This is an optimization exercise on Yosys and OpenROAD, whose aim is small area, a short achievable clock period and few clock cycles, not a production implementation. RTL that was checked went through simulation tests only; none was proved equivalent to the original. Some runs may be left out. An edit can pass the tests and still lose a function that they never use. The RTL of runs 5 to 7 was laid out without a check of its function.

### M1 wires, run 1

Scale: 4 px per um. Supply wires on this layer in gray.
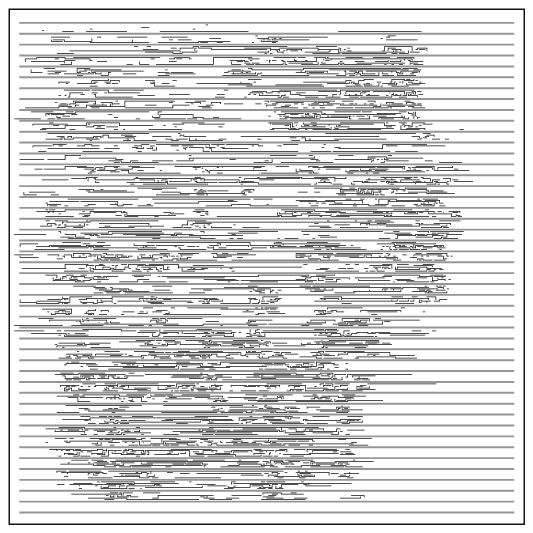
### Routing congestion map, run 1

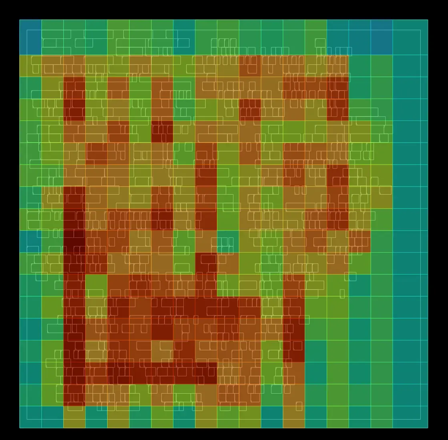
### Cell classes on the final placement, run 1

Scale: 6 px per um. Fill, decap, tap and diode cells in gray.
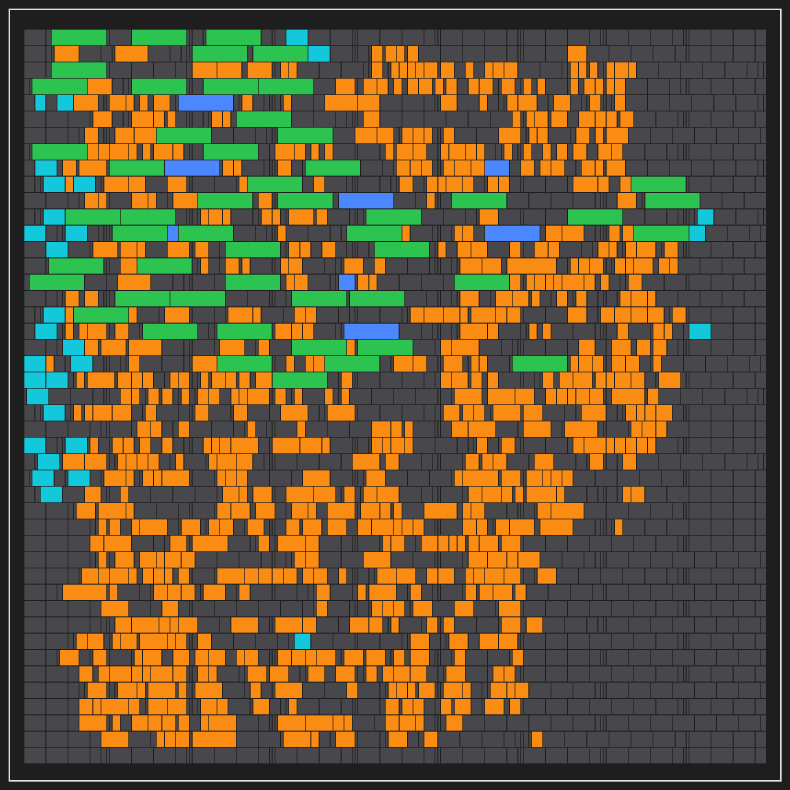
==> flow/design.v <==
module ALUb
	(output reg [7:0] Result,
	output reg [3:0] NZVC,  
	input wire [7:0] A, B,
	input wire [2:0] ALU_Sel);
	always @ (*)
		begin
			case (ALU_Sel)
				3'b000: begin		 
							{NZVC[0], Result} = A + B; 		 
							NZVC[3] = Result[7];			 
							if (Result==0)
								NZVC[2] = 1;				 
							else
								NZVC[2] = 0;
							if (A[7]==0 && B[7]==0 && Result[7]==1) 		 
								NZVC[1] = 1;
							else if (A[7]==1 && B[7]==1 && Result[7]==0)
								NZVC[1] = 1;
							else
								NZVC[1] = 0;
						end
				3'b001: begin		 
							{NZVC[0], Result} = A + 1;
							NZVC[3] = Result[7];
							if (Result==0)
								NZVC[2] = 1;
							else
								NZVC[2] = 0;
							if (A[7]==0 && Result[7]==1) 
								NZVC[1] = 1;
							else
								NZVC[1] = 0;
						end	
				3'b010: begin		 
							{NZVC[0], Result} = A - B;
							NZVC[3] = Result[7];
							if (Result==0)
								NZVC[2] = 1;
							else
								NZVC[2] = 0;
							if (A[7]==0 && B[7]==1 && Result[7]==1) 
								NZVC[1] = 1;
							else if (A[7]==1 && B[7]==0 && Result[7]==0)
								NZVC[1] = 1;
							else 
								NZVC[1] = 0;
						end
				3'b011: begin		 
							{NZVC[0], Result} = A - 1;
							NZVC[3] = Result[7];
							if (Result==0)
								NZVC[2] = 1;
							else
								NZVC[2] = 0;
							if (A[7]==1 && Result[7]==0) 
								NZVC[1] = 1;
							else 
								NZVC[1] = 0;          
						end	
				3'b100: begin			 
							Result = A & B;
							NZVC[3] = Result[7];
							if (Result==0)
								NZVC[2] = 1;
							else
								NZVC[2] = 0;
							NZVC[1] = 0;
							NZVC[0] = 0;
						end
				3'b101: begin		 
							Result = A | B;
							NZVC[3] = Result[7];
							if (Result==0)
								NZVC[2] = 1;
							else
								NZVC[2] = 0;
							NZVC[1] = 0;
							NZVC[0] = 0;
						end
				3'b110: begin		 
							Result = A ^ B;
							NZVC[3] = Result[7];
							if (Result==0)
								NZVC[2] = 1;
							else
								NZVC[2] = 0;
							NZVC[1] = 0;
							NZVC[0] = 0;
						end
				3'b111: begin		 
							Result = ~A;
							NZVC[3] = Result[7];
							if (Result==0)
								NZVC[2] = 1;
							else
								NZVC[2] = 0;
							NZVC[1] = 0;
							NZVC[0] = 0;
						end	
				default: begin
							Result = 8'hXX;
							NZVC = 4'hX; 
						end
				endcase	
		end	
endmodule
module data_path 
	(output reg [7:0] address,
	output reg [7:0] to_memory,
	output reg [7:0] IR_out,
	output reg [3:0] CCR_Result, 
	input wire [7:0] from_memory,
	input wire [2:0] ALU_Sel,
	input wire [1:0] Bus1_Sel, Bus2_Sel,
	input wire IR_Load, MAR_Load, PC_Load, A_Load, B_Load, CCR_Load, PC_Inc,
	input wire Clk, Reset);
	wire [3:0] NZVC;
	reg [7:0] IR;
	reg [7:0] Bus1, Bus2;
	reg [7:0] PC, MAR, A, B;
	wire [7:0] ALU_Result;
	always @ (Bus1_Sel, PC, A, B) 
	begin: MUX_BUS1
		case (Bus1_Sel)
			2'b00 : Bus1 = PC;
			2'b01 : Bus1 = A;
			2'b10 : Bus1 = B; 
			default : Bus1 = 8'h00;
		endcase 
	end
	always @ (Bus2_Sel, ALU_Result, Bus1, from_memory) 
	begin: MUX_BUS2
		case (Bus2_Sel)
			2'b00 : Bus2 = ALU_Result;
			2'b01 : Bus2 = Bus1;
			2'b10 : Bus2 = from_memory; 
			default : Bus2 = 8'h00;
		endcase 
	end	
	always @ (Bus1, MAR) 
	begin
		to_memory = Bus1;
		address = MAR; 
	end
	always @ (posedge Clk or negedge Reset)
	begin: INSTRUCTION_REGISTER
		if (!Reset) begin
			IR <= 8'h00;
			IR_out <= 8'h00;  
		end else begin
			if (IR_Load) begin
				IR <= Bus2;
				IR_out <= Bus2;
			end
		end
	end
	always @ (posedge Clk or negedge Reset)
	begin: MEMORY_ADDRESS_REGISTER
		if (!Reset)
			MAR <= 8'h00;
		else
			if (MAR_Load)
				MAR <= Bus2;
	end
	always @ (posedge Clk or negedge Reset)
	begin: PROGRAM_COUNTER
		if (!Reset)
			PC <= 8'h00;
		else
			if (PC_Load)
				PC <= Bus2;
			else if (PC_Inc)
				PC <= MAR + 1;
	end
	always @ (posedge Clk or negedge Reset)  
	begin: A_REGISTER
		if (!Reset)
			A <= 8'h00;
		else
			if (A_Load)
				A <= Bus2;
	end
	always @ (posedge Clk or negedge Reset)  
	begin: B_REGISTER
		if (!Reset)
			B <= 8'h00;
		else
			if (B_Load)
				B <= Bus2;
	end
	ALUb alu(.A(A), .B(B), .ALU_Sel(ALU_Sel), .NZVC(NZVC), .Result(ALU_Result));  
	always @ (posedge Clk or negedge Reset)  
	begin: CONDITION_CODE_REGISTER
		if (!Reset)
			CCR_Result <= 4'h0;
		else
			if (CCR_Load)
				CCR_Result <= NZVC;
	end
endmodule
module control_unit 
	(output reg IR_Load, 
	 output reg MAR_Load, 
	 output reg PC_Load, PC_Inc, 
	 output reg A_Load, B_Load,
	 output reg CCR_Load,
	 output reg [2:0] ALU_Sel,
	 output reg [1:0] Bus1_Sel, Bus2_Sel,
	 output reg write, 
	 input wire [7:0] IR, 
	 input wire [3:0] CCR_Result,
     input wire Clk, Reset);
  	reg [7:0] current_state, next_state;
  	parameter S0_FETCH = 0,   
              S1_FETCH = 1,
              S2_FETCH = 2,
              S3_DECODE = 3,  
              S4_LDA_IMM = 4,  
              S5_LDA_IMM = 5,
              S6_LDA_IMM = 6,
              S4_LDA_DIR = 7,  
              S5_LDA_DIR = 8,
              S6_LDA_DIR = 9,
              S7_LDA_DIR = 10,
              S8_LDA_DIR = 11,
			  S4_STA_DIR = 12,  
			  S5_STA_DIR = 13, 
			  S6_STA_DIR = 14, 
			  S7_STA_DIR = 15, 
			  S4_LDB_IMM = 16,  
			  S5_LDB_IMM = 17,
			  S6_LDB_IMM = 18,
			  S4_LDB_DIR = 19,  
			  S5_LDB_DIR = 20,
			  S6_LDB_DIR = 21,
			  S7_LDB_DIR = 22,
			  S8_LDB_DIR = 23,
			  S4_STB_DIR = 24,  
			  S5_STB_DIR = 25,
			  S6_STB_DIR = 26,
			  S7_STB_DIR = 27,
			  S4_BRA = 28,  
			  S5_BRA = 29,
			  S6_BRA = 30,
			  S4_BEQ = 31,  
			  S5_BEQ = 32,
			  S6_BEQ = 33,
			  S7_BEQ = 34,  
			  S4_BNE = 35,  
			  S5_BNE = 36,
			  S6_BNE = 37,
			  S7_BNE = 38,  
			  S4_BMI = 39,  
			  S5_BMI = 40,
			  S6_BMI = 41, 
			  S7_BMI = 42,  
			  S4_BPL = 43,  
			  S5_BPL = 44,
			  S6_BPL = 45,
			  S7_BPL = 46,  
			  S4_BVS = 47,  
			  S5_BVS = 48,
			  S6_BVS = 49,
			  S7_BVS = 50,  
			  S4_BVC = 51,  
			  S5_BVC = 52, 
			  S6_BVC = 53,
			  S7_BVC = 54,  
			  S4_BCS = 55,  
			  S5_BCS = 56,
			  S6_BCS = 57,
			  S7_BCS = 58,  
			  S4_BCC = 59,  
			  S5_BCC = 60,
			  S6_BCC = 61,
			  S7_BCC = 62,  
			  S4_ADD_AB = 63,  
			  S4_SUB_AB = 64,  
			  S4_AND_AB = 65,  
			  S4_OR_AB = 66,  
 			  S4_INCA = 67,  
			  S4_INCB = 68,  
			  S4_DECA = 69,  
			  S4_DECB = 70,  
			  S4_XORAB = 71,  
			  S4_NOTA = 72,  
			  S4_NOTB = 73,  
			  S4_ADDAB_LDB = 74,  
			  S8_BSKIP = 75;  
			  parameter LDA_IMM = 8'h86;  
			  parameter LDA_DIR = 8'h87;  
			  parameter LDB_IMM = 8'h88;  
			  parameter LDB_DIR = 8'h89;  
			  parameter STA_DIR = 8'h96;  
			  parameter STB_DIR = 8'h97;  
			  parameter ADD_AB = 8'h42;  
			  parameter SUB_AB = 8'h43;  
			  parameter AND_AB = 8'h44;  
			  parameter OR_AB = 8'h45;  
			  parameter INCA = 8'h46;  
			  parameter INCB = 8'h47;  
			  parameter DECA = 8'h48;  
			  parameter DECB = 8'h49;  
			  parameter XOR_AB = 8'h4A;  
			  parameter NOTA = 8'h4B;  
			  parameter NOTB = 8'h4C;  
			  parameter ADDAB_LDB = 8'h4D;  
			  parameter BRA = 8'h20;  
			  parameter BMI = 8'h21;  
			  parameter BPL = 8'h22;  
			  parameter BEQ = 8'h23;  
			  parameter BNE = 8'h24;  
			  parameter BVS = 8'h25;  
			  parameter BVC = 8'h26;  
			  parameter BCS = 8'h27;  
			  parameter BCC = 8'h28;  
  	always @ (posedge Clk or negedge Reset)
  		begin: STATE_MEMORY
  			if (!Reset)
  				current_state <= S0_FETCH;
  			else
  				current_state <= next_state;
  		end
  	always @ (*)
  		begin: NEXT_STATE_LOGIC
  			case (current_state)
  				S0_FETCH : next_state = S1_FETCH;
  				S1_FETCH : next_state = S2_FETCH;
  				S2_FETCH : next_state = S3_DECODE;
  				S3_DECODE : if (IR == LDA_IMM) next_state = S4_LDA_IMM;
  							 else if (IR == LDA_DIR) next_state = S4_LDA_DIR;
  							 else if (IR == STA_DIR) next_state = S4_STA_DIR;
							 else if (IR == LDB_IMM) next_state = S4_LDB_IMM;
							 else if (IR == LDB_DIR) next_state = S4_LDB_DIR;
							 else if (IR == STA_DIR) next_state = S4_STA_DIR;
							 else if (IR == STB_DIR) next_state = S4_STB_DIR;
							 else if (IR == ADD_AB) next_state = S4_ADD_AB;
							 else if (IR == ADDAB_LDB) next_state = S4_ADDAB_LDB;
							 else if (IR == SUB_AB) next_state = S4_SUB_AB;
							 else if (IR == AND_AB) next_state = S4_AND_AB;
							 else if (IR == OR_AB) next_state = S4_OR_AB;
							 else if (IR == INCA) next_state = S4_INCA;
							 else if (IR == INCB) next_state = S4_INCB;
							 else if (IR == DECA) next_state = S4_DECA;
							 else if (IR == DECB) next_state = S4_DECB;
							 else if (IR == XOR_AB) next_state = S4_XORAB;
							 else if (IR == NOTA) next_state = S4_NOTA;
							 else if (IR == NOTB) next_state = S4_NOTB;
							 else if (IR == BRA) next_state = S4_BRA;
							 else if (IR == BMI) 
								begin
									if (CCR_Result[3] == 1)
										next_state = S4_BMI;
									else
										next_state = S7_BMI;
								end
							 else if (IR == BPL) 
								begin
									if (CCR_Result[3] == 0)
										next_state = S4_BPL;
									else
										next_state = S7_BPL;
								end
							 else if (IR == BEQ) 
							 	begin
									if (CCR_Result[2] == 1)
										next_state = S4_BEQ;
									else
										next_state = S7_BEQ;
								end
							 else if (IR == BNE) 
							 	begin
									if (CCR_Result[2] == 0)
										next_state = S4_BNE;
									else
										next_state = S7_BNE;
								end
							 else if (IR == BVS) 
							 	begin
									if (CCR_Result[1] == 1)
										next_state = S4_BVS;
									else
										next_state = S7_BVS;
								end
							 else if (IR == BVC) 
							 	begin
									if (CCR_Result[1] == 0)
										next_state = S4_BVC;
									else
										next_state = S7_BVC;
								end
							 else if (IR == BCS) 
							 	begin
									if (CCR_Result[0] == 1)
										next_state = S4_BCS;
									else
										next_state = S7_BCS;
								end
							 else if (IR == BCC) 
							 	begin
									if (CCR_Result[0] == 0)
										next_state = S4_BCC;
									else
										next_state = S7_BCC;
								end
							 else next_state = S3_DECODE;  
  				S4_LDA_IMM : next_state = S5_LDA_IMM;  
  				S5_LDA_IMM : next_state = S6_LDA_IMM;
				S6_LDA_IMM : next_state = S0_FETCH;
				S4_LDA_DIR : next_state = S5_LDA_DIR;
				S5_LDA_DIR : next_state = S6_LDA_DIR;
				S6_LDA_DIR : next_state = S7_LDA_DIR;
				S7_LDA_DIR : next_state = S8_LDA_DIR;
				S8_LDA_DIR : next_state = S0_FETCH;
				S4_STA_DIR : next_state = S5_STA_DIR;
				S5_STA_DIR : next_state = S6_STA_DIR;
				S6_STA_DIR : next_state = S7_STA_DIR;
				S7_STA_DIR : next_state = S0_FETCH;
				S4_LDB_IMM : next_state = S5_LDB_IMM;
				S5_LDB_IMM : next_state = S6_LDB_IMM;
				S6_LDB_IMM : next_state = S0_FETCH;
				S4_LDB_DIR : next_state = S5_LDB_DIR;
				S5_LDB_DIR : next_state = S6_LDB_DIR;
				S6_LDB_DIR : next_state = S7_LDB_DIR;
				S7_LDB_DIR : next_state = S8_LDB_DIR;
				S8_LDB_DIR : next_state = S0_FETCH;
				S4_STB_DIR : next_state = S5_STB_DIR;
				S5_STB_DIR : next_state = S6_STB_DIR;
				S6_STB_DIR : next_state = S7_STB_DIR;
				S7_STB_DIR : next_state = S0_FETCH;
				S4_BRA : next_state = S5_BRA;
				S5_BRA : next_state = S6_BRA;
				S6_BRA : next_state = S0_FETCH;
			  	S4_BEQ : next_state = S5_BEQ;
				S5_BEQ : next_state = S6_BEQ;
				S6_BEQ : next_state = S0_FETCH;
				S7_BEQ : next_state = S8_BSKIP;
				S4_BNE : next_state = S5_BNE;
				S5_BNE : next_state = S6_BNE;
				S6_BNE : next_state = S0_FETCH;
				S7_BNE : next_state = S8_BSKIP;
				S4_BMI : next_state = S5_BMI;
				S5_BMI : next_state = S6_BMI;
				S6_BMI : next_state = S0_FETCH;
				S7_BMI : next_state = S8_BSKIP;
				S4_BPL : next_state = S5_BPL;
				S5_BPL : next_state = S6_BPL;
				S6_BPL : next_state = S0_FETCH;
				S7_BPL : next_state = S8_BSKIP;
				S4_BVS : next_state = S5_BVS;
				S5_BVS : next_state = S6_BVS;
				S6_BVS : next_state = S0_FETCH;
				S7_BVS : next_state = S8_BSKIP;
				S4_BVC : next_state = S5_BVC;
				S5_BVC : next_state = S6_BVC;
				S6_BVC : next_state = S0_FETCH;
				S7_BVC : next_state = S8_BSKIP;
				S4_BCS : next_state = S5_BCS;
				S5_BCS : next_state = S6_BCS;
				S6_BCS : next_state = S0_FETCH;
				S7_BCS : next_state = S8_BSKIP;
				S4_BCC : next_state = S5_BCC;
				S5_BCC : next_state = S6_BCC;
				S6_BCC : next_state = S0_FETCH;
				S7_BCC : next_state = S8_BSKIP;
				S8_BSKIP : next_state = S0_FETCH;
				S4_ADD_AB : next_state = S0_FETCH;
				S4_SUB_AB : next_state = S0_FETCH;
				S4_AND_AB : next_state = S0_FETCH;
				S4_OR_AB : next_state = S0_FETCH;
				S4_INCA : next_state = S0_FETCH;
  				default  : next_state = S0_FETCH;
  			endcase
  		end
  		always @ (*)
  			begin: OUTPUT_LOGIC
  				case (current_state)
  					S0_FETCH : 
  						begin  
  							IR_Load = 0;
							MAR_Load = 1;
							PC_Load = 0;
							PC_Inc = 0;
 							A_Load = 0;
							B_Load = 0;
 							ALU_Sel = 3'b000;
 							CCR_Load = 0;
 							Bus1_Sel = 2'b00;  
  							Bus2_Sel = 2'b01;  
 							write = 0;
						end
					S1_FETCH : 
  						begin  
  							IR_Load = 0;
							MAR_Load = 0;
							PC_Load = 0;
							PC_Inc = 1;
 							A_Load = 0;
							B_Load = 0;
 							ALU_Sel = 3'b000;
 							CCR_Load = 0;
 							Bus1_Sel = 2'b00;  
  							Bus2_Sel = 2'b01;  
 							write = 0;
						end
					S2_FETCH :
						begin  
							IR_Load = 1;
							MAR_Load = 0;
							PC_Load = 0;
							PC_Inc = 0;
 							A_Load = 0;
							B_Load = 0;
 							ALU_Sel = 3'b000;
 							CCR_Load = 0;
 							Bus1_Sel = 2'b00;  
  							Bus2_Sel = 2'b10;  
 							write = 0;
						end
					S3_DECODE : 
  						begin  
  							IR_Load = 0;
							MAR_Load = 0;
							PC_Load = 0;
							PC_Inc = 0;
 							A_Load = 0;
							B_Load = 0;
 							ALU_Sel = 3'b000;
 							CCR_Load = 0;
 							Bus1_Sel = 2'b00;  
  							Bus2_Sel = 2'b01;  
 							write = 0;
						end
					S4_LDA_IMM : 
  						begin  
  							IR_Load = 0;
							MAR_Load = 1;
							PC_Load = 0;
							PC_Inc = 0;
 							A_Load = 0;
							B_Load = 0;
 							ALU_Sel = 3'b000;
 							CCR_Load = 0;
 							Bus1_Sel = 2'b00;  
  							Bus2_Sel = 2'b01;  
 							write = 0;
						end
					S5_LDA_IMM : 
  						begin  
  							IR_Load = 0;
							MAR_Load = 0;
							PC_Load = 0;
							PC_Inc = 1;
 							A_Load = 0;
							B_Load = 0;
 							ALU_Sel = 3'b000;
 							CCR_Load = 0;
 							Bus1_Sel = 2'b00;  
  							Bus2_Sel = 2'b10;  
 							write = 0;
						end
					S6_LDA_IMM : 
  						begin  
  							IR_Load = 0;
							MAR_Load = 0;
							PC_Load = 0;
							PC_Inc = 0;
 							A_Load = 1;
							B_Load = 0;
 							ALU_Sel = 3'b000;
 							CCR_Load = 0;
 							Bus1_Sel = 2'b00;  
  							Bus2_Sel = 2'b10;  
 							write = 0;
						end
					S4_LDA_DIR : 
  						begin  
  							IR_Load = 0;
							MAR_Load = 1;
							PC_Load = 0;
							PC_Inc = 0;
 							A_Load = 0;
							B_Load = 0;
 							ALU_Sel = 3'b000;
 							CCR_Load = 0;
 							Bus1_Sel = 2'b00;  
  							Bus2_Sel = 2'b01;  
 							write = 0;
						end
					S5_LDA_DIR : 
  						begin  
  							IR_Load = 0;
							MAR_Load = 0;
							PC_Load = 0;
							PC_Inc = 1;
 							A_Load = 0;
							B_Load = 0;
 							ALU_Sel = 3'b000;
 							CCR_Load = 0;
 							Bus1_Sel = 2'b00;  
  							Bus2_Sel = 2'b10;  
 							write = 0;
						end
					S6_LDA_DIR : 
  						begin  
  							IR_Load = 0;
							MAR_Load = 1;
							PC_Load = 0;
							PC_Inc = 0;
 							A_Load = 0;
							B_Load = 0;
 							ALU_Sel = 3'b000;
 							CCR_Load = 0;
 							Bus1_Sel = 2'b00;  
  							Bus2_Sel = 2'b10;  
 							write = 0;
						end
					S7_LDA_DIR :
						begin  
  							IR_Load = 0;
							MAR_Load = 0;
							PC_Load = 0;
							PC_Inc = 0;
 							A_Load = 0;
							B_Load = 0;
 							ALU_Sel = 3'b000;
 							CCR_Load = 0;
 							Bus1_Sel = 2'b00;  
  							Bus2_Sel = 2'b10;  
 							write = 0;
						end
					S8_LDA_DIR :
						begin  
  							IR_Load = 0;
							MAR_Load = 0;
							PC_Load = 0;
							PC_Inc = 0;
 							A_Load = 1;
							B_Load = 0;
 							ALU_Sel = 3'b000;
 							CCR_Load = 0;
 							Bus1_Sel = 2'b00;  
  							Bus2_Sel = 2'b10;  
 							write = 0;
						end
					S4_LDB_IMM : 
  						begin  
  							IR_Load = 0;
							MAR_Load = 1;
							PC_Load = 0;
							PC_Inc = 0;
 							A_Load = 0;
							B_Load = 0;
 							ALU_Sel = 3'b000;
 							CCR_Load = 0;
 							Bus1_Sel = 2'b00;  
  							Bus2_Sel = 2'b01;  
 							write = 0;
						end
					S5_LDB_IMM : 
  						begin  
  							IR_Load = 0;
							MAR_Load = 0;
							PC_Load = 0;
							PC_Inc = 1;
 							A_Load = 0;
							B_Load = 0;
 							ALU_Sel = 3'b000;
 							CCR_Load = 0;
 							Bus1_Sel = 2'b00;  
  							Bus2_Sel = 2'b10;  
 							write = 0;
						end
					S6_LDB_IMM : 
  						begin  
  							IR_Load = 0;
							MAR_Load = 0;
							PC_Load = 0;
							PC_Inc = 0;
 							A_Load = 0;
							B_Load = 1;
 							ALU_Sel = 3'b000;
 							CCR_Load = 0;
 							Bus1_Sel = 2'b00;  
  							Bus2_Sel = 2'b10;  
 							write = 0;
						end
					S4_LDB_DIR : 
  						begin  
  							IR_Load = 0;
							MAR_Load = 1;
							PC_Load = 0;
							PC_Inc = 0;
 							A_Load = 0;
							B_Load = 0;
 							ALU_Sel = 3'b000;
 							CCR_Load = 0;
 							Bus1_Sel = 2'b00;  
  							Bus2_Sel = 2'b01;  
 							write = 0;
						end
					S5_LDB_DIR : 
  						begin  
  							IR_Load = 0;
							MAR_Load = 0;
							PC_Load = 0;
							PC_Inc = 1;
 							A_Load = 0;
							B_Load = 0;
 							ALU_Sel = 3'b000;
 							CCR_Load = 0;
 							Bus1_Sel = 2'b00;  
  							Bus2_Sel = 2'b10;  
 							write = 0;
						end
					S6_LDB_DIR : 
  						begin  
  							IR_Load = 0;
							MAR_Load = 1;
							PC_Load = 0;
							PC_Inc = 0;
 							A_Load = 0;
							B_Load = 0;
 							ALU_Sel = 3'b000;
 							CCR_Load = 0;
 							Bus1_Sel = 2'b00;  
  							Bus2_Sel = 2'b10;  
 							write = 0;
						end
					S7_LDB_DIR : 
  						begin  
  							IR_Load = 0;
							MAR_Load = 0;
							PC_Load = 0;
							PC_Inc = 0;
 							A_Load = 0;
							B_Load = 0;
 							ALU_Sel = 3'b000;
 							CCR_Load = 0;
 							Bus1_Sel = 2'b00;  
  							Bus2_Sel = 2'b10;  
 							write = 0;
						end
					S8_LDB_DIR :
						begin  
  							IR_Load = 0;
							MAR_Load = 0;
							PC_Load = 0;
							PC_Inc = 0;
 							A_Load = 0;
							B_Load = 1;
 							ALU_Sel = 3'b000;
 							CCR_Load = 0;
 							Bus1_Sel = 2'b00;  
  							Bus2_Sel = 2'b10;  
 							write = 0;
						end
					S4_STA_DIR : 
  						begin  
  							IR_Load = 0;
							MAR_Load = 1;
							PC_Load = 0;
							PC_Inc = 0;
 							A_Load = 0;
							B_Load = 0;
 							ALU_Sel = 3'b000;
 							CCR_Load = 0;
 							Bus1_Sel = 2'b00;  
  							Bus2_Sel = 2'b01;  
 							write = 0;
						end
					S5_STA_DIR : 
  						begin  
  							IR_Load = 0;
							MAR_Load = 0;
							PC_Load = 0;
							PC_Inc = 1;
 							A_Load = 0;
							B_Load = 0;
 							ALU_Sel = 3'b000;
 							CCR_Load = 0;
 							Bus1_Sel = 2'b00;  
  							Bus2_Sel = 2'b10;  
 							write = 0;
						end
					S6_STA_DIR : 
  						begin  
  							IR_Load = 0;
							MAR_Load = 1;
							PC_Load = 0;
							PC_Inc = 0;
 							A_Load = 0;
							B_Load = 0;
 							ALU_Sel = 3'b000;
 							CCR_Load = 0;
 							Bus1_Sel = 2'b00;  
  							Bus2_Sel = 2'b10;  
 							write = 0;
						end
					S7_STA_DIR : 
  						begin  
  							IR_Load = 0;
							MAR_Load = 0;
							PC_Load = 0;
							PC_Inc = 0;
 							A_Load = 0;
							B_Load = 0;
 							ALU_Sel = 3'b000;
 							CCR_Load = 0;
 							Bus1_Sel = 2'b01;  
  							Bus2_Sel = 2'b00;  
 							write = 1;
						end
					S4_STB_DIR : 
  						begin  
  							IR_Load = 0;
							MAR_Load = 1;
							PC_Load = 0;
							PC_Inc = 0;
 							A_Load = 0;
							B_Load = 0;
 							ALU_Sel = 3'b000;
 							CCR_Load = 0;
 							Bus1_Sel = 2'b00;  
  							Bus2_Sel = 2'b01;  
 							write = 0;
						end
					S5_STB_DIR : 
  						begin  
  							IR_Load = 0;
							MAR_Load = 0;
							PC_Load = 0;
							PC_Inc = 1;
 							A_Load = 0;
							B_Load = 0;
 							ALU_Sel = 3'b000;
 							CCR_Load = 0;
 							Bus1_Sel = 2'b00;  
  							Bus2_Sel = 2'b10;  
 							write = 0;
						end
					S6_STB_DIR : 
  						begin  
  							IR_Load = 0;
							MAR_Load = 1;
							PC_Load = 0;
							PC_Inc = 0;
 							A_Load = 0;
							B_Load = 0;
 							ALU_Sel = 3'b000;
 							CCR_Load = 0;
 							Bus1_Sel = 2'b00;  
  							Bus2_Sel = 2'b10;  
 							write = 0;
						end
					S7_STB_DIR : 
  						begin  
  							IR_Load = 0;
							MAR_Load = 0;
							PC_Load = 0;
							PC_Inc = 0;
 							A_Load = 0;
							B_Load = 0;
 							ALU_Sel = 3'b000;
 							CCR_Load = 0;
 							Bus1_Sel = 2'b10;  
  							Bus2_Sel = 2'b00;  
 							write = 1;
						end
					S4_ADD_AB : 
  						begin  
  							IR_Load = 0;
							MAR_Load = 0;
							PC_Load = 0;
							PC_Inc = 0;
 							A_Load = 1;
							B_Load = 0;
 							ALU_Sel = 3'b000;
 							CCR_Load = 1;
 							Bus1_Sel = 2'b01;  
  							Bus2_Sel = 2'b00;  
 							write = 0;
						end
					S4_SUB_AB :
						begin  
							IR_Load = 0;
							MAR_Load = 0;
							PC_Load = 0;
							PC_Inc = 0;
 							A_Load = 1;
							B_Load = 0;
 							ALU_Sel = 3'b010;
 							CCR_Load = 1;
 							Bus1_Sel = 2'b01;  
  							Bus2_Sel = 2'b00;  
 							write = 0;
						end
					S4_AND_AB :
						begin  
							IR_Load = 0;
							MAR_Load = 0;
							PC_Load = 0;
							PC_Inc = 0;
 							A_Load = 1;
							B_Load = 0;
 							ALU_Sel = 3'b100;
 							CCR_Load = 1;
 							Bus1_Sel = 2'b01;  
  							Bus2_Sel = 2'b00;  
 							write = 0;
						end
					S4_OR_AB :
						begin  
							IR_Load = 0;
							MAR_Load = 0;
							PC_Load = 0;
							PC_Inc = 0;
 							A_Load = 1;
							B_Load = 0;
 							ALU_Sel = 3'b101;
 							CCR_Load = 1;
 							Bus1_Sel = 2'b01;  
  							Bus2_Sel = 2'b00;  
 							write = 0;
						end
					S4_INCA :
						begin  
							IR_Load = 0;
							MAR_Load = 0;
							PC_Load = 0;
							PC_Inc = 0;
 							A_Load = 1;
							B_Load = 0;
 							ALU_Sel = 3'b001;
 							CCR_Load = 1;
 							Bus1_Sel = 2'b01;  
  							Bus2_Sel = 2'b00;  
 							write = 0;
						end
					S4_DECA :
						begin  
							IR_Load = 0;
							MAR_Load = 0;
							PC_Load = 0;
							PC_Inc = 0;
 							A_Load = 1;
							B_Load = 0;
 							ALU_Sel = 3'b011;
 							CCR_Load = 1;
 							Bus1_Sel = 2'b01;  
  							Bus2_Sel = 2'b00;  
 							write = 0;
						end
					S4_XORAB :
						begin  
							IR_Load = 0;
							MAR_Load = 0;
							PC_Load = 0;
							PC_Inc = 0;
 							A_Load = 1;
							B_Load = 0;
 							ALU_Sel = 3'b110;
 							CCR_Load = 1;
 							Bus1_Sel = 2'b01;  
  							Bus2_Sel = 2'b00;  
 							write = 0;
						end
					S4_NOTA :
						begin  
							IR_Load = 0;
							MAR_Load = 0;
							PC_Load = 0;
							PC_Inc = 0;
 							A_Load = 1;
							B_Load = 0;
 							ALU_Sel = 3'b111;
 							CCR_Load = 1;
 							Bus1_Sel = 2'b01;  
  							Bus2_Sel = 2'b00;  
 							write = 0;
						end
					S4_ADDAB_LDB :
						begin  
							IR_Load = 0;
							MAR_Load = 0;
							PC_Load = 0;
							PC_Inc = 0;
 							A_Load = 0;
							B_Load = 1;
 							ALU_Sel = 3'b000;
 							CCR_Load = 1;
 							Bus1_Sel = 2'b01;  
  							Bus2_Sel = 2'b00;  
 							write = 0;
						end
					S4_INCB :
						begin  
							IR_Load = 0;
							MAR_Load = 0;
							PC_Load = 0;
							PC_Inc = 0;
							A_Load = 0;
							B_Load = 1;
							ALU_Sel = 3'b001;
							CCR_Load = 1;
							Bus1_Sel = 2'b10;  
							Bus2_Sel = 2'b00;  
							write = 0;
						end
					S4_DECB :
						begin  
							IR_Load = 0;
							MAR_Load = 0;
							PC_Load = 0;
							PC_Inc = 0;
							A_Load = 0;
							B_Load = 1;
							ALU_Sel = 3'b011;
							CCR_Load = 1;
							Bus1_Sel = 2'b10;  
							Bus2_Sel = 2'b00;  
							write = 0;
						end
					S4_NOTB :
						begin  
							IR_Load = 0;
							MAR_Load = 0;
							PC_Load = 0;
							PC_Inc = 0;
							A_Load = 0;
							B_Load = 1;
							ALU_Sel = 3'b111;
							CCR_Load = 1;
							Bus1_Sel = 2'b10;  
							Bus2_Sel = 2'b00;  
							write = 0;
						end
					S4_BRA :
						begin  
							IR_Load = 0;
							MAR_Load = 1;
							PC_Load = 0;
							PC_Inc = 0;
							A_Load = 0;
							B_Load = 0;
							ALU_Sel = 3'b000;
							CCR_Load = 0;
							Bus1_Sel = 2'b00;  
							Bus2_Sel = 2'b01;  
							write = 0;
						end
					S5_BRA :
						begin  
							IR_Load = 0;
							MAR_Load = 0;
							PC_Load = 0;
							PC_Inc = 0;
							A_Load = 0;
							B_Load = 0;
							ALU_Sel = 3'b000;
							CCR_Load = 0;
							Bus1_Sel = 2'b00;  
							Bus2_Sel = 2'b10;  
							write = 0;
						end
					S6_BRA :
						begin  
							IR_Load = 0;
							MAR_Load = 0;
							PC_Load = 1;
							PC_Inc = 0;
							A_Load = 0;
							B_Load = 0;
							ALU_Sel = 3'b000;
							CCR_Load = 0;
							Bus1_Sel = 2'b00;  
							Bus2_Sel = 2'b10;  
							write = 0;
						end
					S4_BMI :
						begin  
							IR_Load = 0;
							MAR_Load = 1;
							PC_Load = 0;
							PC_Inc = 0;
							A_Load = 0;
							B_Load = 0;
							ALU_Sel = 3'b000;
							CCR_Load = 0;
							Bus1_Sel = 2'b00;  
							Bus2_Sel = 2'b01;  
							write = 0;
						end
					S5_BMI :
						begin  
							IR_Load = 0;
							MAR_Load = 0;
							PC_Load = 0;
							PC_Inc = 0;
							A_Load = 0;
							B_Load = 0;
							ALU_Sel = 3'b000;
							CCR_Load = 0;
							Bus1_Sel = 2'b00;  
							Bus2_Sel = 2'b10;  
							write = 0;
						end
					S6_BMI :
						begin  
							IR_Load = 0;
							MAR_Load = 0;
							PC_Load = 1;
							PC_Inc = 0;
							A_Load = 0;
							B_Load = 0;
							ALU_Sel = 3'b000;
							CCR_Load = 0;
							Bus1_Sel = 2'b00;  
							Bus2_Sel = 2'b10;  
							write = 0;
						end
					S7_BMI :
						begin  
							IR_Load = 0;
							MAR_Load = 1;
							PC_Load = 0;
							PC_Inc = 0;
							A_Load = 0;
							B_Load = 0;
							ALU_Sel = 3'b000;
							CCR_Load = 0;
							Bus1_Sel = 2'b00;  
							Bus2_Sel = 2'b01;  
							write = 0;
						end
					S4_BPL :
						begin  
							IR_Load = 0;
							MAR_Load = 1;
							PC_Load = 0;
							PC_Inc = 0;
							A_Load = 0;
							B_Load = 0;
							ALU_Sel = 3'b000;
							CCR_Load = 0;
							Bus1_Sel = 2'b00;  
							Bus2_Sel = 2'b01;  
							write = 0;
						end
					S5_BPL :
						begin  
							IR_Load = 0;
							MAR_Load = 0;
							PC_Load = 0;
							PC_Inc = 0;
							A_Load = 0;
							B_Load = 0;
							ALU_Sel = 3'b000;
							CCR_Load = 0;
							Bus1_Sel = 2'b00;  
							Bus2_Sel = 2'b10;  
							write = 0;
						end
					S6_BPL :
						begin  
							IR_Load = 0;
							MAR_Load = 0;
							PC_Load = 1;
							PC_Inc = 0;
							A_Load = 0;
							B_Load = 0;
							ALU_Sel = 3'b000;
							CCR_Load = 0;
							Bus1_Sel = 2'b00;  
							Bus2_Sel = 2'b10;  
							write = 0;
						end
					S7_BPL :
						begin  
							IR_Load = 0;
							MAR_Load = 1;
							PC_Load = 0;
							PC_Inc = 0;
							A_Load = 0;
							B_Load = 0;
							ALU_Sel = 3'b000;
							CCR_Load = 0;
							Bus1_Sel = 2'b00;  
							Bus2_Sel = 2'b01;  
							write = 0;
						end
					S4_BEQ :
						begin  
							IR_Load = 0;
							MAR_Load = 1;
							PC_Load = 0;
							PC_Inc = 0;
							A_Load = 0;
							B_Load = 0;
							ALU_Sel = 3'b000;
							CCR_Load = 0;
							Bus1_Sel = 2'b00;  
							Bus2_Sel = 2'b01;  
							write = 0;
						end
					S5_BEQ :
						begin  
							IR_Load = 0;
							MAR_Load = 0;
							PC_Load = 0;
							PC_Inc = 0;
							A_Load = 0;
							B_Load = 0;
							ALU_Sel = 3'b000;
							CCR_Load = 0;
							Bus1_Sel = 2'b00;  
							Bus2_Sel = 2'b10;  
							write = 0;
						end
					S6_BEQ :
						begin  
							IR_Load = 0;
							MAR_Load = 0;
							PC_Load = 1;
							PC_Inc = 0;
							A_Load = 0;
							B_Load = 0;
							ALU_Sel = 3'b000;
							CCR_Load = 0;
							Bus1_Sel = 2'b00;  
							Bus2_Sel = 2'b10;  
							write = 0;
						end
					S7_BEQ :
						begin  
							IR_Load = 0;
							MAR_Load = 1;
							PC_Load = 0;
							PC_Inc = 0;
							A_Load = 0;
							B_Load = 0;
							ALU_Sel = 3'b000;
							CCR_Load = 0;
							Bus1_Sel = 2'b00;  
							Bus2_Sel = 2'b01;  
							write = 0;
						end
					S4_BNE :
						begin  
							IR_Load = 0;
							MAR_Load = 1;
							PC_Load = 0;
							PC_Inc = 0;
							A_Load = 0;
							B_Load = 0;
							ALU_Sel = 3'b000;
							CCR_Load = 0;
							Bus1_Sel = 2'b00;  
							Bus2_Sel = 2'b01;  
							write = 0;
						end
					S5_BNE :
						begin  
							IR_Load = 0;
							MAR_Load = 0;
							PC_Load = 0;
							PC_Inc = 0;
							A_Load = 0;
							B_Load = 0;
							ALU_Sel = 3'b000;
							CCR_Load = 0;
							Bus1_Sel = 2'b00;  
							Bus2_Sel = 2'b10;  
							write = 0;
						end
					S6_BNE :
						begin  
							IR_Load = 0;
							MAR_Load = 0;
							PC_Load = 1;
							PC_Inc = 0;
							A_Load = 0;
							B_Load = 0;
							ALU_Sel = 3'b000;
							CCR_Load = 0;
							Bus1_Sel = 2'b00;  
							Bus2_Sel = 2'b10;  
							write = 0;
						end
					S7_BNE :
						begin  
							IR_Load = 0;
							MAR_Load = 1;
							PC_Load = 0;
							PC_Inc = 0;
							A_Load = 0;
							B_Load = 0;
							ALU_Sel = 3'b000;
							CCR_Load = 0;
							Bus1_Sel = 2'b00;  
							Bus2_Sel = 2'b01;  
							write = 0;
						end
					S4_BVS :
						begin  
							IR_Load = 0;
							MAR_Load = 1;
							PC_Load = 0;
							PC_Inc = 0;
							A_Load = 0;
							B_Load = 0;
							ALU_Sel = 3'b000;
							CCR_Load = 0;
							Bus1_Sel = 2'b00;  
							Bus2_Sel = 2'b01;  
							write = 0;
						end
					S5_BVS :
						begin  
							IR_Load = 0;
							MAR_Load = 0;
							PC_Load = 0;
							PC_Inc = 0;
							A_Load = 0;
							B_Load = 0;
							ALU_Sel = 3'b000;
							CCR_Load = 0;
							Bus1_Sel = 2'b00;  
							Bus2_Sel = 2'b10;  
							write = 0;
						end
					S6_BVS :
						begin  
							IR_Load = 0;
							MAR_Load = 0;
							PC_Load = 1;
							PC_Inc = 0;
							A_Load = 0;
							B_Load = 0;
							ALU_Sel = 3'b000;
							CCR_Load = 0;
							Bus1_Sel = 2'b00;  
							Bus2_Sel = 2'b10;  
							write = 0;
						end
					S7_BVS :
						begin  
							IR_Load = 0;
							MAR_Load = 1;
							PC_Load = 0;
							PC_Inc = 0;
							A_Load = 0;
							B_Load = 0;
							ALU_Sel = 3'b000;
							CCR_Load = 0;
							Bus1_Sel = 2'b00;  
							Bus2_Sel = 2'b01;  
							write = 0;
						end
					S4_BVC :
						begin  
							IR_Load = 0;
							MAR_Load = 1;
							PC_Load = 0;
							PC_Inc = 0;
							A_Load = 0;
							B_Load = 0;
							ALU_Sel = 3'b000;
							CCR_Load = 0;
							Bus1_Sel = 2'b00;  
							Bus2_Sel = 2'b01;  
							write = 0;
						end
					S5_BVC :
						begin  
							IR_Load = 0;
							MAR_Load = 0;
							PC_Load = 0;
							PC_Inc = 0;
							A_Load = 0;
							B_Load = 0;
							ALU_Sel = 3'b000;
							CCR_Load = 0;
							Bus1_Sel = 2'b00;  
							Bus2_Sel = 2'b10;  
							write = 0;
						end
					S6_BVC :
						begin  
							IR_Load = 0;
							MAR_Load = 0;
							PC_Load = 1;
							PC_Inc = 0;
							A_Load = 0;
							B_Load = 0;
							ALU_Sel = 3'b000;
							CCR_Load = 0;
							Bus1_Sel = 2'b00;  
							Bus2_Sel = 2'b10;  
							write = 0;
						end
					S7_BVC :
						begin  
							IR_Load = 0;
							MAR_Load = 1;
							PC_Load = 0;
							PC_Inc = 0;
							A_Load = 0;
							B_Load = 0;
							ALU_Sel = 3'b000;
							CCR_Load = 0;
							Bus1_Sel = 2'b00;  
							Bus2_Sel = 2'b01;  
							write = 0;
						end
					S4_BCS :
						begin  
							IR_Load = 0;
							MAR_Load = 1;
							PC_Load = 0;
							PC_Inc = 0;
							A_Load = 0;
							B_Load = 0;
							ALU_Sel = 3'b000;
							CCR_Load = 0;
							Bus1_Sel = 2'b00;  
							Bus2_Sel = 2'b01;  
							write = 0;
						end
					S5_BCS :
						begin  
							IR_Load = 0;
							MAR_Load = 0;
							PC_Load = 0;
							PC_Inc = 0;
							A_Load = 0;
							B_Load = 0;
							ALU_Sel = 3'b000;
							CCR_Load = 0;
							Bus1_Sel = 2'b00;  
							Bus2_Sel = 2'b10;  
							write = 0;
						end
					S6_BCS :
						begin  
							IR_Load = 0;
							MAR_Load = 0;
							PC_Load = 1;
							PC_Inc = 0;
							A_Load = 0;
							B_Load = 0;
							ALU_Sel = 3'b000;
							CCR_Load = 0;
							Bus1_Sel = 2'b00;  
							Bus2_Sel = 2'b10;  
							write = 0;
						end
					S7_BCS :
						begin  
							IR_Load = 0;
							MAR_Load = 1;
							PC_Load = 0;
							PC_Inc = 0;
							A_Load = 0;
							B_Load = 0;
							ALU_Sel = 3'b000;
							CCR_Load = 0;
							Bus1_Sel = 2'b00;  
							Bus2_Sel = 2'b01;  
							write = 0;
						end
					S4_BCC :
						begin  
							IR_Load = 0;
							MAR_Load = 1;
							PC_Load = 0;
							PC_Inc = 0;
							A_Load = 0;
							B_Load = 0;
							ALU_Sel = 3'b000;
							CCR_Load = 0;
							Bus1_Sel = 2'b00;  
							Bus2_Sel = 2'b01;  
							write = 0;
						end
					S5_BCC :
						begin  
							IR_Load = 0;
							MAR_Load = 0;
							PC_Load = 0;
							PC_Inc = 0;
							A_Load = 0;
							B_Load = 0;
							ALU_Sel = 3'b000;
							CCR_Load = 0;
							Bus1_Sel = 2'b00;  
							Bus2_Sel = 2'b10;  
							write = 0;
						end
					S6_BCC :
						begin  
							IR_Load = 0;
							MAR_Load = 0;
							PC_Load = 1;
							PC_Inc = 0;
							A_Load = 0;
							B_Load = 0;
							ALU_Sel = 3'b000;
							CCR_Load = 0;
							Bus1_Sel = 2'b00;  
							Bus2_Sel = 2'b10;  
							write = 0;
						end
					S7_BCC :
						begin  
							IR_Load = 0;
							MAR_Load = 1;
							PC_Load = 0;
							PC_Inc = 0;
							A_Load = 0;
							B_Load = 0;
							ALU_Sel = 3'b000;
							CCR_Load = 0;
							Bus1_Sel = 2'b00;  
							Bus2_Sel = 2'b01;  
							write = 0;
						end
					S8_BSKIP :
						begin  
							IR_Load = 0;
							MAR_Load = 0;
							PC_Load = 0;
							PC_Inc = 1;
							A_Load = 0;
							B_Load = 0;
							ALU_Sel = 3'b000;
							CCR_Load = 0;
							Bus1_Sel = 2'b00;  
							Bus2_Sel = 2'b10;  
							write = 0;
						end
					default : 
						begin
							IR_Load = 0;
							MAR_Load = 0;
							PC_Load = 0;
							PC_Inc = 0;
							A_Load = 0;
							B_Load = 0;
							ALU_Sel = 3'b000;
							CCR_Load = 0;
							Bus1_Sel = 2'b00;  
							Bus2_Sel = 2'b00;  
							write = 0;
						end
  				endcase
  			end
endmodule
module cpu 
	(output wire [7:0] address,
	 output wire [7:0] to_memory,
	 output wire write,
	 input wire [7:0] from_memory, 
     input wire clk, reset);
        wire IR_Load;
    wire MAR_Load;
    wire PC_Load;
    wire PC_Inc;
    wire A_Load;
    wire B_Load;
    wire CCR_Load;
    wire[2:0] ALU_Sel;
    wire[1:0] Bus1_Sel, Bus2_Sel;
    wire[7:0] IR;
    wire[3:0] CCR_Result;
	control_unit ctrl_un0 (
        .IR_Load(IR_Load),
        .MAR_Load(MAR_Load),
        .PC_Load(PC_Load),
        .PC_Inc(PC_Inc),
        .A_Load(A_Load),
        .B_Load(B_Load),
        .CCR_Load(CCR_Load),
        .ALU_Sel(ALU_Sel),
        .Bus1_Sel(Bus1_Sel),
        .Bus2_Sel(Bus2_Sel),
        .write(write),
        .IR(IR),
        .CCR_Result(CCR_Result),
        .Clk(clk),
        .Reset(reset)
	);
	data_path dt_pht0 (
		.address(address),
        .to_memory(to_memory),
        .IR_out(IR),
        .CCR_Result(CCR_Result),
        .from_memory(from_memory),
        .ALU_Sel(ALU_Sel),
        .Bus1_Sel(Bus1_Sel),
        .Bus2_Sel(Bus2_Sel),
        .IR_Load(IR_Load),
        .MAR_Load(MAR_Load),
        .PC_Load(PC_Load),
        .PC_Inc(PC_Inc),
        .A_Load(A_Load),
        .B_Load(B_Load),
        .CCR_Load(CCR_Load),
        .Clk(clk),
        .Reset(reset)
	);
endmodule
==> flow/run.sh <==
#!/bin/bash
# synth_recipe.tcl (not shown) runs the flow's synth.tcl, then flattens the netlist and writes it again
# the make line also repeats each setting of config.mk as NAME=value (left out here)
make -C /OpenROAD-flow-scripts/flow DESIGN_CONFIG=/design/flow/config.mk WORK_HOME=/design/flow/orfs CLKGATE_MAP_FILE= SYNTH_SCRIPT=/design/flow/synth_recipe.tcl finish
==> flow/config.mk <==
export PLATFORM = sky130hd
export DESIGN_NAME = cpu
export DESIGN_NICKNAME = cpu
export VERILOG_FILES = /design/flow/design.v
export SDC_FILE = /design/flow/constraint.sdc
export NUM_CORES = 4
export LEC_CHECK = 0
export CAP_MARGIN = 20
export CORE_MARGIN = 2
export CORE_UTILIZATION = 40
export SLEW_MARGIN = 20
==> flow/constraint.sdc <==
create_clock -name core_clock -period 8.0 [get_ports {clk}]
set_input_delay 1.6000 -clock core_clock [delete_from_list [all_inputs] [get_ports {clk}]]
set_output_delay 1.6000 -clock core_clock [all_outputs]
set_load 0.01 [all_outputs]
==> impl_metrics.csv, run 1 <==
group,metric,value,unit
run_status,status,"complete, no violations",
drt,drc,0,
clocking,cts_resized,0,
global_routing,groute.usage.overall,27.7,%
setup_path,arrival,3820,ps
final_layout,fin_nets,846,
synth,yosysMostFrequentCell,"nand2_1",
synth,async_flop_share,100,%
setup_path,end_kind,"primary output",
drt,drt_iter0_markers,1005,
synth,yosysTopAreaCell,"dfrtp_1",
floorplan,die_y,128,um
global_routing,grt_pass1_wl,35800,um
synth,synth-simple-area-share,25.5,%
sta,grt_setup_unrepaired,"no",
final_layout,largest_cell_class,"multi-input gates",
worst_hold_path,hold_path_end,"dt_pht0.B[5]$_DFFE_PN0P_",
final_layout,fin_cells,985,
sta,worst_slew_pin_slew,1060,ps
synth,synth_area,0.00618,mm^2
final_layout,ff_latch_area,0.00128,mm^2
floorplan,core_area,0.0151,mm^2
synth,synthTopCellsByCount,"71 x nand2_1, 67 x a21oi_1, 63 x nor2_1",
setup_path,critical_path.max_fanout,17,
sta,period_needed,5420,ps
final_layout,diodes,0,
drt,routed_wl,22700,um
Testbench counts for the RTL of run 1, summed over its fixed seeds: cycles 200,438.
## Picture notes: 'M1 wires'
longest straight run: 49.7 um
share of all routed wire: 42%

## Picture notes: 'Routing congestion map'
met2 Usage GRT: 43.2%
final cell utilization of the core: 43.5%
per-cell routed wire length: 23.1 um

## Picture notes: 'Cell classes on the final placement'
[orange] all other logic | cells: 708 | share of their area: 73%
[green] flops | cells: 51 | share of their area: 20%
[blue] clock drivers and dummy loads | cells: 8 | share of their area: 2.3%
[cyan] other buffers and delay cells | cells: 30 | share of their area: 4.5%

[run 1: state kept, by name, summed over array words and instances, names as in the netlist]
register / flops
dt_pht0.B: 8
dt_pht0.MAR: 8
dt_pht0.PC: 8
dt_pht0.A: 8
ctrl_un0.current_state: 7
dt_pht0.IR_out: 8
dt_pht0.CCR_Result: 4
[run 1: layer usage]
metal | wire (um) | up-vias | part of all wire, %
li1 | - | 3016 | -
met1 | 9650 | 3118 | 42
met2 | 10000 | 408 | 44
met3 | 2360 | 66 | 10
met4 | 697 | 0 | 3.1
met5 | 0 | - | 0
[run 1: cell usage in the layout, fill, tap and decap left out, drive strengths merged, types with 18 or more instances in the layout]
master         instances
nor3                  33
nand3                 27
mux2                  22
a21oi                 68
inv                   35
dfrtp                 51
nor2                  63
nand2                 71
a31oi                 18
nor2b                 18
ha                    38
o21ai                 59
clkdlybuf4s50         25
[run 1: critical path, stage by stage (launching register included)]
cell	delay [ps]
dfrtp_1	560
ha_1	660
nand2b_1	250
or4_1	690
and2_1	330
a21oi_1	180
a2bb2oi_1	280
inv_1	70
clkdlybuf4s50_1	480
### Cell density map, run 1

Scale: 3 px per um. The die is cut into 13 by 13 equal tiles; white is low, dark blue is high, 0 to 100% covered.
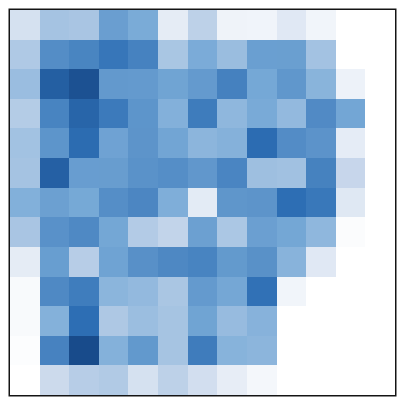

## Run 2: files that changed since run 1, shown whole
==> flow/design.v <==
module ALUb
	(output wire [7:0] Result,
	 output wire [3:0] NZVC,
	 input  wire [7:0] A, B,
	 input  wire [3:0] op);
	wire is_sub = (op == 4'h3);
	wire is_inc = (op == 4'h6) | (op == 4'h7);
	wire is_dec = (op == 4'h8) | (op == 4'h9);
	wire is_add = (op == 4'h2) | (op == 4'hD);
	wire [7:0] opb = is_add ? B : is_sub ? ~B : {8{is_dec}};
	wire cin = is_sub | is_inc;
	wire [8:0] sum = {1'b0, A} + {1'b0, opb} + {8'd0, cin};
	wire arith = is_add | is_sub | is_inc | is_dec;
	reg [7:0] lr;
	always @(*) begin
		case (op[1:0])
			2'b00: lr = A & B;       
			2'b01: lr = A | B;       
			2'b10: lr = A ^ B;       
			default: lr = ~A;        
		endcase
		if (op == 4'hC) lr = ~A;  
	end
	assign Result = arith ? sum[7:0] : lr;
	wire c = arith & (sum[8] ^ (is_sub | is_dec));
	wire v = arith & (A[7] == opb[7]) & (sum[7] != A[7]);
	assign NZVC = {Result[7], Result == 8'd0, v, c};
endmodule
module cpu
	(output wire [7:0] address,
	 output wire [7:0] to_memory,
	 output wire write,
	 input  wire [7:0] from_memory,
	 input  wire clk, reset);
	localparam [3:0] S_OP = 4'd0, S_IMM = 4'd1, S_DLD = 4'd2, S_DST = 4'd3, S_BR = 4'd4,
	                 S_LD1 = 4'd5, S_LD2 = 4'd6, S_WR = 4'd7, S_HALT = 4'd8;
	reg [7:0] A, B, AR, RP;
	reg [3:0] F;           
	reg [3:0] irl;         
	reg [3:0] st;
	reg aluv, fast, cap, pv;
	wire [7:0] d = from_memory;
	assign address = AR;
	assign write = (st == S_WR);
	assign to_memory = irl[0] ? B : A;
	wire ar_io = &AR[7:5];
	wire rp_io = &RP[7:5];
	wire ar_fastok = ~ar_io & (AR[6:0] != 7'h7F) & (AR != 8'hDF);
	wire rp_fastok = ~rp_io & (RP[6:0] != 7'h7F) & (RP != 8'hDF);
	wire same_rg = (AR[7] == RP[7]) & (ar_io == rp_io);
	wire [7:0] ARinc = AR + 8'd1;
	wire [7:0] RPinc = RP + 8'd1;
	wire wants = (st == S_OP) | (st == S_IMM) | (st == S_DLD) | (st == S_DST) | (st == S_BR);
	wire avail = fast | cap | ar_io;
	wire consume = wants & avail;
	wire op_alu = (d[7:4] == 4'h4) & (d[3:0] >= 4'h2) & (d[3:0] <= 4'hD);
	wire op_imm = (d == 8'h86) | (d == 8'h88);
	wire op_dld = (d == 8'h87) | (d == 8'h89);
	wire op_dst = (d == 8'h96) | (d == 8'h97);
	wire op_br  = (d[7:4] == 4'h2) & (d[3:0] <= 4'h8);
	reg taken;
	always @(*) begin
		case (irl)
			4'h0: taken = 1'b1;
			4'h1: taken = F[3];
			4'h2: taken = ~F[3];
			4'h3: taken = F[2];
			4'h4: taken = ~F[2];
			4'h5: taken = F[1];
			4'h6: taken = ~F[1];
			4'h7: taken = F[0];
			default: taken = ~F[0];
		endcase
	end
	wire [7:0] alu_r;
	wire [3:0] alu_f;
	ALUb alu (.Result(alu_r), .NZVC(alu_f), .A(A), .B(B), .op(irl));
	wire alu_to_b = (irl == 4'h7) | (irl == 4'h9) | (irl == 4'hC) | (irl == 4'hD);
	wire ld_now = (st == S_IMM & consume) | (st == S_LD1 & ar_io) | (st == S_LD2);
	wire ld_b = (st == S_IMM) ? ~irl[1] : ~irl[1];
	wire ret = (st == S_WR) | (st == S_LD1 & ar_io) | (st == S_LD2);
	wire pv_eff = (st == S_WR) ? (pv & ~same_rg) : pv;
	always @(posedge clk or negedge reset) begin
		if (!reset) begin
			A <= 8'd0; B <= 8'd0; F <= 4'd0; AR <= 8'd0;
			st <= S_OP; aluv <= 1'b0; fast <= 1'b0; cap <= 1'b0;
		end else begin
			aluv <= 1'b0;
			if (aluv) begin
				F <= alu_f;
				if (alu_to_b) B <= alu_r; else A <= alu_r;
			end
			if (ld_now) begin
				if (ld_b) B <= d; else A <= d;
			end
			if (wants) begin
				if (fast | ~avail) begin
					AR <= ar_fastok ? ARinc : AR;
					fast <= ar_fastok;
					cap <= ~ar_fastok;
				end else begin
					AR <= ARinc;
					fast <= 1'b0;
					cap <= 1'b0;
				end
			end
			if (consume) begin
				case (st)
					S_OP: begin
						if (op_alu) aluv <= 1'b1;
						st <= op_alu ? S_OP : op_imm ? S_IMM : op_dld ? S_DLD :
						      op_dst ? S_DST : op_br ? S_BR : S_HALT;
					end
					S_IMM: st <= S_OP;
					S_DLD, S_DST: begin
						AR <= d;
						st <= (st == S_DLD) ? S_LD1 : S_WR;
					end
					S_BR: begin
						st <= S_OP;
						if (taken) begin
							AR <= d; fast <= 1'b0; cap <= 1'b0;
						end
					end
					default: ;
				endcase
			end
			if (st == S_LD1 && !ar_io) begin
				st <= S_LD2;
				if (same_rg) AR <= RP;
			end
			if (ret) begin
				st <= S_OP;
				AR <= (pv_eff & rp_fastok) ? RPinc : RP;
				fast <= pv_eff & rp_fastok;
				cap <= pv_eff & ~rp_fastok;
			end
		end
	end
	always @(posedge clk) begin
		if (consume && st == S_OP) irl <= d[3:0];
		if (consume && (st == S_DLD || st == S_DST)) begin
			RP <= fast ? AR : ARinc;
			pv <= fast;
		end
		if (st == S_LD1 && !ar_io && same_rg) pv <= 1'b1;
	end
endmodule
==> flow/config.mk <==
export PLATFORM = sky130hd
export DESIGN_NAME = cpu
export DESIGN_NICKNAME = cpu
export VERILOG_FILES = /design/flow/design.v
export SDC_FILE = /design/flow/constraint.sdc
export NUM_CORES = 4
export LEC_CHECK = 0
export ABC_CLOCK_PERIOD_IN_PS = 2500
export CAP_MARGIN = 20
export CORE_MARGIN = 2
export CORE_UTILIZATION = 40
export SLEW_MARGIN = 20
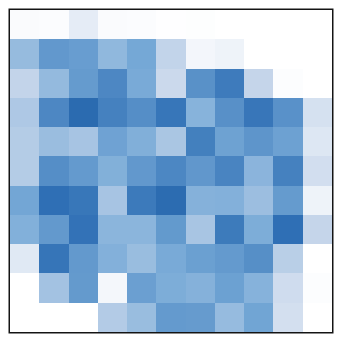
*Cell density map, run 2*
Scale: 3 px per um. The die is cut into 11 by 11 equal tiles; white is low, dark blue is high, 0 to 100% covered.
emptiest ninth of the die: top right
mean over tiles: 39%
densest ninth of the die: middle
fullest tile: 76%
nearly empty tiles: 17%

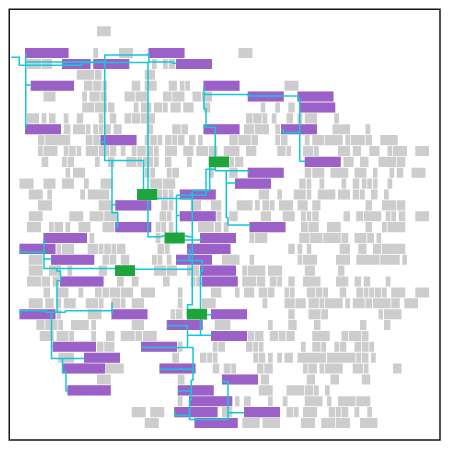
*Clock network drawn from the DEF, run 2*
Scale: 4 px per um.
[purple] flip-flops | count: 48
[green] cells driving clock nets | count: 5
[cyan] clock wires | length: 663 um
routed clock nets: 6

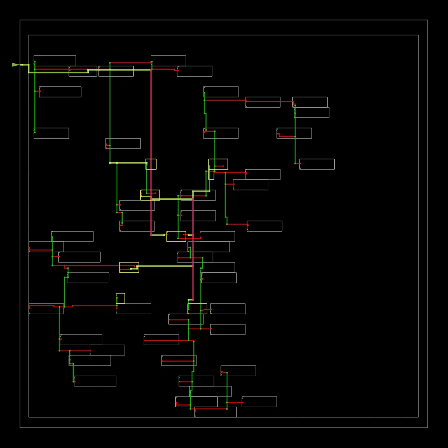
*The clock network, run 2*
Setup Skew: 6.10 ps
TritonCTS buffer count: 5
number of clock sinks: 48
flip-flop and latch count: 48
worst-skew pair later-pin latency: 300 ps

==> impl_metrics.csv, run 2 <==
group,metric,value,unit
run_status,status,"complete, no violations",
final_layout,largest_cell_class,"multi-input gates",
final_layout,fin_cells,682,
setup_path,cpMostUsedCell,"a21oi_1",
setup_path,critical_path_buf_inv_count,0,
sta,finalSetupViolCount,0,
global_routing,grt_pass1_wl,18900,um
final_layout,nClkBuffers,5,
synth,yosysTopAreaCell,"dfrtp_1",
drt,met1_length,5140,um
final_layout,fin_nets,582,
final_layout,diodes,0,
setup_path,cp.required,8200,ps
setup_path,critical_path.max_fanout,21,
final_layout,ff_latch_area,0.00126,mm^2
drt,wl_met2,5460,um
final_layout,final_cell_mix,"88 x nand2_1, 49 x nor2_1, 42 x o21ai_0",
setup_path,slowest_delay,970,ps
synth,yosysMostFrequentCell,"nand2_1",
setup_path,cpLargestDelayFamily,"simple AND/OR/NAND/NOR gates",
setup_path,cp_cell_sequence,"and2b_4 -> nor2b_1 -> a21oi_1 -> nor2_1 -> a21oi_1 -> fa_1 -> fa_1 -> nor2b_1 -> o31ai_1 -> a21oi_1 -> xor2_1 -> mux2i_1 -> o21ai_1 -> mux2_2",
final_layout,final_common_cell,"nand2_1",
final_layout,drive_gt1_share,4.76,%
drt,routed_wl,11200,um
clocking,cts_resized,0,
synth,synth_area,0.00427,mm^2
sta,worst_slew_pin_slew,927,ps
drt,drt_iter0_markers,154,
setup_path,end_kind,"register",
drt,ant_nets,0,
global_routing,grt_max_degree,44,
drt,wl_per_cell,16.4,um
sta,period_needed,4240,ps
synth,ys_ff_latch,48,
floorplan,die_y,107,um
final_layout,final_util,45.1,%
sta,finalWorstSetupSlack,3760,ps
clocking,hold_buffers,0,
drt,topRoutingLayerUsed,"met4",
global_routing,grt.met2_usage,34.8,%
global_routing,groute.usage.overall,20.6,%
drt,route.met3.wl,339,um
synth,synth_nets,574,
synth,async_flop_share,72.9,%
final_layout,nFillCells,1050,
setup_path,arrival,4430,ps
sta,holdWs,547,ps
setup_path,cp_slowest_cell,"edfxtp_1",
synth,synthTopCellsByCount,"88 x nand2_1, 49 x nor2_1, 42 x o21ai_0",
drt,drc,0,
Testbench counts for the RTL of run 2, summed over its fixed seeds: cycles 69,132.
[run 2: changes by cell type in the layout (fill, tap and decap cells not counted), moves of 12 or more]
cell      previous run  this run
a21oi_1             67        35
mux2i_1              6        19
a31oi_1             18         6
edfxtp_1             0        12
and3_1              16         4
dfrtp_1             51        35
nand3_1             26         5
nand2_1             71        88
nor2_1              63        49
mux2_2              17         4
ha_1                38        25
nor3_1              33         7
[run 2: logic make-up after synthesis]
logic type	synth area share, %
AND/OR/NAND/NOR	21.9
AO/OA/AOI/OAI	24.7
buffers and inverters	5.60
flip-flops	29.4
adder cells (fa/ha/maj)	8.26
multiplexers	5.77
XOR/XNOR	4.31
[run 2: final timing paths]
check	end	slack [ps]	startpoint	depth (start not counted)
setup reg to reg	B[6]$_DFF_PN0_	3760	irl[1]$_DFFE_PP_	14
hold reg to reg	AR[1]$_DFF_PN0_	550	RP[1]$_DFFE_PP_	2
min in group asynchronous	cap$_DFF_PN0_	1710	reset	2
max in group asynchronous	AR[0]$_DFF_PN0_	5920	reset	2
hold / removal	AR[1]$_DFF_PN0_	550	RP[1]$_DFFE_PP_	2
setup / recovery	B[6]$_DFF_PN0_	3760	irl[1]$_DFFE_PP_	14
### Routing congestion map, run 2

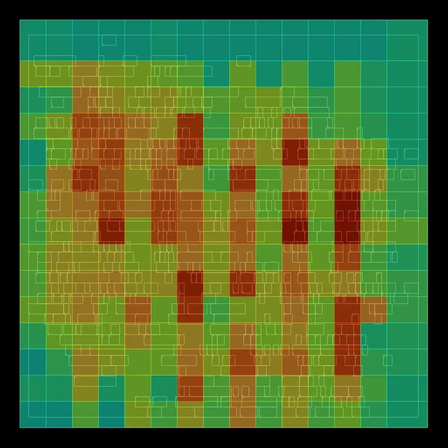

--- run 3 (diff from run 2) ---
--- a/flow/config.mk
+++ b/flow/config.mk
@@ -5,8 +5,8 @@
 export SDC_FILE = /design/flow/constraint.sdc
 export NUM_CORES = 4
 export LEC_CHECK = 0
-export ABC_CLOCK_PERIOD_IN_PS = 2500
 export CAP_MARGIN = 20
 export CORE_MARGIN = 2
 export CORE_UTILIZATION = 40
+export SETUP_SLACK_MARGIN = 5.0
 export SLEW_MARGIN = 20
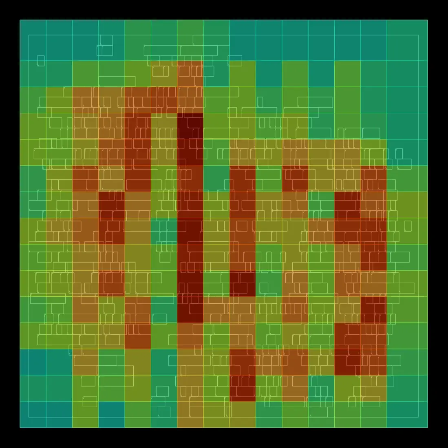
*Routing congestion map, run 3*
met3 Use GR: 2.78%
per-cell routed wire length: 17.5 um
Top Usage Layer GRT: met2
met1 usage: 28.8%

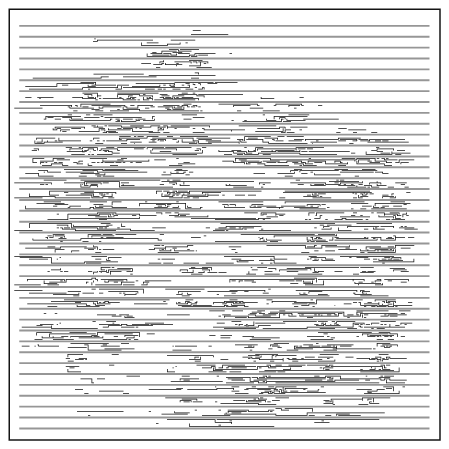
*M1 wires, run 3*
Scale: 4 px per um. Supply wires on this layer in gray.
longest straight run: 40.5 um
main direction: horizontal
wire length on this layer: 5370 um

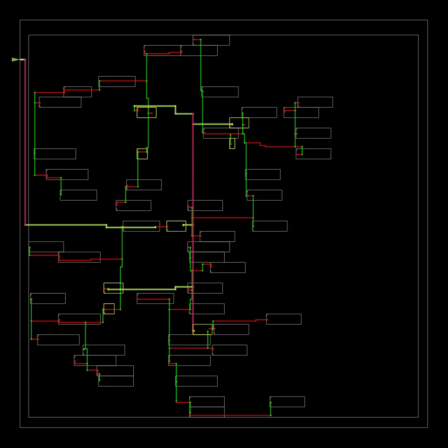
*The clock network, run 3*
Setup Skew: 5.35 ps
worst-skew pair later-pin latency: 320 ps
# clk buffers: 5

==> impl_metrics.csv, run 3 <==
group,metric,value,unit
clocking,cts_buffers,5,
final_layout,nFillCells,995,
drt,wl_met2,5960,um
setup_path,r2r_cells,14,
synth,async_flop_share,72.9,%
drt,route.met3.wl,676,um
synth,synthTopCellsByCount,"88 x nand2_1, 49 x nor2_1, 42 x o21ai_0",
drt,routed_wl,12400,um
final_layout,diodes,0,
global_routing,groute.usage.overall,22.1,%
synth,ys_ff_latch,48,
synth,synth_top_family_by_area,"compound AO/OA/AOI/OAI gates",
setup_path,arrival,3480,ps
sta,finalSetupViolCount,0,
setup_path,slowest_delay,440,ps
global_routing,grt.met2_usage,36.8,%
setup_path,cp_slowest_cell,"edfxtp_1",
drt,ant_nets,0,
synth,yosysTopAreaCell,"dfrtp_1",
synth,synth_compound_area_share,24.7,%
setup_path,cp_cell_sequence,"and2b_4 -> nor2b_4 -> a21oi_2 -> nor2_1 -> a21oi_2 -> fa_2 -> fa_2 -> nor2b_4 -> o31ai_4 -> a21oi_2 -> xor2_1 -> mux2i_1 -> o21ai_1 -> mux2_4",
setup_path,worstSetupPathDepth,14,
final_layout,final_common_cell,"nand2_1",
synth,yosys.area_share.adder,8.26,%
synth,yosysMostFrequentCell,"nand2_1",
setup_path,critical_path_buf_inv_count,0,
setup_path,cpMostUsedCell,"a21oi_2",
final_layout,fin_nets,610,
synth,synth-simple-area-share,21.9,%
drt,drc,0,
setup_path,crit_start,"irl[3]$_DFFE_PP_",
run_status,status,"complete, no violations",
setup_path,r2r_start,"irl[3]$_DFFE_PP_",
synth,synth_xor_area_share,4.31,%
sta,period_needed,3260,ps
sta,worst_slew_pin_slew,890,ps
sta,holdWs,563,ps
drt,topRoutingLayerUsed,"met4",
final_layout,fin_cells,710,
synth,ys_types,69,
worst_hold_path,hold_depth,2,
synth,synth_nets,574,
final_layout,final_util,49.2,%
setup_path,end_kind,"register",
sta,finalWorstSetupSlack,4740,ps
clocking,hold_buffers,0,
final_layout,final_cell_mix,"87 x nand2_1, 49 x nor2_1, 35 x o21ai_0",
setup_path,cp.required,8210,ps
floorplan,die_y,107,um
-- run 3: cell counts after synthesis --
Identical to the previous run, type by type.
-- run 3: worst paths after layout --
| kind | end | slack, ps |
|---|---|---|
| setup / recovery | B[6]$_DFF_PN0_ | 4740 |
| hold / removal | F[3]$_DFFE_PN0P_ | 560 |
| setup reg to reg | B[6]$_DFF_PN0_ | 4740 |
| hold reg to reg | F[3]$_DFFE_PN0P_ | 560 |
| max in group asynchronous | AR[0]$_DFF_PN0_ | 5990 |
| min in group asynchronous | st[2]$_DFFE_PN0P_ | 1400 |
-- run 3: final cells by class --
cell class | instances | area, um^2 | area share (%)
Clock buffer | 5 | 68.8 | 1.36
Clock inverter | 3 | 18.8 | 0.370
Inverter | 24 | 90.1 | 1.77
Multi-Input combinational cell | 438 | 2940 | 57.9
Sequential cell | 48 | 1270 | 25.0
Tap cell | 136 | 170 | 3.35
Timing Repair Buffer | 56 | 520 | 10.3
-- run 3: repair_timing --
action	in CTS	in global routing
pin swaps	11	14
setup endpoints to repair	36	29
gates resized for setup	42	34
setup buffers	21	7
cloned	1	1
### Cell classes on the final placement, run 3

Scale: 8 px per um. Fill, decap, tap and diode cells in gray.
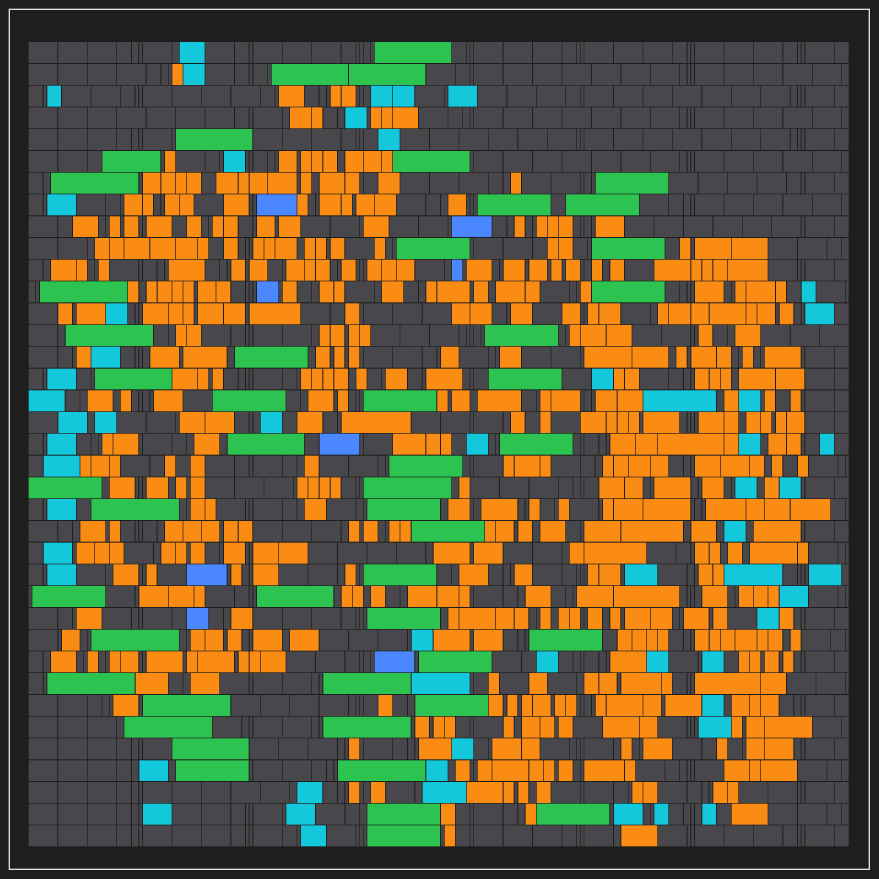

--- run 4 (diff from run 3) ---
--- a/flow/config.mk
+++ b/flow/config.mk
@@ -8,5 +8,4 @@
 export CAP_MARGIN = 20
 export CORE_MARGIN = 2
 export CORE_UTILIZATION = 40
-export SETUP_SLACK_MARGIN = 5.0
 export SLEW_MARGIN = 20
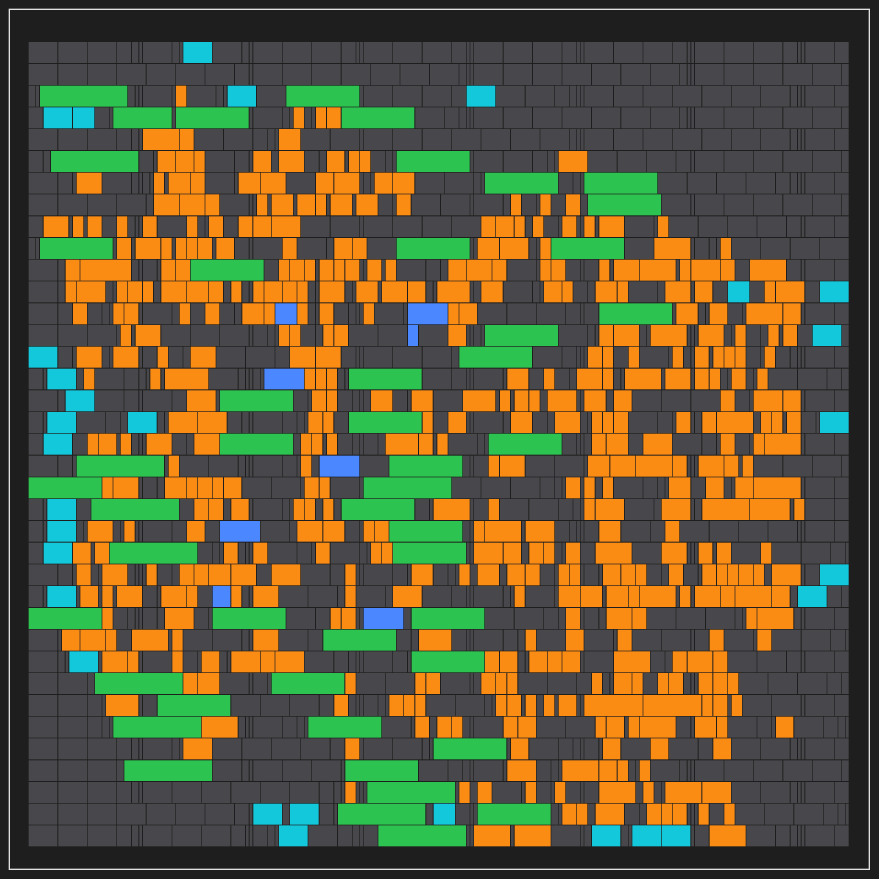
*Cell classes on the final placement, run 4*
Scale: 8 px per um. Fill, decap, tap and diode cells in gray.
[orange] all other logic | cells: 461 | share of their area: 64%
[blue] clock drivers and dummy loads | cells: 8 | share of their area: 1.9%
[green] flops | cells: 48 | share of their area: 28%
[cyan] other buffers and delay cells | cells: 29 | share of their area: 6.3%

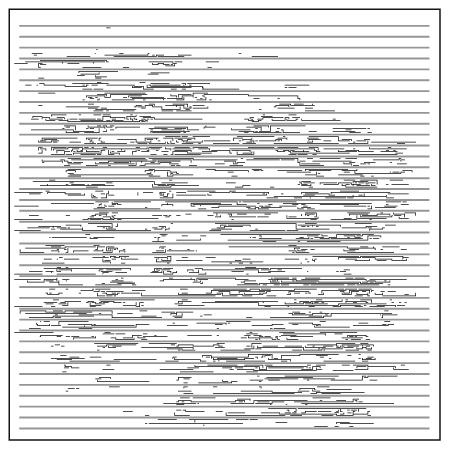
*M1 wires, run 4*
Scale: 4 px per um. Supply wires on this layer in gray.
main direction: horizontal
share of all routed wire: 46%
nets with wire on the layer: 532
longest straight run: 35.0 um
wire length on this layer: 5140 um

==> impl_metrics.csv, run 4 <==
group,metric,value,unit
setup_path,cp_slowest_cell,"edfxtp_1",
final_layout,nFillCells,1050,
setup_path,worstReg2RegEnd,"B[6]$_DFF_PN0_",
synth,yosysTopAreaCell,"dfrtp_1",
final_layout,clock_area_share,1.85,%
synth,ys_ff_latch,48,
setup_path,end_kind,"register",
setup_path,r2r_cells,14,
drt,wl_per_cell,16.4,um
final_layout,fin_cells,682,
clocking,cts_resized,0,
drt,route.met3.wl,339,um
synth,synth_nets,574,
final_layout,final_common_cell,"nand2_1",
floorplan,die_y,107,um
global_routing,grt.met2_usage,34.8,%
global_routing,grtUsageMet1,27.6,%
floorplan,tap_cells,136,
setup_path,cp-endpoint,"B[6]$_DFF_PN0_",
run_status,status,"complete, no violations",
clocking,hold_buffers,0,
sta,fin_skew,6.10,ps
final_layout,largest_cell_class,"multi-input gates",
clocking,cts_buffers,5,
sta,holdWs,547,ps
final_layout,multi_input_gates,437,
clocking,clock_latency,300,ps
setup_path,cp_cell_sequence,"and2b_4 -> nor2b_1 -> a21oi_1 -> nor2_1 -> a21oi_1 -> fa_1 -> fa_1 -> nor2b_1 -> o31ai_1 -> a21oi_1 -> xor2_1 -> mux2i_1 -> o21ai_1 -> mux2_2",
synth,ys_types,69,
final_layout,final_util,45.1,%
final_layout,seq_cells,48,
final_layout,nClkBuffers,5,
final_layout,final_cell_mix,"88 x nand2_1, 49 x nor2_1, 42 x o21ai_0",
global_routing,busiest_layer,"met2",
setup_path,cp.required,8200,ps
final_layout,layout.nonclk_buf_share,6.07,%
setup_path,rrSetupSlack,3760,ps
worst_hold_path,hold_depth,2,
synth,yosysMostFrequentCell,"nand2_1",
drt,topRoutingLayerUsed,"met4",
final_layout,multi_input_area,0.00278,mm^2
sta,period_needed,4240,ps
setup_path,worstSetupPathDepth,14,
global_routing,met3_usage,2.48,%
synth,synthTopCellsByCount,"88 x nand2_1, 49 x nor2_1, 42 x o21ai_0",
setup_path,critical_path_buf_inv_count,0,
final_layout,nNonClkBuffers,29,
setup_path,arrival,4430,ps
sta,worst_slew_pin_slew,927,ps
worst_hold_path,hold_path_end,"AR[1]$_DFF_PN0_",
run 4: changes by cell type in the layout (fill, tap and decap cells not counted), sizes merged:
cell,change
buf,-27
clkbuf,-5
clkdlybuf4s15,-4
clkdlybuf4s50,+14
clkinvlp,-1
dlygate4sd2,-3
dlymetal6s2s,-2
inv,+1
nor2b,-1
run 4: cell families (layout without fill, tap and decap cells):
group | Yosys count | in the layout | synth area share, %
AND/OR/NAND/NOR | 201 | 201 | 21.9
AO/OA/AOI/OAI | 164 | 164 | 24.7
buffers and inverters | 52 | 61 | 5.60
flip-flops | 48 | 48 | 29.4
adder cells (fa/ha/maj) | 27 | 27 | 8.26
multiplexers | 24 | 24 | 5.77
XOR/XNOR | 21 | 21 | 4.31
--- run 5 (changed files replaced; the others as in run 4) ---
==> flow/design.v <==
module ALUb
	(output wire [7:0] Result,
	 output wire [3:0] NZVC,
	 input  wire [7:0] A, B,
	 input  wire y_b, y_nb, y_one, cin, pen, gen, arith, cinv);
	wire [7:0] Y = (B & {8{y_b}}) | (~B & {8{y_nb}}) | {8{y_one}};
	wire [7:0] p = A ^ Y;
	wire [7:0] g = A & Y;
	wire [8:0] c;
	assign c[0] = cin;
	genvar i;
	generate for (i = 0; i < 8; i = i + 1) begin : chain
		assign c[i+1] = (g[i] & arith) | (p[i] & c[i]);
	end endgenerate
	wire [7:0] lr = (p & {8{pen}}) ^ (g & {8{gen}});
	assign Result = lr ^ c[7:0];
	wire zsum = (p == {A[6:0] | Y[6:0], cin});
	wire z = arith ? zsum : (lr == 8'd0);
	assign NZVC = {Result[7], z, c[8] ^ c[7], c[8] ^ cinv};
endmodule
module cpu
	(output wire [7:0] address,
	 output wire [7:0] to_memory,
	 output wire write,
	 input  wire [7:0] from_memory,
	 input  wire clk, reset);
	localparam [3:0] S_OP = 4'd0, S_IMM = 4'd1, S_DLD = 4'd2, S_DST = 4'd3, S_BR = 4'd4,
	                 S_LD1 = 4'd5, S_LD2 = 4'd6, S_WR = 4'd7, S_HALT = 4'd8;
	reg [7:0] A, B, AR, RP;
	reg [3:0] F;           
	reg [3:0] irl;         
	reg [3:0] st;
	reg aluv, fast, cap, pv;
	wire [7:0] d = from_memory;
	assign address = AR;
	assign write = (st == S_WR);
	assign to_memory = irl[0] ? B : A;
	wire ar_io = &AR[7:5];
	wire rp_io = &RP[7:5];
	wire ar_fastok = ~ar_io & (AR[6:0] != 7'h7F) & (AR != 8'hDF);
	wire rp_fastok = ~rp_io & (RP[6:0] != 7'h7F) & (RP != 8'hDF);
	wire same_rg = (AR[7] == RP[7]) & (ar_io == rp_io);
	wire wants = (st == S_OP) | (st == S_IMM) | (st == S_DLD) | (st == S_DST) | (st == S_BR);
	wire avail = fast | cap | ar_io;
	wire consume = wants & avail;
	wire op_alu = d[6];
	wire op_imm = d[7] & ~d[4] & ~d[0];
	wire op_dld = d[7] & ~d[4] & d[0];
	wire op_dst = d[7] & d[4];
	wire op_br  = d[5];
	wire op_valid = ((d[7:4] == 4'h4) & (d[3:0] >= 4'h2) & (d[3:0] <= 4'hD)) |
	                (d == 8'h86) | (d == 8'h88) | (d == 8'h87) | (d == 8'h89) |
	                (d == 8'h96) | (d == 8'h97) |
	                ((d[7:4] == 4'h2) & (d[3:0] <= 4'h8));
	reg bad;
	reg taken;
	always @(*) begin
		case (irl)
			4'h0: taken = 1'b1;
			4'h1: taken = F[3];
			4'h2: taken = ~F[3];
			4'h3: taken = F[2];
			4'h4: taken = ~F[2];
			4'h5: taken = F[1];
			4'h6: taken = ~F[1];
			4'h7: taken = F[0];
			default: taken = ~F[0];
		endcase
	end
	wire [3:0] o = d[3:0];
	wire dsub = (o == 4'h3);
	wire dinc = (o == 4'h6) | (o == 4'h7);
	wire ddec = (o == 4'h8) | (o == 4'h9);
	wire dadd = (o == 4'h2) | (o == 4'hD);
	wire dand = (o == 4'h4);
	wire dor  = (o == 4'h5);
	wire dnot = (o == 4'hB) | (o == 4'hC);
	reg c_yb, c_ynb, c_yone, c_cin, c_pen, c_gen, c_arith, c_cinv, alu_to_b;
	always @(posedge clk) begin
		c_yb    <= dadd | dand | dor | (o == 4'hA);
		c_ynb   <= dsub;
		c_yone  <= ddec | dnot;
		c_cin   <= dsub | dinc;
		c_pen   <= ~dand;
		c_gen   <= dand | dor;
		c_arith <= dadd | dsub | dinc | ddec;
		c_cinv  <= dsub | ddec;
		alu_to_b <= (o == 4'h7) | (o == 4'h9) | (o == 4'hC) | (o == 4'hD);
	end
	wire [7:0] alu_r;
	wire [3:0] alu_f;
	ALUb alu (.Result(alu_r), .NZVC(alu_f), .A(A), .B(B),
	          .y_b(c_yb), .y_nb(c_ynb), .y_one(c_yone), .cin(c_cin), .pen(c_pen),
	          .gen(c_gen), .arith(c_arith), .cinv(c_cinv));
	wire ld_now = (st == S_IMM & consume) | (st == S_LD1 & ar_io) | (st == S_LD2);
	wire ld_b = ~irl[1];
	wire ret = (st == S_WR) | (st == S_LD1 & ar_io) | (st == S_LD2);
	wire pv_eff = pv & ~((st == S_WR) & same_rg);
	wire ld1_pf = (st == S_LD1) & ~ar_io & same_rg & pv;    
	wire sel_d = consume & ((st == S_DLD) | (st == S_DST) | ((st == S_BR) & taken));
	wire sel_rp = ret | ld1_pf;
	wire step_a = fast | ~avail;
	wire inc = ret ? (pv ? (pv_eff & rp_fastok) : 1'b1) :
	           (wants & (step_a ? ar_fastok : 1'b1));
	wire [7:0] base = sel_rp ? RP : AR;
	wire [7:0] nxt = base + {7'd0, inc};
	always @(posedge clk or negedge reset) begin
		if (!reset) begin
			A <= 8'd0; B <= 8'd0; F <= 4'd0; AR <= 8'd0;
			st <= S_OP; aluv <= 1'b0; fast <= 1'b0; cap <= 1'b0; bad <= 1'b0;
		end else begin
			if (aluv) begin
				F <= alu_f;
				if (alu_to_b) B <= alu_r; else A <= alu_r;
			end
			if (ld_now) begin
				if (ld_b) B <= d; else A <= d;
			end
			aluv <= consume & (st == S_OP) & op_alu;
			AR <= sel_d ? d : nxt;
			if (ret) begin
				fast <= pv_eff & rp_fastok;
				cap <= pv_eff & ~rp_fastok;
			end else if (wants) begin
				fast <= ~sel_d & step_a & ar_fastok;
				cap <= ~sel_d & step_a & ~ar_fastok;
			end
			bad <= consume & (st == S_OP) & ~op_valid;
			if (bad) st <= S_HALT;
			else case (st)
				S_OP:  if (consume)
					st <= op_alu ? S_OP : op_imm ? S_IMM : op_dld ? S_DLD :
					      op_dst ? S_DST : op_br ? S_BR : S_HALT;
				S_IMM, S_BR: if (consume) st <= S_OP;
				S_DLD: if (consume) st <= S_LD1;
				S_DST: if (consume) st <= S_WR;
				S_LD1: st <= ar_io ? S_OP : S_LD2;
				S_LD2, S_WR: st <= S_OP;
				default: ;
			endcase
		end
	end
	always @(posedge clk) begin
		if (consume && st == S_OP) irl <= d[3:0];
		if (consume && (st == S_DLD || st == S_DST)) begin
			RP <= AR;
			pv <= fast;
		end
	end
endmodule
==> flow/config.mk <==
export PLATFORM = sky130hd
export DESIGN_NAME = cpu
export DESIGN_NICKNAME = cpu
export VERILOG_FILES = /design/flow/design.v
export SDC_FILE = /design/flow/constraint.sdc
export NUM_CORES = 4
export LEC_CHECK = 0
export CAP_MARGIN = 20
export CORE_MARGIN = 2
export CORE_UTILIZATION = 40
export SETUP_SLACK_MARGIN = 5.0
export SLEW_MARGIN = 20
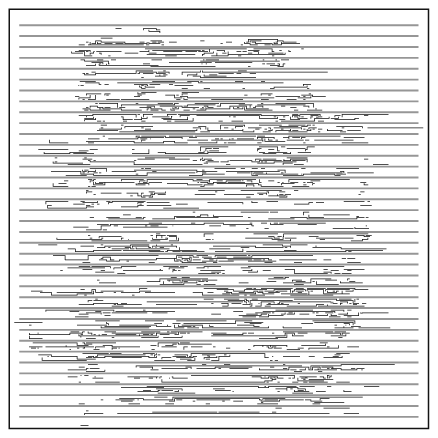
*M1 wires, run 5*
Scale: 4 px per um. Supply wires on this layer in gray.
share of all routed wire: 47%
main direction: horizontal
wire length on this layer: 4900 um
nets with wire on the layer: 470
longest straight run: 52.9 um

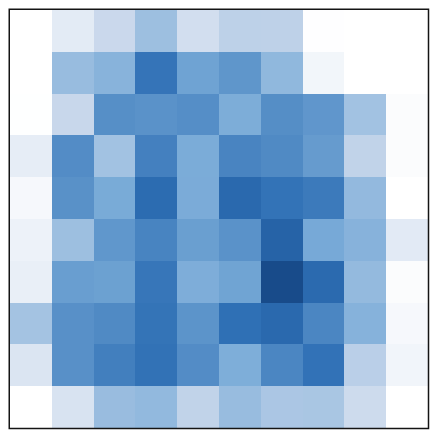
*Cell density map, run 5*
Scale: 4 px per um. The die is cut into 10 by 10 equal tiles; white is low, dark blue is high, 0 to 100% covered.
nearly empty tiles: 14%
emptiest ninth of the die: top right
tiles over 75% full: 6.0%
fullest tile: 89%
mean over tiles: 41%

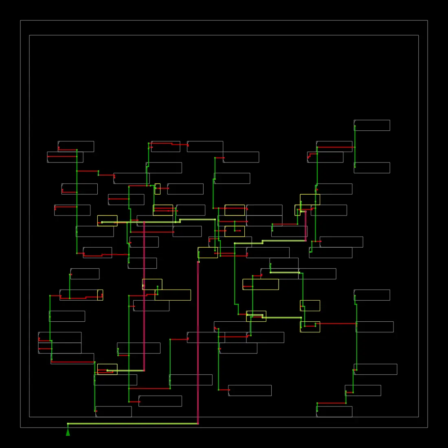
*The clock network, run 5*
TritonCTS buffer count: 9
# clk buffers: 16

==> impl_metrics.csv, run 5 <==
group,metric,value,unit
run_status,status,"complete, no violations",
final_layout,multi_input_gates,356,
synth,yosys.area_share.adder,5.83,%
setup_path,arrival,1320,ps
clocking,hold_buffers,0,
synth,synth_compound_area_share,18.7,%
final_layout,nNonClkBuffers,37,
global_routing,grt.met2_usage,31.9,%
final_layout,diodes,0,
drt,route.met3.wl,327,um
drt,wl_per_cell,16.8,um
sta,fin_skew,6.77,ps
global_routing,busiest_layer,"met2",
global_routing,met3_usage,3.57,%
final_layout,fin_nets,513,
final_layout,final_util,47.7,%
synth,yosysTopAreaCell,"dfrtp_1",
synth,ys_types,64,
global_routing,grtUsageMet1,27.4,%
synth,ys_ff_latch,58,
synth,yosys-top-cells-area,"dfrtp_1 22%, edfxtp_1 9.7%, nand2_1 6.5%",
floorplan,tap_cells,133,
final_layout,seq_cells,58,
final_layout,multi_input_area,0.00240,mm^2
final_layout,layout.nonclk_buf_share,6.77,%
clocking,clock_latency,340,ps
final_layout,nFillCells,961,
synth,synth-simple-area-share,21.0,%
synth,synth_nets,492,
setup_path,criticalPathCategory,"reg2out",
setup_path,end_kind,"primary output",
synth,synth_mux_area_share,5.67,%
setup_path,cp_cell_sequence,"nor2b_4 -> nand3_1 -> inv_1 -> clkdlybuf4s15_1",
setup_path,cp_slowest_cell,"dfrtp_2",
sta,period_needed,2920,ps
final_layout,clock_area_share,4.56,%
synth,synth_top_family_by_area,"simple AND/OR/NAND/NOR gates",
setup_path,cp.required,6400,ps
floorplan,core_area,0.00977,mm^2
final_layout,largest_cell_class,"multi-input gates",
sta,worst_slew_pin_slew,898,ps
synth,yosysMostFrequentCell,"nand2_1",
final_layout,fin_cells,623,
drt,topRoutingLayerUsed,"met4",
synth,synth_xor_area_share,6.95,%
final_layout,final_cell_mix,"70 x nand2_1, 31 x nor2_1, 28 x dfrtp_1",
synth,synthTopCellsByCount,"70 x nand2_1, 36 x dfrtp_1, 31 x nor2_1",
final_layout,final_common_cell,"nand2_1",
==> run 5: cell types whose count changed in the layout (fill, tap and decap cells not counted), sizes merged, moves of 10 or more <==
cell | previous run | this run
clkdlybuf4s50 | 26 | 10
a21oi | 37 | 22
nor2 | 50 | 31
a211o | 0 | 10
clkbuf | 5 | 21
o21ai | 60 | 29
nand2 | 88 | 70
mux2i | 19 | 9
==> run 5: worst paths after layout <==
| kind | slack, ps | depth (start not counted) | endpoint | from |
|---|---|---|---|---|
| setup / recovery | 5080 | 4 | write | st[3]$_DFFE_PN0P_ |
| hold / removal | 510 | 0 | RP[0]$_DFFE_PP_ | AR[0]$_DFF_PN0_ |
| setup reg to reg | 5140 | 13 | AR[7]$_DFF_PN0_ | AR[2]$_DFF_PN0_ |
| hold reg to reg | 510 | 0 | RP[0]$_DFFE_PP_ | AR[0]$_DFF_PN0_ |
| max in group asynchronous | 5990 | 1 | st[1]$_DFFE_PN0P_ | reset |
| min in group asynchronous | 1390 | 1 | cap$_DFFE_PN0P_ | reset |
==> run 5: worst max-delay path: cells and delay by family, from the launching register on <==
kind          cells  cell delay, ps
flops             1             430
simple gates      2             230
buf+inv           2             330
### Clock network drawn from the DEF, run 5

Scale: 4 px per um.
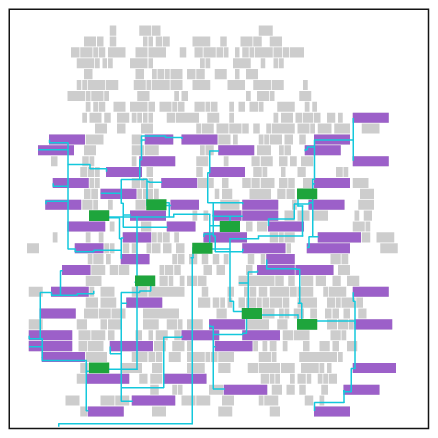

--- run 6 (diff from run 5) ---
--- a/flow/config.mk
+++ b/flow/config.mk
@@ -5,8 +5,8 @@
 export SDC_FILE = /design/flow/constraint.sdc
 export NUM_CORES = 4
 export LEC_CHECK = 0
-export CAP_MARGIN = 20
+export CAP_MARGIN = 0
 export CORE_MARGIN = 2
 export CORE_UTILIZATION = 40
 export SETUP_SLACK_MARGIN = 5.0
-export SLEW_MARGIN = 20
+export SLEW_MARGIN = 0
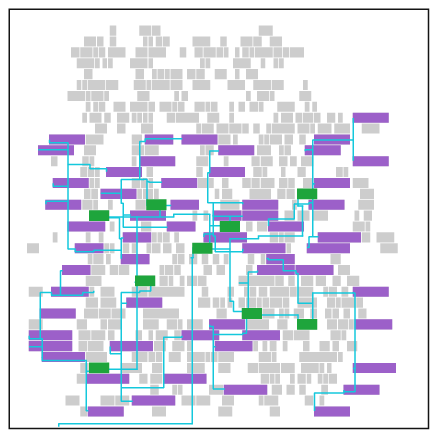
*Clock network drawn from the DEF, run 6*
Scale: 4 px per um.
[cyan] clock wires | length: 827 um
[green] cells driving clock nets | count: 9
[purple] flip-flops | count: 58
routed clock nets: 10

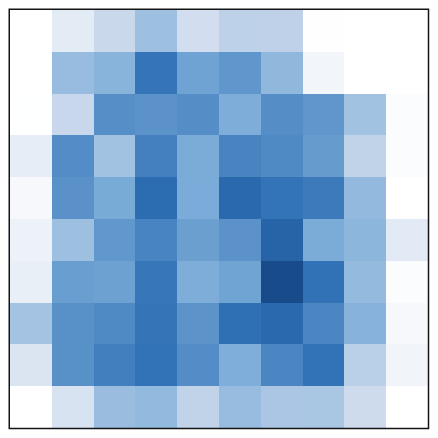
*Cell density map, run 6*
Scale: 4 px per um. The die is cut into 10 by 10 equal tiles; white is low, dark blue is high, 0 to 100% covered.
densest ninth of the die: middle
mean over tiles: 41%
emptiest ninth of the die: top right

==> impl_metrics.csv, run 6 <==
group,metric,value,unit
run_status,status,"complete, no violations",
setup_path,cp.required,6400,ps
synth,ys_ff_latch,58,
global_routing,grt.met2_usage,31.9,%
final_layout,fin_cells,623,
setup_path,cp_slowest_cell,"dfrtp_2",
synth,synthTopCellsByCount,"70 x nand2_1, 36 x dfrtp_1, 31 x nor2_1",
synth,synth_nets,492,
sta,period_needed,2920,ps
setup_path,cp-endpoint,"write",
synth,ys_types,64,
final_layout,multi_input_area,0.00239,mm^2
worst_hold_path,hold_depth,0,
drt,topRoutingLayerUsed,"met4",
drt,wl_per_cell,16.7,um
setup_path,worstReg2RegEnd,"AR[7]$_DFF_PN0_",
worst_hold_path,hold_path_end,"RP[0]$_DFFE_PP_",
clocking,cts_buffers,9,
final_layout,final_common_cell,"nand2_1",
sta,worst_slew_pin_slew,1150,ps
worst_hold_path,holdCritStartpoint,"AR[0]$_DFF_PN0_",
synth,yosys-top-cells-area,"dfrtp_1 22%, edfxtp_1 9.7%, nand2_1 6.5%",
floorplan,core_area,0.00977,mm^2
global_routing,busiest_layer,"met2",
setup_path,criticalPathCategory,"reg2out",
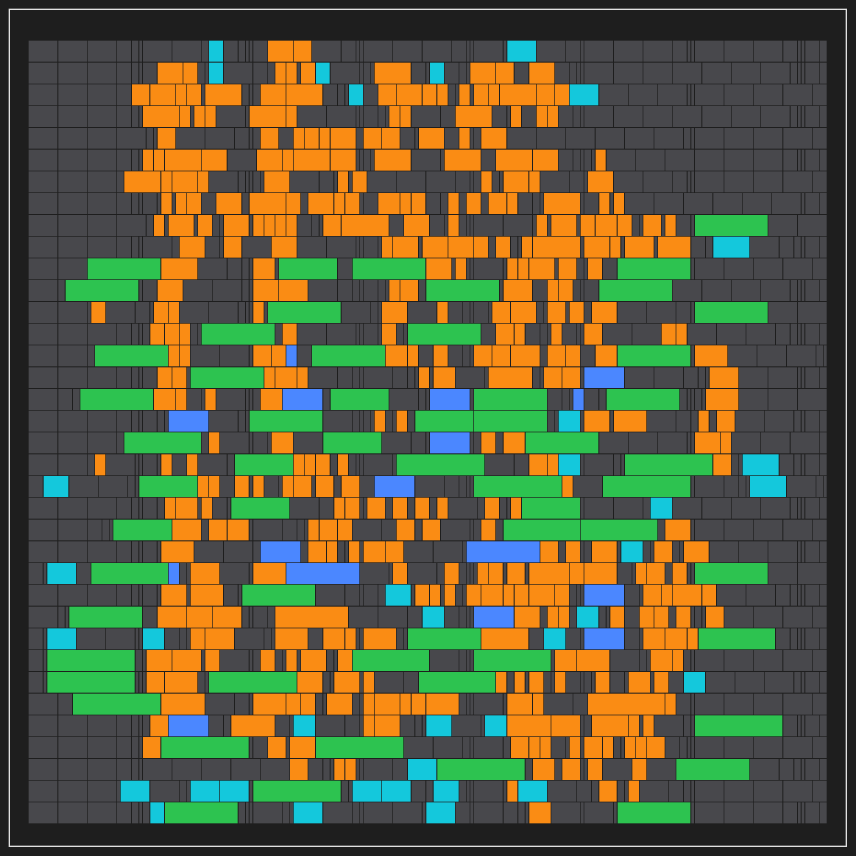
*Cell classes on the final placement, run 6*
Scale: 8 px per um. Fill, decap, tap and diode cells in gray.
[blue] clock drivers and dummy loads | cells: 16 | share of their area: 4.7%
[orange] all other logic | cells: 379 | share of their area: 55%
[green] flops | cells: 58 | share of their area: 33%
[cyan] other buffers and delay cells | cells: 37 | share of their area: 7.0%

## run 6: cell counts after synthesis
Identical to the previous run, type by type.
## run 6: cell type report
cell class / instances / share of cell area, %
Tap cell: 133 / 3.58
Clock buffer: 16 / 4.57
Timing Repair Buffer: 37 / 6.78
Inverter: 23 / 1.86
Sequential cell: 58 / 31.8
Multi-Input combinational cell: 356 / 51.4
## run 6: repair_timing
item	CTS	global route
setup buffers	9	1
hold buffers	0	0
endpoints found under the setup margin	18	18
gates resized for setup	23	24
pin swaps	1	2
## run 6: kinds of logic (layout without fill, tap and decap cells)
group	Yosys count	count (layout)	synth area share (%)
AO/OA/AOI/OAI	107	107	18.7
XOR/XNOR	32	32	6.95
adder cells (fa/ha/maj)	19	19	5.83
buffers and inverters	50	76	5.40
flip-flops	58	58	36.5
multiplexers	21	21	5.67
AND/OR/NAND/NOR	177	177	21.0
## run 6: per-stage QoR
step,util [%]
after floorplan,-
after global placement,44.3
after detailed placement,44.3
after CTS,47.3
after global routing,47.6
final,47.6
### Routing congestion map, run 6

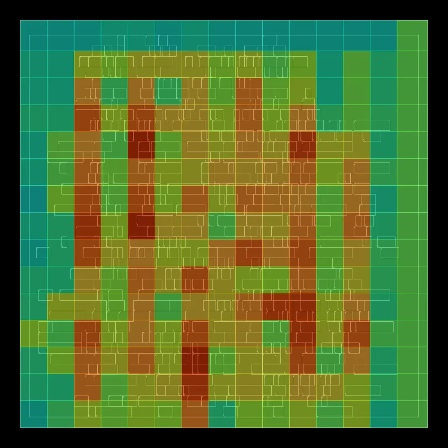

--- run 7 (diff from run 6) ---
--- a/flow/config.mk
+++ b/flow/config.mk
@@ -5,8 +5,9 @@
 export SDC_FILE = /design/flow/constraint.sdc
 export NUM_CORES = 4
 export LEC_CHECK = 0
-export CAP_MARGIN = 0
+export CAP_MARGIN = 20
 export CORE_MARGIN = 2
 export CORE_UTILIZATION = 40
+export CTS_BUF_LIST = sky130_fd_sc_hd__clkbuf_4 sky130_fd_sc_hd__clkbuf_2
 export SETUP_SLACK_MARGIN = 5.0
-export SLEW_MARGIN = 0
+export SLEW_MARGIN = 20
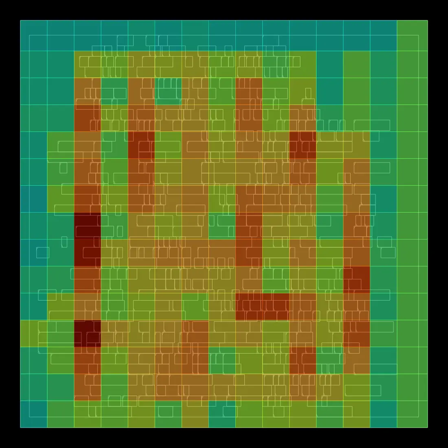
*Routing congestion map, run 7*
per-cell routed wire length: 16.7 um
final cell utilization of the core: 48.0%
total track usage: 20.2%

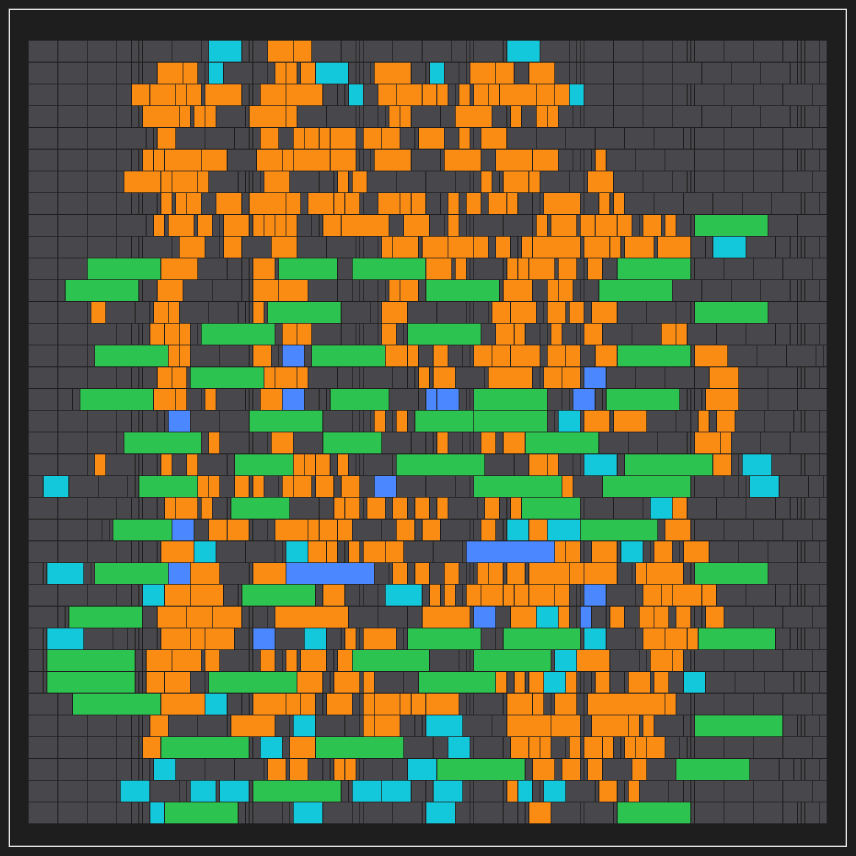
*Cell classes on the final placement, run 7*
Scale: 8 px per um. Fill, decap, tap and diode cells in gray.
[blue] clock drivers and dummy loads | cells: 16 | share of their area: 3.5%
[orange] all other logic | cells: 379 | share of their area: 55%
[green] flops | cells: 58 | share of their area: 33%
[cyan] other buffers and delay cells | cells: 47 | share of their area: 9.0%

==> impl_metrics.csv, run 7 <==
group,metric,value,unit
run_status,status,"complete, no violations",
final_layout,seq_cells,58,
clocking,cts_buffers,9,
final_layout,nNonClkBuffers,47,
setup_path,worstReg2RegEnd,"B[6]$_DFF_PN0_",
final_layout,fin_cells,633,
synth,yosys.area_share.adder,5.83,%
final_layout,multi_input_area_share,51.0,%
sta,worst_slew_pin_slew,887,ps
synth,synth_mux_area_share,5.67,%
final_layout,inv_count,23,
worst_hold_path,hold_path_end,"st[0]$_DFFE_PN0P_",
final_layout,seq_share,31.5,%
final_layout,clock_area_share,3.36,%
setup_path,critical_path_buf_inv_count,3,
setup_path,cp.required,6400,ps
worst_hold_path,hold_depth,1,
synth,yosys-top-cells-area,"dfrtp_1 22%, edfxtp_1 9.7%, nand2_1 6.5%",
worst_hold_path,holdCritStartpoint,"bad$_DFF_PN0_",
floorplan,tap_cells,133,
setup_path,criticalPathCategory,"reg2out",
sta,period_needed,3070,ps
synth,synth_top_family_by_area,"simple AND/OR/NAND/NOR gates",
clocking,hold_buffers,0,
final_layout,multi_input_gates,356,
floorplan,core_area,0.00977,mm^2
final_layout,layout.nonclk_buf_share,8.69,%
final_layout,multi_input_area,0.00239,mm^2
final_layout,final_common_cell,"nand2_1",
final_layout,largest_cell_class,"multi-input gates",
setup_path,cp_slowest_cell,"edfxtp_1",
sta,fin_tns_setup,0,ps
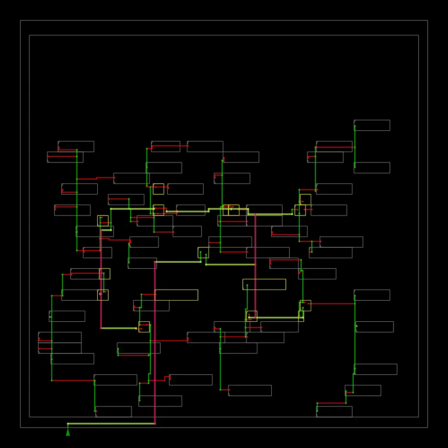
*The clock network, run 7*
number of clock sinks: 58
# clk buffers: 12

[run 7: cell counts after synthesis]
Identical to the previous run, type by type.
[run 7: cell families after synthesis]
kind of cell               after synthesis
adders and majority gates               19
buffers and inverters                   50
muxes                                   21
AOI/OAI and AO/OA                      107
and+or+nand+nor                        177
xor gates and xnor gates                32
DFF                                     58
[run 7: what timing repair did]
action | 4_1_cts | 5_1_grt
gates resized for setup | 40 | 19
endpoints found under the hold margin | 0 | 0
setup buffers | 17 | 3
pin swaps | 1 | 1
endpoints found under the setup margin | 20 | 20
[run 7: how the worst max path moves through the flow]
stage / start / endpoint / slack (ps) / depth (start not counted)
final: irl[0]$_DFFE_PP_ / to_memory[7] / 4930 / 4
after detailed placement: from_memory[0] / st[1]$_DFFE_PN0P_ / 4590 / 5
after CTS: irl[0]$_DFFE_PP_ / to_memory[7] / 4910 / 4
after floorplan: from_memory[7] / st[1]$_DFFE_PN0P_ / 5110 / 5
after global placement: from_memory[0] / st[1]$_DFFE_PN0P_ / 4610 / 5
after global routing: from_memory[3] / bad$_DFF_PN0_ / 4850 / 7
[run 7: per-layer routing]
metal	wire length (um)	global-route usage, %
met5	0	0
met3	289	3.70
met1	4980	28.0
met2	5140	32.6
met4	164	4.83
### Clock network drawn from the DEF, run 7

Scale: 4 px per um.
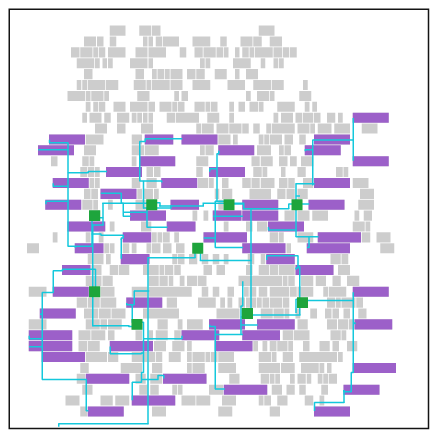

--- run 8 (diff from run 7) ---
--- a/flow/design.v
+++ b/flow/design.v
@@ -14,9 +14,7 @@
 	end endgenerate
 	wire [7:0] lr = (p & {8{pen}}) ^ (g & {8{gen}});
 	assign Result = lr ^ c[7:0];
-	wire zsum = (p == {A[6:0] | Y[6:0], cin});
-	wire z = arith ? zsum : (lr == 8'd0);
-	assign NZVC = {Result[7], z, c[8] ^ c[7], c[8] ^ cinv};
+	assign NZVC = {Result[7], 1'b0, c[8] ^ c[7], c[8] ^ cinv};
 endmodule
 module cpu
 	(output wire [7:0] address,
@@ -28,6 +26,8 @@
 	                 S_LD1 = 4'd5, S_LD2 = 4'd6, S_WR = 4'd7, S_HALT = 4'd8;
 	reg [7:0] A, B, AR, RP;
 	reg [3:0] F;           
+	reg zpend, zsrc;
+	wire z_now = zpend ? ~|(zsrc ? B : A) : F[2];
 	reg [3:0] irl;         
 	reg [3:0] st;
 	reg aluv, fast, cap, pv;
@@ -59,8 +59,8 @@
 			4'h0: taken = 1'b1;
 			4'h1: taken = F[3];
 			4'h2: taken = ~F[3];
-			4'h3: taken = F[2];
-			4'h4: taken = ~F[2];
+			4'h3: taken = z_now;
+			4'h4: taken = ~z_now;
 			4'h5: taken = F[1];
 			4'h6: taken = ~F[1];
 			4'h7: taken = F[0];
@@ -95,29 +95,33 @@
 	wire ld_now = (st == S_IMM & consume) | (st == S_LD1 & ar_io) | (st == S_LD2);
 	wire ld_b = ~irl[1];
 	wire ret = (st == S_WR) | (st == S_LD1 & ar_io) | (st == S_LD2);
-	wire pv_eff = pv & ~((st == S_WR) & same_rg);
-	wire ld1_pf = (st == S_LD1) & ~ar_io & same_rg & pv;    
+	wire clob = (st == S_WR) & same_rg;
+	wire pv_eff = pv & ~clob;
+	wire hold = (st == S_LD1) & ~ar_io & ~(same_rg & pv);
 	wire sel_d = consume & ((st == S_DLD) | (st == S_DST) | ((st == S_BR) & taken));
-	wire sel_rp = ret | ld1_pf;
+	wire use_rp = (st == S_LD1) | (st == S_LD2) | (st == S_WR);
 	wire step_a = fast | ~avail;
-	wire inc = ret ? (pv ? (pv_eff & rp_fastok) : 1'b1) :
-	           (wants & (step_a ? ar_fastok : 1'b1));
-	wire [7:0] base = sel_rp ? RP : AR;
-	wire [7:0] nxt = base + {7'd0, inc};
+	wire inc = use_rp ? (ret & (pv ? (pv_eff & rp_fastok) : 1'b1)) :
+	           (wants & (~step_a | ar_fastok));
+	wire [7:0] base = use_rp ? RP : AR;
+	wire [7:0] base1 = base + 8'd1;
+	wire [7:0] nxt = sel_d ? d : hold ? AR : inc ? base1 : base;
 	always @(posedge clk or negedge reset) begin
 		if (!reset) begin
 			A <= 8'd0; B <= 8'd0; F <= 4'd0; AR <= 8'd0;
-			st <= S_OP; aluv <= 1'b0; fast <= 1'b0; cap <= 1'b0; bad <= 1'b0;
+			st <= S_OP; aluv <= 1'b0; fast <= 1'b0; cap <= 1'b0; bad <= 1'b0; zpend <= 1'b0;
 		end else begin
+			zpend <= aluv;
+			if (zpend) F[2] <= z_now;
 			if (aluv) begin
-				F <= alu_f;
+				{F[3], F[1:0]} <= {alu_f[3], alu_f[1:0]};
 				if (alu_to_b) B <= alu_r; else A <= alu_r;
 			end
 			if (ld_now) begin
 				if (ld_b) B <= d; else A <= d;
 			end
 			aluv <= consume & (st == S_OP) & op_alu;
-			AR <= sel_d ? d : nxt;
+			AR <= nxt;
 			if (ret) begin
 				fast <= pv_eff & rp_fastok;
 				cap <= pv_eff & ~rp_fastok;
@@ -141,6 +145,7 @@
 		end
 	end
 	always @(posedge clk) begin
+		zsrc <= alu_to_b;
 		if (consume && st == S_OP) irl <= d[3:0];
 		if (consume && (st == S_DLD || st == S_DST)) begin
 			RP <= AR;
--- a/flow/config.mk
+++ b/flow/config.mk
@@ -8,6 +8,5 @@
 export CAP_MARGIN = 20
 export CORE_MARGIN = 2
 export CORE_UTILIZATION = 40
-export CTS_BUF_LIST = sky130_fd_sc_hd__clkbuf_4 sky130_fd_sc_hd__clkbuf_2
 export SETUP_SLACK_MARGIN = 5.0
 export SLEW_MARGIN = 20
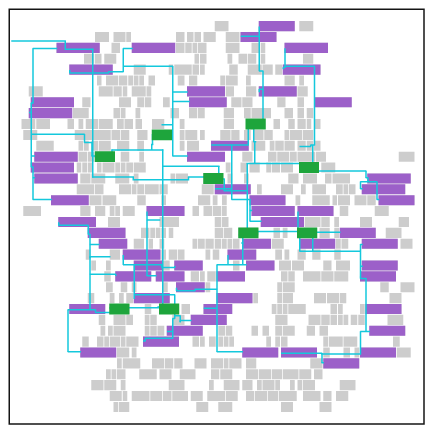
*Clock network drawn from the DEF, run 8*
Scale: 4 px per um.
[purple] flip-flops | count: 60
[green] cells driving clock nets | count: 9
[cyan] clock wires | length: 866 um
routed clock nets: 10
flops lie: widely spread

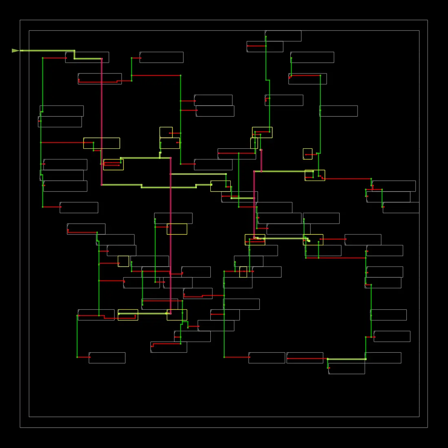
*The clock network, run 8*
worst-skew pair later-pin latency: 340 ps
flip-flop and latch count: 60
number of clock sinks: 60
# clk buffers: 11

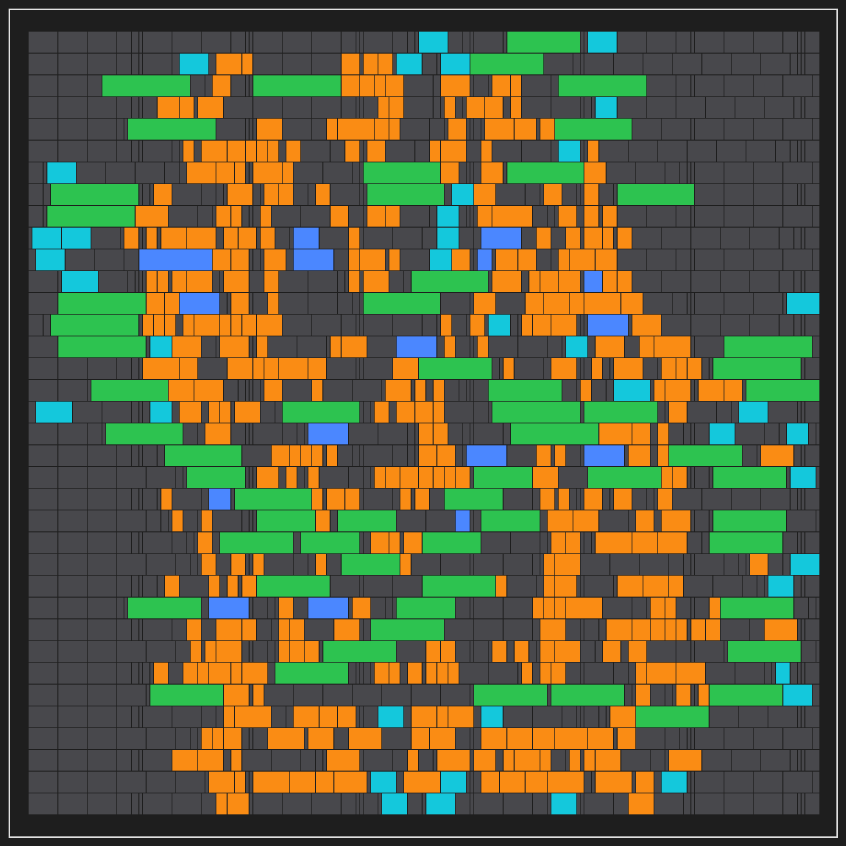
*Cell classes on the final placement, run 8*
Scale: 8 px per um. Fill, decap, tap and diode cells in gray.
[orange] all other logic | cells: 372 | share of their area: 53%
[green] flops | cells: 60 | share of their area: 35%
[cyan] other buffers and delay cells | cells: 39 | share of their area: 8.0%
[blue] clock drivers and dummy loads | cells: 16 | share of their area: 4.5%

==> impl_metrics.csv, run 8 <==
group,metric,value,unit
clocking,hold_buffers,0,
clocking,cts_resized,23,
setup_path,crit_start,"irl[0]$_DFFE_PP_",
sta,worst_slew_pin_slew,868,ps
setup_path,worstSetupPathDepth,3,
drt,routed_wl,10800,um
setup_path,criticalPathCategory,"reg2out",
setup_path,cp_slowest_cell,"edfxtp_1",
worst_hold_path,hold_path_end,"zsrc$_DFF_P_",
setup_path,cp.required,6400,ps
clocking,post_cts.repair.setup_buffers,9,
global_routing,groute.usage.overall,21.5,%
worst_hold_path,holdCritStartpoint,"alu_to_b$_DFF_P_",
drt,wl_per_cell,17.4,um
sta,hold_viol,0,
setup_path,critical_path_buf_inv_count,2,
final_layout,fin_cells,620,
final_layout,final_common_cell,"nand2_1",
synth,synth_top_family_by_area,"simple AND/OR/NAND/NOR gates",
run_status,status,"complete, no violations",
sta,period_needed,3070,ps
setup_path,cp-endpoint,"to_memory[2]",
floorplan,core_area,0.00968,mm^2
synth,async_flop_share,61.7,%
final_layout,multi_input_area,0.00227,mm^2
synth,synth_mux_area_share,5.65,%
synth,yosys.area_share.adder,2.85,%
sta,fin_tns_setup,0,ps
worst_hold_path,hold_depth,0,
Testbench counts for the RTL of run 8, summed over its fixed seeds: cycles 69,132.
-- run 8: cell count changes in the layout (fill, tap and decap cells not counted), sizes merged, moves of 5 or more --
| cell | delta |
|---|---|
| a21oi | +8 |
| buf | -12 |
| nand2b | +5 |
| xor2 | -9 |
| ha | -9 |
| o221ai | +5 |
| inv | -13 |
| nor2 | +11 |
| dlygate4sd2 | +8 |
-- run 8: layer usage --
layer,up-vias,share of wire (%),wire length (um),track usage (%)
met5,-,0,0,0
met2,88,44,4780,32.8
met3,12,5.0,534,4.37
li1,1713,-,-,-
met1,1702,49,5330,30.7
met4,0,1.2,126,6.78
-- run 8: layout make-up --
type                            count  share of cell area, %
Clock buffer                       11                   3.58
Clock inverter                      5                  0.715
Inverter                            9                  0.743
Multi-Input combinational cell    363                   49.9
Sequential cell                    60                   33.7
Tap cell                          133                   3.66
Timing Repair Buffer               39                   7.73
### Cell density map, run 8

Scale: 4 px per um. The die is cut into 10 by 10 equal tiles; white is low, dark blue is high, 0 to 100% covered.
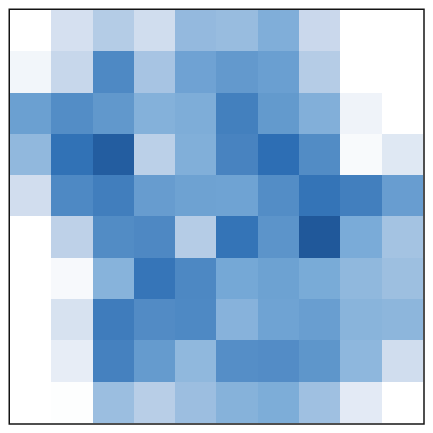

--- run 9 (diff from run 8) ---
--- a/flow/config.mk
+++ b/flow/config.mk
@@ -5,6 +5,7 @@
 export SDC_FILE = /design/flow/constraint.sdc
 export NUM_CORES = 4
 export LEC_CHECK = 0
+export ABC_AREA = 1
 export CAP_MARGIN = 20
 export CORE_MARGIN = 2
 export CORE_UTILIZATION = 40
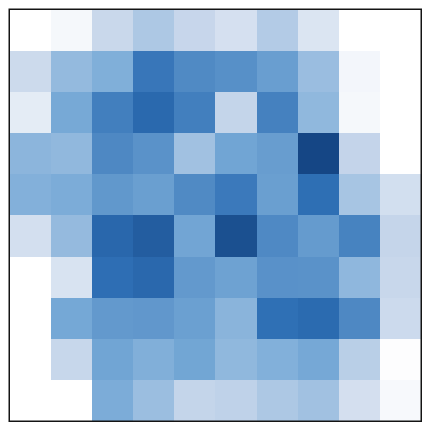
*Cell density map, run 9*
Scale: 4 px per um. The die is cut into 10 by 10 equal tiles; white is low, dark blue is high, 0 to 100% covered.
nearly empty tiles: 12%
densest ninth of the die: middle
mean over tiles: 41%

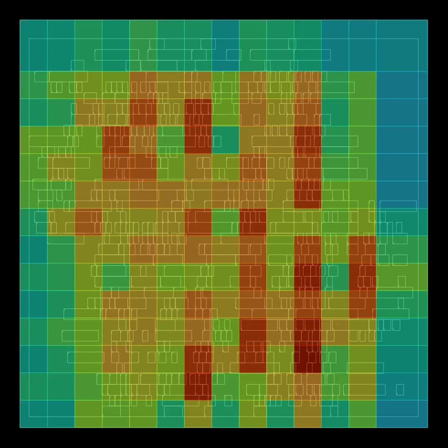
*Routing congestion map, run 9*
met1 usage: 33.8%
per-cell routed wire length: 14.9 um
final cell utilization of the core: 48.1%
met2 Usage GRT: 32.3%

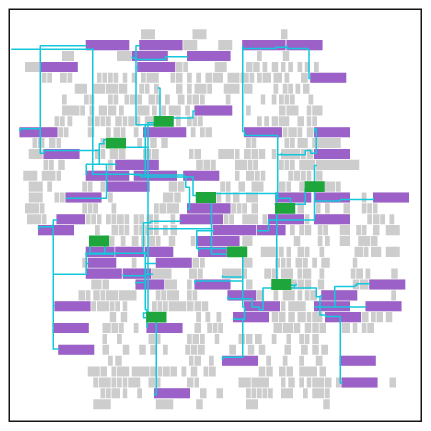
*Clock network drawn from the DEF, run 9*
Scale: 4 px per um.
[green] cells driving clock nets | count: 9
[purple] flip-flops | count: 60
[cyan] clock wires | length: 911 um
flops lie: widely spread

==> impl_metrics.csv, run 9 <==
group,metric,value,unit
run_status,status,"complete, no violations",
clocking,cts_resized,36,
setup_path,cp_cell_sequence,"clkdlybuf4s50_1",
global_routing,met3_usage,4.07,%
drt,routed_wl,10700,um
sta,fin_tns_setup,0,ps
clocking,clock_sinks,60,
final_layout,final_common_cell,"nand2_1",
floorplan,io_pins,27,
synth,synth_mux_area_share,0,%
setup_path,cp.required,6400,ps
synth,synth_edf_count,13,
synth,synth_compound_area_share,14.7,%
drt,drc,0,
clocking,h-tree-depth,3,
setup_path,criticalPathCategory,"reg2out",
synth,yosysTopAreaCell,"dfrtp_1",
setup_path,cp_slowest_cell,"clkdlybuf4s50_1",
synth,ys_ff_latch,60,
synth,async_flop_share,61.7,%
clocking,post_cts.repair.setup_buffers,7,
clocking,hold_buffers,0,
sta,hold_viol,0,
synth,synth_top_area_share,23.8,%
floorplan,core_area,0.00933,mm^2
synth,synth_top_family_by_area,"simple AND/OR/NAND/NOR gates",
setup_path,critical_path_buf_inv_count,1,
synth,syn_area_per_cell,7.07,um^2
synth,yosysWarnings,1,
global_routing,busiest_layer,"met1",
floorplan,die_y,103,um
clocking,cts_tree,"done",
final_layout,drive_gt1_share,10.2,%
final_layout,fin_cells,717,
sta,worst_slew_pin_slew,923,ps
synth,ys_types,38,
synth,yosys.area_share.adder,2.89,%
drt,via_per_inst,5.26,
global_routing,groute.usage.overall,22.3,%
clocking,clock_latency,340,ps
final_layout,multi_input_area,0.00205,mm^2
synth,ys.flop_type,"dfrtp_1",
worst_hold_path,worstHoldPathType,"reg2reg",
floorplan,rows,35,
synth,synth_area,0.00389,mm^2
sta,period_needed,2930,ps
## run 9: routing by layer
metal / share of wire, % / vias up
li1: - / 1862
met1: 49 / 1774
met2: 43 / 112
met3: 5.3 / 20
met4: 1.9 / 0
met5: 0 / -
## run 9: layout make-up
| cell class | instances | share of cell area (%) |
|---|---|---|
| clock buffers | 15 | 3.94 |
| multi-input cells | 407 | 45.7 |
| repair buffers | 33 | 6.00 |
| clock inverters | 1 | 0.670 |
| inverters | 72 | 6.08 |
| flip-flops and latches | 60 | 34.0 |
| well taps | 129 | 3.60 |
## run 9: path summary, 6_finish.rpt
path | from | to | slack, ps | cells past startpoint
max | AR[2]$_DFFE_PN0P_ | address[2] | 5070 | 1
min | alu_to_b$_DFF_P_ | zsrc$_DFF_P_ | 400 | 0
max reg2reg | c_yb$_DFF_P_ | F[0]$_DFFE_PN0P_ | 5540 | 21
min reg2reg | alu_to_b$_DFF_P_ | zsrc$_DFF_P_ | 400 | 0
max in group asynchronous | reset | AR[0]$_DFFE_PN0P_ | 5970 | 1
min in group asynchronous | reset | B[5]$_DFF_PN0_ | 1390 | 1
### M1 wires, run 9

Scale: 4 px per um. Supply wires on this layer in gray.
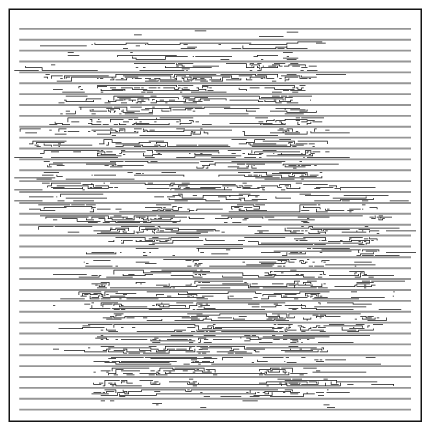

--- run 10 (diff from run 9) ---
==> flow/flow/run.sh (new file) <==
#!/bin/bash
# The standard layout, with timing repair aiming at a larger setup margin.
set -euo pipefail
sed 's/SETUP_SLACK_MARGIN=[0-9.]*/SETUP_SLACK_MARGIN=5.5/' standard.sh > standard_margin.sh
bash standard_margin.sh > standard.log 2>&1
==> flow/standard.sh (new file) <==
#!/bin/bash
# synth_recipe.tcl (not shown) runs the flow's synth.tcl, then flattens the netlist and writes it again
# the make line also repeats each setting of config.mk as NAME=value (left out here)
make -C /OpenROAD-flow-scripts/flow DESIGN_CONFIG=/design/flow/config.mk WORK_HOME=/design/flow/orfs CLKGATE_MAP_FILE= SYNTH_SCRIPT=/design/flow/synth_recipe.tcl "${@:-finish}"
removed: flow/run.sh
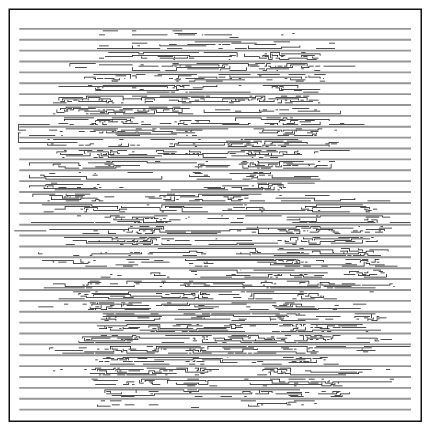
*M1 wires, run 10*
Scale: 4 px per um. Supply wires on this layer in gray.
nets with wire on the layer: 574
main direction: horizontal
wire length on this layer: 5530 um
share of all routed wire: 50%

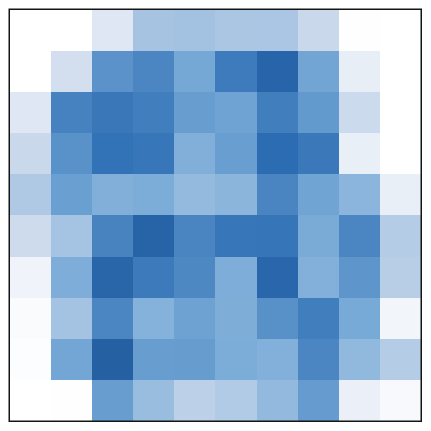
*Cell density map, run 10*
Scale: 4 px per um. The die is cut into 10 by 10 equal tiles; white is low, dark blue is high, 0 to 100% covered.
mean over tiles: 43%
nearly empty tiles: 11%
fullest tile: 81%

==> impl_metrics.csv, run 10 <==
group,metric,value,unit
run_status,status,"complete, no violations",
drt,wl_per_cell,14.9,um
synth,syn_area_per_cell,7.07,um^2
worst_hold_path,holdCritStartpoint,"alu_to_b$_DFF_P_",
worst_hold_path,hold_depth,0,
synth,yosysWarnings,1,
setup_path,r2r_cells,22,
setup_path,cp.required,6400,ps
floorplan,die_y,103,um
setup_path,r2r_start,"B[0]$_DFF_PN0_",
drt,routed_wl,11000,um
sta,worst_slew_pin_slew,941,ps
synth,ys_ff_latch,60,
floorplan,io_pins,27,
synth,ys_types,38,
final_layout,fin_cells,735,
setup_path,worstReg2RegEnd,"F[0]$_DFFE_PN0P_",
clocking,cts_tree,"done",
floorplan,core_area,0.00933,mm^2
setup_path,crit_start,"irl[0]$_DFFE_PP_",
final_layout,final_common_cell,"nand2_1",
clocking,hold_buffers,0,
synth,ys.flop_type,"dfrtp_1",
synth,synth_edf_count,13,
synth,async_flop_share,61.7,%
synth,synth_top_area_share,23.8,%
final_layout,drive_gt1_share,19.3,%
synth,synth_area,0.00389,mm^2
sta,period_needed,2920,ps
setup_path,rrSetupSlack,5560,ps
floorplan,rows,35,
synth,yosysTopAreaCell,"dfrtp_1",
sta,fin_tns_setup,0,ps
worst_hold_path,hold_path_end,"zsrc$_DFF_P_",
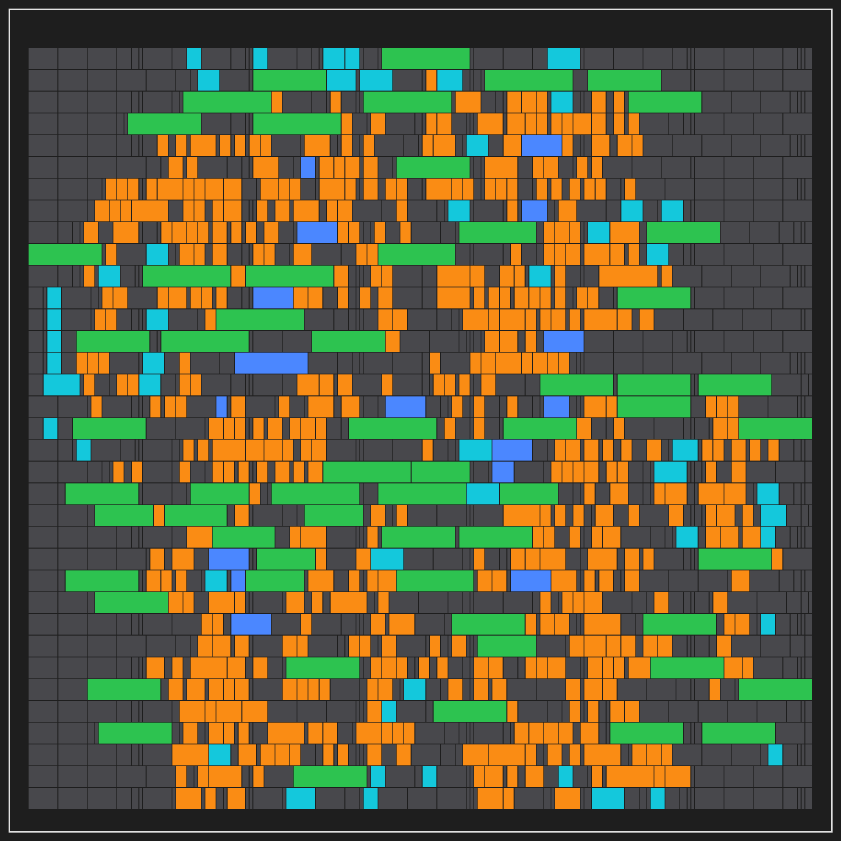
*Cell classes on the final placement, run 10*
Scale: 8 px per um. Fill, decap, tap and diode cells in gray.
[green] flops | cells: 60 | share of their area: 34%
[cyan] other buffers and delay cells | cells: 51 | share of their area: 8.4%
[orange] all other logic | cells: 479 | share of their area: 54%
[blue] clock drivers and dummy loads | cells: 16 | share of their area: 4.2%

[run 10: cell counts after synthesis]
No cell type changed its count.
[run 10: cells by family after synthesis]
| logic type | after synthesis | share of synthesized area (%) |
|---|---|---|
| xor+xnor | 21 | 4.73 |
| fa+ha+maj | 9 | 2.89 |
| simple gates | 274 | 30.3 |
| flops | 60 | 39.0 |
| buf+inv | 83 | 8.42 |
| compound gates | 103 | 14.7 |
[run 10: area by class of cell]
cell class,instances,area [um^2],share of cell area (%)
sequential,60,1520,32.7
clock inverter,5,35.0,0.753
clock buffer,11,153,3.28
timing repair buffer,51,378,8.12
tap,129,161,3.47
inverter,72,275,5.92
multi-input combinational,407,2130,45.7
[run 10: timing repair]
item / 4_1_cts / 5_1_grt
hold endpoints to repair: 0 / 0
buffers inserted: 17 / 7
resized for setup: 89 / 48
gates cloned: 0 / 1
setup endpoints to repair: 25 / 32
pin swaps: 2 / 9
[run 10: critical path, cell delays in order (launching register included)]
cell and delay (ps):
edfxtp_1 470, buf_6 170, buf_6 110, o21ai_1 90
buf_2 140
[run 10: layer usage]
metal / track usage (%) / wire length (um)
met1: 33.9 / 5530
met2: 32.5 / 4660
met3: 3.80 / 577
met4: 7.79 / 212
met5: 0 / 0
### Clock network drawn from the DEF, run 10

Scale: 4 px per um.
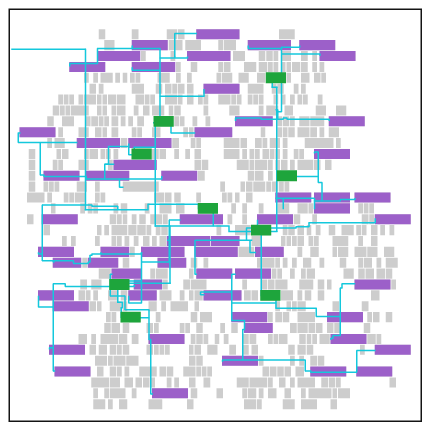

--- run 11 (diff from run 10) ---
==> flow/flow/run.sh (replaced) <==
#!/bin/bash
# The standard layout, with timing repair aiming at a larger setup margin.
set -euo pipefail
sed 's/SETUP_SLACK_MARGIN=[0-9.]*/SETUP_SLACK_MARGIN=6.0/' standard.sh > standard_margin.sh
bash standard_margin.sh > standard.log 2>&1
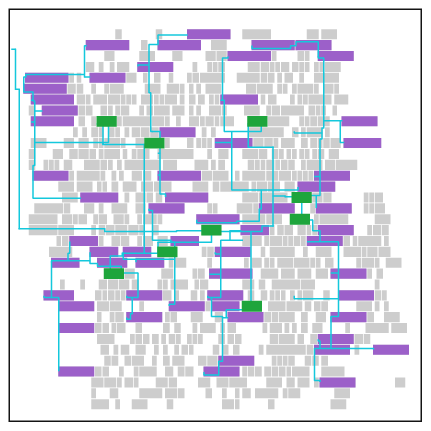
*Clock network drawn from the DEF, run 11*
Scale: 4 px per um.
[cyan] clock wires | length: 886 um
[green] cells driving clock nets | count: 9
[purple] flip-flops | count: 60
flops lie: widely spread
routed clock nets: 10

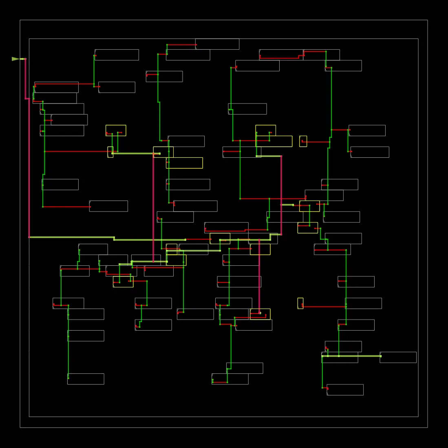
*The clock network, run 11*
Setup Skew: 11.3 ps
# clk buffers: 14

==> impl_metrics.csv, run 11 <==
group,metric,value,unit
run_status,status,"complete, no violations",
setup_path,cp_cell_sequence,"buf_6 -> buf_12 -> o21ai_2 -> buf_2",
setup_path,rrSetupSlack,5620,ps
drt,wl_per_cell,16.0,um
setup_path,r2r_start,"B[0]$_DFF_PN0_",
sta,fin_tns_setup,0,ps
sta,worst_slew_pin_slew,616,ps
floorplan,die_y,103,um
worst_hold_path,holdCritStartpoint,"alu_to_b$_DFF_P_",
synth,synth_edf_count,13,
global_routing,met3_usage,2.98,%
floorplan,rows,35,
synth,syn_area_per_cell,7.07,um^2
drt,routed_wl,12100,um
drt,route.met3.wl,524,um
clocking,cts_resized,177,
drt,topRoutingLayerUsed,"met4",
synth,yosysTopAreaCell,"dfrtp_1",
setup_path,slowest_delay,430,ps
setup_path,worstReg2RegEnd,"B[7]$_DFF_PN0_",
final_layout,drive_gt1_share,34.6,%
setup_path,cp_slowest_cell,"edfxtp_1",
drt,wl_met2,5730,um
synth,async_flop_share,61.7,%
setup_path,cp.required,6400,ps
global_routing,grt.met2_usage,36.6,%
final_layout,multi_input_area,0.00256,mm^2
worst_hold_path,hold_depth,0,
synth,ys.flop_type,"dfrtp_1",
clocking,cts_tree,"done",
synth,ys_ff_latch,60,
setup_path,worstSetupPathDepth,4,
worst_hold_path,hold_path_end,"zsrc$_DFF_P_",
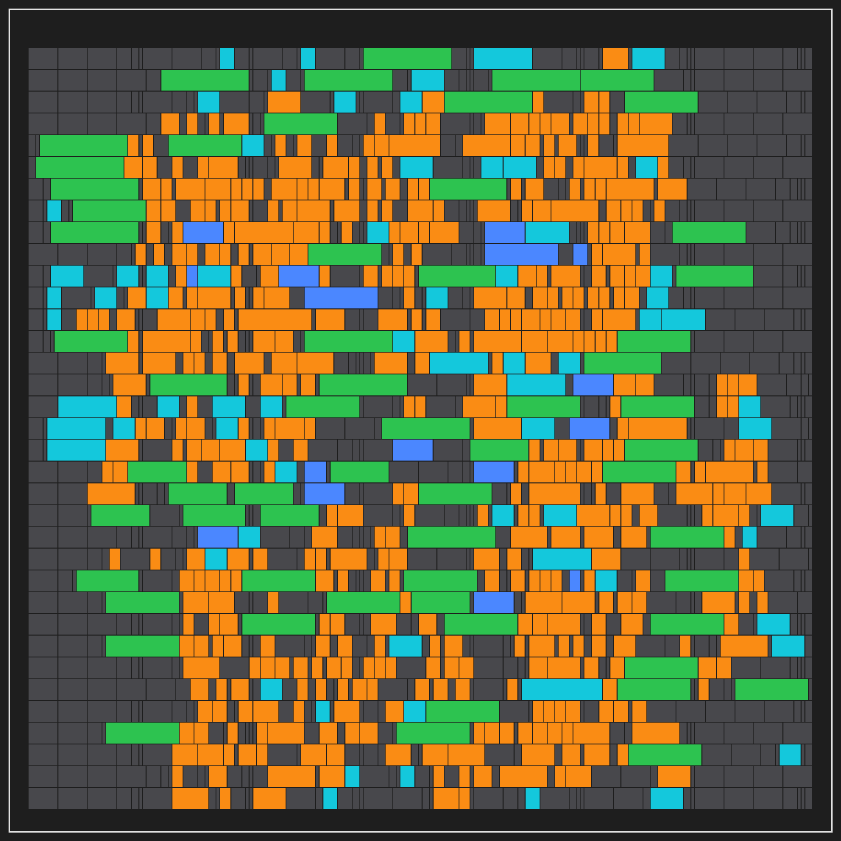
*Cell classes on the final placement, run 11*
Scale: 8 px per um. Fill, decap, tap and diode cells in gray.
[green] flops | cells: 60 | share of their area: 29%
[blue] clock drivers and dummy loads | cells: 16 | share of their area: 3.9%
[cyan] other buffers and delay cells | cells: 70 | share of their area: 13%
[orange] all other logic | cells: 479 | share of their area: 55%

run 11: kinds of logic after synthesis:
logic type,synth area share [%]
simple gates,30.3
xor+xnor,4.73
fa+ha+maj,2.89
flops,39.0
buf+inv,8.42
compound gates,14.7
run 11: area by class of cell:
cell class / count / area share (%)
clock buffers: 14 / 3.58
multi-input cells: 407 / 46.9
well taps: 129 / 2.96
inverters: 72 / 6.03
flip-flops and latches: 60 / 27.9
repair buffers: 70 / 12.4
clock inverters: 2 / 0.229
run 11: how the worst max path moves through the flow:
stage / slack [ps] / to / from
floorplan: 5600 / to_memory[0] / irl[0]$_DFFE_PP_
global placement: 4590 / to_memory[7] / irl[0]$_DFFE_PP_
detailed placement: 4530 / to_memory[7] / irl[0]$_DFFE_PP_
CTS: 5090 / to_memory[1] / irl[0]$_DFFE_PP_
global route: 5050 / to_memory[2] / irl[0]$_DFFE_PP_
finish: 5080 / to_memory[2] / irl[0]$_DFFE_PP_
### Cell density map, run 11

Scale: 4 px per um. The die is cut into 10 by 10 equal tiles; white is low, dark blue is high, 0 to 100% covered.
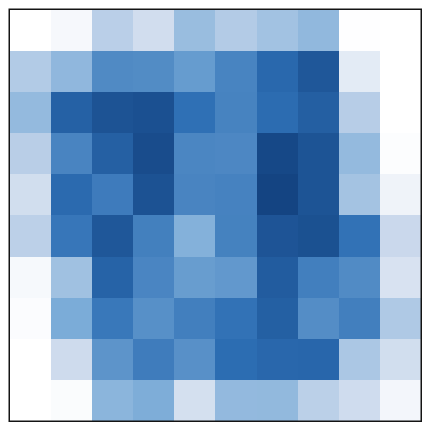

--- run 12 (diff from run 11) ---
--- a/flow/design.v
+++ b/flow/design.v
@@ -33,8 +33,10 @@
 	reg aluv, fast, cap, pv;
 	wire [7:0] d = from_memory;
 	assign address = AR;
-	assign write = (st == S_WR);
-	assign to_memory = irl[0] ? B : A;
+	reg [7:0] W;
+	reg wr;
+	assign write = wr;
+	assign to_memory = W;
 	wire ar_io = &AR[7:5];
 	wire rp_io = &RP[7:5];
 	wire ar_fastok = ~ar_io & (AR[6:0] != 7'h7F) & (AR != 8'hDF);
@@ -109,7 +111,7 @@
 	always @(posedge clk or negedge reset) begin
 		if (!reset) begin
 			A <= 8'd0; B <= 8'd0; F <= 4'd0; AR <= 8'd0;
-			st <= S_OP; aluv <= 1'b0; fast <= 1'b0; cap <= 1'b0; bad <= 1'b0; zpend <= 1'b0;
+			st <= S_OP; aluv <= 1'b0; fast <= 1'b0; cap <= 1'b0; bad <= 1'b0; zpend <= 1'b0; wr <= 1'b0;
 		end else begin
 			zpend <= aluv;
 			if (zpend) F[2] <= z_now;
@@ -130,6 +132,7 @@
 				cap <= ~sel_d & step_a & ~ar_fastok;
 			end
 			bad <= consume & (st == S_OP) & ~op_valid;
+			wr <= ~bad & consume & (st == S_DST);
 			if (bad) st <= S_HALT;
 			else case (st)
 				S_OP:  if (consume)
@@ -146,6 +149,7 @@
 	end
 	always @(posedge clk) begin
 		zsrc <= alu_to_b;
+		W <= irl[0] ? B : A;
 		if (consume && st == S_OP) irl <= d[3:0];
 		if (consume && (st == S_DLD || st == S_DST)) begin
 			RP <= AR;
==> flow/flow/run.sh (replaced) <==
#!/bin/bash
# The standard layout, with timing repair aiming at a larger setup margin.
set -euo pipefail
sed 's/SETUP_SLACK_MARGIN=[0-9.]*/SETUP_SLACK_MARGIN=5.5/' standard.sh > standard_margin.sh
bash standard_margin.sh > standard.log 2>&1
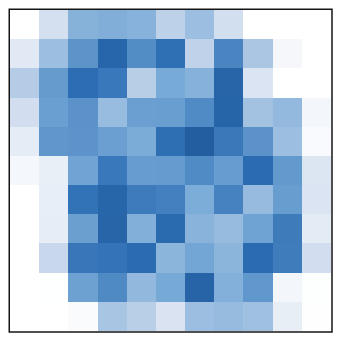
*Cell density map, run 12*
Scale: 3 px per um. The die is cut into 11 by 11 equal tiles; white is low, dark blue is high, 0 to 100% covered.
emptiest ninth of the die: top right
tiles over 75% full: 9.9%
fullest tile: 82%
nearly empty tiles: 13%
mean over tiles: 41%

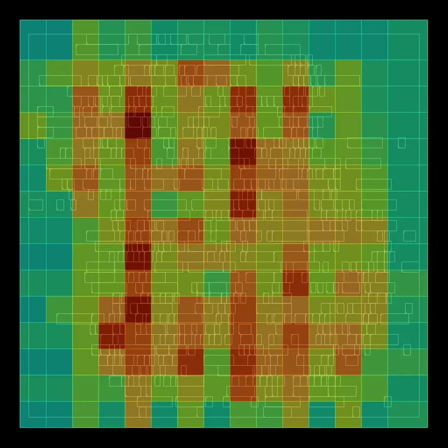
*Routing congestion map, run 12*
met3 Use GR: 2.19%
met1 usage: 30.2%
per-cell routed wire length: 14.6 um

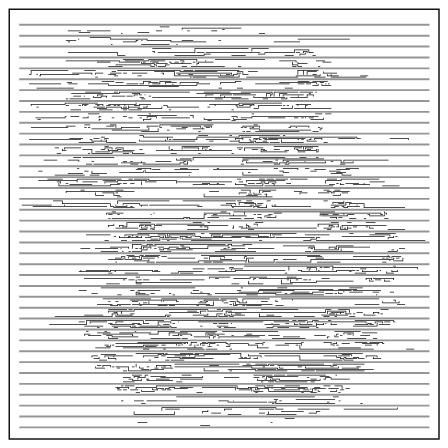
*M1 wires, run 12*
Scale: 4 px per um. Supply wires on this layer in gray.
longest straight run: 34.5 um
wire length on this layer: 5260 um
main direction: horizontal
nets with wire on the layer: 576

==> impl_metrics.csv, run 12 <==
group,metric,value,unit
setup_path,rrSetupSlack,5760,ps
floorplan,rows,37,
setup_path,cp-endpoint,"address[6]",
synth,synth_top_family_by_area,"simple AND/OR/NAND/NOR gates",
flow_run,maxCapViolCount,0,
synth,syn_area_per_cell,7.48,um^2
floorplan,die_y,107,um
floorplan,floorplan.initialDensity,41.2,%
worst_hold_path,holdCritStartpoint,"alu_to_b$_DFF_P_",
drt,drt_iter0_markers,308,
setup_path,cp_cell_sequence,"buf_6",
setup_path,cpLargestDelayFamily,"flip-flops",
place,dp_hpwl,7990,um
setup_path,cp_slowest_cell,"dfrtp_2",
worst_hold_path,hold_path_end,"zsrc$_DFF_P_",
setup_path,crit_start,"AR[6]$_DFFE_PN0P_",
synth,yosysWarnings,1,
setup_path,worstReg2RegEnd,"B[7]$_DFF_PN0_",
synth,synth-simple-area-share,32.2,%
synth,synth_top_area_share,22.4,%
synth,synth_xor_area_share,4.33,%
synth,synth_mux_area_share,0,%
drt,routed_wl,10900,um
sta,fin_skew,13.4,ps
setup_path,end_kind,"primary output",
setup_path,worstSetupPathDepth,1,
setup_path,r2r_start,"c_yone$_DFF_P_",
worst_hold_path,hold_depth,0,
sta,worst_slew_pin_slew,952,ps
clocking,cts_tree,"done",
global_routing,overflow,0,
synth,async_flop_share,55.1,%
synth,yosys.area_share.adder,2.65,%
setup_path,slowest_delay,440,ps
sta,fin_crit_sh,31.5,%
place,post-place-cells,720,
synth,ys.flop_type,"dfrtp_1",
sta,fin_tns_setup,0,ps
run_status,status,"complete, no violations",
synth,ys_ff_latch,69,
synth,synth_edf_count,13,
final_layout,drive_gt1_share,19.8,%
clocking,cts_buffers,9,
clocking,cts_resized,75,
synth,synth_compound_area_share,12.5,%
synth,yosysTopAreaCell,"dfrtp_1",
Testbench counts for the RTL of run 12, summed over its fixed seeds: cycles 69,132.
run 12: cell count changes after synthesis, moves of 4 or more:
cell     before  now
dfxtp_1      10   18
a21oi_1      31   22
nand2_1     158  152
nand3_2       0    5
inv_2         5    9
nand2_2       5   27
nand3_1      44   38
o21ai_1       3   10
o21ai_0      49   37
run 12: logic make-up (layout without fill, tap and decap cells):
family,count (synthesis),in the layout
adder cells (fa/ha/maj),9,9
flip-flops,69,69
buffers and inverters,85,129
AND/OR/NAND/NOR,294,294
XOR/XNOR,21,21
AO/OA/AOI/OAI,90,90
run 12: final cells by class:
class                   instances  area [um^2]  area share (%)
multi-input cells             414         2210            45.7
flip-flops and latches         69         1710            35.4
repair buffers                 38          297            6.13
inverters                      75          289            5.97
well taps                     136          170            3.52
clock buffers                  11          131            2.71
clock inverters                 5         27.5           0.569
run 12: routing by layer:
layer | global-route usage, % | share of wire (%) | up-vias
li1 | - | - | 1914
met1 | 30.2 | 48 | 1810
met2 | 31.7 | 45 | 101
met3 | 2.19 | 5.3 | 16
met4 | 8.81 | 1.9 | 0
met5 | 0 | 0 | -
### Cell classes on the final placement, run 12

Scale: 8 px per um. Fill, decap, tap and diode cells in gray.
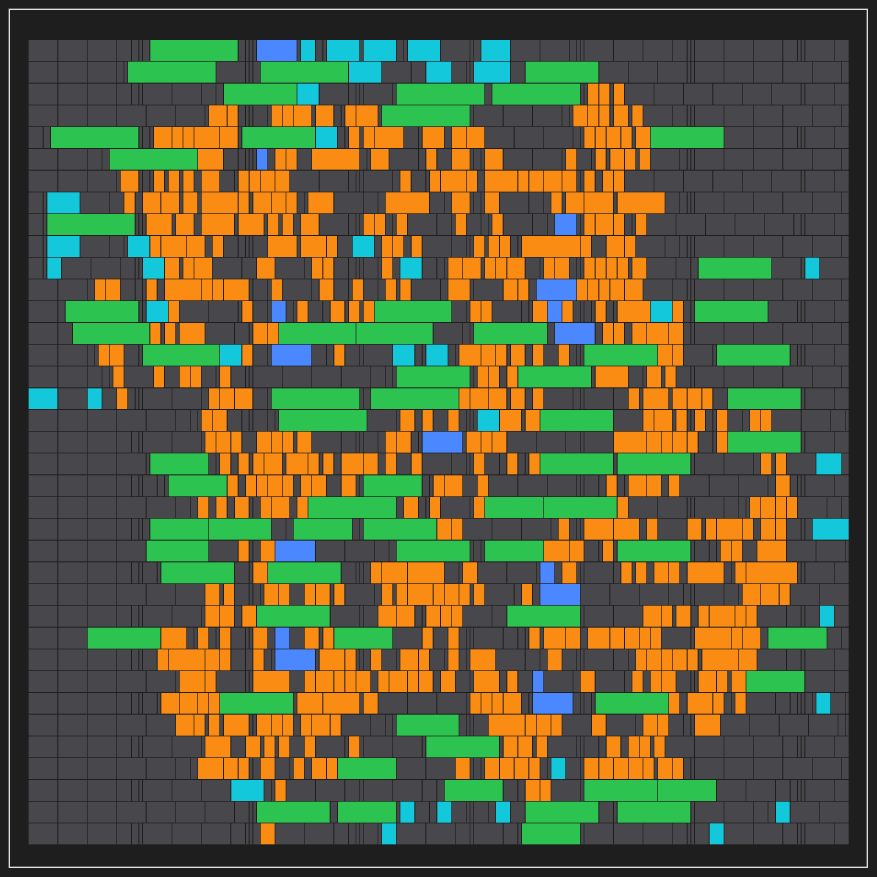

--- run 13 (diff from run 12) ---
==> flow/flow/run.sh (replaced) <==
#!/bin/bash
# The standard layout, with timing repair aiming at a larger setup margin.
set -euo pipefail
sed 's/SETUP_SLACK_MARGIN=[0-9.]*/SETUP_SLACK_MARGIN=5.6/' standard.sh > standard_margin.sh
bash standard_margin.sh > standard.log 2>&1
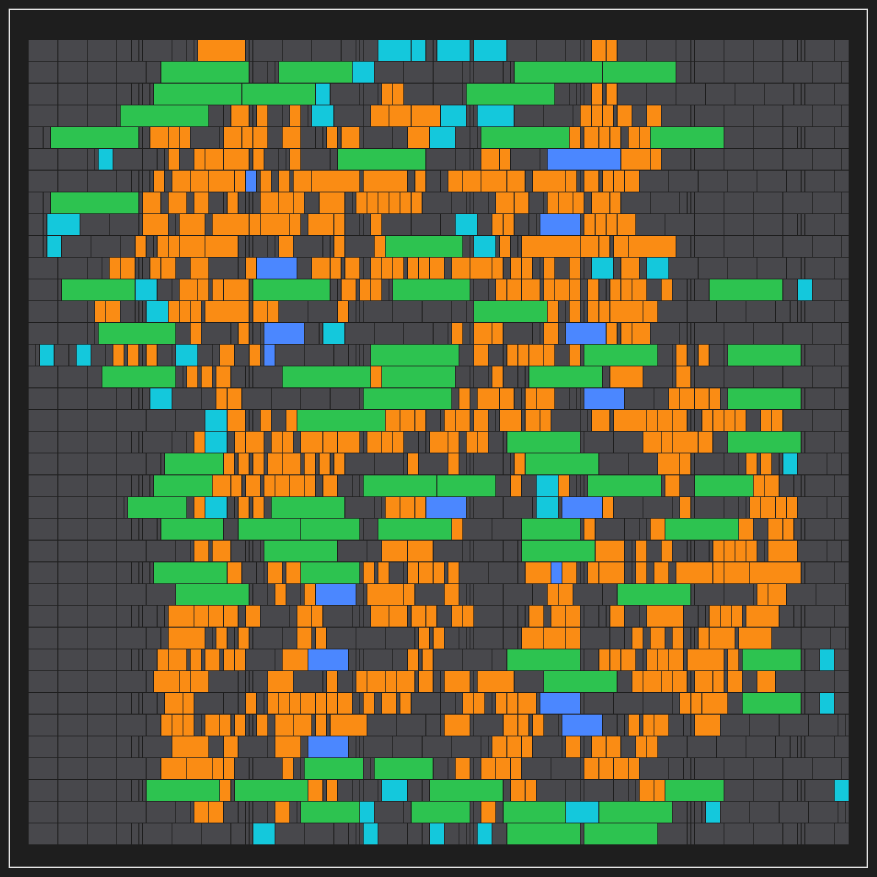
*Cell classes on the final placement, run 13*
Scale: 8 px per um. Fill, decap, tap and diode cells in gray.
[cyan] other buffers and delay cells | cells: 42 | share of their area: 6.4%
[blue] clock drivers and dummy loads | cells: 16 | share of their area: 4.2%
[orange] all other logic | cells: 489 | share of their area: 53%
[green] flops | cells: 69 | share of their area: 36%

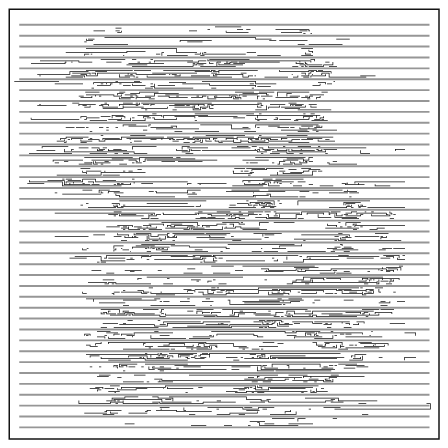
*M1 wires, run 13*
Scale: 4 px per um. Supply wires on this layer in gray.
longest straight run: 37.7 um
main direction: horizontal

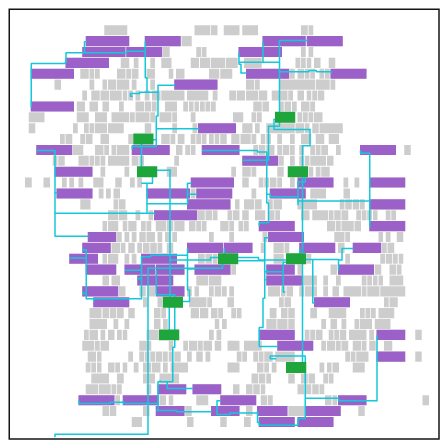
*Clock network drawn from the DEF, run 13*
Scale: 4 px per um.
[green] cells driving clock nets | count: 9
[cyan] clock wires | length: 1010 um
[purple] flip-flops | count: 69
flops lie: widely spread

==> impl_metrics.csv, run 13 <==
group,metric,value,unit
final_layout,drive_gt1_share,21.1,%
drt,routed_wl,11200,um
drt,met1_length,5390,um
synth,synth-simple-area-share,32.2,%
worst_hold_path,hold_depth,0,
setup_path,rrSetupSlack,5780,ps
global_routing,grt.met2_usage,31.6,%
run_status,status,"complete, no violations",
sta,fin_tns_setup,0,ps
place,dp_hpwl,8010,um
synth,ys.flop_type,"dfrtp_1",
clocking,cts_resized,91,
setup_path,worstReg2RegEnd,"B[7]$_DFF_PN0_",
drt,drt_iter0_markers,225,
setup_path,end_kind,"primary output",
sta,fin_crit_sh,31.2,%
setup_path,cpLargestDelayFamily,"flip-flops",
place,post-place-cells,720,
synth,ys_ff_latch,69,
synth,synth_mux_area_share,0,%
sta,fin_skew,7.07,ps
==> run 13: cell count changes in the layout (fill, tap and decap cells not counted), moves of 3 or more <==
cell | before | now
buf_2 | 9 | 15
buf_4 | 12 | 16
clkinv_2 | 4 | 0
clkbuf_2 | 4 | 1
clkbuf_8 | 9 | 12
inv_1 | 62 | 59
==> run 13: cell type report <==
cell class	count	share of cell area (%)
clock buffers	16	4.10
inverters	75	5.93
multi-input cells	414	45.5
flip-flops and latches	69	34.8
well taps	136	3.46
repair buffers	42	6.16
==> run 13: cells by family after synthesis <==
group	Yosys count
AO/OA/AOI/OAI	90
XOR/XNOR	21
adder cells (fa/ha/maj)	9
buffers and inverters	85
flip-flops	69
AND/OR/NAND/NOR	294
### Cell density map, run 13

Scale: 3 px per um. The die is cut into 11 by 11 equal tiles; white is low, dark blue is high, 0 to 100% covered.
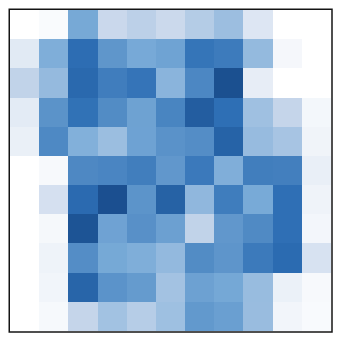

--- run 14 (diff from run 13) ---
==> flow/flow/run.sh (replaced) <==
#!/bin/bash
# The standard layout, with timing repair aiming at a larger setup margin
# and the port buffers made with sky130_fd_sc_hd__buf_1.
set -euo pipefail
sed 's/SETUP_SLACK_MARGIN=[0-9.]*/SETUP_SLACK_MARGIN=5.5/' standard.sh > standard_margin.sh
export BUFFER_PORTS_ARGS="-buffer_cell sky130_fd_sc_hd__buf_1"
bash standard_margin.sh > standard.log 2>&1
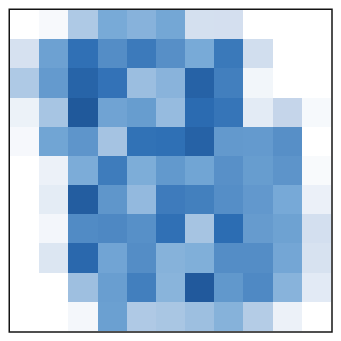
*Cell density map, run 14*
Scale: 3 px per um. The die is cut into 11 by 11 equal tiles; white is low, dark blue is high, 0 to 100% covered.
nearly empty tiles: 15%
fullest tile: 84%
emptiest ninth of the die: top right
densest ninth of the die: middle
mean over tiles: 41%

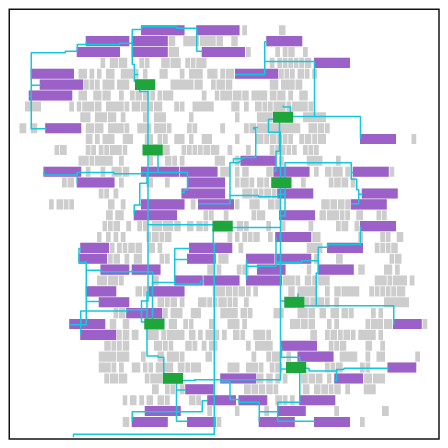
*Clock network drawn from the DEF, run 14*
Scale: 4 px per um.
[green] cells driving clock nets | count: 9
[purple] flip-flops | count: 69
[cyan] clock wires | length: 1010 um
routed clock nets: 10
flops lie: widely spread

==> impl_metrics.csv, run 14 <==
group,metric,value,unit
run_status,status,"complete, no violations",
final_layout,largest_cell_class,"multi-input gates",
final_layout,seq_share,35.6,%
drt,wl_per_cell,14.4,um
clocking,cts_resized,8,
synth,ys_ff_latch,69,
sta,fin_tns_setup,0,ps
final_layout,clock_area_share,4.03,%
global_routing,grt.met2_usage,30.1,%
drt,routed_wl,10800,um
floorplan,tap_cells,136,
clocking,cts_max_path_buffers,2,
sta,fin_crit_sh,31.4,%
final_layout,drive_gt1_share,18.0,%
synth,ys.flop_type,"dfrtp_1",
final_layout,nClkBuffers,12,
final_layout,ff_latch_area,0.00171,mm^2
final_layout,multi_input_gates,414,
final_layout,layout.nonclk_buf_share,5.05,%
place,post-place-cells,720,
final_layout,nNonClkBuffers,41,
drt,met1_length,5370,um
setup_path,end_kind,"primary output",
final_layout,multi_input_area_share,45.7,%
final_layout,inv_count,75,
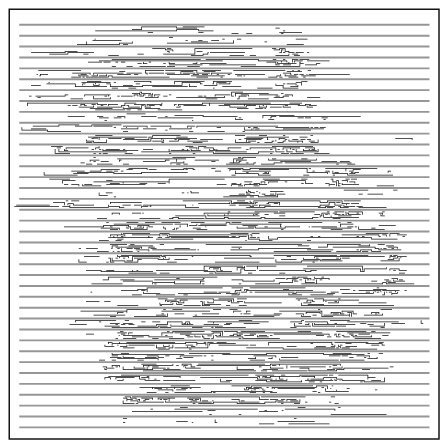
*M1 wires, run 14*
Scale: 4 px per um. Supply wires on this layer in gray.
share of all routed wire: 50%
main direction: horizontal
wire length on this layer: 5370 um
nets with wire on the layer: 577

-- run 14: kinds of logic after synthesis --
group | after synthesis | share of synthesized area [%]
buffers and inverters | 85 | 8.25
flip-flops | 69 | 40.0
adder cells (fa/ha/maj) | 9 | 2.65
XOR/XNOR | 21 | 4.33
AND/OR/NAND/NOR | 294 | 32.2
AO/OA/AOI/OAI | 90 | 12.5
-- run 14: stage by stage --
| stage | cell area (um^2) | hold WS (ps) |
|---|---|---|
| after floorplan | 4250 | 351 |
| after global placement | 4460 | 384 |
| after detailed placement | 4460 | 381 |
| after CTS | 4730 | 391 |
| after global routing | 4810 | 396 |
| final | 4810 | 381 |
-- run 14: final timing paths --
check	start	end	slack, ps
max	AR[6]$_DFFE_PN0P_	address[6]	5490
min	alu_to_b$_DFF_P_	zsrc$_DFF_P_	380
max reg2reg	st[1]$_DFFE_PN0P_	AR[6]$_DFFE_PN0P_	5680
min reg2reg	alu_to_b$_DFF_P_	zsrc$_DFF_P_	380
max in group asynchronous	reset	AR[1]$_DFFE_PN0P_	5960
min in group asynchronous	reset	A[5]$_DFF_PN0_	1380
### The clock network, run 14

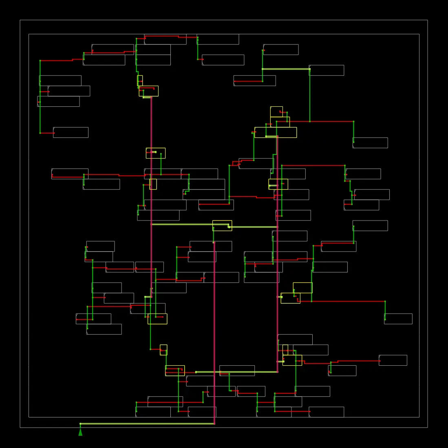

--- run 15 (diff from run 14) ---
==> flow/flow/run.sh (replaced) <==
#!/bin/bash
# The standard layout, with timing repair aiming at a larger setup margin
# and the port buffers made with sky130_fd_sc_hd__buf_2.
set -euo pipefail
sed 's/SETUP_SLACK_MARGIN=[0-9.]*/SETUP_SLACK_MARGIN=5.5/' standard.sh > standard_margin.sh
export BUFFER_PORTS_ARGS="-buffer_cell sky130_fd_sc_hd__buf_2"
bash standard_margin.sh > standard.log 2>&1
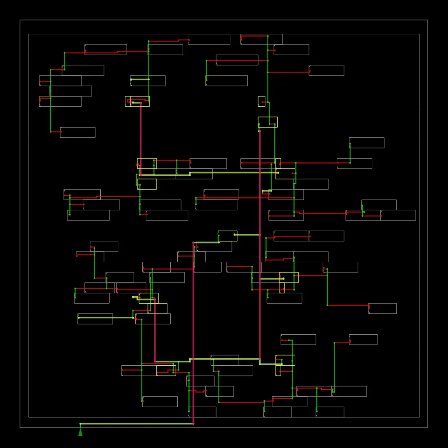
*The clock network, run 15*
number of clock sinks: 69
flip-flop and latch count: 69
# clk buffers: 15
worst-skew pair later-pin latency: 360 ps
Setup Skew: 7.83 ps

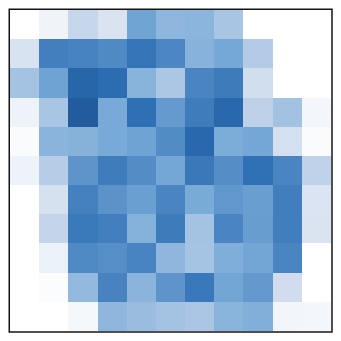
*Cell density map, run 15*
Scale: 3 px per um. The die is cut into 11 by 11 equal tiles; white is low, dark blue is high, 0 to 100% covered.
tiles over 75% full: 4.1%
nearly empty tiles: 14%
fullest tile: 82%

==> impl_metrics.csv, run 15 <==
group,metric,value,unit
run_status,status,"complete, no violations",
place,dpl-instance-area,0.00449,mm^2
drt,drc,0,
synth,ys_ff_latch,69,
clocking,cts_max_path_buffers,2,
global_routing,grtUsageMet1,29.2,%
drt,routed_wl,11000,um
sta,holdWs,376,ps
setup_path,worstSetupPathDepth,1,
setup_path,cp-endpoint,"address[6]",
global_routing,antenna_found_initial,0,
clocking,clkTransAtPathRegs,70,ps
sta,period_needed,2500,ps
setup_path,rrSetupSlack,5750,ps
final_layout,drive_gt1_share,19.8,%
final_layout,final_common_cell,"nand2_1",
sta,fin_tns_setup,0,ps
synth,yosysMostFrequentCell,"nand2_1",
setup_path,crit_start,"AR[6]$_DFFE_PN0P_",
setup_path,end_kind,"primary output",
final_layout,finalInstanceArea,0.00481,mm^2
setup_path,r2r_start,"st[1]$_DFFE_PN0P_",
drt,met1_length,5410,um
synth,ys.flop_type,"dfrtp_1",
sta,finalWorstSetupSlack,5500,ps
synth,async_flop_share,55.1,%
floorplan,floorplan.initialDensity,41.2,%
sta,fin_crit_sh,31.2,%
setup_path,worstReg2RegEnd,"AR[6]$_DFFE_PN0P_",
worst_hold_path,holdCritStartpoint,"alu_to_b$_DFF_P_",
global_routing,grt.met2_usage,30.6,%
sta,drv_slew,0,
clocking,cts_buffers,9,
place,post-place-cells,720,
sta,slew_headroom,35.8,%
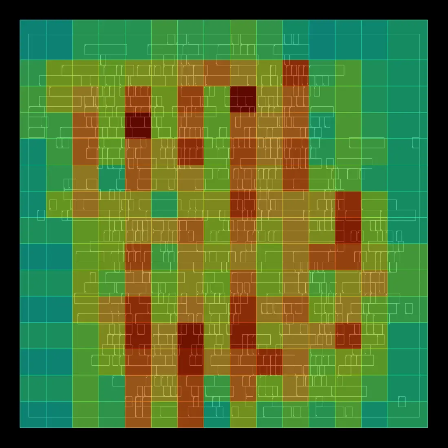
*Routing congestion map, run 15*
per-cell routed wire length: 14.7 um
total track usage: 20.3%
met3 Use GR: 2.98%

-- run 15: cell families after synthesis --
| kind of cell | Yosys count | synth area share (%) |
|---|---|---|
| AO/OA/AOI/OAI | 90 | 12.5 |
| XOR/XNOR | 21 | 4.33 |
| adder cells (fa/ha/maj) | 9 | 2.65 |
| flip-flops | 69 | 40.0 |
| AND/OR/NAND/NOR | 294 | 32.2 |
| buffers and inverters | 85 | 8.25 |
-- run 15: per-stage QoR --
| step | util (%) |
|---|---|
| after detailed placement | 43.5 |
| final | 46.6 |
| after global placement | 43.5 |
| after floorplan | - |
| after global routing | 46.6 |
| after CTS | 46.0 |
-- run 15: area by class of cell --
type | count | area [um^2]
fillers | 1056 | 5520
multi-input cells | 414 | 2210
flip-flops and latches | 69 | 1710
inverters | 75 | 289
repair buffers | 38 | 251
well taps | 136 | 170
clock buffers | 15 | 166
clock inverters | 1 | 5.00
-- run 15: what timing repair did --
item                                    CTS  global route
hold buffers                              0             0
resized for setup                         9             7
endpoints found under the setup margin    8            18
pin swaps                                 0             0
buffers inserted                          8             4
cloned                                    0             0
### M1 wires, run 15

Scale: 4 px per um. Supply wires on this layer in gray.
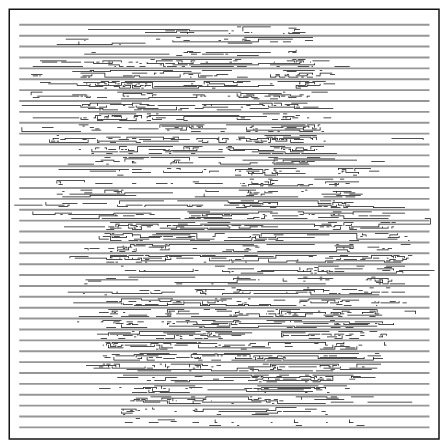

--- run 16 (diff from run 15) ---
--- a/flow/config.mk
+++ b/flow/config.mk
@@ -5,7 +5,6 @@
 export SDC_FILE = /design/flow/constraint.sdc
 export NUM_CORES = 4
 export LEC_CHECK = 0
-export ABC_AREA = 1
 export CAP_MARGIN = 20
 export CORE_MARGIN = 2
 export CORE_UTILIZATION = 40
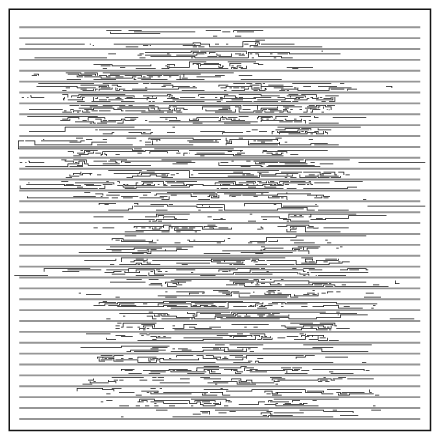
*M1 wires, run 16*
Scale: 4 px per um. Supply wires on this layer in gray.
wire length on this layer: 5510 um
longest straight run: 40.9 um

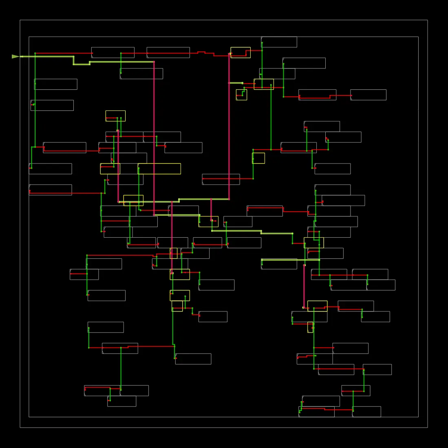
*The clock network, run 16*
Setup Skew: 5.32 ps
# clk buffers: 11
worst-skew pair later-pin latency: 350 ps

==> impl_metrics.csv, run 16 <==
group,metric,value,unit
sta,period_needed,2520,ps
sta,fin_crit_sh,31.5,%
final_layout,final_util,50.3,%
setup_path,rrSetupSlack,5530,ps
synth,synth_xor_area_share,5.16,%
final_layout,drive_gt1_share,25.4,%
run_status,status,"complete, no violations",
setup_path,end_kind,"primary output",
global_routing,grtUsageMet1,30.9,%
global_routing,antenna_found_initial,0,
global_routing,groute.usage.overall,20.7,%
global_routing,grt.met2_usage,30.0,%
synth,synth-simple-area-share,21.4,%
final_layout,final_common_cell,"nand2_1",
synth,synth_compound_area_share,19.7,%
synth,async_flop_share,55.1,%
setup_path,crit_start,"AR[5]$_DFFE_PN0P_",
final_layout,ff_latch_area,0.00172,mm^2
global_routing,met3_usage,3.18,%
drt,routed_wl,11300,um
clocking,hold_buffers,0,
synth,ys_ff_latch,69,
clocking,post_cts.repair.setup_buffers,21,
sta,slew_headroom,37.2,%
setup_path,r2r_start,"c_ynb$_DFF_P_",
clocking,cts_buffers,9,
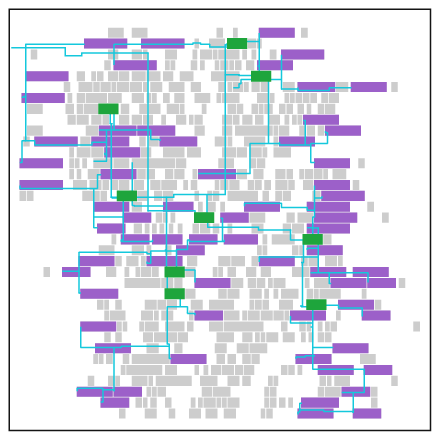
*Clock network drawn from the DEF, run 16*
Scale: 4 px per um.
[green] cells driving clock nets | count: 9
[cyan] clock wires | length: 969 um
[purple] flip-flops | count: 69
flops lie: widely spread
routed clock nets: 10

run 16: changes by cell type in the layout (fill, tap and decap cells not counted), moves of 10 or more:
| cell | delta |
|---|---|
| nor2b_1 | +10 |
| nand4_1 | -10 |
| nand2_1 | -85 |
| inv_2 | -10 |
| nand3_1 | -32 |
| buf_4 | +19 |
| mux2_2 | +10 |
| nand2_2 | -24 |
| inv_1 | -54 |
run 16: layout make-up:
type / instances / area share (%)
well taps: 133 / 3.37
repair buffers: 58 / 8.39
clock buffers: 11 / 2.86
inverters: 9 / 0.684
clock inverters: 5 / 1.19
multi-input cells: 356 / 48.7
flip-flops and latches: 69 / 34.8
run 16: per-stage QoR:
| step | cells | area, um^2 |
|---|---|---|
| after floorplan | 460 | 4100 |
| after global placement | 594 | 4280 |
| after detailed placement | 594 | 4280 |
| after CTS | 631 | 4740 |
| after global routing | 641 | 4940 |
| final | 641 | 4940 |
run 16: routing by layer:
layer | up-vias | wire [um]
li1 | 1730 | -
met1 | 1762 | 5510
met2 | 117 | 5070
met3 | 21 | 551
met4 | 0 | 218
met5 | - | 0
### Cell density map, run 16

Scale: 4 px per um. The die is cut into 10 by 10 equal tiles; white is low, dark blue is high, 0 to 100% covered.
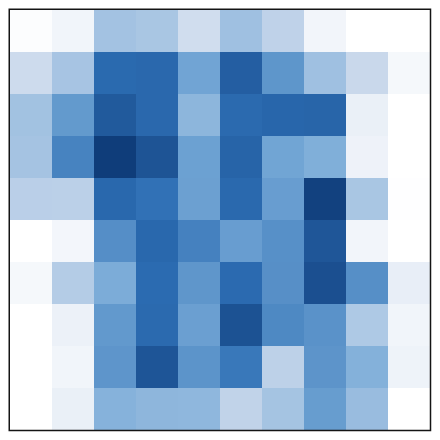

--- run 17 (diff from run 16) ---
--- a/flow/config.mk
+++ b/flow/config.mk
@@ -5,8 +5,9 @@
 export SDC_FILE = /design/flow/constraint.sdc
 export NUM_CORES = 4
 export LEC_CHECK = 0
+export ABC_AREA = 1
 export CAP_MARGIN = 20
 export CORE_MARGIN = 2
-export CORE_UTILIZATION = 40
+export CORE_UTILIZATION = 65
 export SETUP_SLACK_MARGIN = 5.0
 export SLEW_MARGIN = 20
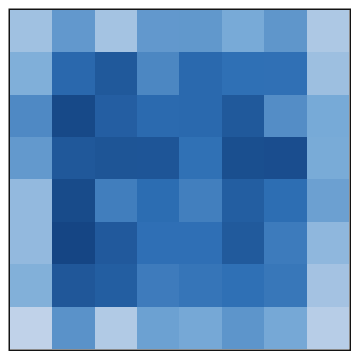
*Cell density map, run 17*
Scale: 4 px per um. The die is cut into 8 by 8 equal tiles; white is low, dark blue is high, 0 to 100% covered.
tiles over 75% full: 34%
mean over tiles: 65%
fullest tile: 91%

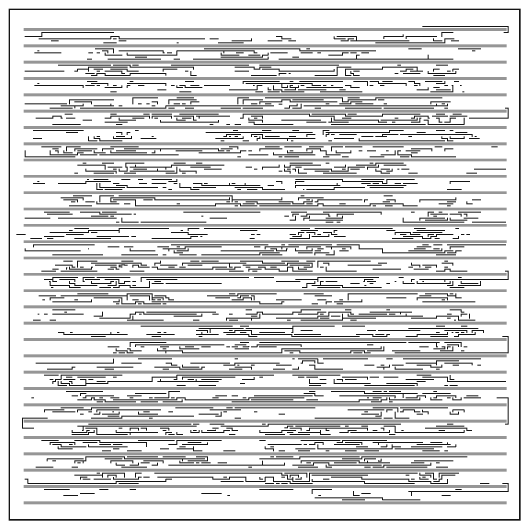
*M1 wires, run 17*
Scale: 6 px per um. Supply wires on this layer in gray.
share of all routed wire: 46%
main direction: horizontal

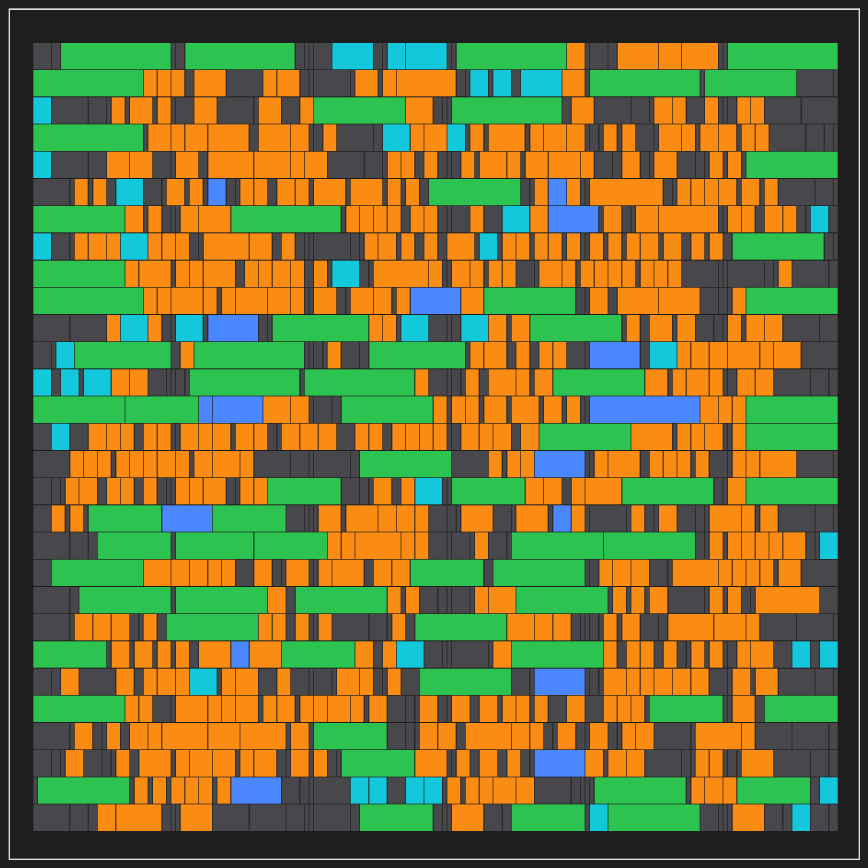
*Cell classes on the final placement, run 17*
Scale: 10 px per um. Fill, decap, tap and diode cells in gray.
[cyan] other buffers and delay cells | cells: 40 | share of their area: 5.5%
[orange] all other logic | cells: 489 | share of their area: 54%
[green] flops | cells: 69 | share of their area: 37%
[blue] clock drivers and dummy loads | cells: 16 | share of their area: 4.1%

==> impl_metrics.csv, run 17 <==
group,metric,value,unit
global_routing,groute.usage.overall,31.1,%
drt,topRoutingLayerUsed,"met4",
drt,met1_length,4910,um
sta,slew_headroom,40.4,%
final_layout,finalInstanceArea,0.00475,mm^2
setup_path,crit_start,"AR[0]$_DFFE_PN0P_",
clocking,clock_latency,350,ps
final_layout,largest_cell_class,"multi-input gates",
sta,period_needed,2510,ps
global_routing,grt.met2_usage,49.0,%
final_layout,nClkBuffers,11,
final_layout,fin_cells,691,
run_status,status,"complete, no violations",
setup_path,end_kind,"primary output",
clocking,hold_buffers,0,
final_layout,final_common_cell,"nand2_1",
floorplan,tap_cells,77,
clocking,post_cts.repair.setup_buffers,8,
synth,async_flop_share,55.1,%
place,post-place-cells,661,
setup_path,rrSetupSlack,5690,ps
sta,fin_crit_sh,31.4,%
synth,ys_ff_latch,69,
final_layout,multi_input_gates,414,
clocking,cts_buffers,9,
final_layout,nNonClkBuffers,40,
final_layout,drive_gt1_share,19.9,%
## run 17: changes by cell type after synthesis, sizes merged, moves of 10 or more
cell	delta
mux2	-11
nand2	+114
nand3	+37
inv	+65
nor2b	-13
nand4	+10
a31oi	-10
clkbuf	-11
o21ai	+18
## run 17: kinds of logic after synthesis
group	Yosys count	share of synthesized area, %
AND/OR/NAND/NOR	294	32.2
flip-flops	69	40.0
adder cells (fa/ha/maj)	9	2.65
AO/OA/AOI/OAI	90	12.5
buffers and inverters	85	8.25
XOR/XNOR	21	4.33
## run 17: metrics by stage
step	hold WS (ps)	utilization [%]
3_5_place_dp	383	69.5
4_1_cts	392	73.6
6_report	392	74.8
2_1_floorplan	351	-
3_3_place_gp	391	69.5
5_1_grt	422	74.8
### The clock network, run 17

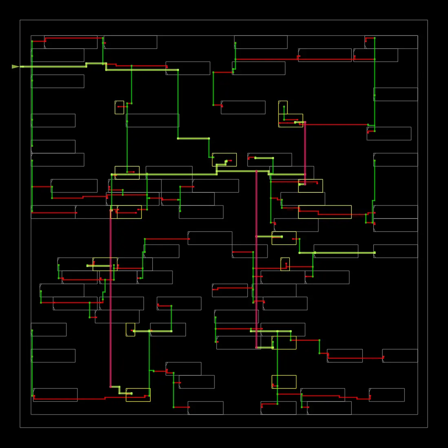

--- run 18 (diff from run 17) ---
--- a/flow/design.v
+++ b/flow/design.v
@@ -77,18 +77,18 @@
 	wire dand = (o == 4'h4);
 	wire dor  = (o == 4'h5);
 	wire dnot = (o == 4'hB) | (o == 4'hC);
-	reg c_yb, c_ynb, c_yone, c_cin, c_pen, c_gen, c_arith, c_cinv, alu_to_b;
+	reg c_yb, c_ynb, c_yone, c_cin, c_arith;
 	always @(posedge clk) begin
 		c_yb    <= dadd | dand | dor | (o == 4'hA);
 		c_ynb   <= dsub;
 		c_yone  <= ddec | dnot;
 		c_cin   <= dsub | dinc;
-		c_pen   <= ~dand;
-		c_gen   <= dand | dor;
 		c_arith <= dadd | dsub | dinc | ddec;
-		c_cinv  <= dsub | ddec;
-		alu_to_b <= (o == 4'h7) | (o == 4'h9) | (o == 4'hC) | (o == 4'hD);
 	end
+	wire c_pen   = ~(irl == 4'h4);
+	wire c_gen   = (irl == 4'h4) | (irl == 4'h5);
+	wire c_cinv  = (irl == 4'h3) | (irl == 4'h8) | (irl == 4'h9);
+	wire alu_to_b = (irl == 4'h7) | (irl == 4'h9) | (irl == 4'hC) | (irl == 4'hD);
 	wire [7:0] alu_r;
 	wire [3:0] alu_f;
 	ALUb alu (.Result(alu_r), .NZVC(alu_f), .A(A), .B(B),
--- a/flow/config.mk
+++ b/flow/config.mk
@@ -8,6 +8,6 @@
 export ABC_AREA = 1
 export CAP_MARGIN = 20
 export CORE_MARGIN = 2
-export CORE_UTILIZATION = 65
+export CORE_UTILIZATION = 40
 export SETUP_SLACK_MARGIN = 5.0
 export SLEW_MARGIN = 20
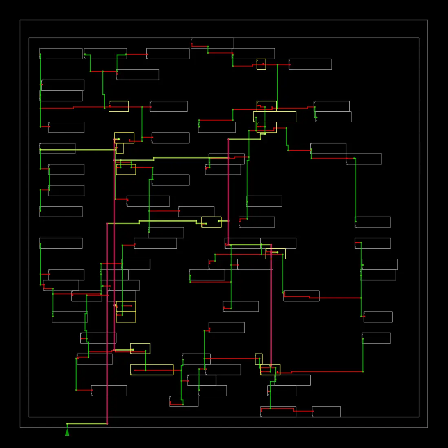
*The clock network, run 18*
flip-flop and latch count: 65
Setup Skew: 8.73 ps
number of clock sinks: 65
worst-skew pair later-pin latency: 360 ps

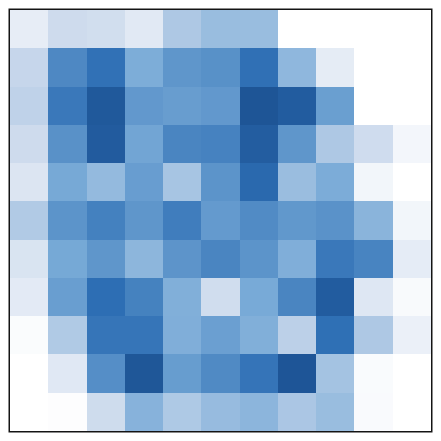
*Cell density map, run 18*
Scale: 4 px per um. The die is cut into 11 by 11 equal tiles; white is low, dark blue is high, 0 to 100% covered.
mean over tiles: 42%
emptiest ninth of the die: top right
nearly empty tiles: 12%
fullest tile: 85%

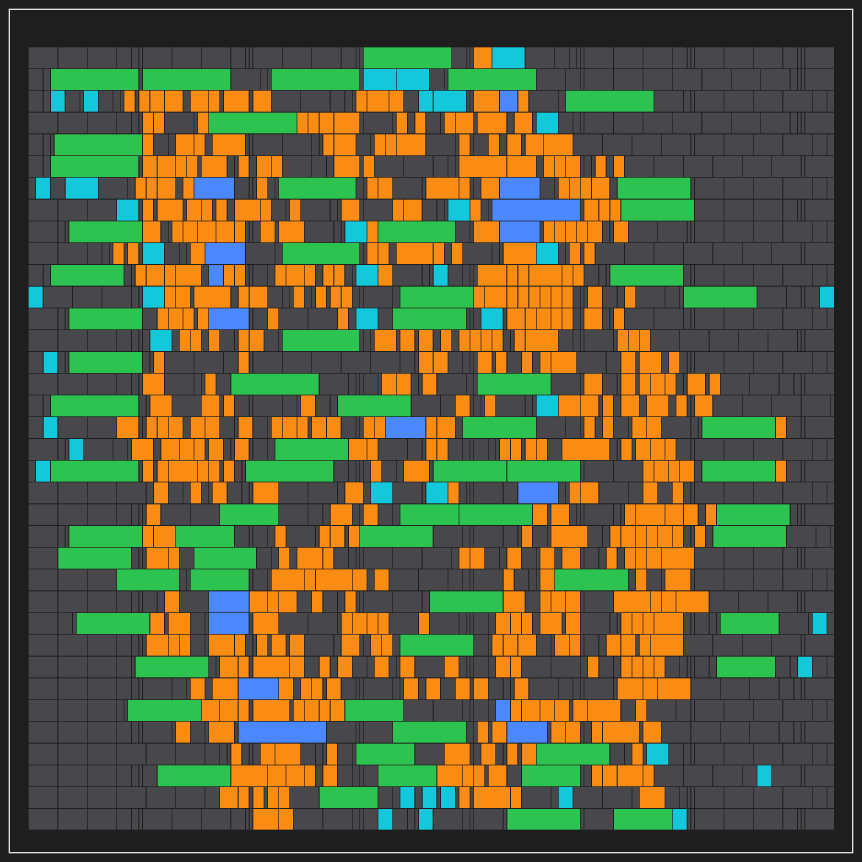
*Cell classes on the final placement, run 18*
Scale: 8 px per um. Fill, decap, tap and diode cells in gray.
[orange] all other logic | cells: 469 | share of their area: 54%
[green] flops | cells: 65 | share of their area: 35%
[cyan] other buffers and delay cells | cells: 41 | share of their area: 6.0%
[blue] clock drivers and dummy loads | cells: 16 | share of their area: 5.0%

==> impl_metrics.csv, run 18 <==
group,metric,value,unit
final_layout,nNonClkBuffers,41,
clocking,post_cts.repair.setup_buffers,8,
global_routing,grt.met2_usage,31.5,%
floorplan,tap_cells,133,
final_layout,drive_gt1_share,21.0,%
synth,async_flop_share,58.5,%
synth,synth_nets,562,
drt,drt_iter0_markers,265,
final_layout,largest_cell_class,"multi-input gates",
final_layout,final_common_cell,"nand2_1",
setup_path,rrSetupSlack,5650,ps
global_routing,groute.usage.overall,20.7,%
final_layout,inv_count,76,
sta,clock.fmax,399,MHz
drt,met1_length,5360,um
drt,drc,0,
sta,period_needed,2510,ps
final_layout,nClkBuffers,11,
drt,topRoutingLayerUsed,"met4",
setup_path,crit_path_start_kind,"register",
run_status,status,"complete, no violations",
sta,holdWs,492,ps
clocking,cts_buffers,9,
sta,fin_crit_sh,31.3,%
final_layout,multi_input_gates,393,
sta,finalWorstSetupSlack,5490,ps
final_layout,finalInstanceArea,0.00476,mm^2
Testbench counts for the RTL of run 18, summed over its fixed seeds: cycles 69,132.
## run 18: changes by cell type after synthesis, moves of 4 or more
cell and delta:
nand2_1 -28, nand2_2 -9, nand3_1 -8, o21ai_0 +8
a21oi_1 +7, a31oi_1 +6, o21ai_1 -5, buf_6 +4
dfxtp_1 -4
## run 18: path summary, 6_finish.rpt
check	to	cells after the start	startpoint
min in group asynchronous	A[5]$_DFF_PN0_	1	reset
max reg2reg	A[7]$_DFF_PN0_	21	B[0]$_DFF_PN0_
min	F[0]$_DFFE_PN0P_	2	F[0]$_DFFE_PN0P_
min reg2reg	F[0]$_DFFE_PN0P_	2	F[0]$_DFFE_PN0P_
max	address[0]	1	AR[0]$_DFFE_PN0P_
max in group asynchronous	AR[7]$_DFFE_PN0P_	1	reset
## run 18: cell families (layout without fill, tap and decap cells)
| group | count (synthesis) | in the layout | synth area share (%) |
|---|---|---|---|
| adder cells (fa/ha/maj) | 9 | 9 | 2.75 |
| AND/OR/NAND/NOR | 248 | 248 | 28.2 |
| XOR/XNOR | 20 | 20 | 4.27 |
| AO/OA/AOI/OAI | 116 | 116 | 16.7 |
| buffers and inverters | 85 | 133 | 8.57 |
| flip-flops | 65 | 65 | 39.5 |
--- run 19 (diff from run 18) ---
--- a/flow/config.mk
+++ b/flow/config.mk
@@ -9,5 +9,7 @@
 export CAP_MARGIN = 20
 export CORE_MARGIN = 2
 export CORE_UTILIZATION = 40
+export CTS_BUF_LIST = sky130_fd_sc_hd__clkbuf_8
+export CTS_CLUSTER_SIZE = 25
 export SETUP_SLACK_MARGIN = 5.0
 export SLEW_MARGIN = 20
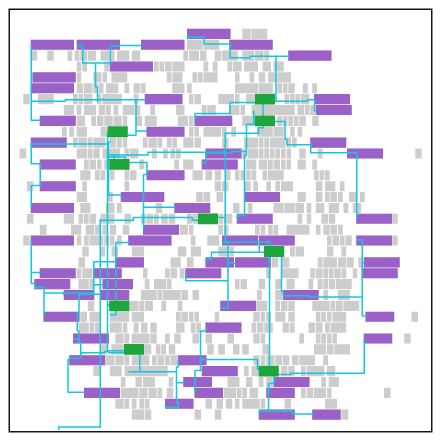
*Clock network drawn from the DEF, run 19*
Scale: 4 px per um.
[green] cells driving clock nets | count: 9
[cyan] clock wires | length: 1040 um
[purple] flip-flops | count: 65
flops lie: widely spread

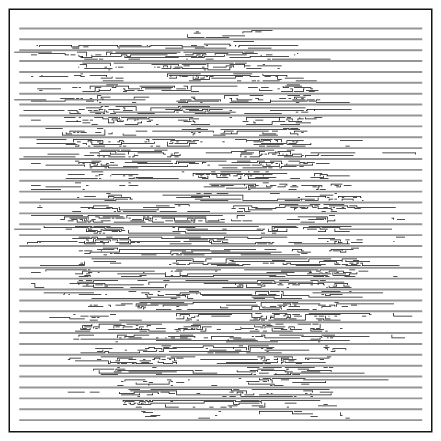
*M1 wires, run 19*
Scale: 4 px per um. Supply wires on this layer in gray.
main direction: horizontal
longest straight run: 31.3 um
nets with wire on the layer: 560
wire length on this layer: 5360 um

==> impl_metrics.csv, run 19 <==
group,metric,value,unit
synth,synth_nets,562,
drt,drc,0,
sta,fin_skew,8.73,ps
run_status,status,"complete, no violations",
global_routing,grt.met2_usage,31.5,%
drt,met1_length,5360,um
setup_path,r2r_start,"B[0]$_DFF_PN0_",
sta,clock.fmax,399,MHz
final_layout,final_common_cell,"nand2_1",
setup_path,rrSetupSlack,5650,ps
setup_path,worstSetupPathDepth,1,
setup_path,cp-endpoint,"address[0]",
setup_path,r2r_cells,21,
final_layout,drive_gt1_share,21.0,%
setup_path,crit_path_start_kind,"register",
sta,fin_crit_sh,31.3,%
synth,yosys.area_share.adder,2.75,%
synth,synth_top_family_by_area,"simple AND/OR/NAND/NOR gates",
synth,synth_compound_area_share,16.7,%
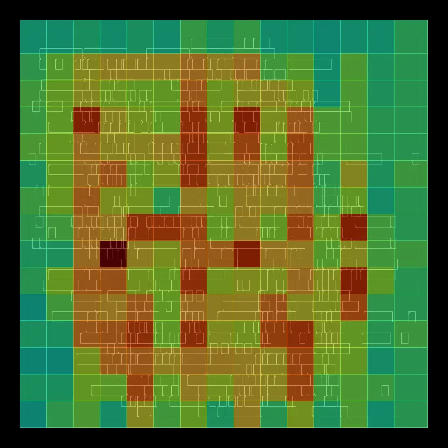
*Routing congestion map, run 19*
met3 Use GR: 3.09%
total track usage: 20.7%
per-cell routed wire length: 15.3 um
met1 usage: 29.3%

run 19: cell counts in the layout (fill, tap and decap cells not counted):
Identical to the previous run, type by type.
run 19: layout make-up:
cell class | instances | area share (%)
clock buffers | 11 | 3.18
clock inverters | 5 | 1.60
inverters | 76 | 6.10
multi-input cells | 393 | 45.7
flip-flops and latches | 65 | 34.2
well taps | 133 | 3.49
repair buffers | 41 | 5.75
run 19: metrics by stage:
| step | cell area [um^2] | worst slack [ps] | util [%] |
|---|---|---|---|
| finish | 4760 | 5490 | 48.3 |
| global route | 4760 | 5460 | 48.3 |
| CTS | 4640 | 5490 | 47.1 |
| detailed placement | 4330 | 5270 | 43.9 |
| global placement | 4330 | 5380 | 43.9 |
| floorplan | 4100 | 5610 | - |
run 19: repair_timing:
| action | 4_1_cts | 5_1_grt |
|---|---|---|
| endpoints found under the setup margin | 8 | 20 |
| pin swaps | 0 | 7 |
| resized for setup | 7 | 19 |
| setup buffers | 8 | 7 |
--- run 20 (diff from run 19) ---
--- a/flow/config.mk
+++ b/flow/config.mk
@@ -9,7 +9,7 @@
 export CAP_MARGIN = 20
 export CORE_MARGIN = 2
 export CORE_UTILIZATION = 40
-export CTS_BUF_LIST = sky130_fd_sc_hd__clkbuf_8
-export CTS_CLUSTER_SIZE = 25
+export CTS_CLUSTER_DIAMETER = 100
+export CTS_CLUSTER_SIZE = 30
 export SETUP_SLACK_MARGIN = 5.0
 export SLEW_MARGIN = 20
==> impl_metrics.csv, run 20 <==
group,metric,value,unit
run_status,status,"complete, no violations",
final_layout,nClkBuffers,11,
global_routing,groute.usage.overall,20.7,%
final_layout,final_util,48.3,%
final_layout,finalInstanceArea,0.00476,mm^2
final_layout,layout.nonclk_buf_share,5.75,%
drt,met1_length,5360,um
sta,clock.fmax,399,MHz
sta,fin_skew,8.73,ps
final_layout,nNonClkBuffers,41,
final_layout,multi_input_area_share,45.7,%
sta,fin_crit_sh,31.3,%
final_layout,multi_input_gates,393,
final_layout,seq_cells,65,
synth,synth_compound_area_share,16.7,%
synth,synth_top_family_by_area,"simple AND/OR/NAND/NOR gates",
floorplan,tap_cells,133,
clocking,post_cts.repair.setup_buffers,8,
setup_path,crit_path_start_kind,"register",
final_layout,largest_cell_class,"multi-input gates",
drt,wl_per_cell,15.3,um
-- run 20: cell counts after synthesis --
Identical to the previous run, type by type.
-- run 20: final timing paths --
| check | from | to | slack (ps) | cells past startpoint |
|---|---|---|---|---|
| worst max-delay path | AR[0]$_DFFE_PN0P_ | address[0] | 5490 | 1 |
| min in group asynchronous | reset | A[5]$_DFF_PN0_ | 1380 | 1 |
| worst min-delay path | F[0]$_DFFE_PN0P_ | F[0]$_DFFE_PN0P_ | 490 | 2 |
| worst max register to register | B[0]$_DFF_PN0_ | A[7]$_DFF_PN0_ | 5650 | 21 |
| max in group asynchronous | reset | AR[7]$_DFFE_PN0P_ | 5980 | 1 |
| worst min register to register | F[0]$_DFFE_PN0P_ | F[0]$_DFFE_PN0P_ | 490 | 2 |
-- run 20: metal layers --
metal  up-vias  track usage (%)
met5         -                0
met4         0             8.57
met3        21             3.09
met2        86             31.5
met1      1793             29.3
li1       1892                -
--- run 21 (diff from run 20) ---
==> flow/flow/run.sh (replaced) <==
#!/bin/bash
# The standard layout, with timing repair aiming at a larger setup margin
# and the port buffers made with sky130_fd_sc_hd__buf_2.
set -euo pipefail
sed 's/SETUP_SLACK_MARGIN=[0-9.]*/SETUP_SLACK_MARGIN=5.6/' standard.sh > standard_margin.sh
export BUFFER_PORTS_ARGS="-buffer_cell sky130_fd_sc_hd__buf_2"
bash standard_margin.sh > standard.log 2>&1
--- a/flow/config.mk
+++ b/flow/config.mk
@@ -9,7 +9,5 @@
 export CAP_MARGIN = 20
 export CORE_MARGIN = 2
 export CORE_UTILIZATION = 40
-export CTS_CLUSTER_DIAMETER = 100
-export CTS_CLUSTER_SIZE = 30
 export SETUP_SLACK_MARGIN = 5.0
 export SLEW_MARGIN = 20
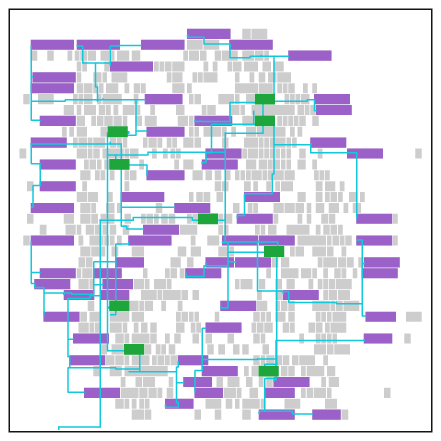
*Clock network drawn from the DEF, run 21*
Scale: 4 px per um.
[green] cells driving clock nets | count: 9
[cyan] clock wires | length: 1060 um
[purple] flip-flops | count: 65
flops lie: widely spread

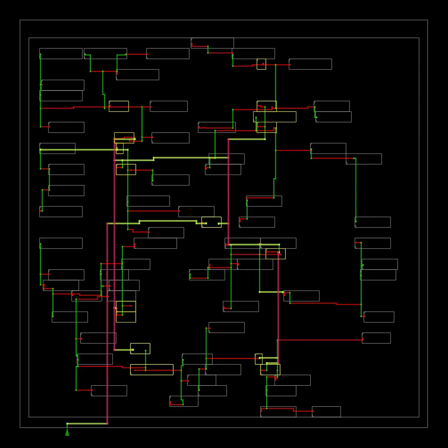
*The clock network, run 21*
Setup Skew: 11.1 ps

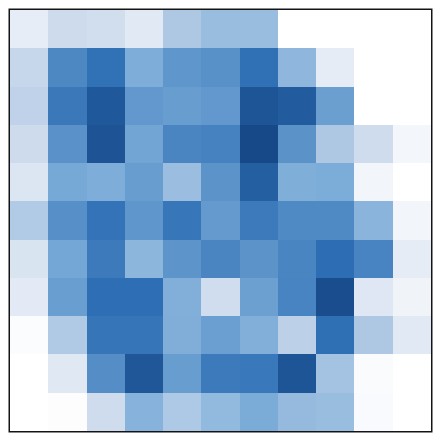
*Cell density map, run 21*
Scale: 4 px per um. The die is cut into 11 by 11 equal tiles; white is low, dark blue is high, 0 to 100% covered.
emptiest ninth of the die: top right
fullest tile: 90%
mean over tiles: 43%
tiles over 75% full: 9.9%
nearly empty tiles: 12%

==> impl_metrics.csv, run 21 <==
group,metric,value,unit
run_status,status,"complete, no violations",
synth,synth_xor_area_share,4.27,%
sta,drv_slew,0,
sta,fin_crit_sh,31.3,%
final_layout,finalInstanceArea,0.00489,mm^2
setup_path,critical_path.max_fanout,2,
synth,ys.flop_type,"dfrtp_1",
synth,synth_top_family_by_area,"simple AND/OR/NAND/NOR gates",
worst_hold_path,holdCritStartpoint,"F[0]$_DFFE_PN0P_",
worst_hold_path,worstHoldPathType,"reg2reg",
worst_hold_path,hold_depth,2,
sta,clock.fmax,399,MHz
setup_path,r2r_start,"B[0]$_DFF_PN0_",
setup_path,worstReg2RegEnd,"A[7]$_DFF_PN0_",
final_layout,nFillCells,946,
drt,drc,0,
synth,yosysMostFrequentCell,"nand2_1",
global_routing,groute.usage.overall,20.7,%
floorplan,core_area,0.00986,mm^2
final_layout,final_cell_mix,"114 x nand2_1, 62 x inv_1, 42 x o21ai_0, 42 x nor2_1, 34 x dfrtp_1",
drt,wl_per_cell,15.4,um
setup_path,crit_path_start_kind,"register",
setup_path,worstSetupPathDepth,1,
drt,route.met3.wl,510,um
sta,grt_setup_unrepaired,"yes",
worst_hold_path,hold_path_end,"F[0]$_DFFE_PN0P_",
synth,synth_compound_area_share,16.7,%
final_layout,ff_latch_area,0.00163,mm^2
setup_path,cp-endpoint,"address[0]",
setup_path,crit_start,"AR[0]$_DFFE_PN0P_",
drt,vias,3828,
drt,met1_length,5380,um
setup_path,rrSetupSlack,5670,ps
place,dp_hpwl,7750,um
final_layout,final_util,49.6,%
setup_path,slowest_delay,430,ps
setup_path,r2r_cells,21,
synth,synth_edf_count,13,
run 21: cell families after synthesis:
family / after synthesis
compound gates: 116
xor+xnor: 20
fa+ha+maj: 9
buf+inv: 85
flops: 65
simple gates: 248
run 21: per-stage QoR:
stage / std cells / setup slack (ps)
2_1_floorplan: 543 / 5610
3_3_place_gp: 693 / 5380
3_5_place_dp: 693 / 5270
4_1_cts: 717 / 5490
5_1_grt: 732 / 5460
6_report: 732 / 5490
run 21: what timing repair did:
item / in CTS / in global routing
hold buffers: 0 / 0
pin swaps: 0 / 12
setup endpoints to repair: 10 / 37
setup buffers: 8 / 15
resized for setup: 9 / 34
run 21: layout make-up:
type / count / area share (%)
Multi-Input combinational cell: 393 / 45.2
Sequential cell: 65 / 33.4
Timing Repair Buffer: 49 / 7.47
Inverter: 76 / 5.93
Tap cell: 133 / 3.40
Clock buffer: 11 / 3.09
Clock inverter: 5 / 1.56
run 21: layer usage:
metal	vias up	global-route usage (%)
met5	-	0
met4	0	8.57
met3	18	3.09
met2	98	31.7
met1	1814	29.3
li1	1898	-
### Routing congestion map, run 21

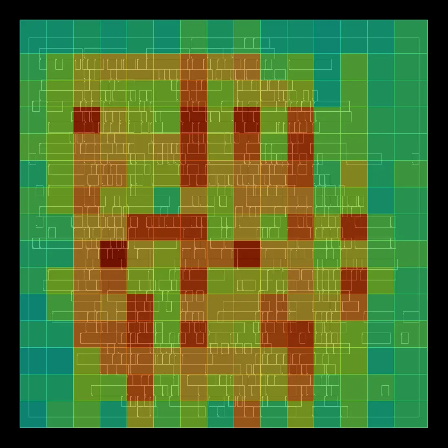

--- run 22 (diff from run 21) ---
==> flow/flow/run.sh (replaced) <==
#!/bin/bash
# The standard layout, with timing repair aiming at a larger setup margin
# and the port buffers made with sky130_fd_sc_hd__buf_2.
set -euo pipefail
sed 's/SETUP_SLACK_MARGIN=[0-9.]*/SETUP_SLACK_MARGIN=5.35/' standard.sh > standard_margin.sh
export BUFFER_PORTS_ARGS="-buffer_cell sky130_fd_sc_hd__buf_2"
bash standard_margin.sh > standard.log 2>&1
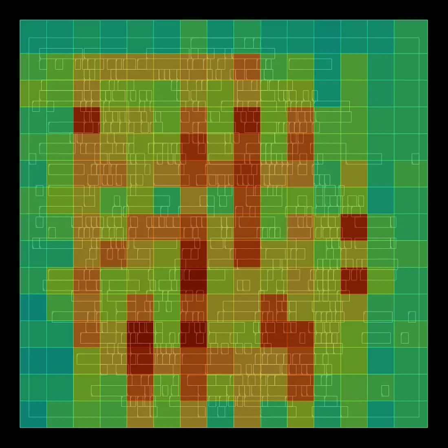
*Routing congestion map, run 22*
met2 Usage GRT: 31.0%
total track usage: 20.3%
final cell utilization of the core: 46.3%
met1 usage: 28.7%

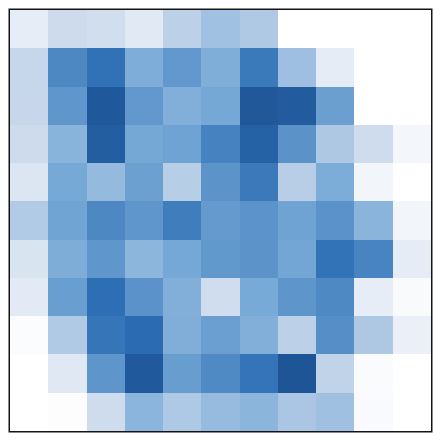
*Cell density map, run 22*
Scale: 4 px per um. The die is cut into 11 by 11 equal tiles; white is low, dark blue is high, 0 to 100% covered.
tiles over 75% full: 7.4%
fullest tile: 85%
emptiest ninth of the die: top right

==> impl_metrics.csv, run 22 <==
group,metric,value,unit
setup_path,rrSetupSlack,5610,ps
setup_path,worstSetupPathDepth,1,
drt,wl_per_cell,15.0,um
sta,clock.fmax,386,MHz
worst_hold_path,worstHoldPathType,"reg2reg",
sta,drv_slew,0,
final_layout,final_cell_mix,"122 x nand2_1, 62 x inv_1, 45 x o21ai_0",
setup_path,crit_start,"AR[5]$_DFFE_PN0P_",
sta,finalWorstSetupSlack,5410,ps
clocking,cts_resized,0,
clocking,post_cts.repair.setup_buffers,0,
final_layout,fin_cells,709,
setup_path,crit_path_start_kind,"register",
floorplan,core_area,0.00986,mm^2
sta,fin_crit_sh,32.4,%
global_routing,met3_usage,4.02,%
run_status,status,"complete, no violations",
clocking,hold_buffers,0,
synth,yosysMostFrequentCell,"nand2_1",
synth,synth_edf_count,13,
floorplan,floorplan.initialDensity,41.6,%
setup_path,critical_path.max_fanout,6,
synth,ys.flop_type,"dfrtp_1",
sta,fin_skew,9.00,ps
final_layout,finalInstanceArea,0.00457,mm^2
setup_path,cp-endpoint,"address[5]",
drt,met1_length,5300,um
sta,grt_setup_unrepaired,"yes",
synth,ys_ff_latch,65,
drt,drc,0,
drt,vias,3696,
setup_path,r2r_cells,21,
setup_path,slowest_delay,460,ps
setup_path,r2r_start,"B[0]$_DFF_PN0_",
place,post-place-ws,5270,ps
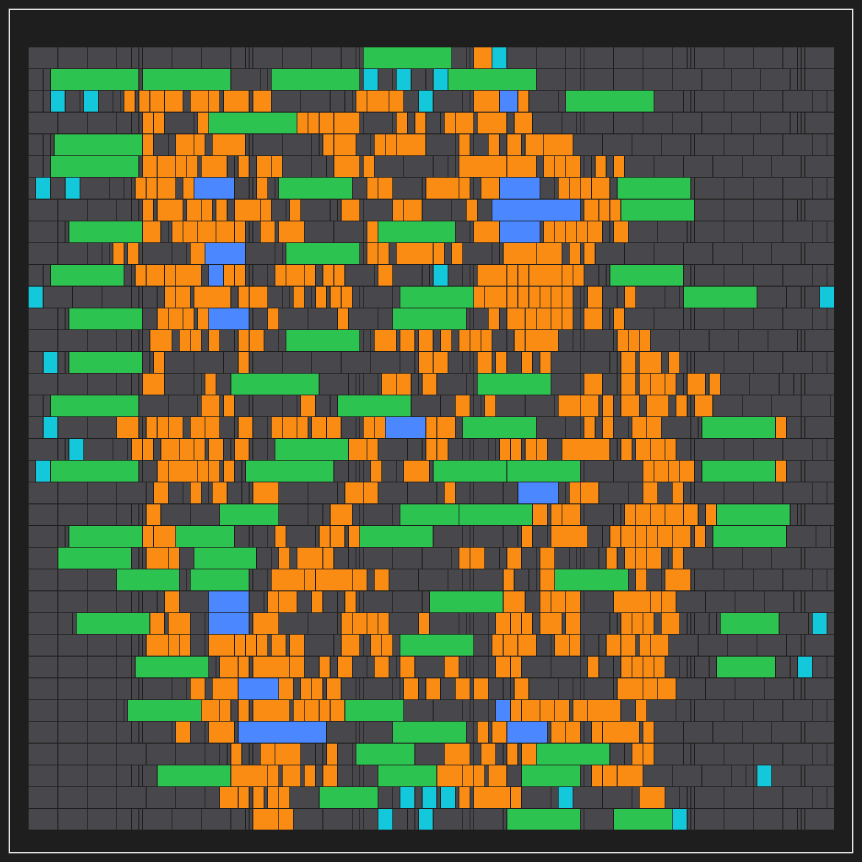
*Cell classes on the final placement, run 22*
Scale: 8 px per um. Fill, decap, tap and diode cells in gray.
[blue] clock drivers and dummy loads | cells: 16 | share of their area: 5.2%
[green] flops | cells: 65 | share of their area: 37%
[cyan] other buffers and delay cells | cells: 26 | share of their area: 3.0%
[orange] all other logic | cells: 469 | share of their area: 55%

==> run 22: logic make-up (layout without fill, tap and decap cells) <==
kind of cell,Yosys count,count (layout),synth area share [%]
xor gates and xnor gates,20,20,4.27
AOI/OAI and AO/OA,116,116,16.7
DFF,65,65,39.5
adders and majority gates,9,9,2.75
buffers and inverters,85,118,8.57
and+or+nand+nor,248,248,28.2
==> run 22: how the worst min path moves through the flow <==
stage                     start               end  slack (ps)  cells past startpoint
6_report       F[0]$_DFFE_PN0P_  F[0]$_DFFE_PN0P_         490                      2
5_1_grt        fast$_DFFE_PN0P_      pv$_DFFE_PP_         520                      0
4_1_cts        F[0]$_DFFE_PN0P_  F[0]$_DFFE_PN0P_         500                      2
3_5_place_dp   fast$_DFFE_PN0P_      pv$_DFFE_PP_         470                      0
3_3_place_gp   F[0]$_DFFE_PN0P_  F[0]$_DFFE_PN0P_         470                      2
2_1_floorplan  fast$_DFFE_PN0P_      pv$_DFFE_PP_         450                      0
==> run 22: cell type report <==
cell class,count,area (um^2)
clock inverter,5,76.3
tap,133,166
inverter,76,287
sequential,65,1630
clock buffer,11,151
fill,973,5300
multi-input combinational,393,2130
timing repair buffer,26,130
### M1 wires, run 22

Scale: 4 px per um. Supply wires on this layer in gray.
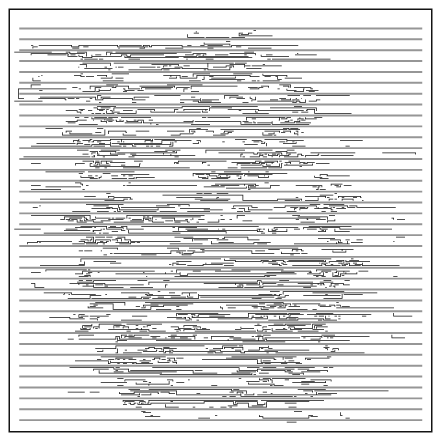

--- run 23 (diff from run 22) ---
==> flow/flow/run.sh (replaced) <==
#!/bin/bash
# The standard layout, with timing repair aiming at a larger setup margin
# and the port buffers made with sky130_fd_sc_hd__buf_2.
set -euo pipefail
sed 's/SETUP_SLACK_MARGIN=[0-9.]*/SETUP_SLACK_MARGIN=5.2/' standard.sh > standard_margin.sh
export BUFFER_PORTS_ARGS="-buffer_cell sky130_fd_sc_hd__buf_2"
bash standard_margin.sh > standard.log 2>&1
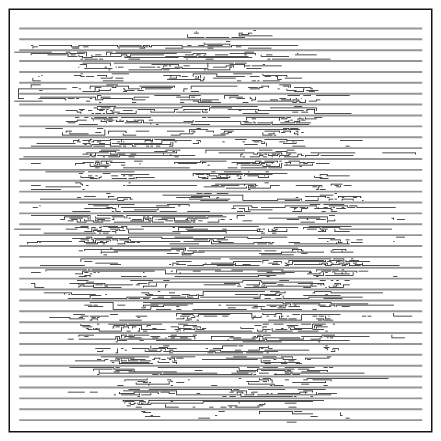
*M1 wires, run 23*
Scale: 4 px per um. Supply wires on this layer in gray.
share of all routed wire: 50%
wire length on this layer: 5320 um
main direction: horizontal

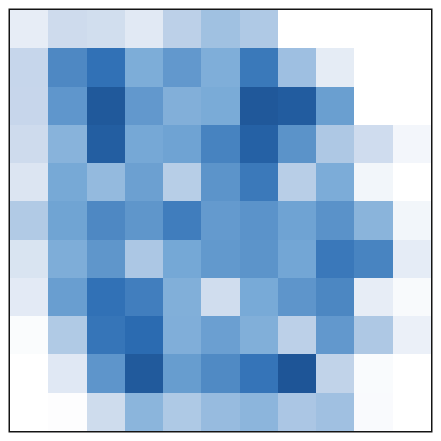
*Cell density map, run 23*
Scale: 4 px per um. The die is cut into 11 by 11 equal tiles; white is low, dark blue is high, 0 to 100% covered.
mean over tiles: 40%
tiles over 75% full: 6.6%
emptiest ninth of the die: top right

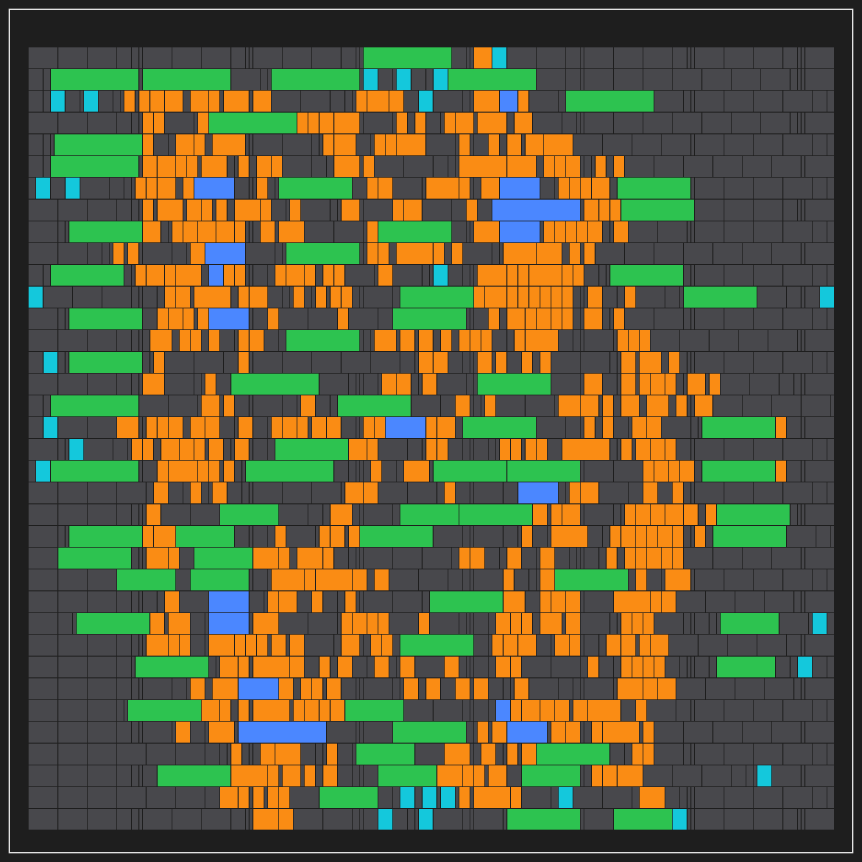
*Cell classes on the final placement, run 23*
Scale: 8 px per um. Fill, decap, tap and diode cells in gray.
[blue] clock drivers and dummy loads | cells: 16 | share of their area: 5.2%
[cyan] other buffers and delay cells | cells: 26 | share of their area: 3.0%
[green] flops | cells: 65 | share of their area: 37%
[orange] all other logic | cells: 469 | share of their area: 55%

==> impl_metrics.csv, run 23 <==
group,metric,value,unit
final_layout,nClkBuffers,11,
final_layout,largest_cell_class,"multi-input gates",
sta,fin_skew,8.29,ps
synth,ys_ff_latch,65,
final_layout,fin_cells,709,
final_layout,ff_latch_area,0.00162,mm^2
final_layout,final_util,46.2,%
setup_path,crit_path_start_kind,"register",
setup_path,critical_path.max_fanout,7,
floorplan,floorplan.initialDensity,41.6,%
synth,synth_edf_count,13,
setup_path,worstSetupPathDepth,1,
run_status,status,"complete, no violations",
place,post-place-ws,5270,ps
drt,wl_per_cell,14.9,um
floorplan,tap_cells,133,
final_layout,clock_area_share,4.99,%
synth,yosysMostFrequentCell,"nand2_1",
drt,met1_length,5320,um
setup_path,slowest_delay,490,ps
sta,clock.fmax,380,MHz
floorplan,core_area,0.00986,mm^2
final_layout,seq_share,35.6,%
final_layout,layout.nonclk_buf_share,2.85,%
final_layout,multi_input_area,0.00213,mm^2
setup_path,rrSetupSlack,5500,ps
sta,fin_crit_sh,32.9,%
clocking,post_cts.repair.setup_buffers,0,
worst_hold_path,hold_depth,2,
clocking,cts_resized,0,
worst_hold_path,worstHoldPathType,"reg2reg",
worst_hold_path,holdCritStartpoint,"F[0]$_DFFE_PN0P_",
sta,finalWorstSetupSlack,5370,ps
global_routing,groute.usage.overall,20.3,%
drt,vias,3677,
sta,drv_slew,0,
==> run 23: logic make-up (layout without fill, tap and decap cells) <==
family,count (synthesis),count (layout),synth area share (%)
AND/OR/NAND/NOR,248,248,28.2
XOR/XNOR,20,20,4.27
AO/OA/AOI/OAI,116,116,16.7
flip-flops,65,65,39.5
adder cells (fa/ha/maj),9,9,2.75
buffers and inverters,85,118,8.57
==> run 23: worst max path at each step <==
stage | from | end
2_1_floorplan | from_memory[2] | bad$_DFF_PN0_
3_3_place_gp | from_memory[2] | bad$_DFF_PN0_
3_5_place_dp | from_memory[2] | bad$_DFF_PN0_
4_1_cts | AR[7]$_DFFE_PN0P_ | address[7]
5_1_grt | c_yb$_DFF_P_ | A[7]$_DFF_PN0_
6_report | AR[7]$_DFFE_PN0P_ | address[7]
==> run 23: metal layers <==
layer  global-route usage, %  up-vias
met5                       0        -
met4                    6.57        0
met3                    4.02       14
met2                    31.0       71
met1                    28.7     1734
li1                        -     1858
### The clock network, run 23

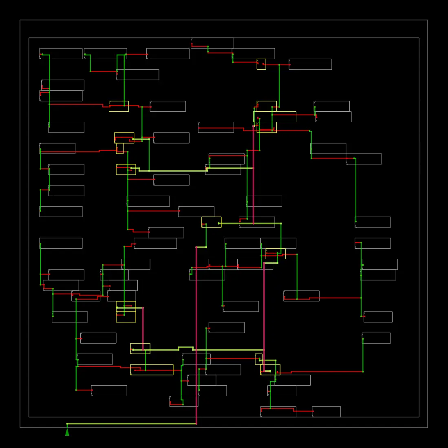

--- run 24 (diff from run 23) ---
==> flow/flow/run.sh (replaced) <==
#!/bin/bash
# The standard layout, with timing repair aiming at a larger setup margin
# and the port buffers made with sky130_fd_sc_hd__buf_2.
set -euo pipefail
sed 's/SETUP_SLACK_MARGIN=[0-9.]*/SETUP_SLACK_MARGIN=5.45/' standard.sh > standard_margin.sh
export BUFFER_PORTS_ARGS="-buffer_cell sky130_fd_sc_hd__buf_2"
bash standard_margin.sh > standard.log 2>&1
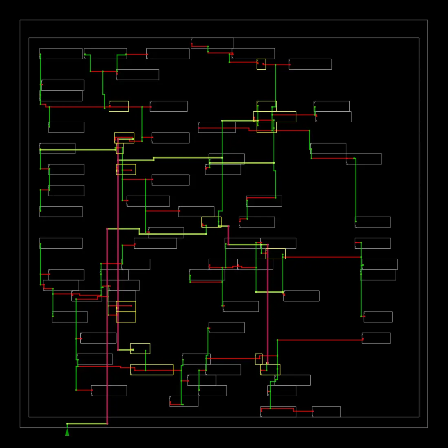
*The clock network, run 24*
Setup Skew: 9.58 ps

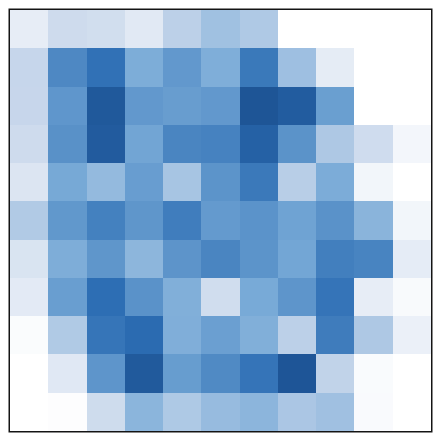
*Cell density map, run 24*
Scale: 4 px per um. The die is cut into 11 by 11 equal tiles; white is low, dark blue is high, 0 to 100% covered.
fullest tile: 85%
tiles over 75% full: 7.4%
mean over tiles: 41%
nearly empty tiles: 12%
emptiest ninth of the die: top right

==> impl_metrics.csv, run 24 <==
group,metric,value,unit
sta,slew_headroom,38.4,%
setup_path,slowest_delay,420,ps
flow_run,maxCapViolCount,0,
final_layout,final_util,47.1,%
synth,synth_edf_count,13,
drt,vias,3740,
clocking,post_cts.repair.setup_buffers,7,
global_routing,grtUsageMet1,29.3,%
floorplan,core_area,0.00986,mm^2
place,post-place-ws,5270,ps
sta,drv_slew,0,
drt,wl_met2,4880,um
worst_hold_path,hold_depth,2,
synth,yosysMostFrequentCell,"nand2_1",
global_routing,met3_usage,3.09,%
clocking,cts_resized,4,
clocking,hold_buffers,0,
drt,firstDrtPassIters,5,
global_routing,grt_max_degree,39,
global_routing,grt.met2_usage,31.5,%
global_routing,groute.usage.overall,20.7,%
run_status,status,"complete, no violations",
floorplan,floorplan.initialDensity,41.6,%
drt,route.met3.wl,554,um
drt,wl_per_cell,15.1,um
final_layout,fin_nets,599,
setup_path,crit_path_start_kind,"register",
synth,ys_ff_latch,65,
setup_path,critical_path.max_fanout,5,
sta,clock.fmax,396,MHz
final_layout,fin_cells,718,
worst_hold_path,worstHoldPathType,"reg2reg",
setup_path,rrSetupSlack,5630,ps
sta,fin_crit_sh,31.6,%
worst_hold_path,holdCritStartpoint,"F[0]$_DFFE_PN0P_",
global_routing,busiest_layer,"met2",
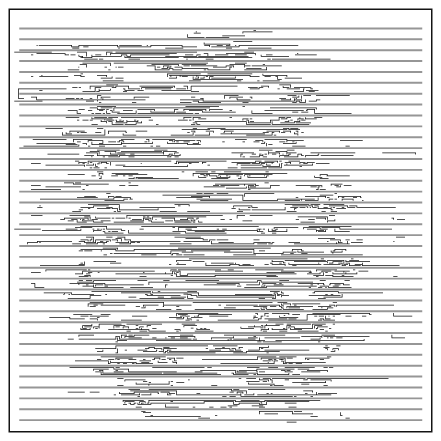
*M1 wires, run 24*
Scale: 4 px per um. Supply wires on this layer in gray.
share of all routed wire: 48%
longest straight run: 29.9 um
main direction: horizontal
wire length on this layer: 5190 um
nets with wire on the layer: 554

==> run 24: how the worst max path moves through the flow <==
stage | to | from | cells past startpoint
after floorplan | bad$_DFF_PN0_ | from_memory[2] | 7
after detailed placement | bad$_DFF_PN0_ | from_memory[2] | 8
after global placement | bad$_DFF_PN0_ | from_memory[2] | 8
after CTS | address[3] | AR[3]$_DFFE_PN0P_ | 1
final | address[3] | AR[3]$_DFFE_PN0P_ | 1
after global routing | A[7]$_DFF_PN0_ | B[0]$_DFF_PN0_ | 21
==> run 24: cells by family (layout without fill, tap and decap cells) <==
| logic type | Yosys count | in the layout | synth area share, % |
|---|---|---|---|
| fa+ha+maj | 9 | 9 | 2.75 |
| buf+inv | 85 | 127 | 8.57 |
| xor+xnor | 20 | 20 | 4.27 |
| compound gates | 116 | 116 | 16.7 |
| flops | 65 | 65 | 39.5 |
| simple gates | 248 | 248 | 28.2 |
==> run 24: area by class of cell <==
cell class                 count  area, um^2
fill                         970        5220
multi-input combinational    393        2140
sequential                    65        1630
inverter                      76         287
timing repair buffer          35         198
tap                          133         166
clock buffer                  11         151
clock inverter                 5        76.3
--- run 25 (diff from run 24) ---
==> flow/flow/run.sh (replaced) <==
#!/bin/bash
# The standard layout (standard.sh), with two changes in how it is made:
#  - timing repair aims at a setup margin of 5.45 ns instead of 5.0 ns;
#  - the port buffers are made with sky130_fd_sc_hd__buf_2.
# The design, constraints, clock period and all other settings are the standard flow's.
# The whole output of the tools goes to standard.log (and ORFS's own logs).
set -euo pipefail
sed 's/SETUP_SLACK_MARGIN=[0-9.]*/SETUP_SLACK_MARGIN=5.45/' standard.sh > standard_margin.sh
export BUFFER_PORTS_ARGS="-buffer_cell sky130_fd_sc_hd__buf_2"
bash standard_margin.sh > standard.log 2>&1
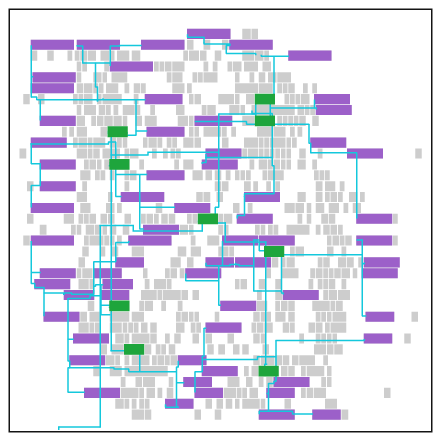
*Clock network drawn from the DEF, run 25*
Scale: 4 px per um.
[cyan] clock wires | length: 1040 um
[green] cells driving clock nets | count: 9
[purple] flip-flops | count: 65
routed clock nets: 10
flops lie: widely spread

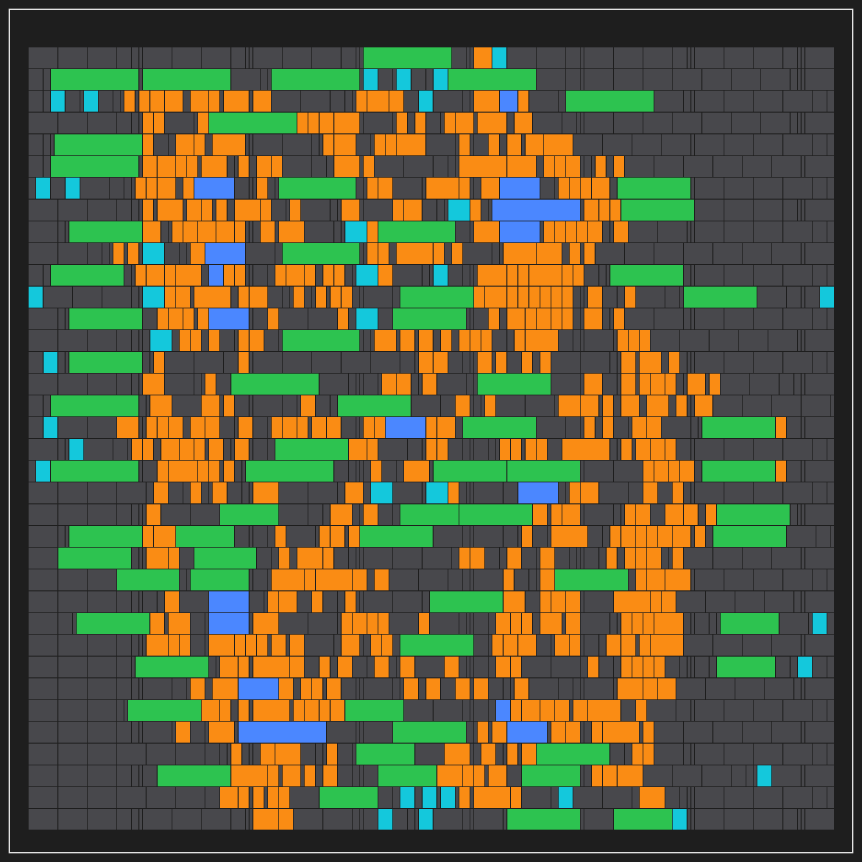
*Cell classes on the final placement, run 25*
Scale: 8 px per um. Fill, decap, tap and diode cells in gray.
[green] flops | cells: 65 | share of their area: 36%
[cyan] other buffers and delay cells | cells: 35 | share of their area: 4.4%
[orange] all other logic | cells: 469 | share of their area: 54%
[blue] clock drivers and dummy loads | cells: 16 | share of their area: 5.1%

==> impl_metrics.csv, run 25 <==
group,metric,value,unit
final_layout,seq_cells,65,
final_layout,multi_input_gates,393,
drt,wl_per_cell,15.1,um
final_layout,nClkBuffers,11,
final_layout,ff_latch_area,0.00163,mm^2
drt,firstDrtPassIters,5,
global_routing,groute.usage.overall,20.7,%
setup_path,critical_path.max_fanout,5,
final_layout,seq_share,35.0,%
worst_hold_path,hold_depth,2,
floorplan,floorplan.initialDensity,41.6,%
synth,synth_edf_count,13,
sta,fin_tns_setup,0,ps
final_layout,multi_input_area,0.00214,mm^2
drt,wl_met2,4880,um
global_routing,grt_max_degree,39,
final_layout,layout.nonclk_buf_share,4.25,%
final_layout,clock_area_share,4.90,%
sta,drv_slew,0,
sta,clock.fmax,396,MHz
final_layout,fin_nets,599,
synth,yosysMostFrequentCell,"nand2_1",
worst_hold_path,holdCritStartpoint,"F[0]$_DFFE_PN0P_",
final_layout,nNonClkBuffers,35,
sta,fin_crit_sh,31.6,%
run_status,status,"complete, no violations",
setup_path,rrSetupSlack,5630,ps
drt,vias,3740,
sta,fin_skew,9.58,ps
global_routing,overflow,0,
final_layout,inv_count,76,
final_layout,multi_input_area_share,46.1,%
final_layout,nFillCells,970,
clocking,hold_buffers,0,
setup_path,slowest_delay,420,ps
synth,ys_ff_latch,65,
final_layout,largest_cell_class,"multi-input gates",
floorplan,tap_cells,133,
setup_path,crit_start,"AR[3]$_DFFE_PN0P_",
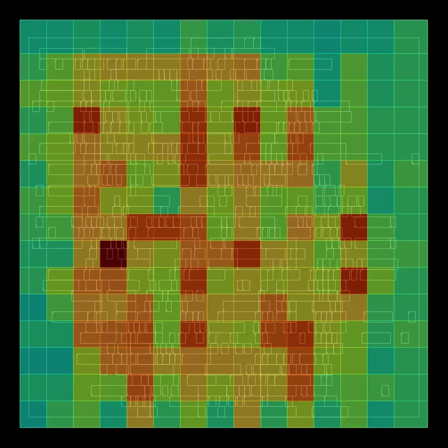
*Routing congestion map, run 25*
met1 usage: 29.3%
final cell utilization of the core: 47.1%

run 25: logic make-up (layout without fill, tap and decap cells):
| family | Yosys count | after routing | synth area share, % |
|---|---|---|---|
| and+or+nand+nor | 248 | 248 | 28.2 |
| xor gates and xnor gates | 20 | 20 | 4.27 |
| AOI/OAI and AO/OA | 116 | 116 | 16.7 |
| DFF | 65 | 65 | 39.5 |
| buffers and inverters | 85 | 127 | 8.57 |
| adders and majority gates | 9 | 9 | 2.75 |
run 25: metrics by stage:
step / setup slack [ps] / std cells
final: 5470 / 718
after global routing: 5380 / 718
after CTS: 5460 / 716
after detailed placement: 5270 / 693
after global placement: 5380 / 693
after floorplan: 5610 / 543
run 25: layer usage:
layer  track usage [%]  up-vias
met5                 0        -
met3              3.09       19
met4              8.57        0
met1              29.3     1739
li1                  -     1880
met2              31.5      102
run 25: what timing repair did:
item,in CTS,in global routing
endpoints found under the setup margin,7,10
setup buffers,7,2
pin swaps,0,1
gates resized for setup,4,7
--- run 26 (diff from run 25) ---
==> flow/flow/run.sh (replaced) <==
#!/bin/bash
# The standard layout (standard.sh), with three changes in how it is made:
#  - logic mapping with the ABC area script flow/abc_area.script (a copy of
#    the ORFS scripts folder is used, with only that file replaced; it adds
#    rounds of choice-based remapping and don't-care optimisation);
#  - timing repair aims at a setup margin of 5.45 ns instead of 5.0 ns;
#  - the port buffers are made with sky130_fd_sc_hd__buf_2.
# The design, constraints, clock period and all other settings are the standard flow's.
# The whole output of the tools goes to standard.log (and ORFS's own logs).
set -euo pipefail
here=$(pwd)
rm -rf "$here/orfs_scripts"
cp -r "$FLOW_HOME/scripts" "$here/orfs_scripts"
cp "$here/flow/abc_area.script" "$here/orfs_scripts/abc_area.script"
sed -e 's/SETUP_SLACK_MARGIN=[0-9.]*/SETUP_SLACK_MARGIN=5.45/' \
    -e "s|^make -C |make SCRIPTS_DIR=$here/orfs_scripts -C |" standard.sh > standard_custom.sh
export BUFFER_PORTS_ARGS="-buffer_cell sky130_fd_sc_hd__buf_2"
export CTS_ARGS="-sink_clustering_enable -repair_clock_nets -dont_use_dummy_load"
bash standard_custom.sh > standard.log 2>&1
==> flow/flow/abc_area.script (new file) <==
strash
dc2
dch -f
map -B 0.9
mfs
strash
dch -f
map -B 0.9
mfs
strash
dch -f
map -B 0.9
topo
stime -c
buffer -c
upsize -c
dnsize -c
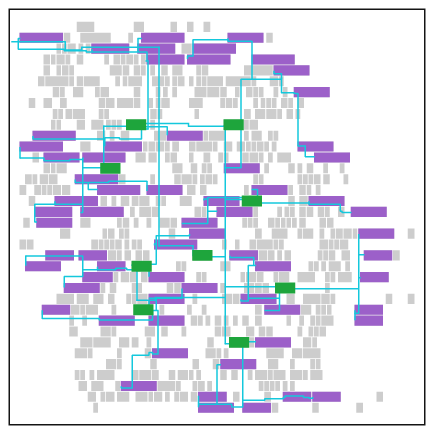
*Clock network drawn from the DEF, run 26*
Scale: 4 px per um.
[green] cells driving clock nets | count: 9
[purple] flip-flops | count: 65
[cyan] clock wires | length: 902 um
flops lie: widely spread
routed clock nets: 10

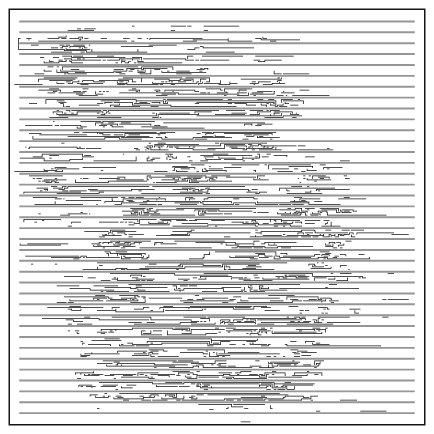
*M1 wires, run 26*
Scale: 4 px per um. Supply wires on this layer in gray.
share of all routed wire: 50%
longest straight run: 47.4 um
main direction: horizontal
nets with wire on the layer: 530

==> impl_metrics.csv, run 26 <==
group,metric,value,unit
drt,wl_per_cell,15.6,um
run_status,status,"complete, no violations",
clocking,hold_buffers,0,
place,post-place-ws,5400,ps
final_layout,layout.nonclk_buf_share,4.29,%
synth,synth_xor_area_share,3.76,%
synth,ys_ff_latch,65,
synth,synth_top_family_by_area,"simple AND/OR/NAND/NOR gates",
synth,yosysMostFrequentCell,"nand2_1",
drt,firstDrtPassIters,5,
sta,drv_slew,0,
final_layout,fin_nets,573,
final_layout,ff_latch_area,0.00163,mm^2
final_layout,clock_area_share,2.80,%
final_layout,seq_cells,65,
final_layout,fin_cells,685,
sta,fin_crit_sh,31.4,%
floorplan,floorplan.initialDensity,40.9,%
global_routing,met3_usage,3.84,%
drt,wl_met2,4510,um
synth,yosys.area_share.adder,2.84,%
synth,synth-simple-area-share,28.4,%
final_layout,largest_cell_class,"multi-input gates",
synth,synth_edf_count,13,
synth,synth_mux_area_share,0,%
global_routing,groute.usage.overall,20.7,%
final_layout,inv_count,70,
final_layout,final_util,45.7,%
final_layout,multi_input_area,0.00205,mm^2
final_layout,nClkBuffers,9,
final_layout,multi_input_gates,374,
final_layout,nFillCells,998,
final_layout,nNonClkBuffers,34,
sta,clock.fmax,398,MHz
setup_path,crit_start,"AR[4]$_DFFE_PN0P_",
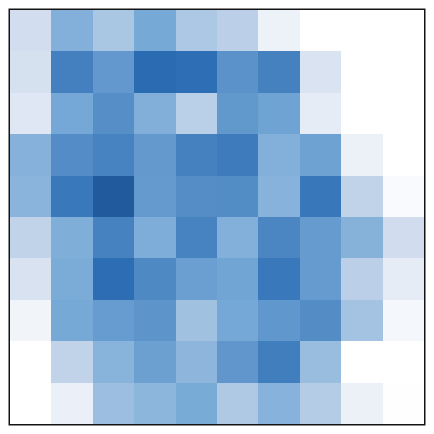
*Cell density map, run 26*
Scale: 4 px per um. The die is cut into 10 by 10 equal tiles; white is low, dark blue is high, 0 to 100% covered.
mean over tiles: 40%
nearly empty tiles: 13%
tiles over 75% full: 4.0%
fullest tile: 83%
emptiest ninth of the die: top right

==> run 26: changes by cell type after synthesis, sizes merged, moves of 3 or more <==
cell    before  now
o22ai        5    8
nor2        48   51
nand4       10    6
xnor2        9    5
a21oi       32   22
nand2      147  135
a22oi        3    6
clkinv       4    0
o211ai       7   13
nand3       33   37
a31oi        6    3
a211oi       3    0
==> run 26: path summary, 6_finish.rpt <==
| kind | slack (ps) | cells past startpoint | end |
|---|---|---|---|
| setup / recovery | 5490 | 1 | address[4] |
| max in group asynchronous | 5930 | 1 | AR[7]$_DFFE_PN0P_ |
| hold reg to reg | 490 | 0 | pv$_DFFE_PP_ |
| min in group asynchronous | 1400 | 1 | A[6]$_DFF_PN0_ |
| hold / removal | 490 | 0 | pv$_DFFE_PP_ |
| setup reg to reg | 5650 | 21 | A[7]$_DFF_PN0_ |
==> run 26: repair_timing <==
| item | 4_1_cts | 5_1_grt |
|---|---|---|
| endpoints found under the setup margin | 5 | 10 |
| gates cloned | 0 | 0 |
| pin swaps | 0 | 5 |
| resized for setup | 5 | 13 |
| setup buffers | 4 | 4 |
### Cell classes on the final placement, run 26

Scale: 8 px per um. Fill, decap, tap and diode cells in gray.
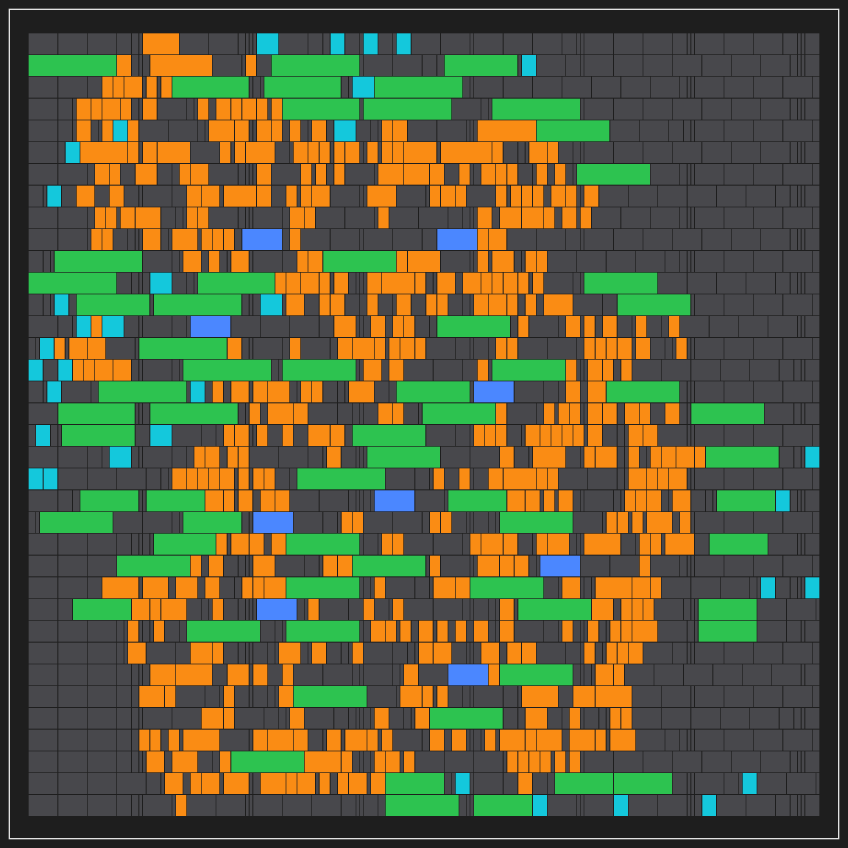

--- run 27 (diff from run 26) ---
--- a/flow/config.mk
+++ b/flow/config.mk
@@ -11,3 +11,4 @@
 export CORE_UTILIZATION = 40
 export SETUP_SLACK_MARGIN = 5.0
 export SLEW_MARGIN = 20
+export TNS_END_PERCENT = 0
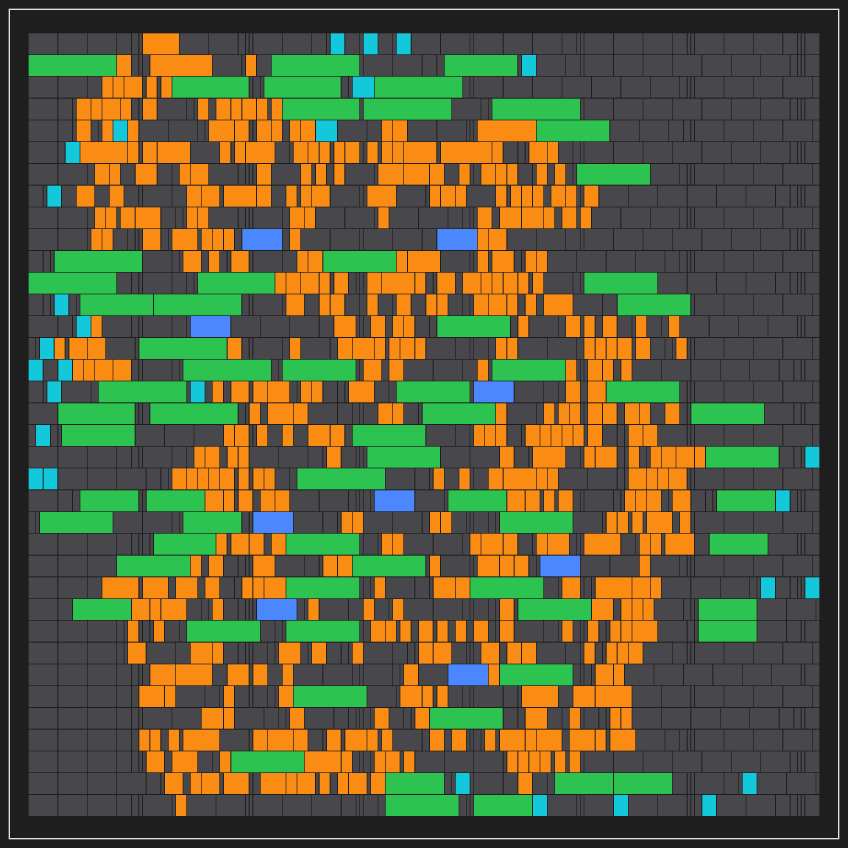
*Cell classes on the final placement, run 27*
Scale: 8 px per um. Fill, decap, tap and diode cells in gray.
[orange] all other logic | cells: 444 | share of their area: 55%
[blue] cells driving clock nets | cells: 9 | share of their area: 2.9%
[cyan] other buffers and delay cells | cells: 28 | share of their area: 3.4%
[green] flops | cells: 65 | share of their area: 39%

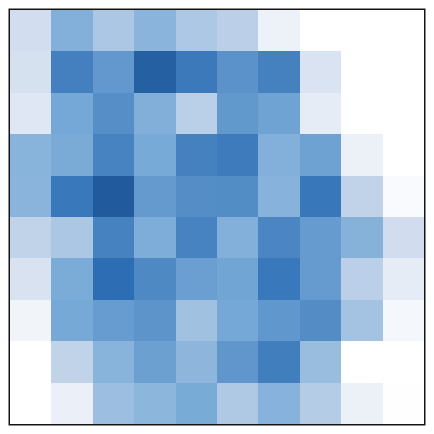
*Cell density map, run 27*
Scale: 4 px per um. The die is cut into 10 by 10 equal tiles; white is low, dark blue is high, 0 to 100% covered.
tiles over 75% full: 3.0%
mean over tiles: 39%
densest ninth of the die: middle

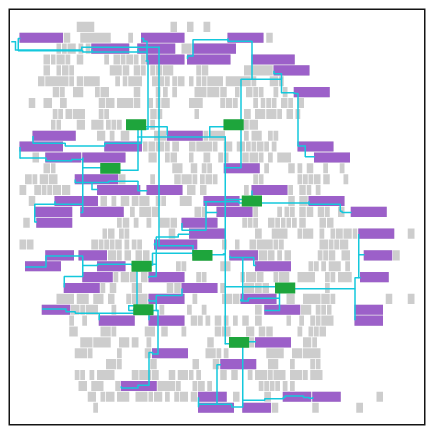
*Clock network drawn from the DEF, run 27*
Scale: 4 px per um.
[green] cells driving clock nets | count: 9
[purple] flip-flops | count: 65
[cyan] clock wires | length: 911 um
flops lie: widely spread
routed clock nets: 10

==> impl_metrics.csv, run 27 <==
group,metric,value,unit
final_layout,ff_latch_area,0.00163,mm^2
worst_hold_path,hold_path_end,"pv$_DFFE_PP_",
setup_path,r2r_start,"irl[0]$_DFFE_PP_",
synth,ys_ff_latch,65,
synth,synth_mux_area_share,0,%
worst_hold_path,holdCritStartpoint,"fast$_DFFE_PN0P_",
final_layout,fin_cells,679,
drt,firstDrtPassIters,4,
final_layout,nNonClkBuffers,28,
clocking,post_cts.repair.setup_buffers,1,
worst_hold_path,hold_depth,0,
final_layout,multi_input_gates,374,
place,dpl-instance-area,0.00421,mm^2
global_routing,groute.usage.overall,20.5,%
final_layout,seq_cells,65,
floorplan,floorplan.initialDensity,40.9,%
clocking,clkTransAtPathRegs,70,ps
synth,synth_nets,536,
sta,clock.fmax,391,MHz
final_layout,inv_count,70,
final_layout,layout.nonclk_buf_share,3.31,%
synth,yosys-top-cells-area,"dfrtp_1 24%, nand2_1 12%, edfxtp_1 9.9%",
final_layout,final_cell_mix,"117 x nand2_1, 59 x inv_1, 41 x nor2_1",
setup_path,worstReg2RegEnd,"AR[3]$_DFFE_PN0P_",
final_layout,fin_nets,567,
drt,wl_per_cell,15.6,um
floorplan,die_y,104,um
clocking,cts_resized,4,
final_layout,nClkBuffers,9,
clocking,hold_buffers,0,
final_layout,clock_area_share,2.83,%
run_status,status,"complete, no violations",
sta,hold_viol,0,
synth,synth_edf_count,13,
sta,fin_crit_sh,31.9,%
setup_path,rrSetupSlack,5620,ps
setup_path,r2r_cells,11,
global_routing,first_global_vias,3425,
place,post-place-cells,668,
synth,synth_top_family_by_area,"simple AND/OR/NAND/NOR gates",
synth,yosysMostFrequentCell,"nand2_1",
sta,drv_slew,0,
synth,synth_xor_area_share,3.76,%
final_layout,nFillCells,994,
final_layout,final_util,45.3,%
place,post-place-ws,5400,ps
sta,grt_setup_unrepaired,"yes",
final_layout,largest_cell_class,"multi-input gates",
synth,synthTopCellsByCount,"124 x nand2_1, 61 x inv_1, 41 x nor2_1",
-- run 27: metal layers --
metal,routed length [um],up-vias,GRT usage (%)
met5,0,-,0
met4,217,0,7.72
met3,673,19,3.84
met2,4470,107,29.9
met1,5250,1693,30.3
li1,-,1769,-
-- run 27: how the worst max path moves through the flow --
stage                      startpoint                end  slack [ps]  cells past startpoint
floorplan              from_memory[0]      bad$_DFF_PN0_        5550                      7
global placement       from_memory[7]  st[0]$_DFFE_PN0P_        5440                      6
detailed placement     from_memory[7]  st[0]$_DFFE_PN0P_        5400                      6
CTS                 AR[6]$_DFFE_PN0P_         address[6]        5440                      1
global route        AR[5]$_DFFE_PN0P_         address[5]        5430                      1
finish              AR[5]$_DFFE_PN0P_         address[5]        5440                      1
--- run 28 (diff from run 27) ---
--- a/flow/config.mk
+++ b/flow/config.mk
@@ -11,4 +11,4 @@
 export CORE_UTILIZATION = 40
 export SETUP_SLACK_MARGIN = 5.0
 export SLEW_MARGIN = 20
-export TNS_END_PERCENT = 0
+export TNS_END_PERCENT = 20
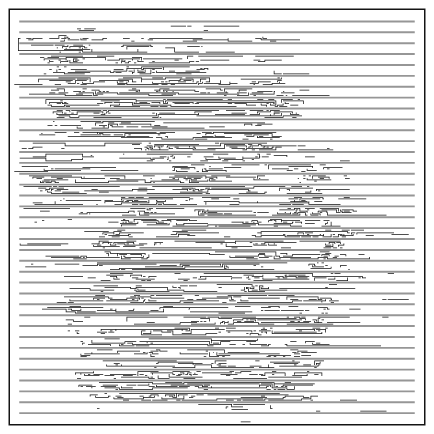
*M1 wires, run 28*
Scale: 4 px per um. Supply wires on this layer in gray.
wire length on this layer: 5250 um
longest straight run: 47.4 um
share of all routed wire: 49%
nets with wire on the layer: 524
main direction: horizontal

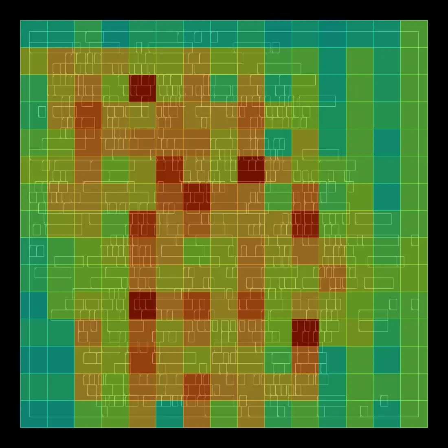
*Routing congestion map, run 28*
met2 Usage GRT: 29.9%
per-cell routed wire length: 15.6 um
Top Usage Layer GRT: met1

==> impl_metrics.csv, run 28 <==
group,metric,value,unit
drt,topRoutingLayerUsed,"met4",
sta,finalSetupViolCount,0,
final_layout,fin_cells,679,
final_layout,largest_cell_class,"multi-input gates",
sta,finalWorstSetupSlack,5440,ps
run_status,status,"complete, no violations",
drt,route.met3.wl,673,um
final_layout,clock_area_share,2.83,%
synth,yosysMostFrequentCell,"nand2_1",
final_layout,seq_cells,65,
sta,grt_setup_unrepaired,"yes",
sta,fin_crit_sh,31.9,%
final_layout,layout.nonclk_buf_share,3.31,%
final_layout,fin_nets,567,
setup_path,cpLargestDelayFamily,"flip-flops",
global_routing,grt_pass1_wl,17500,um
worst_hold_path,worstHoldPathType,"reg2reg",
synth,synth_edf_count,13,
setup_path,r2r_cells,11,
final_layout,inv_count,70,
global_routing,met3_usage,3.84,%
setup_path,worstReg2RegEnd,"AR[3]$_DFFE_PN0P_",
global_routing,groute.usage.overall,20.5,%
worst_hold_path,hold_depth,0,
final_layout,nFillCells,994,
setup_path,worstSetupPathDepth,1,
floorplan,floorplan.initialDensity,40.9,%
setup_path,r2r_start,"irl[0]$_DFFE_PP_",
final_layout,seq_share,37.2,%
synth,yosys-top-cells-area,"dfrtp_1 24%, nand2_1 12%, edfxtp_1 9.9%",
drt,met1_length,5250,um
place,post-place-cells,668,
synth,synthTopCellsByCount,"124 x nand2_1, 61 x inv_1, 41 x nor2_1",
drt,wl_met2,4470,um
final_layout,multi_input_gates,374,
floorplan,io_pins,27,
synth,yosysTopAreaCell,"dfrtp_1",
sta,drv_slew,0,
final_layout,drive_gt1_share,16.8,%
global_routing,grtUsageMet1,30.3,%
sta,hold_viol,0,
floorplan,die_y,104,um
synth,synth_top_area_share,24.0,%
floorplan,tap_cells,133,
synth,ys_seq_area_share,40.9,%
place,dpl-instance-area,0.00421,mm^2
final_layout,ff_latch_area,0.00163,mm^2
place,post-place-ws,5400,ps
final_layout,final_util,45.3,%
sta,holdWs,490,ps
worst_hold_path,holdCritStartpoint,"fast$_DFFE_PN0P_",
clocking,hold_buffers,0,
drt,firstDrtPassIters,4,
worst_hold_path,hold_path_end,"pv$_DFFE_PP_",
clocking,clkTransAtPathRegs,70,ps
sta,clock.fmax,391,MHz
synth,synth_nets,536,
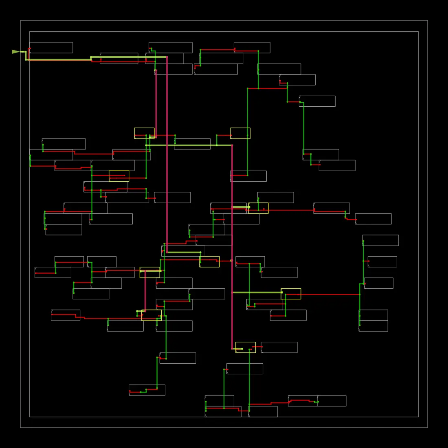
*The clock network, run 28*
worst-skew pair later-pin latency: 340 ps
# clk buffers: 9
Setup Skew: 14.1 ps

[run 28: cell counts in the layout (fill, tap and decap cells not counted)]
Identical to the previous run, type by type.
[run 28: timing repair]
action | CTS | global route
setup endpoints to repair | 5 | 13
gates resized for setup | 4 | 14
pin swaps | 0 | 5
setup buffers | 1 | 1
[run 28: cells by family after synthesis]
logic type,synth area share [%]
XOR/XNOR,3.76
AO/OA/AOI/OAI,16.2
AND/OR/NAND/NOR,28.4
adder cells (fa/ha/maj),2.84
buffers and inverters,7.80
flip-flops,40.9
[run 28: worst max-delay path by stage]
stage	start	to	slack [ps]
2_1_floorplan	from_memory[0]	bad$_DFF_PN0_	5550
3_3_place_gp	from_memory[7]	st[0]$_DFFE_PN0P_	5440
3_5_place_dp	from_memory[7]	st[0]$_DFFE_PN0P_	5400
4_1_cts	AR[6]$_DFFE_PN0P_	address[6]	5440
5_1_grt	AR[5]$_DFFE_PN0P_	address[5]	5430
6_report	AR[5]$_DFFE_PN0P_	address[5]	5440
--- run 29 (diff from run 28) ---
--- a/flow/flow/run.sh
+++ b/flow/flow/run.sh
@@ -15,5 +15,4 @@
 sed -e 's/SETUP_SLACK_MARGIN=[0-9.]*/SETUP_SLACK_MARGIN=5.45/' \
     -e "s|^make -C |make SCRIPTS_DIR=$here/orfs_scripts -C |" standard.sh > standard_custom.sh
 export BUFFER_PORTS_ARGS="-buffer_cell sky130_fd_sc_hd__buf_2"
-export CTS_ARGS="-sink_clustering_enable -repair_clock_nets -dont_use_dummy_load"
 bash standard_custom.sh > standard.log 2>&1
--- a/flow/config.mk
+++ b/flow/config.mk
@@ -11,4 +11,3 @@
 export CORE_UTILIZATION = 40
 export SETUP_SLACK_MARGIN = 5.0
 export SLEW_MARGIN = 20
-export TNS_END_PERCENT = 20
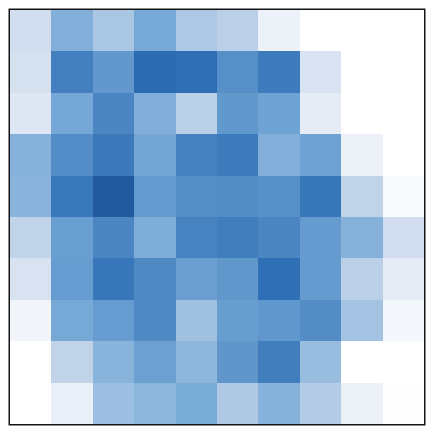
*Cell density map, run 29*
Scale: 4 px per um. The die is cut into 10 by 10 equal tiles; white is low, dark blue is high, 0 to 100% covered.
densest ninth of the die: middle
tiles over 75% full: 3.0%
nearly empty tiles: 13%

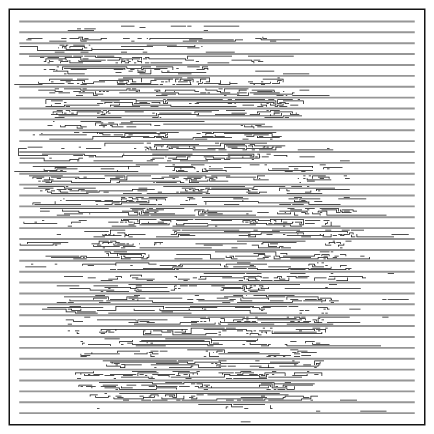
*M1 wires, run 29*
Scale: 4 px per um. Supply wires on this layer in gray.
wire length on this layer: 5370 um
nets with wire on the layer: 531
longest straight run: 42.8 um

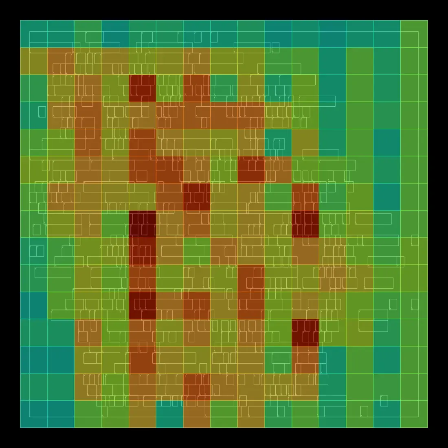
*Routing congestion map, run 29*
total track usage: 20.9%
met2 Usage GRT: 30.9%

==> impl_metrics.csv, run 29 <==
group,metric,value,unit
run_status,status,"complete, no violations",
final_layout,drive_gt1_share,18.3,%
final_layout,final_util,46.5,%
clocking,clock_latency,340,ps
synth,synth_nets,536,
sta,clock.fmax,399,MHz
clocking,clkTransAtPathRegs,70,ps
clocking,hold_buffers,0,
global_routing,grtUsageMet1,30.5,%
floorplan,die_y,104,um
floorplan,io_pins,27,
sta,finalWorstSetupSlack,5490,ps
place,post-place-cells,668,
synth,synth_mux_area_share,0,%
sta,finalSetupViolCount,0,
global_routing,met3_usage,4.03,%
global_routing,grt_pass1_wl,17800,um
setup_path,worstReg2RegEnd,"A[7]$_DFF_PN0_",
setup_path,r2r_cells,21,
sta,fin_crit_sh,31.4,%
synth,synth_xor_area_share,3.76,%
place,dpl-instance-area,0.00421,mm^2
sta,fin_skew,5.59,ps
synth,synth-simple-area-share,28.4,%
sta,drv_slew,0,
setup_path,crit_start,"AR[6]$_DFFE_PN0P_",
sta,holdWs,493,ps
synth,synthTopCellsByCount,"124 x nand2_1, 61 x inv_1, 41 x nor2_1",
setup_path,worstSetupPathDepth,1,
synth,yosys.area_share.adder,2.84,%
sta,hold_viol,0,
drt,wl_per_cell,15.3,um
setup_path,cp-endpoint,"address[6]",
synth,yosysMostFrequentCell,"nand2_1",
synth,ys_seq_area_share,40.9,%
sta,grt_setup_unrepaired,"yes",
drt,firstDrtPassIters,4,
final_layout,fin_cells,695,
synth,synth_edf_count,13,
synth,yosys-top-cells-area,"dfrtp_1 24%, nand2_1 12%, edfxtp_1 9.9%",
synth,yosysTopAreaCell,"dfrtp_1",
synth,synth_top_area_share,24.0,%
setup_path,r2r_start,"B[0]$_DFF_PN0_",
run 29: routing by layer:
metal	up-vias	part of all wire, %
li1	1800	-
met1	1737	50
met2	100	43
met3	17	4.7
met4	0	1.7
met5	-	0
run 29: worst min-delay path by stage:
stage                         endpoint             start  depth (start not counted)
final                     pv$_DFFE_PP_  fast$_DFFE_PN0P_                          0
after global routing      pv$_DFFE_PP_  fast$_DFFE_PN0P_                          0
after CTS                 pv$_DFFE_PP_  fast$_DFFE_PN0P_                          0
after detailed placement  pv$_DFFE_PP_  fast$_DFFE_PN0P_                          0
after global placement    pv$_DFFE_PP_  fast$_DFFE_PN0P_                          0
after floorplan           pv$_DFFE_PP_  fast$_DFFE_PN0P_                          0
run 29: cell type report:
cell class                      instances  area (um^2)
Fill cell                             993         5180
Clock buffer                           12          135
Tap cell                              133          166
Clock inverter                          4         43.8
Inverter                               70          265
Sequential cell                        65         1630
Multi-Input combinational cell        374         2050
Timing Repair Buffer                   37          213
run 29: timing repair:
action | 4_1_cts | 5_1_grt
setup buffers | 5 | 6
resized for setup | 4 | 12
endpoints found under the setup margin | 5 | 11
pin swaps | 0 | 5

==> notes/layouts.md <==
Pictures saved along the way, in no particular order.

The clock network.
shot_01.png
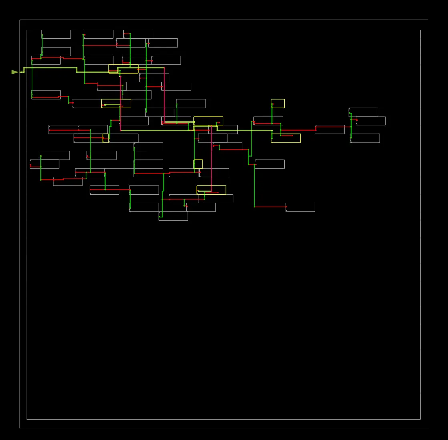
shot_02.png
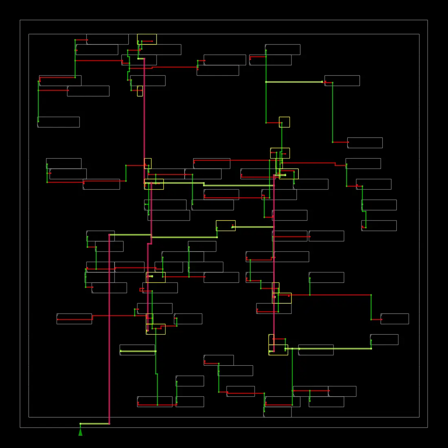
shot_03.png
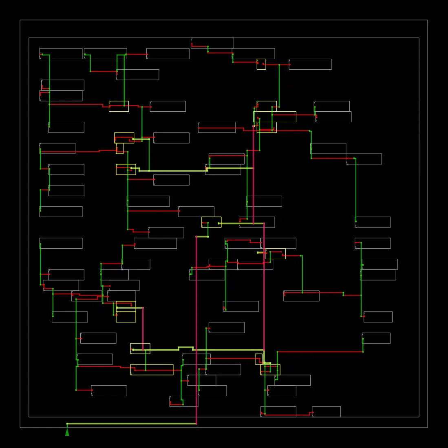
shot_04.png
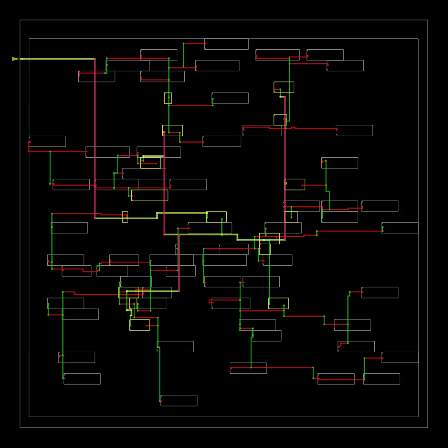
shot_05.png
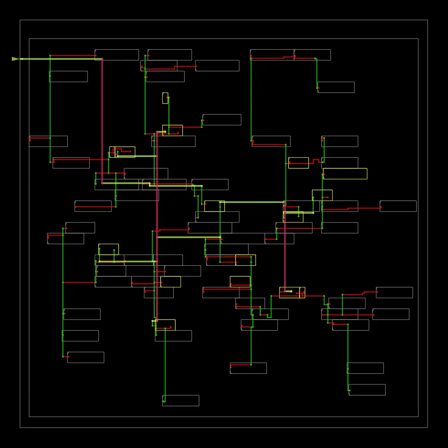
shot_06.png
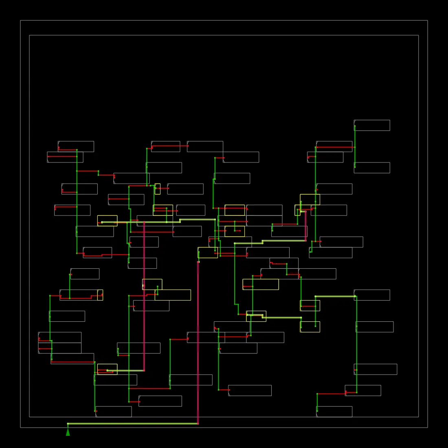
shot_06.png: run 6
shot_01.png: run 1
shot_05.png: run 9
shot_02.png: run 12
shot_04.png: run 10
shot_03.png: run 22


==> screenshots <==
The clock network.
image #1
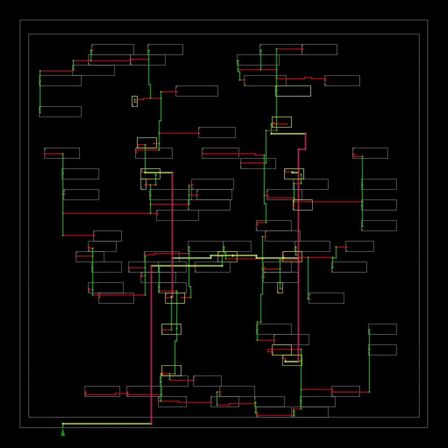
image #2
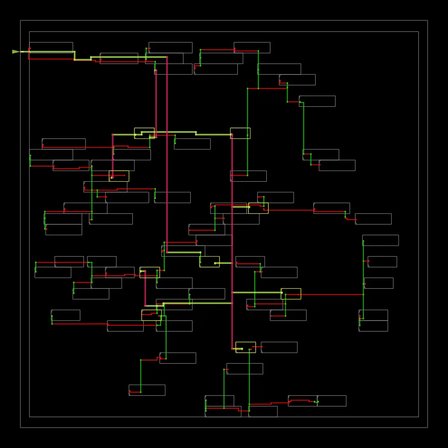
The one with the most clock buffers is image #1.
For run 13, see image #1.
For run 26, see image #2.

-- static timing again, ports no longer ideal --
No port has a modelled driver above. Below, the same layouts with a new extraction and two added sets of constraints. Step 1: set_driving_cell puts a clkbuf_16 on clk and a buf_2 on each other input, an assumption about the parent block. Step 2, shift: input delay + t, output delay - t, t = (earliest + latest rising clock arrival at the registers) / 2. This alone moves slack from input paths to output paths. Three values: ideal, step 1, step 2; two values: the first two.
run	t, ns	setup slack, ns	hold slack, ns
run 1	0.328	2.582 / 2.547 / 2.875	0.552 / 0.552 / 0.552
run 2	0.334	3.764 / 3.764 / 3.764	0.547 / 0.547 / 0.547
run 3	0.343	4.735 / 4.735 / 4.735	0.563 / 0.563 / 0.563
run 4	0.334	3.764 / 3.764 / 3.764	0.547 / 0.547 / 0.547
run 5	0.362	5.076 / 5.047 / 4.759	0.509 / 0.509 / 0.509
run 6	0.362	5.081 / 5.051 / 4.746	0.508 / 0.508 / 0.508
run 7	0.423	4.930 / 4.901 / 4.605	0.520 / 0.520 / 0.520
run 8	0.373	4.926 / 4.893 / 4.746	0.372 / 0.372 / 0.372
run 9	0.368	5.069 / 5.038 / 4.838	0.401 / 0.401 / 0.401
run 10	0.374	5.078 / 5.044 / 5.239	0.386 / 0.386 / 0.386
run 11	0.370	5.078 / 5.047 / 5.418	0.405 / 0.405 / 0.405
run 12	0.382	5.477 / 5.444 / 5.221	0.386 / 0.386 / 0.386
run 13	0.376	5.502 / 5.471 / 5.362	0.384 / 0.384 / 0.384
run 14	0.384	5.491 / 5.461 / 5.287	0.381 / 0.381 / 0.381
run 15	0.384	5.501 / 5.470 / 5.300	0.376 / 0.376 / 0.376
run 16	0.384	5.481 / 5.447 / 5.297	0.379 / 0.379 / 0.379
run 17	0.378	5.490 / 5.463 / 5.318	0.392 / 0.392 / 0.392
run 18	0.389	5.494 / 5.460 / 5.308	0.492 / 0.492 / 0.492
run 19	0.389	5.494 / 5.460 / 5.308	0.492 / 0.492 / 0.492
run 20	0.389	5.494 / 5.460 / 5.308	0.492 / 0.492 / 0.492
run 21	0.391	5.493 / 5.459 / 5.302	0.493 / 0.493 / 0.493
run 22	0.387	5.407 / 5.376 / 5.268	0.491 / 0.491 / 0.491
run 23	0.388	5.366 / 5.335 / 5.265	0.491 / 0.491 / 0.491
run 24	0.384	5.474 / 5.440 / 5.261	0.492 / 0.492 / 0.492
run 25	0.384	5.474 / 5.440 / 5.261	0.492 / 0.492 / 0.492
run 26	0.369	5.489 / 5.453 / 5.381	0.490 / 0.490 / 0.490
run 27	0.367	5.445 / 5.409 / 5.363	0.490 / 0.490 / 0.490
run 28	0.367	5.445 / 5.409 / 5.363	0.490 / 0.490 / 0.490
run 29	0.374	5.491 / 5.455 / 5.373	0.493 / 0.493 / 0.493
After both steps setup and hold are still met in every run listed. The setup slack of run 6, which loses most, moves by -0.030 ns with the drivers and by -0.335 ns with both steps.
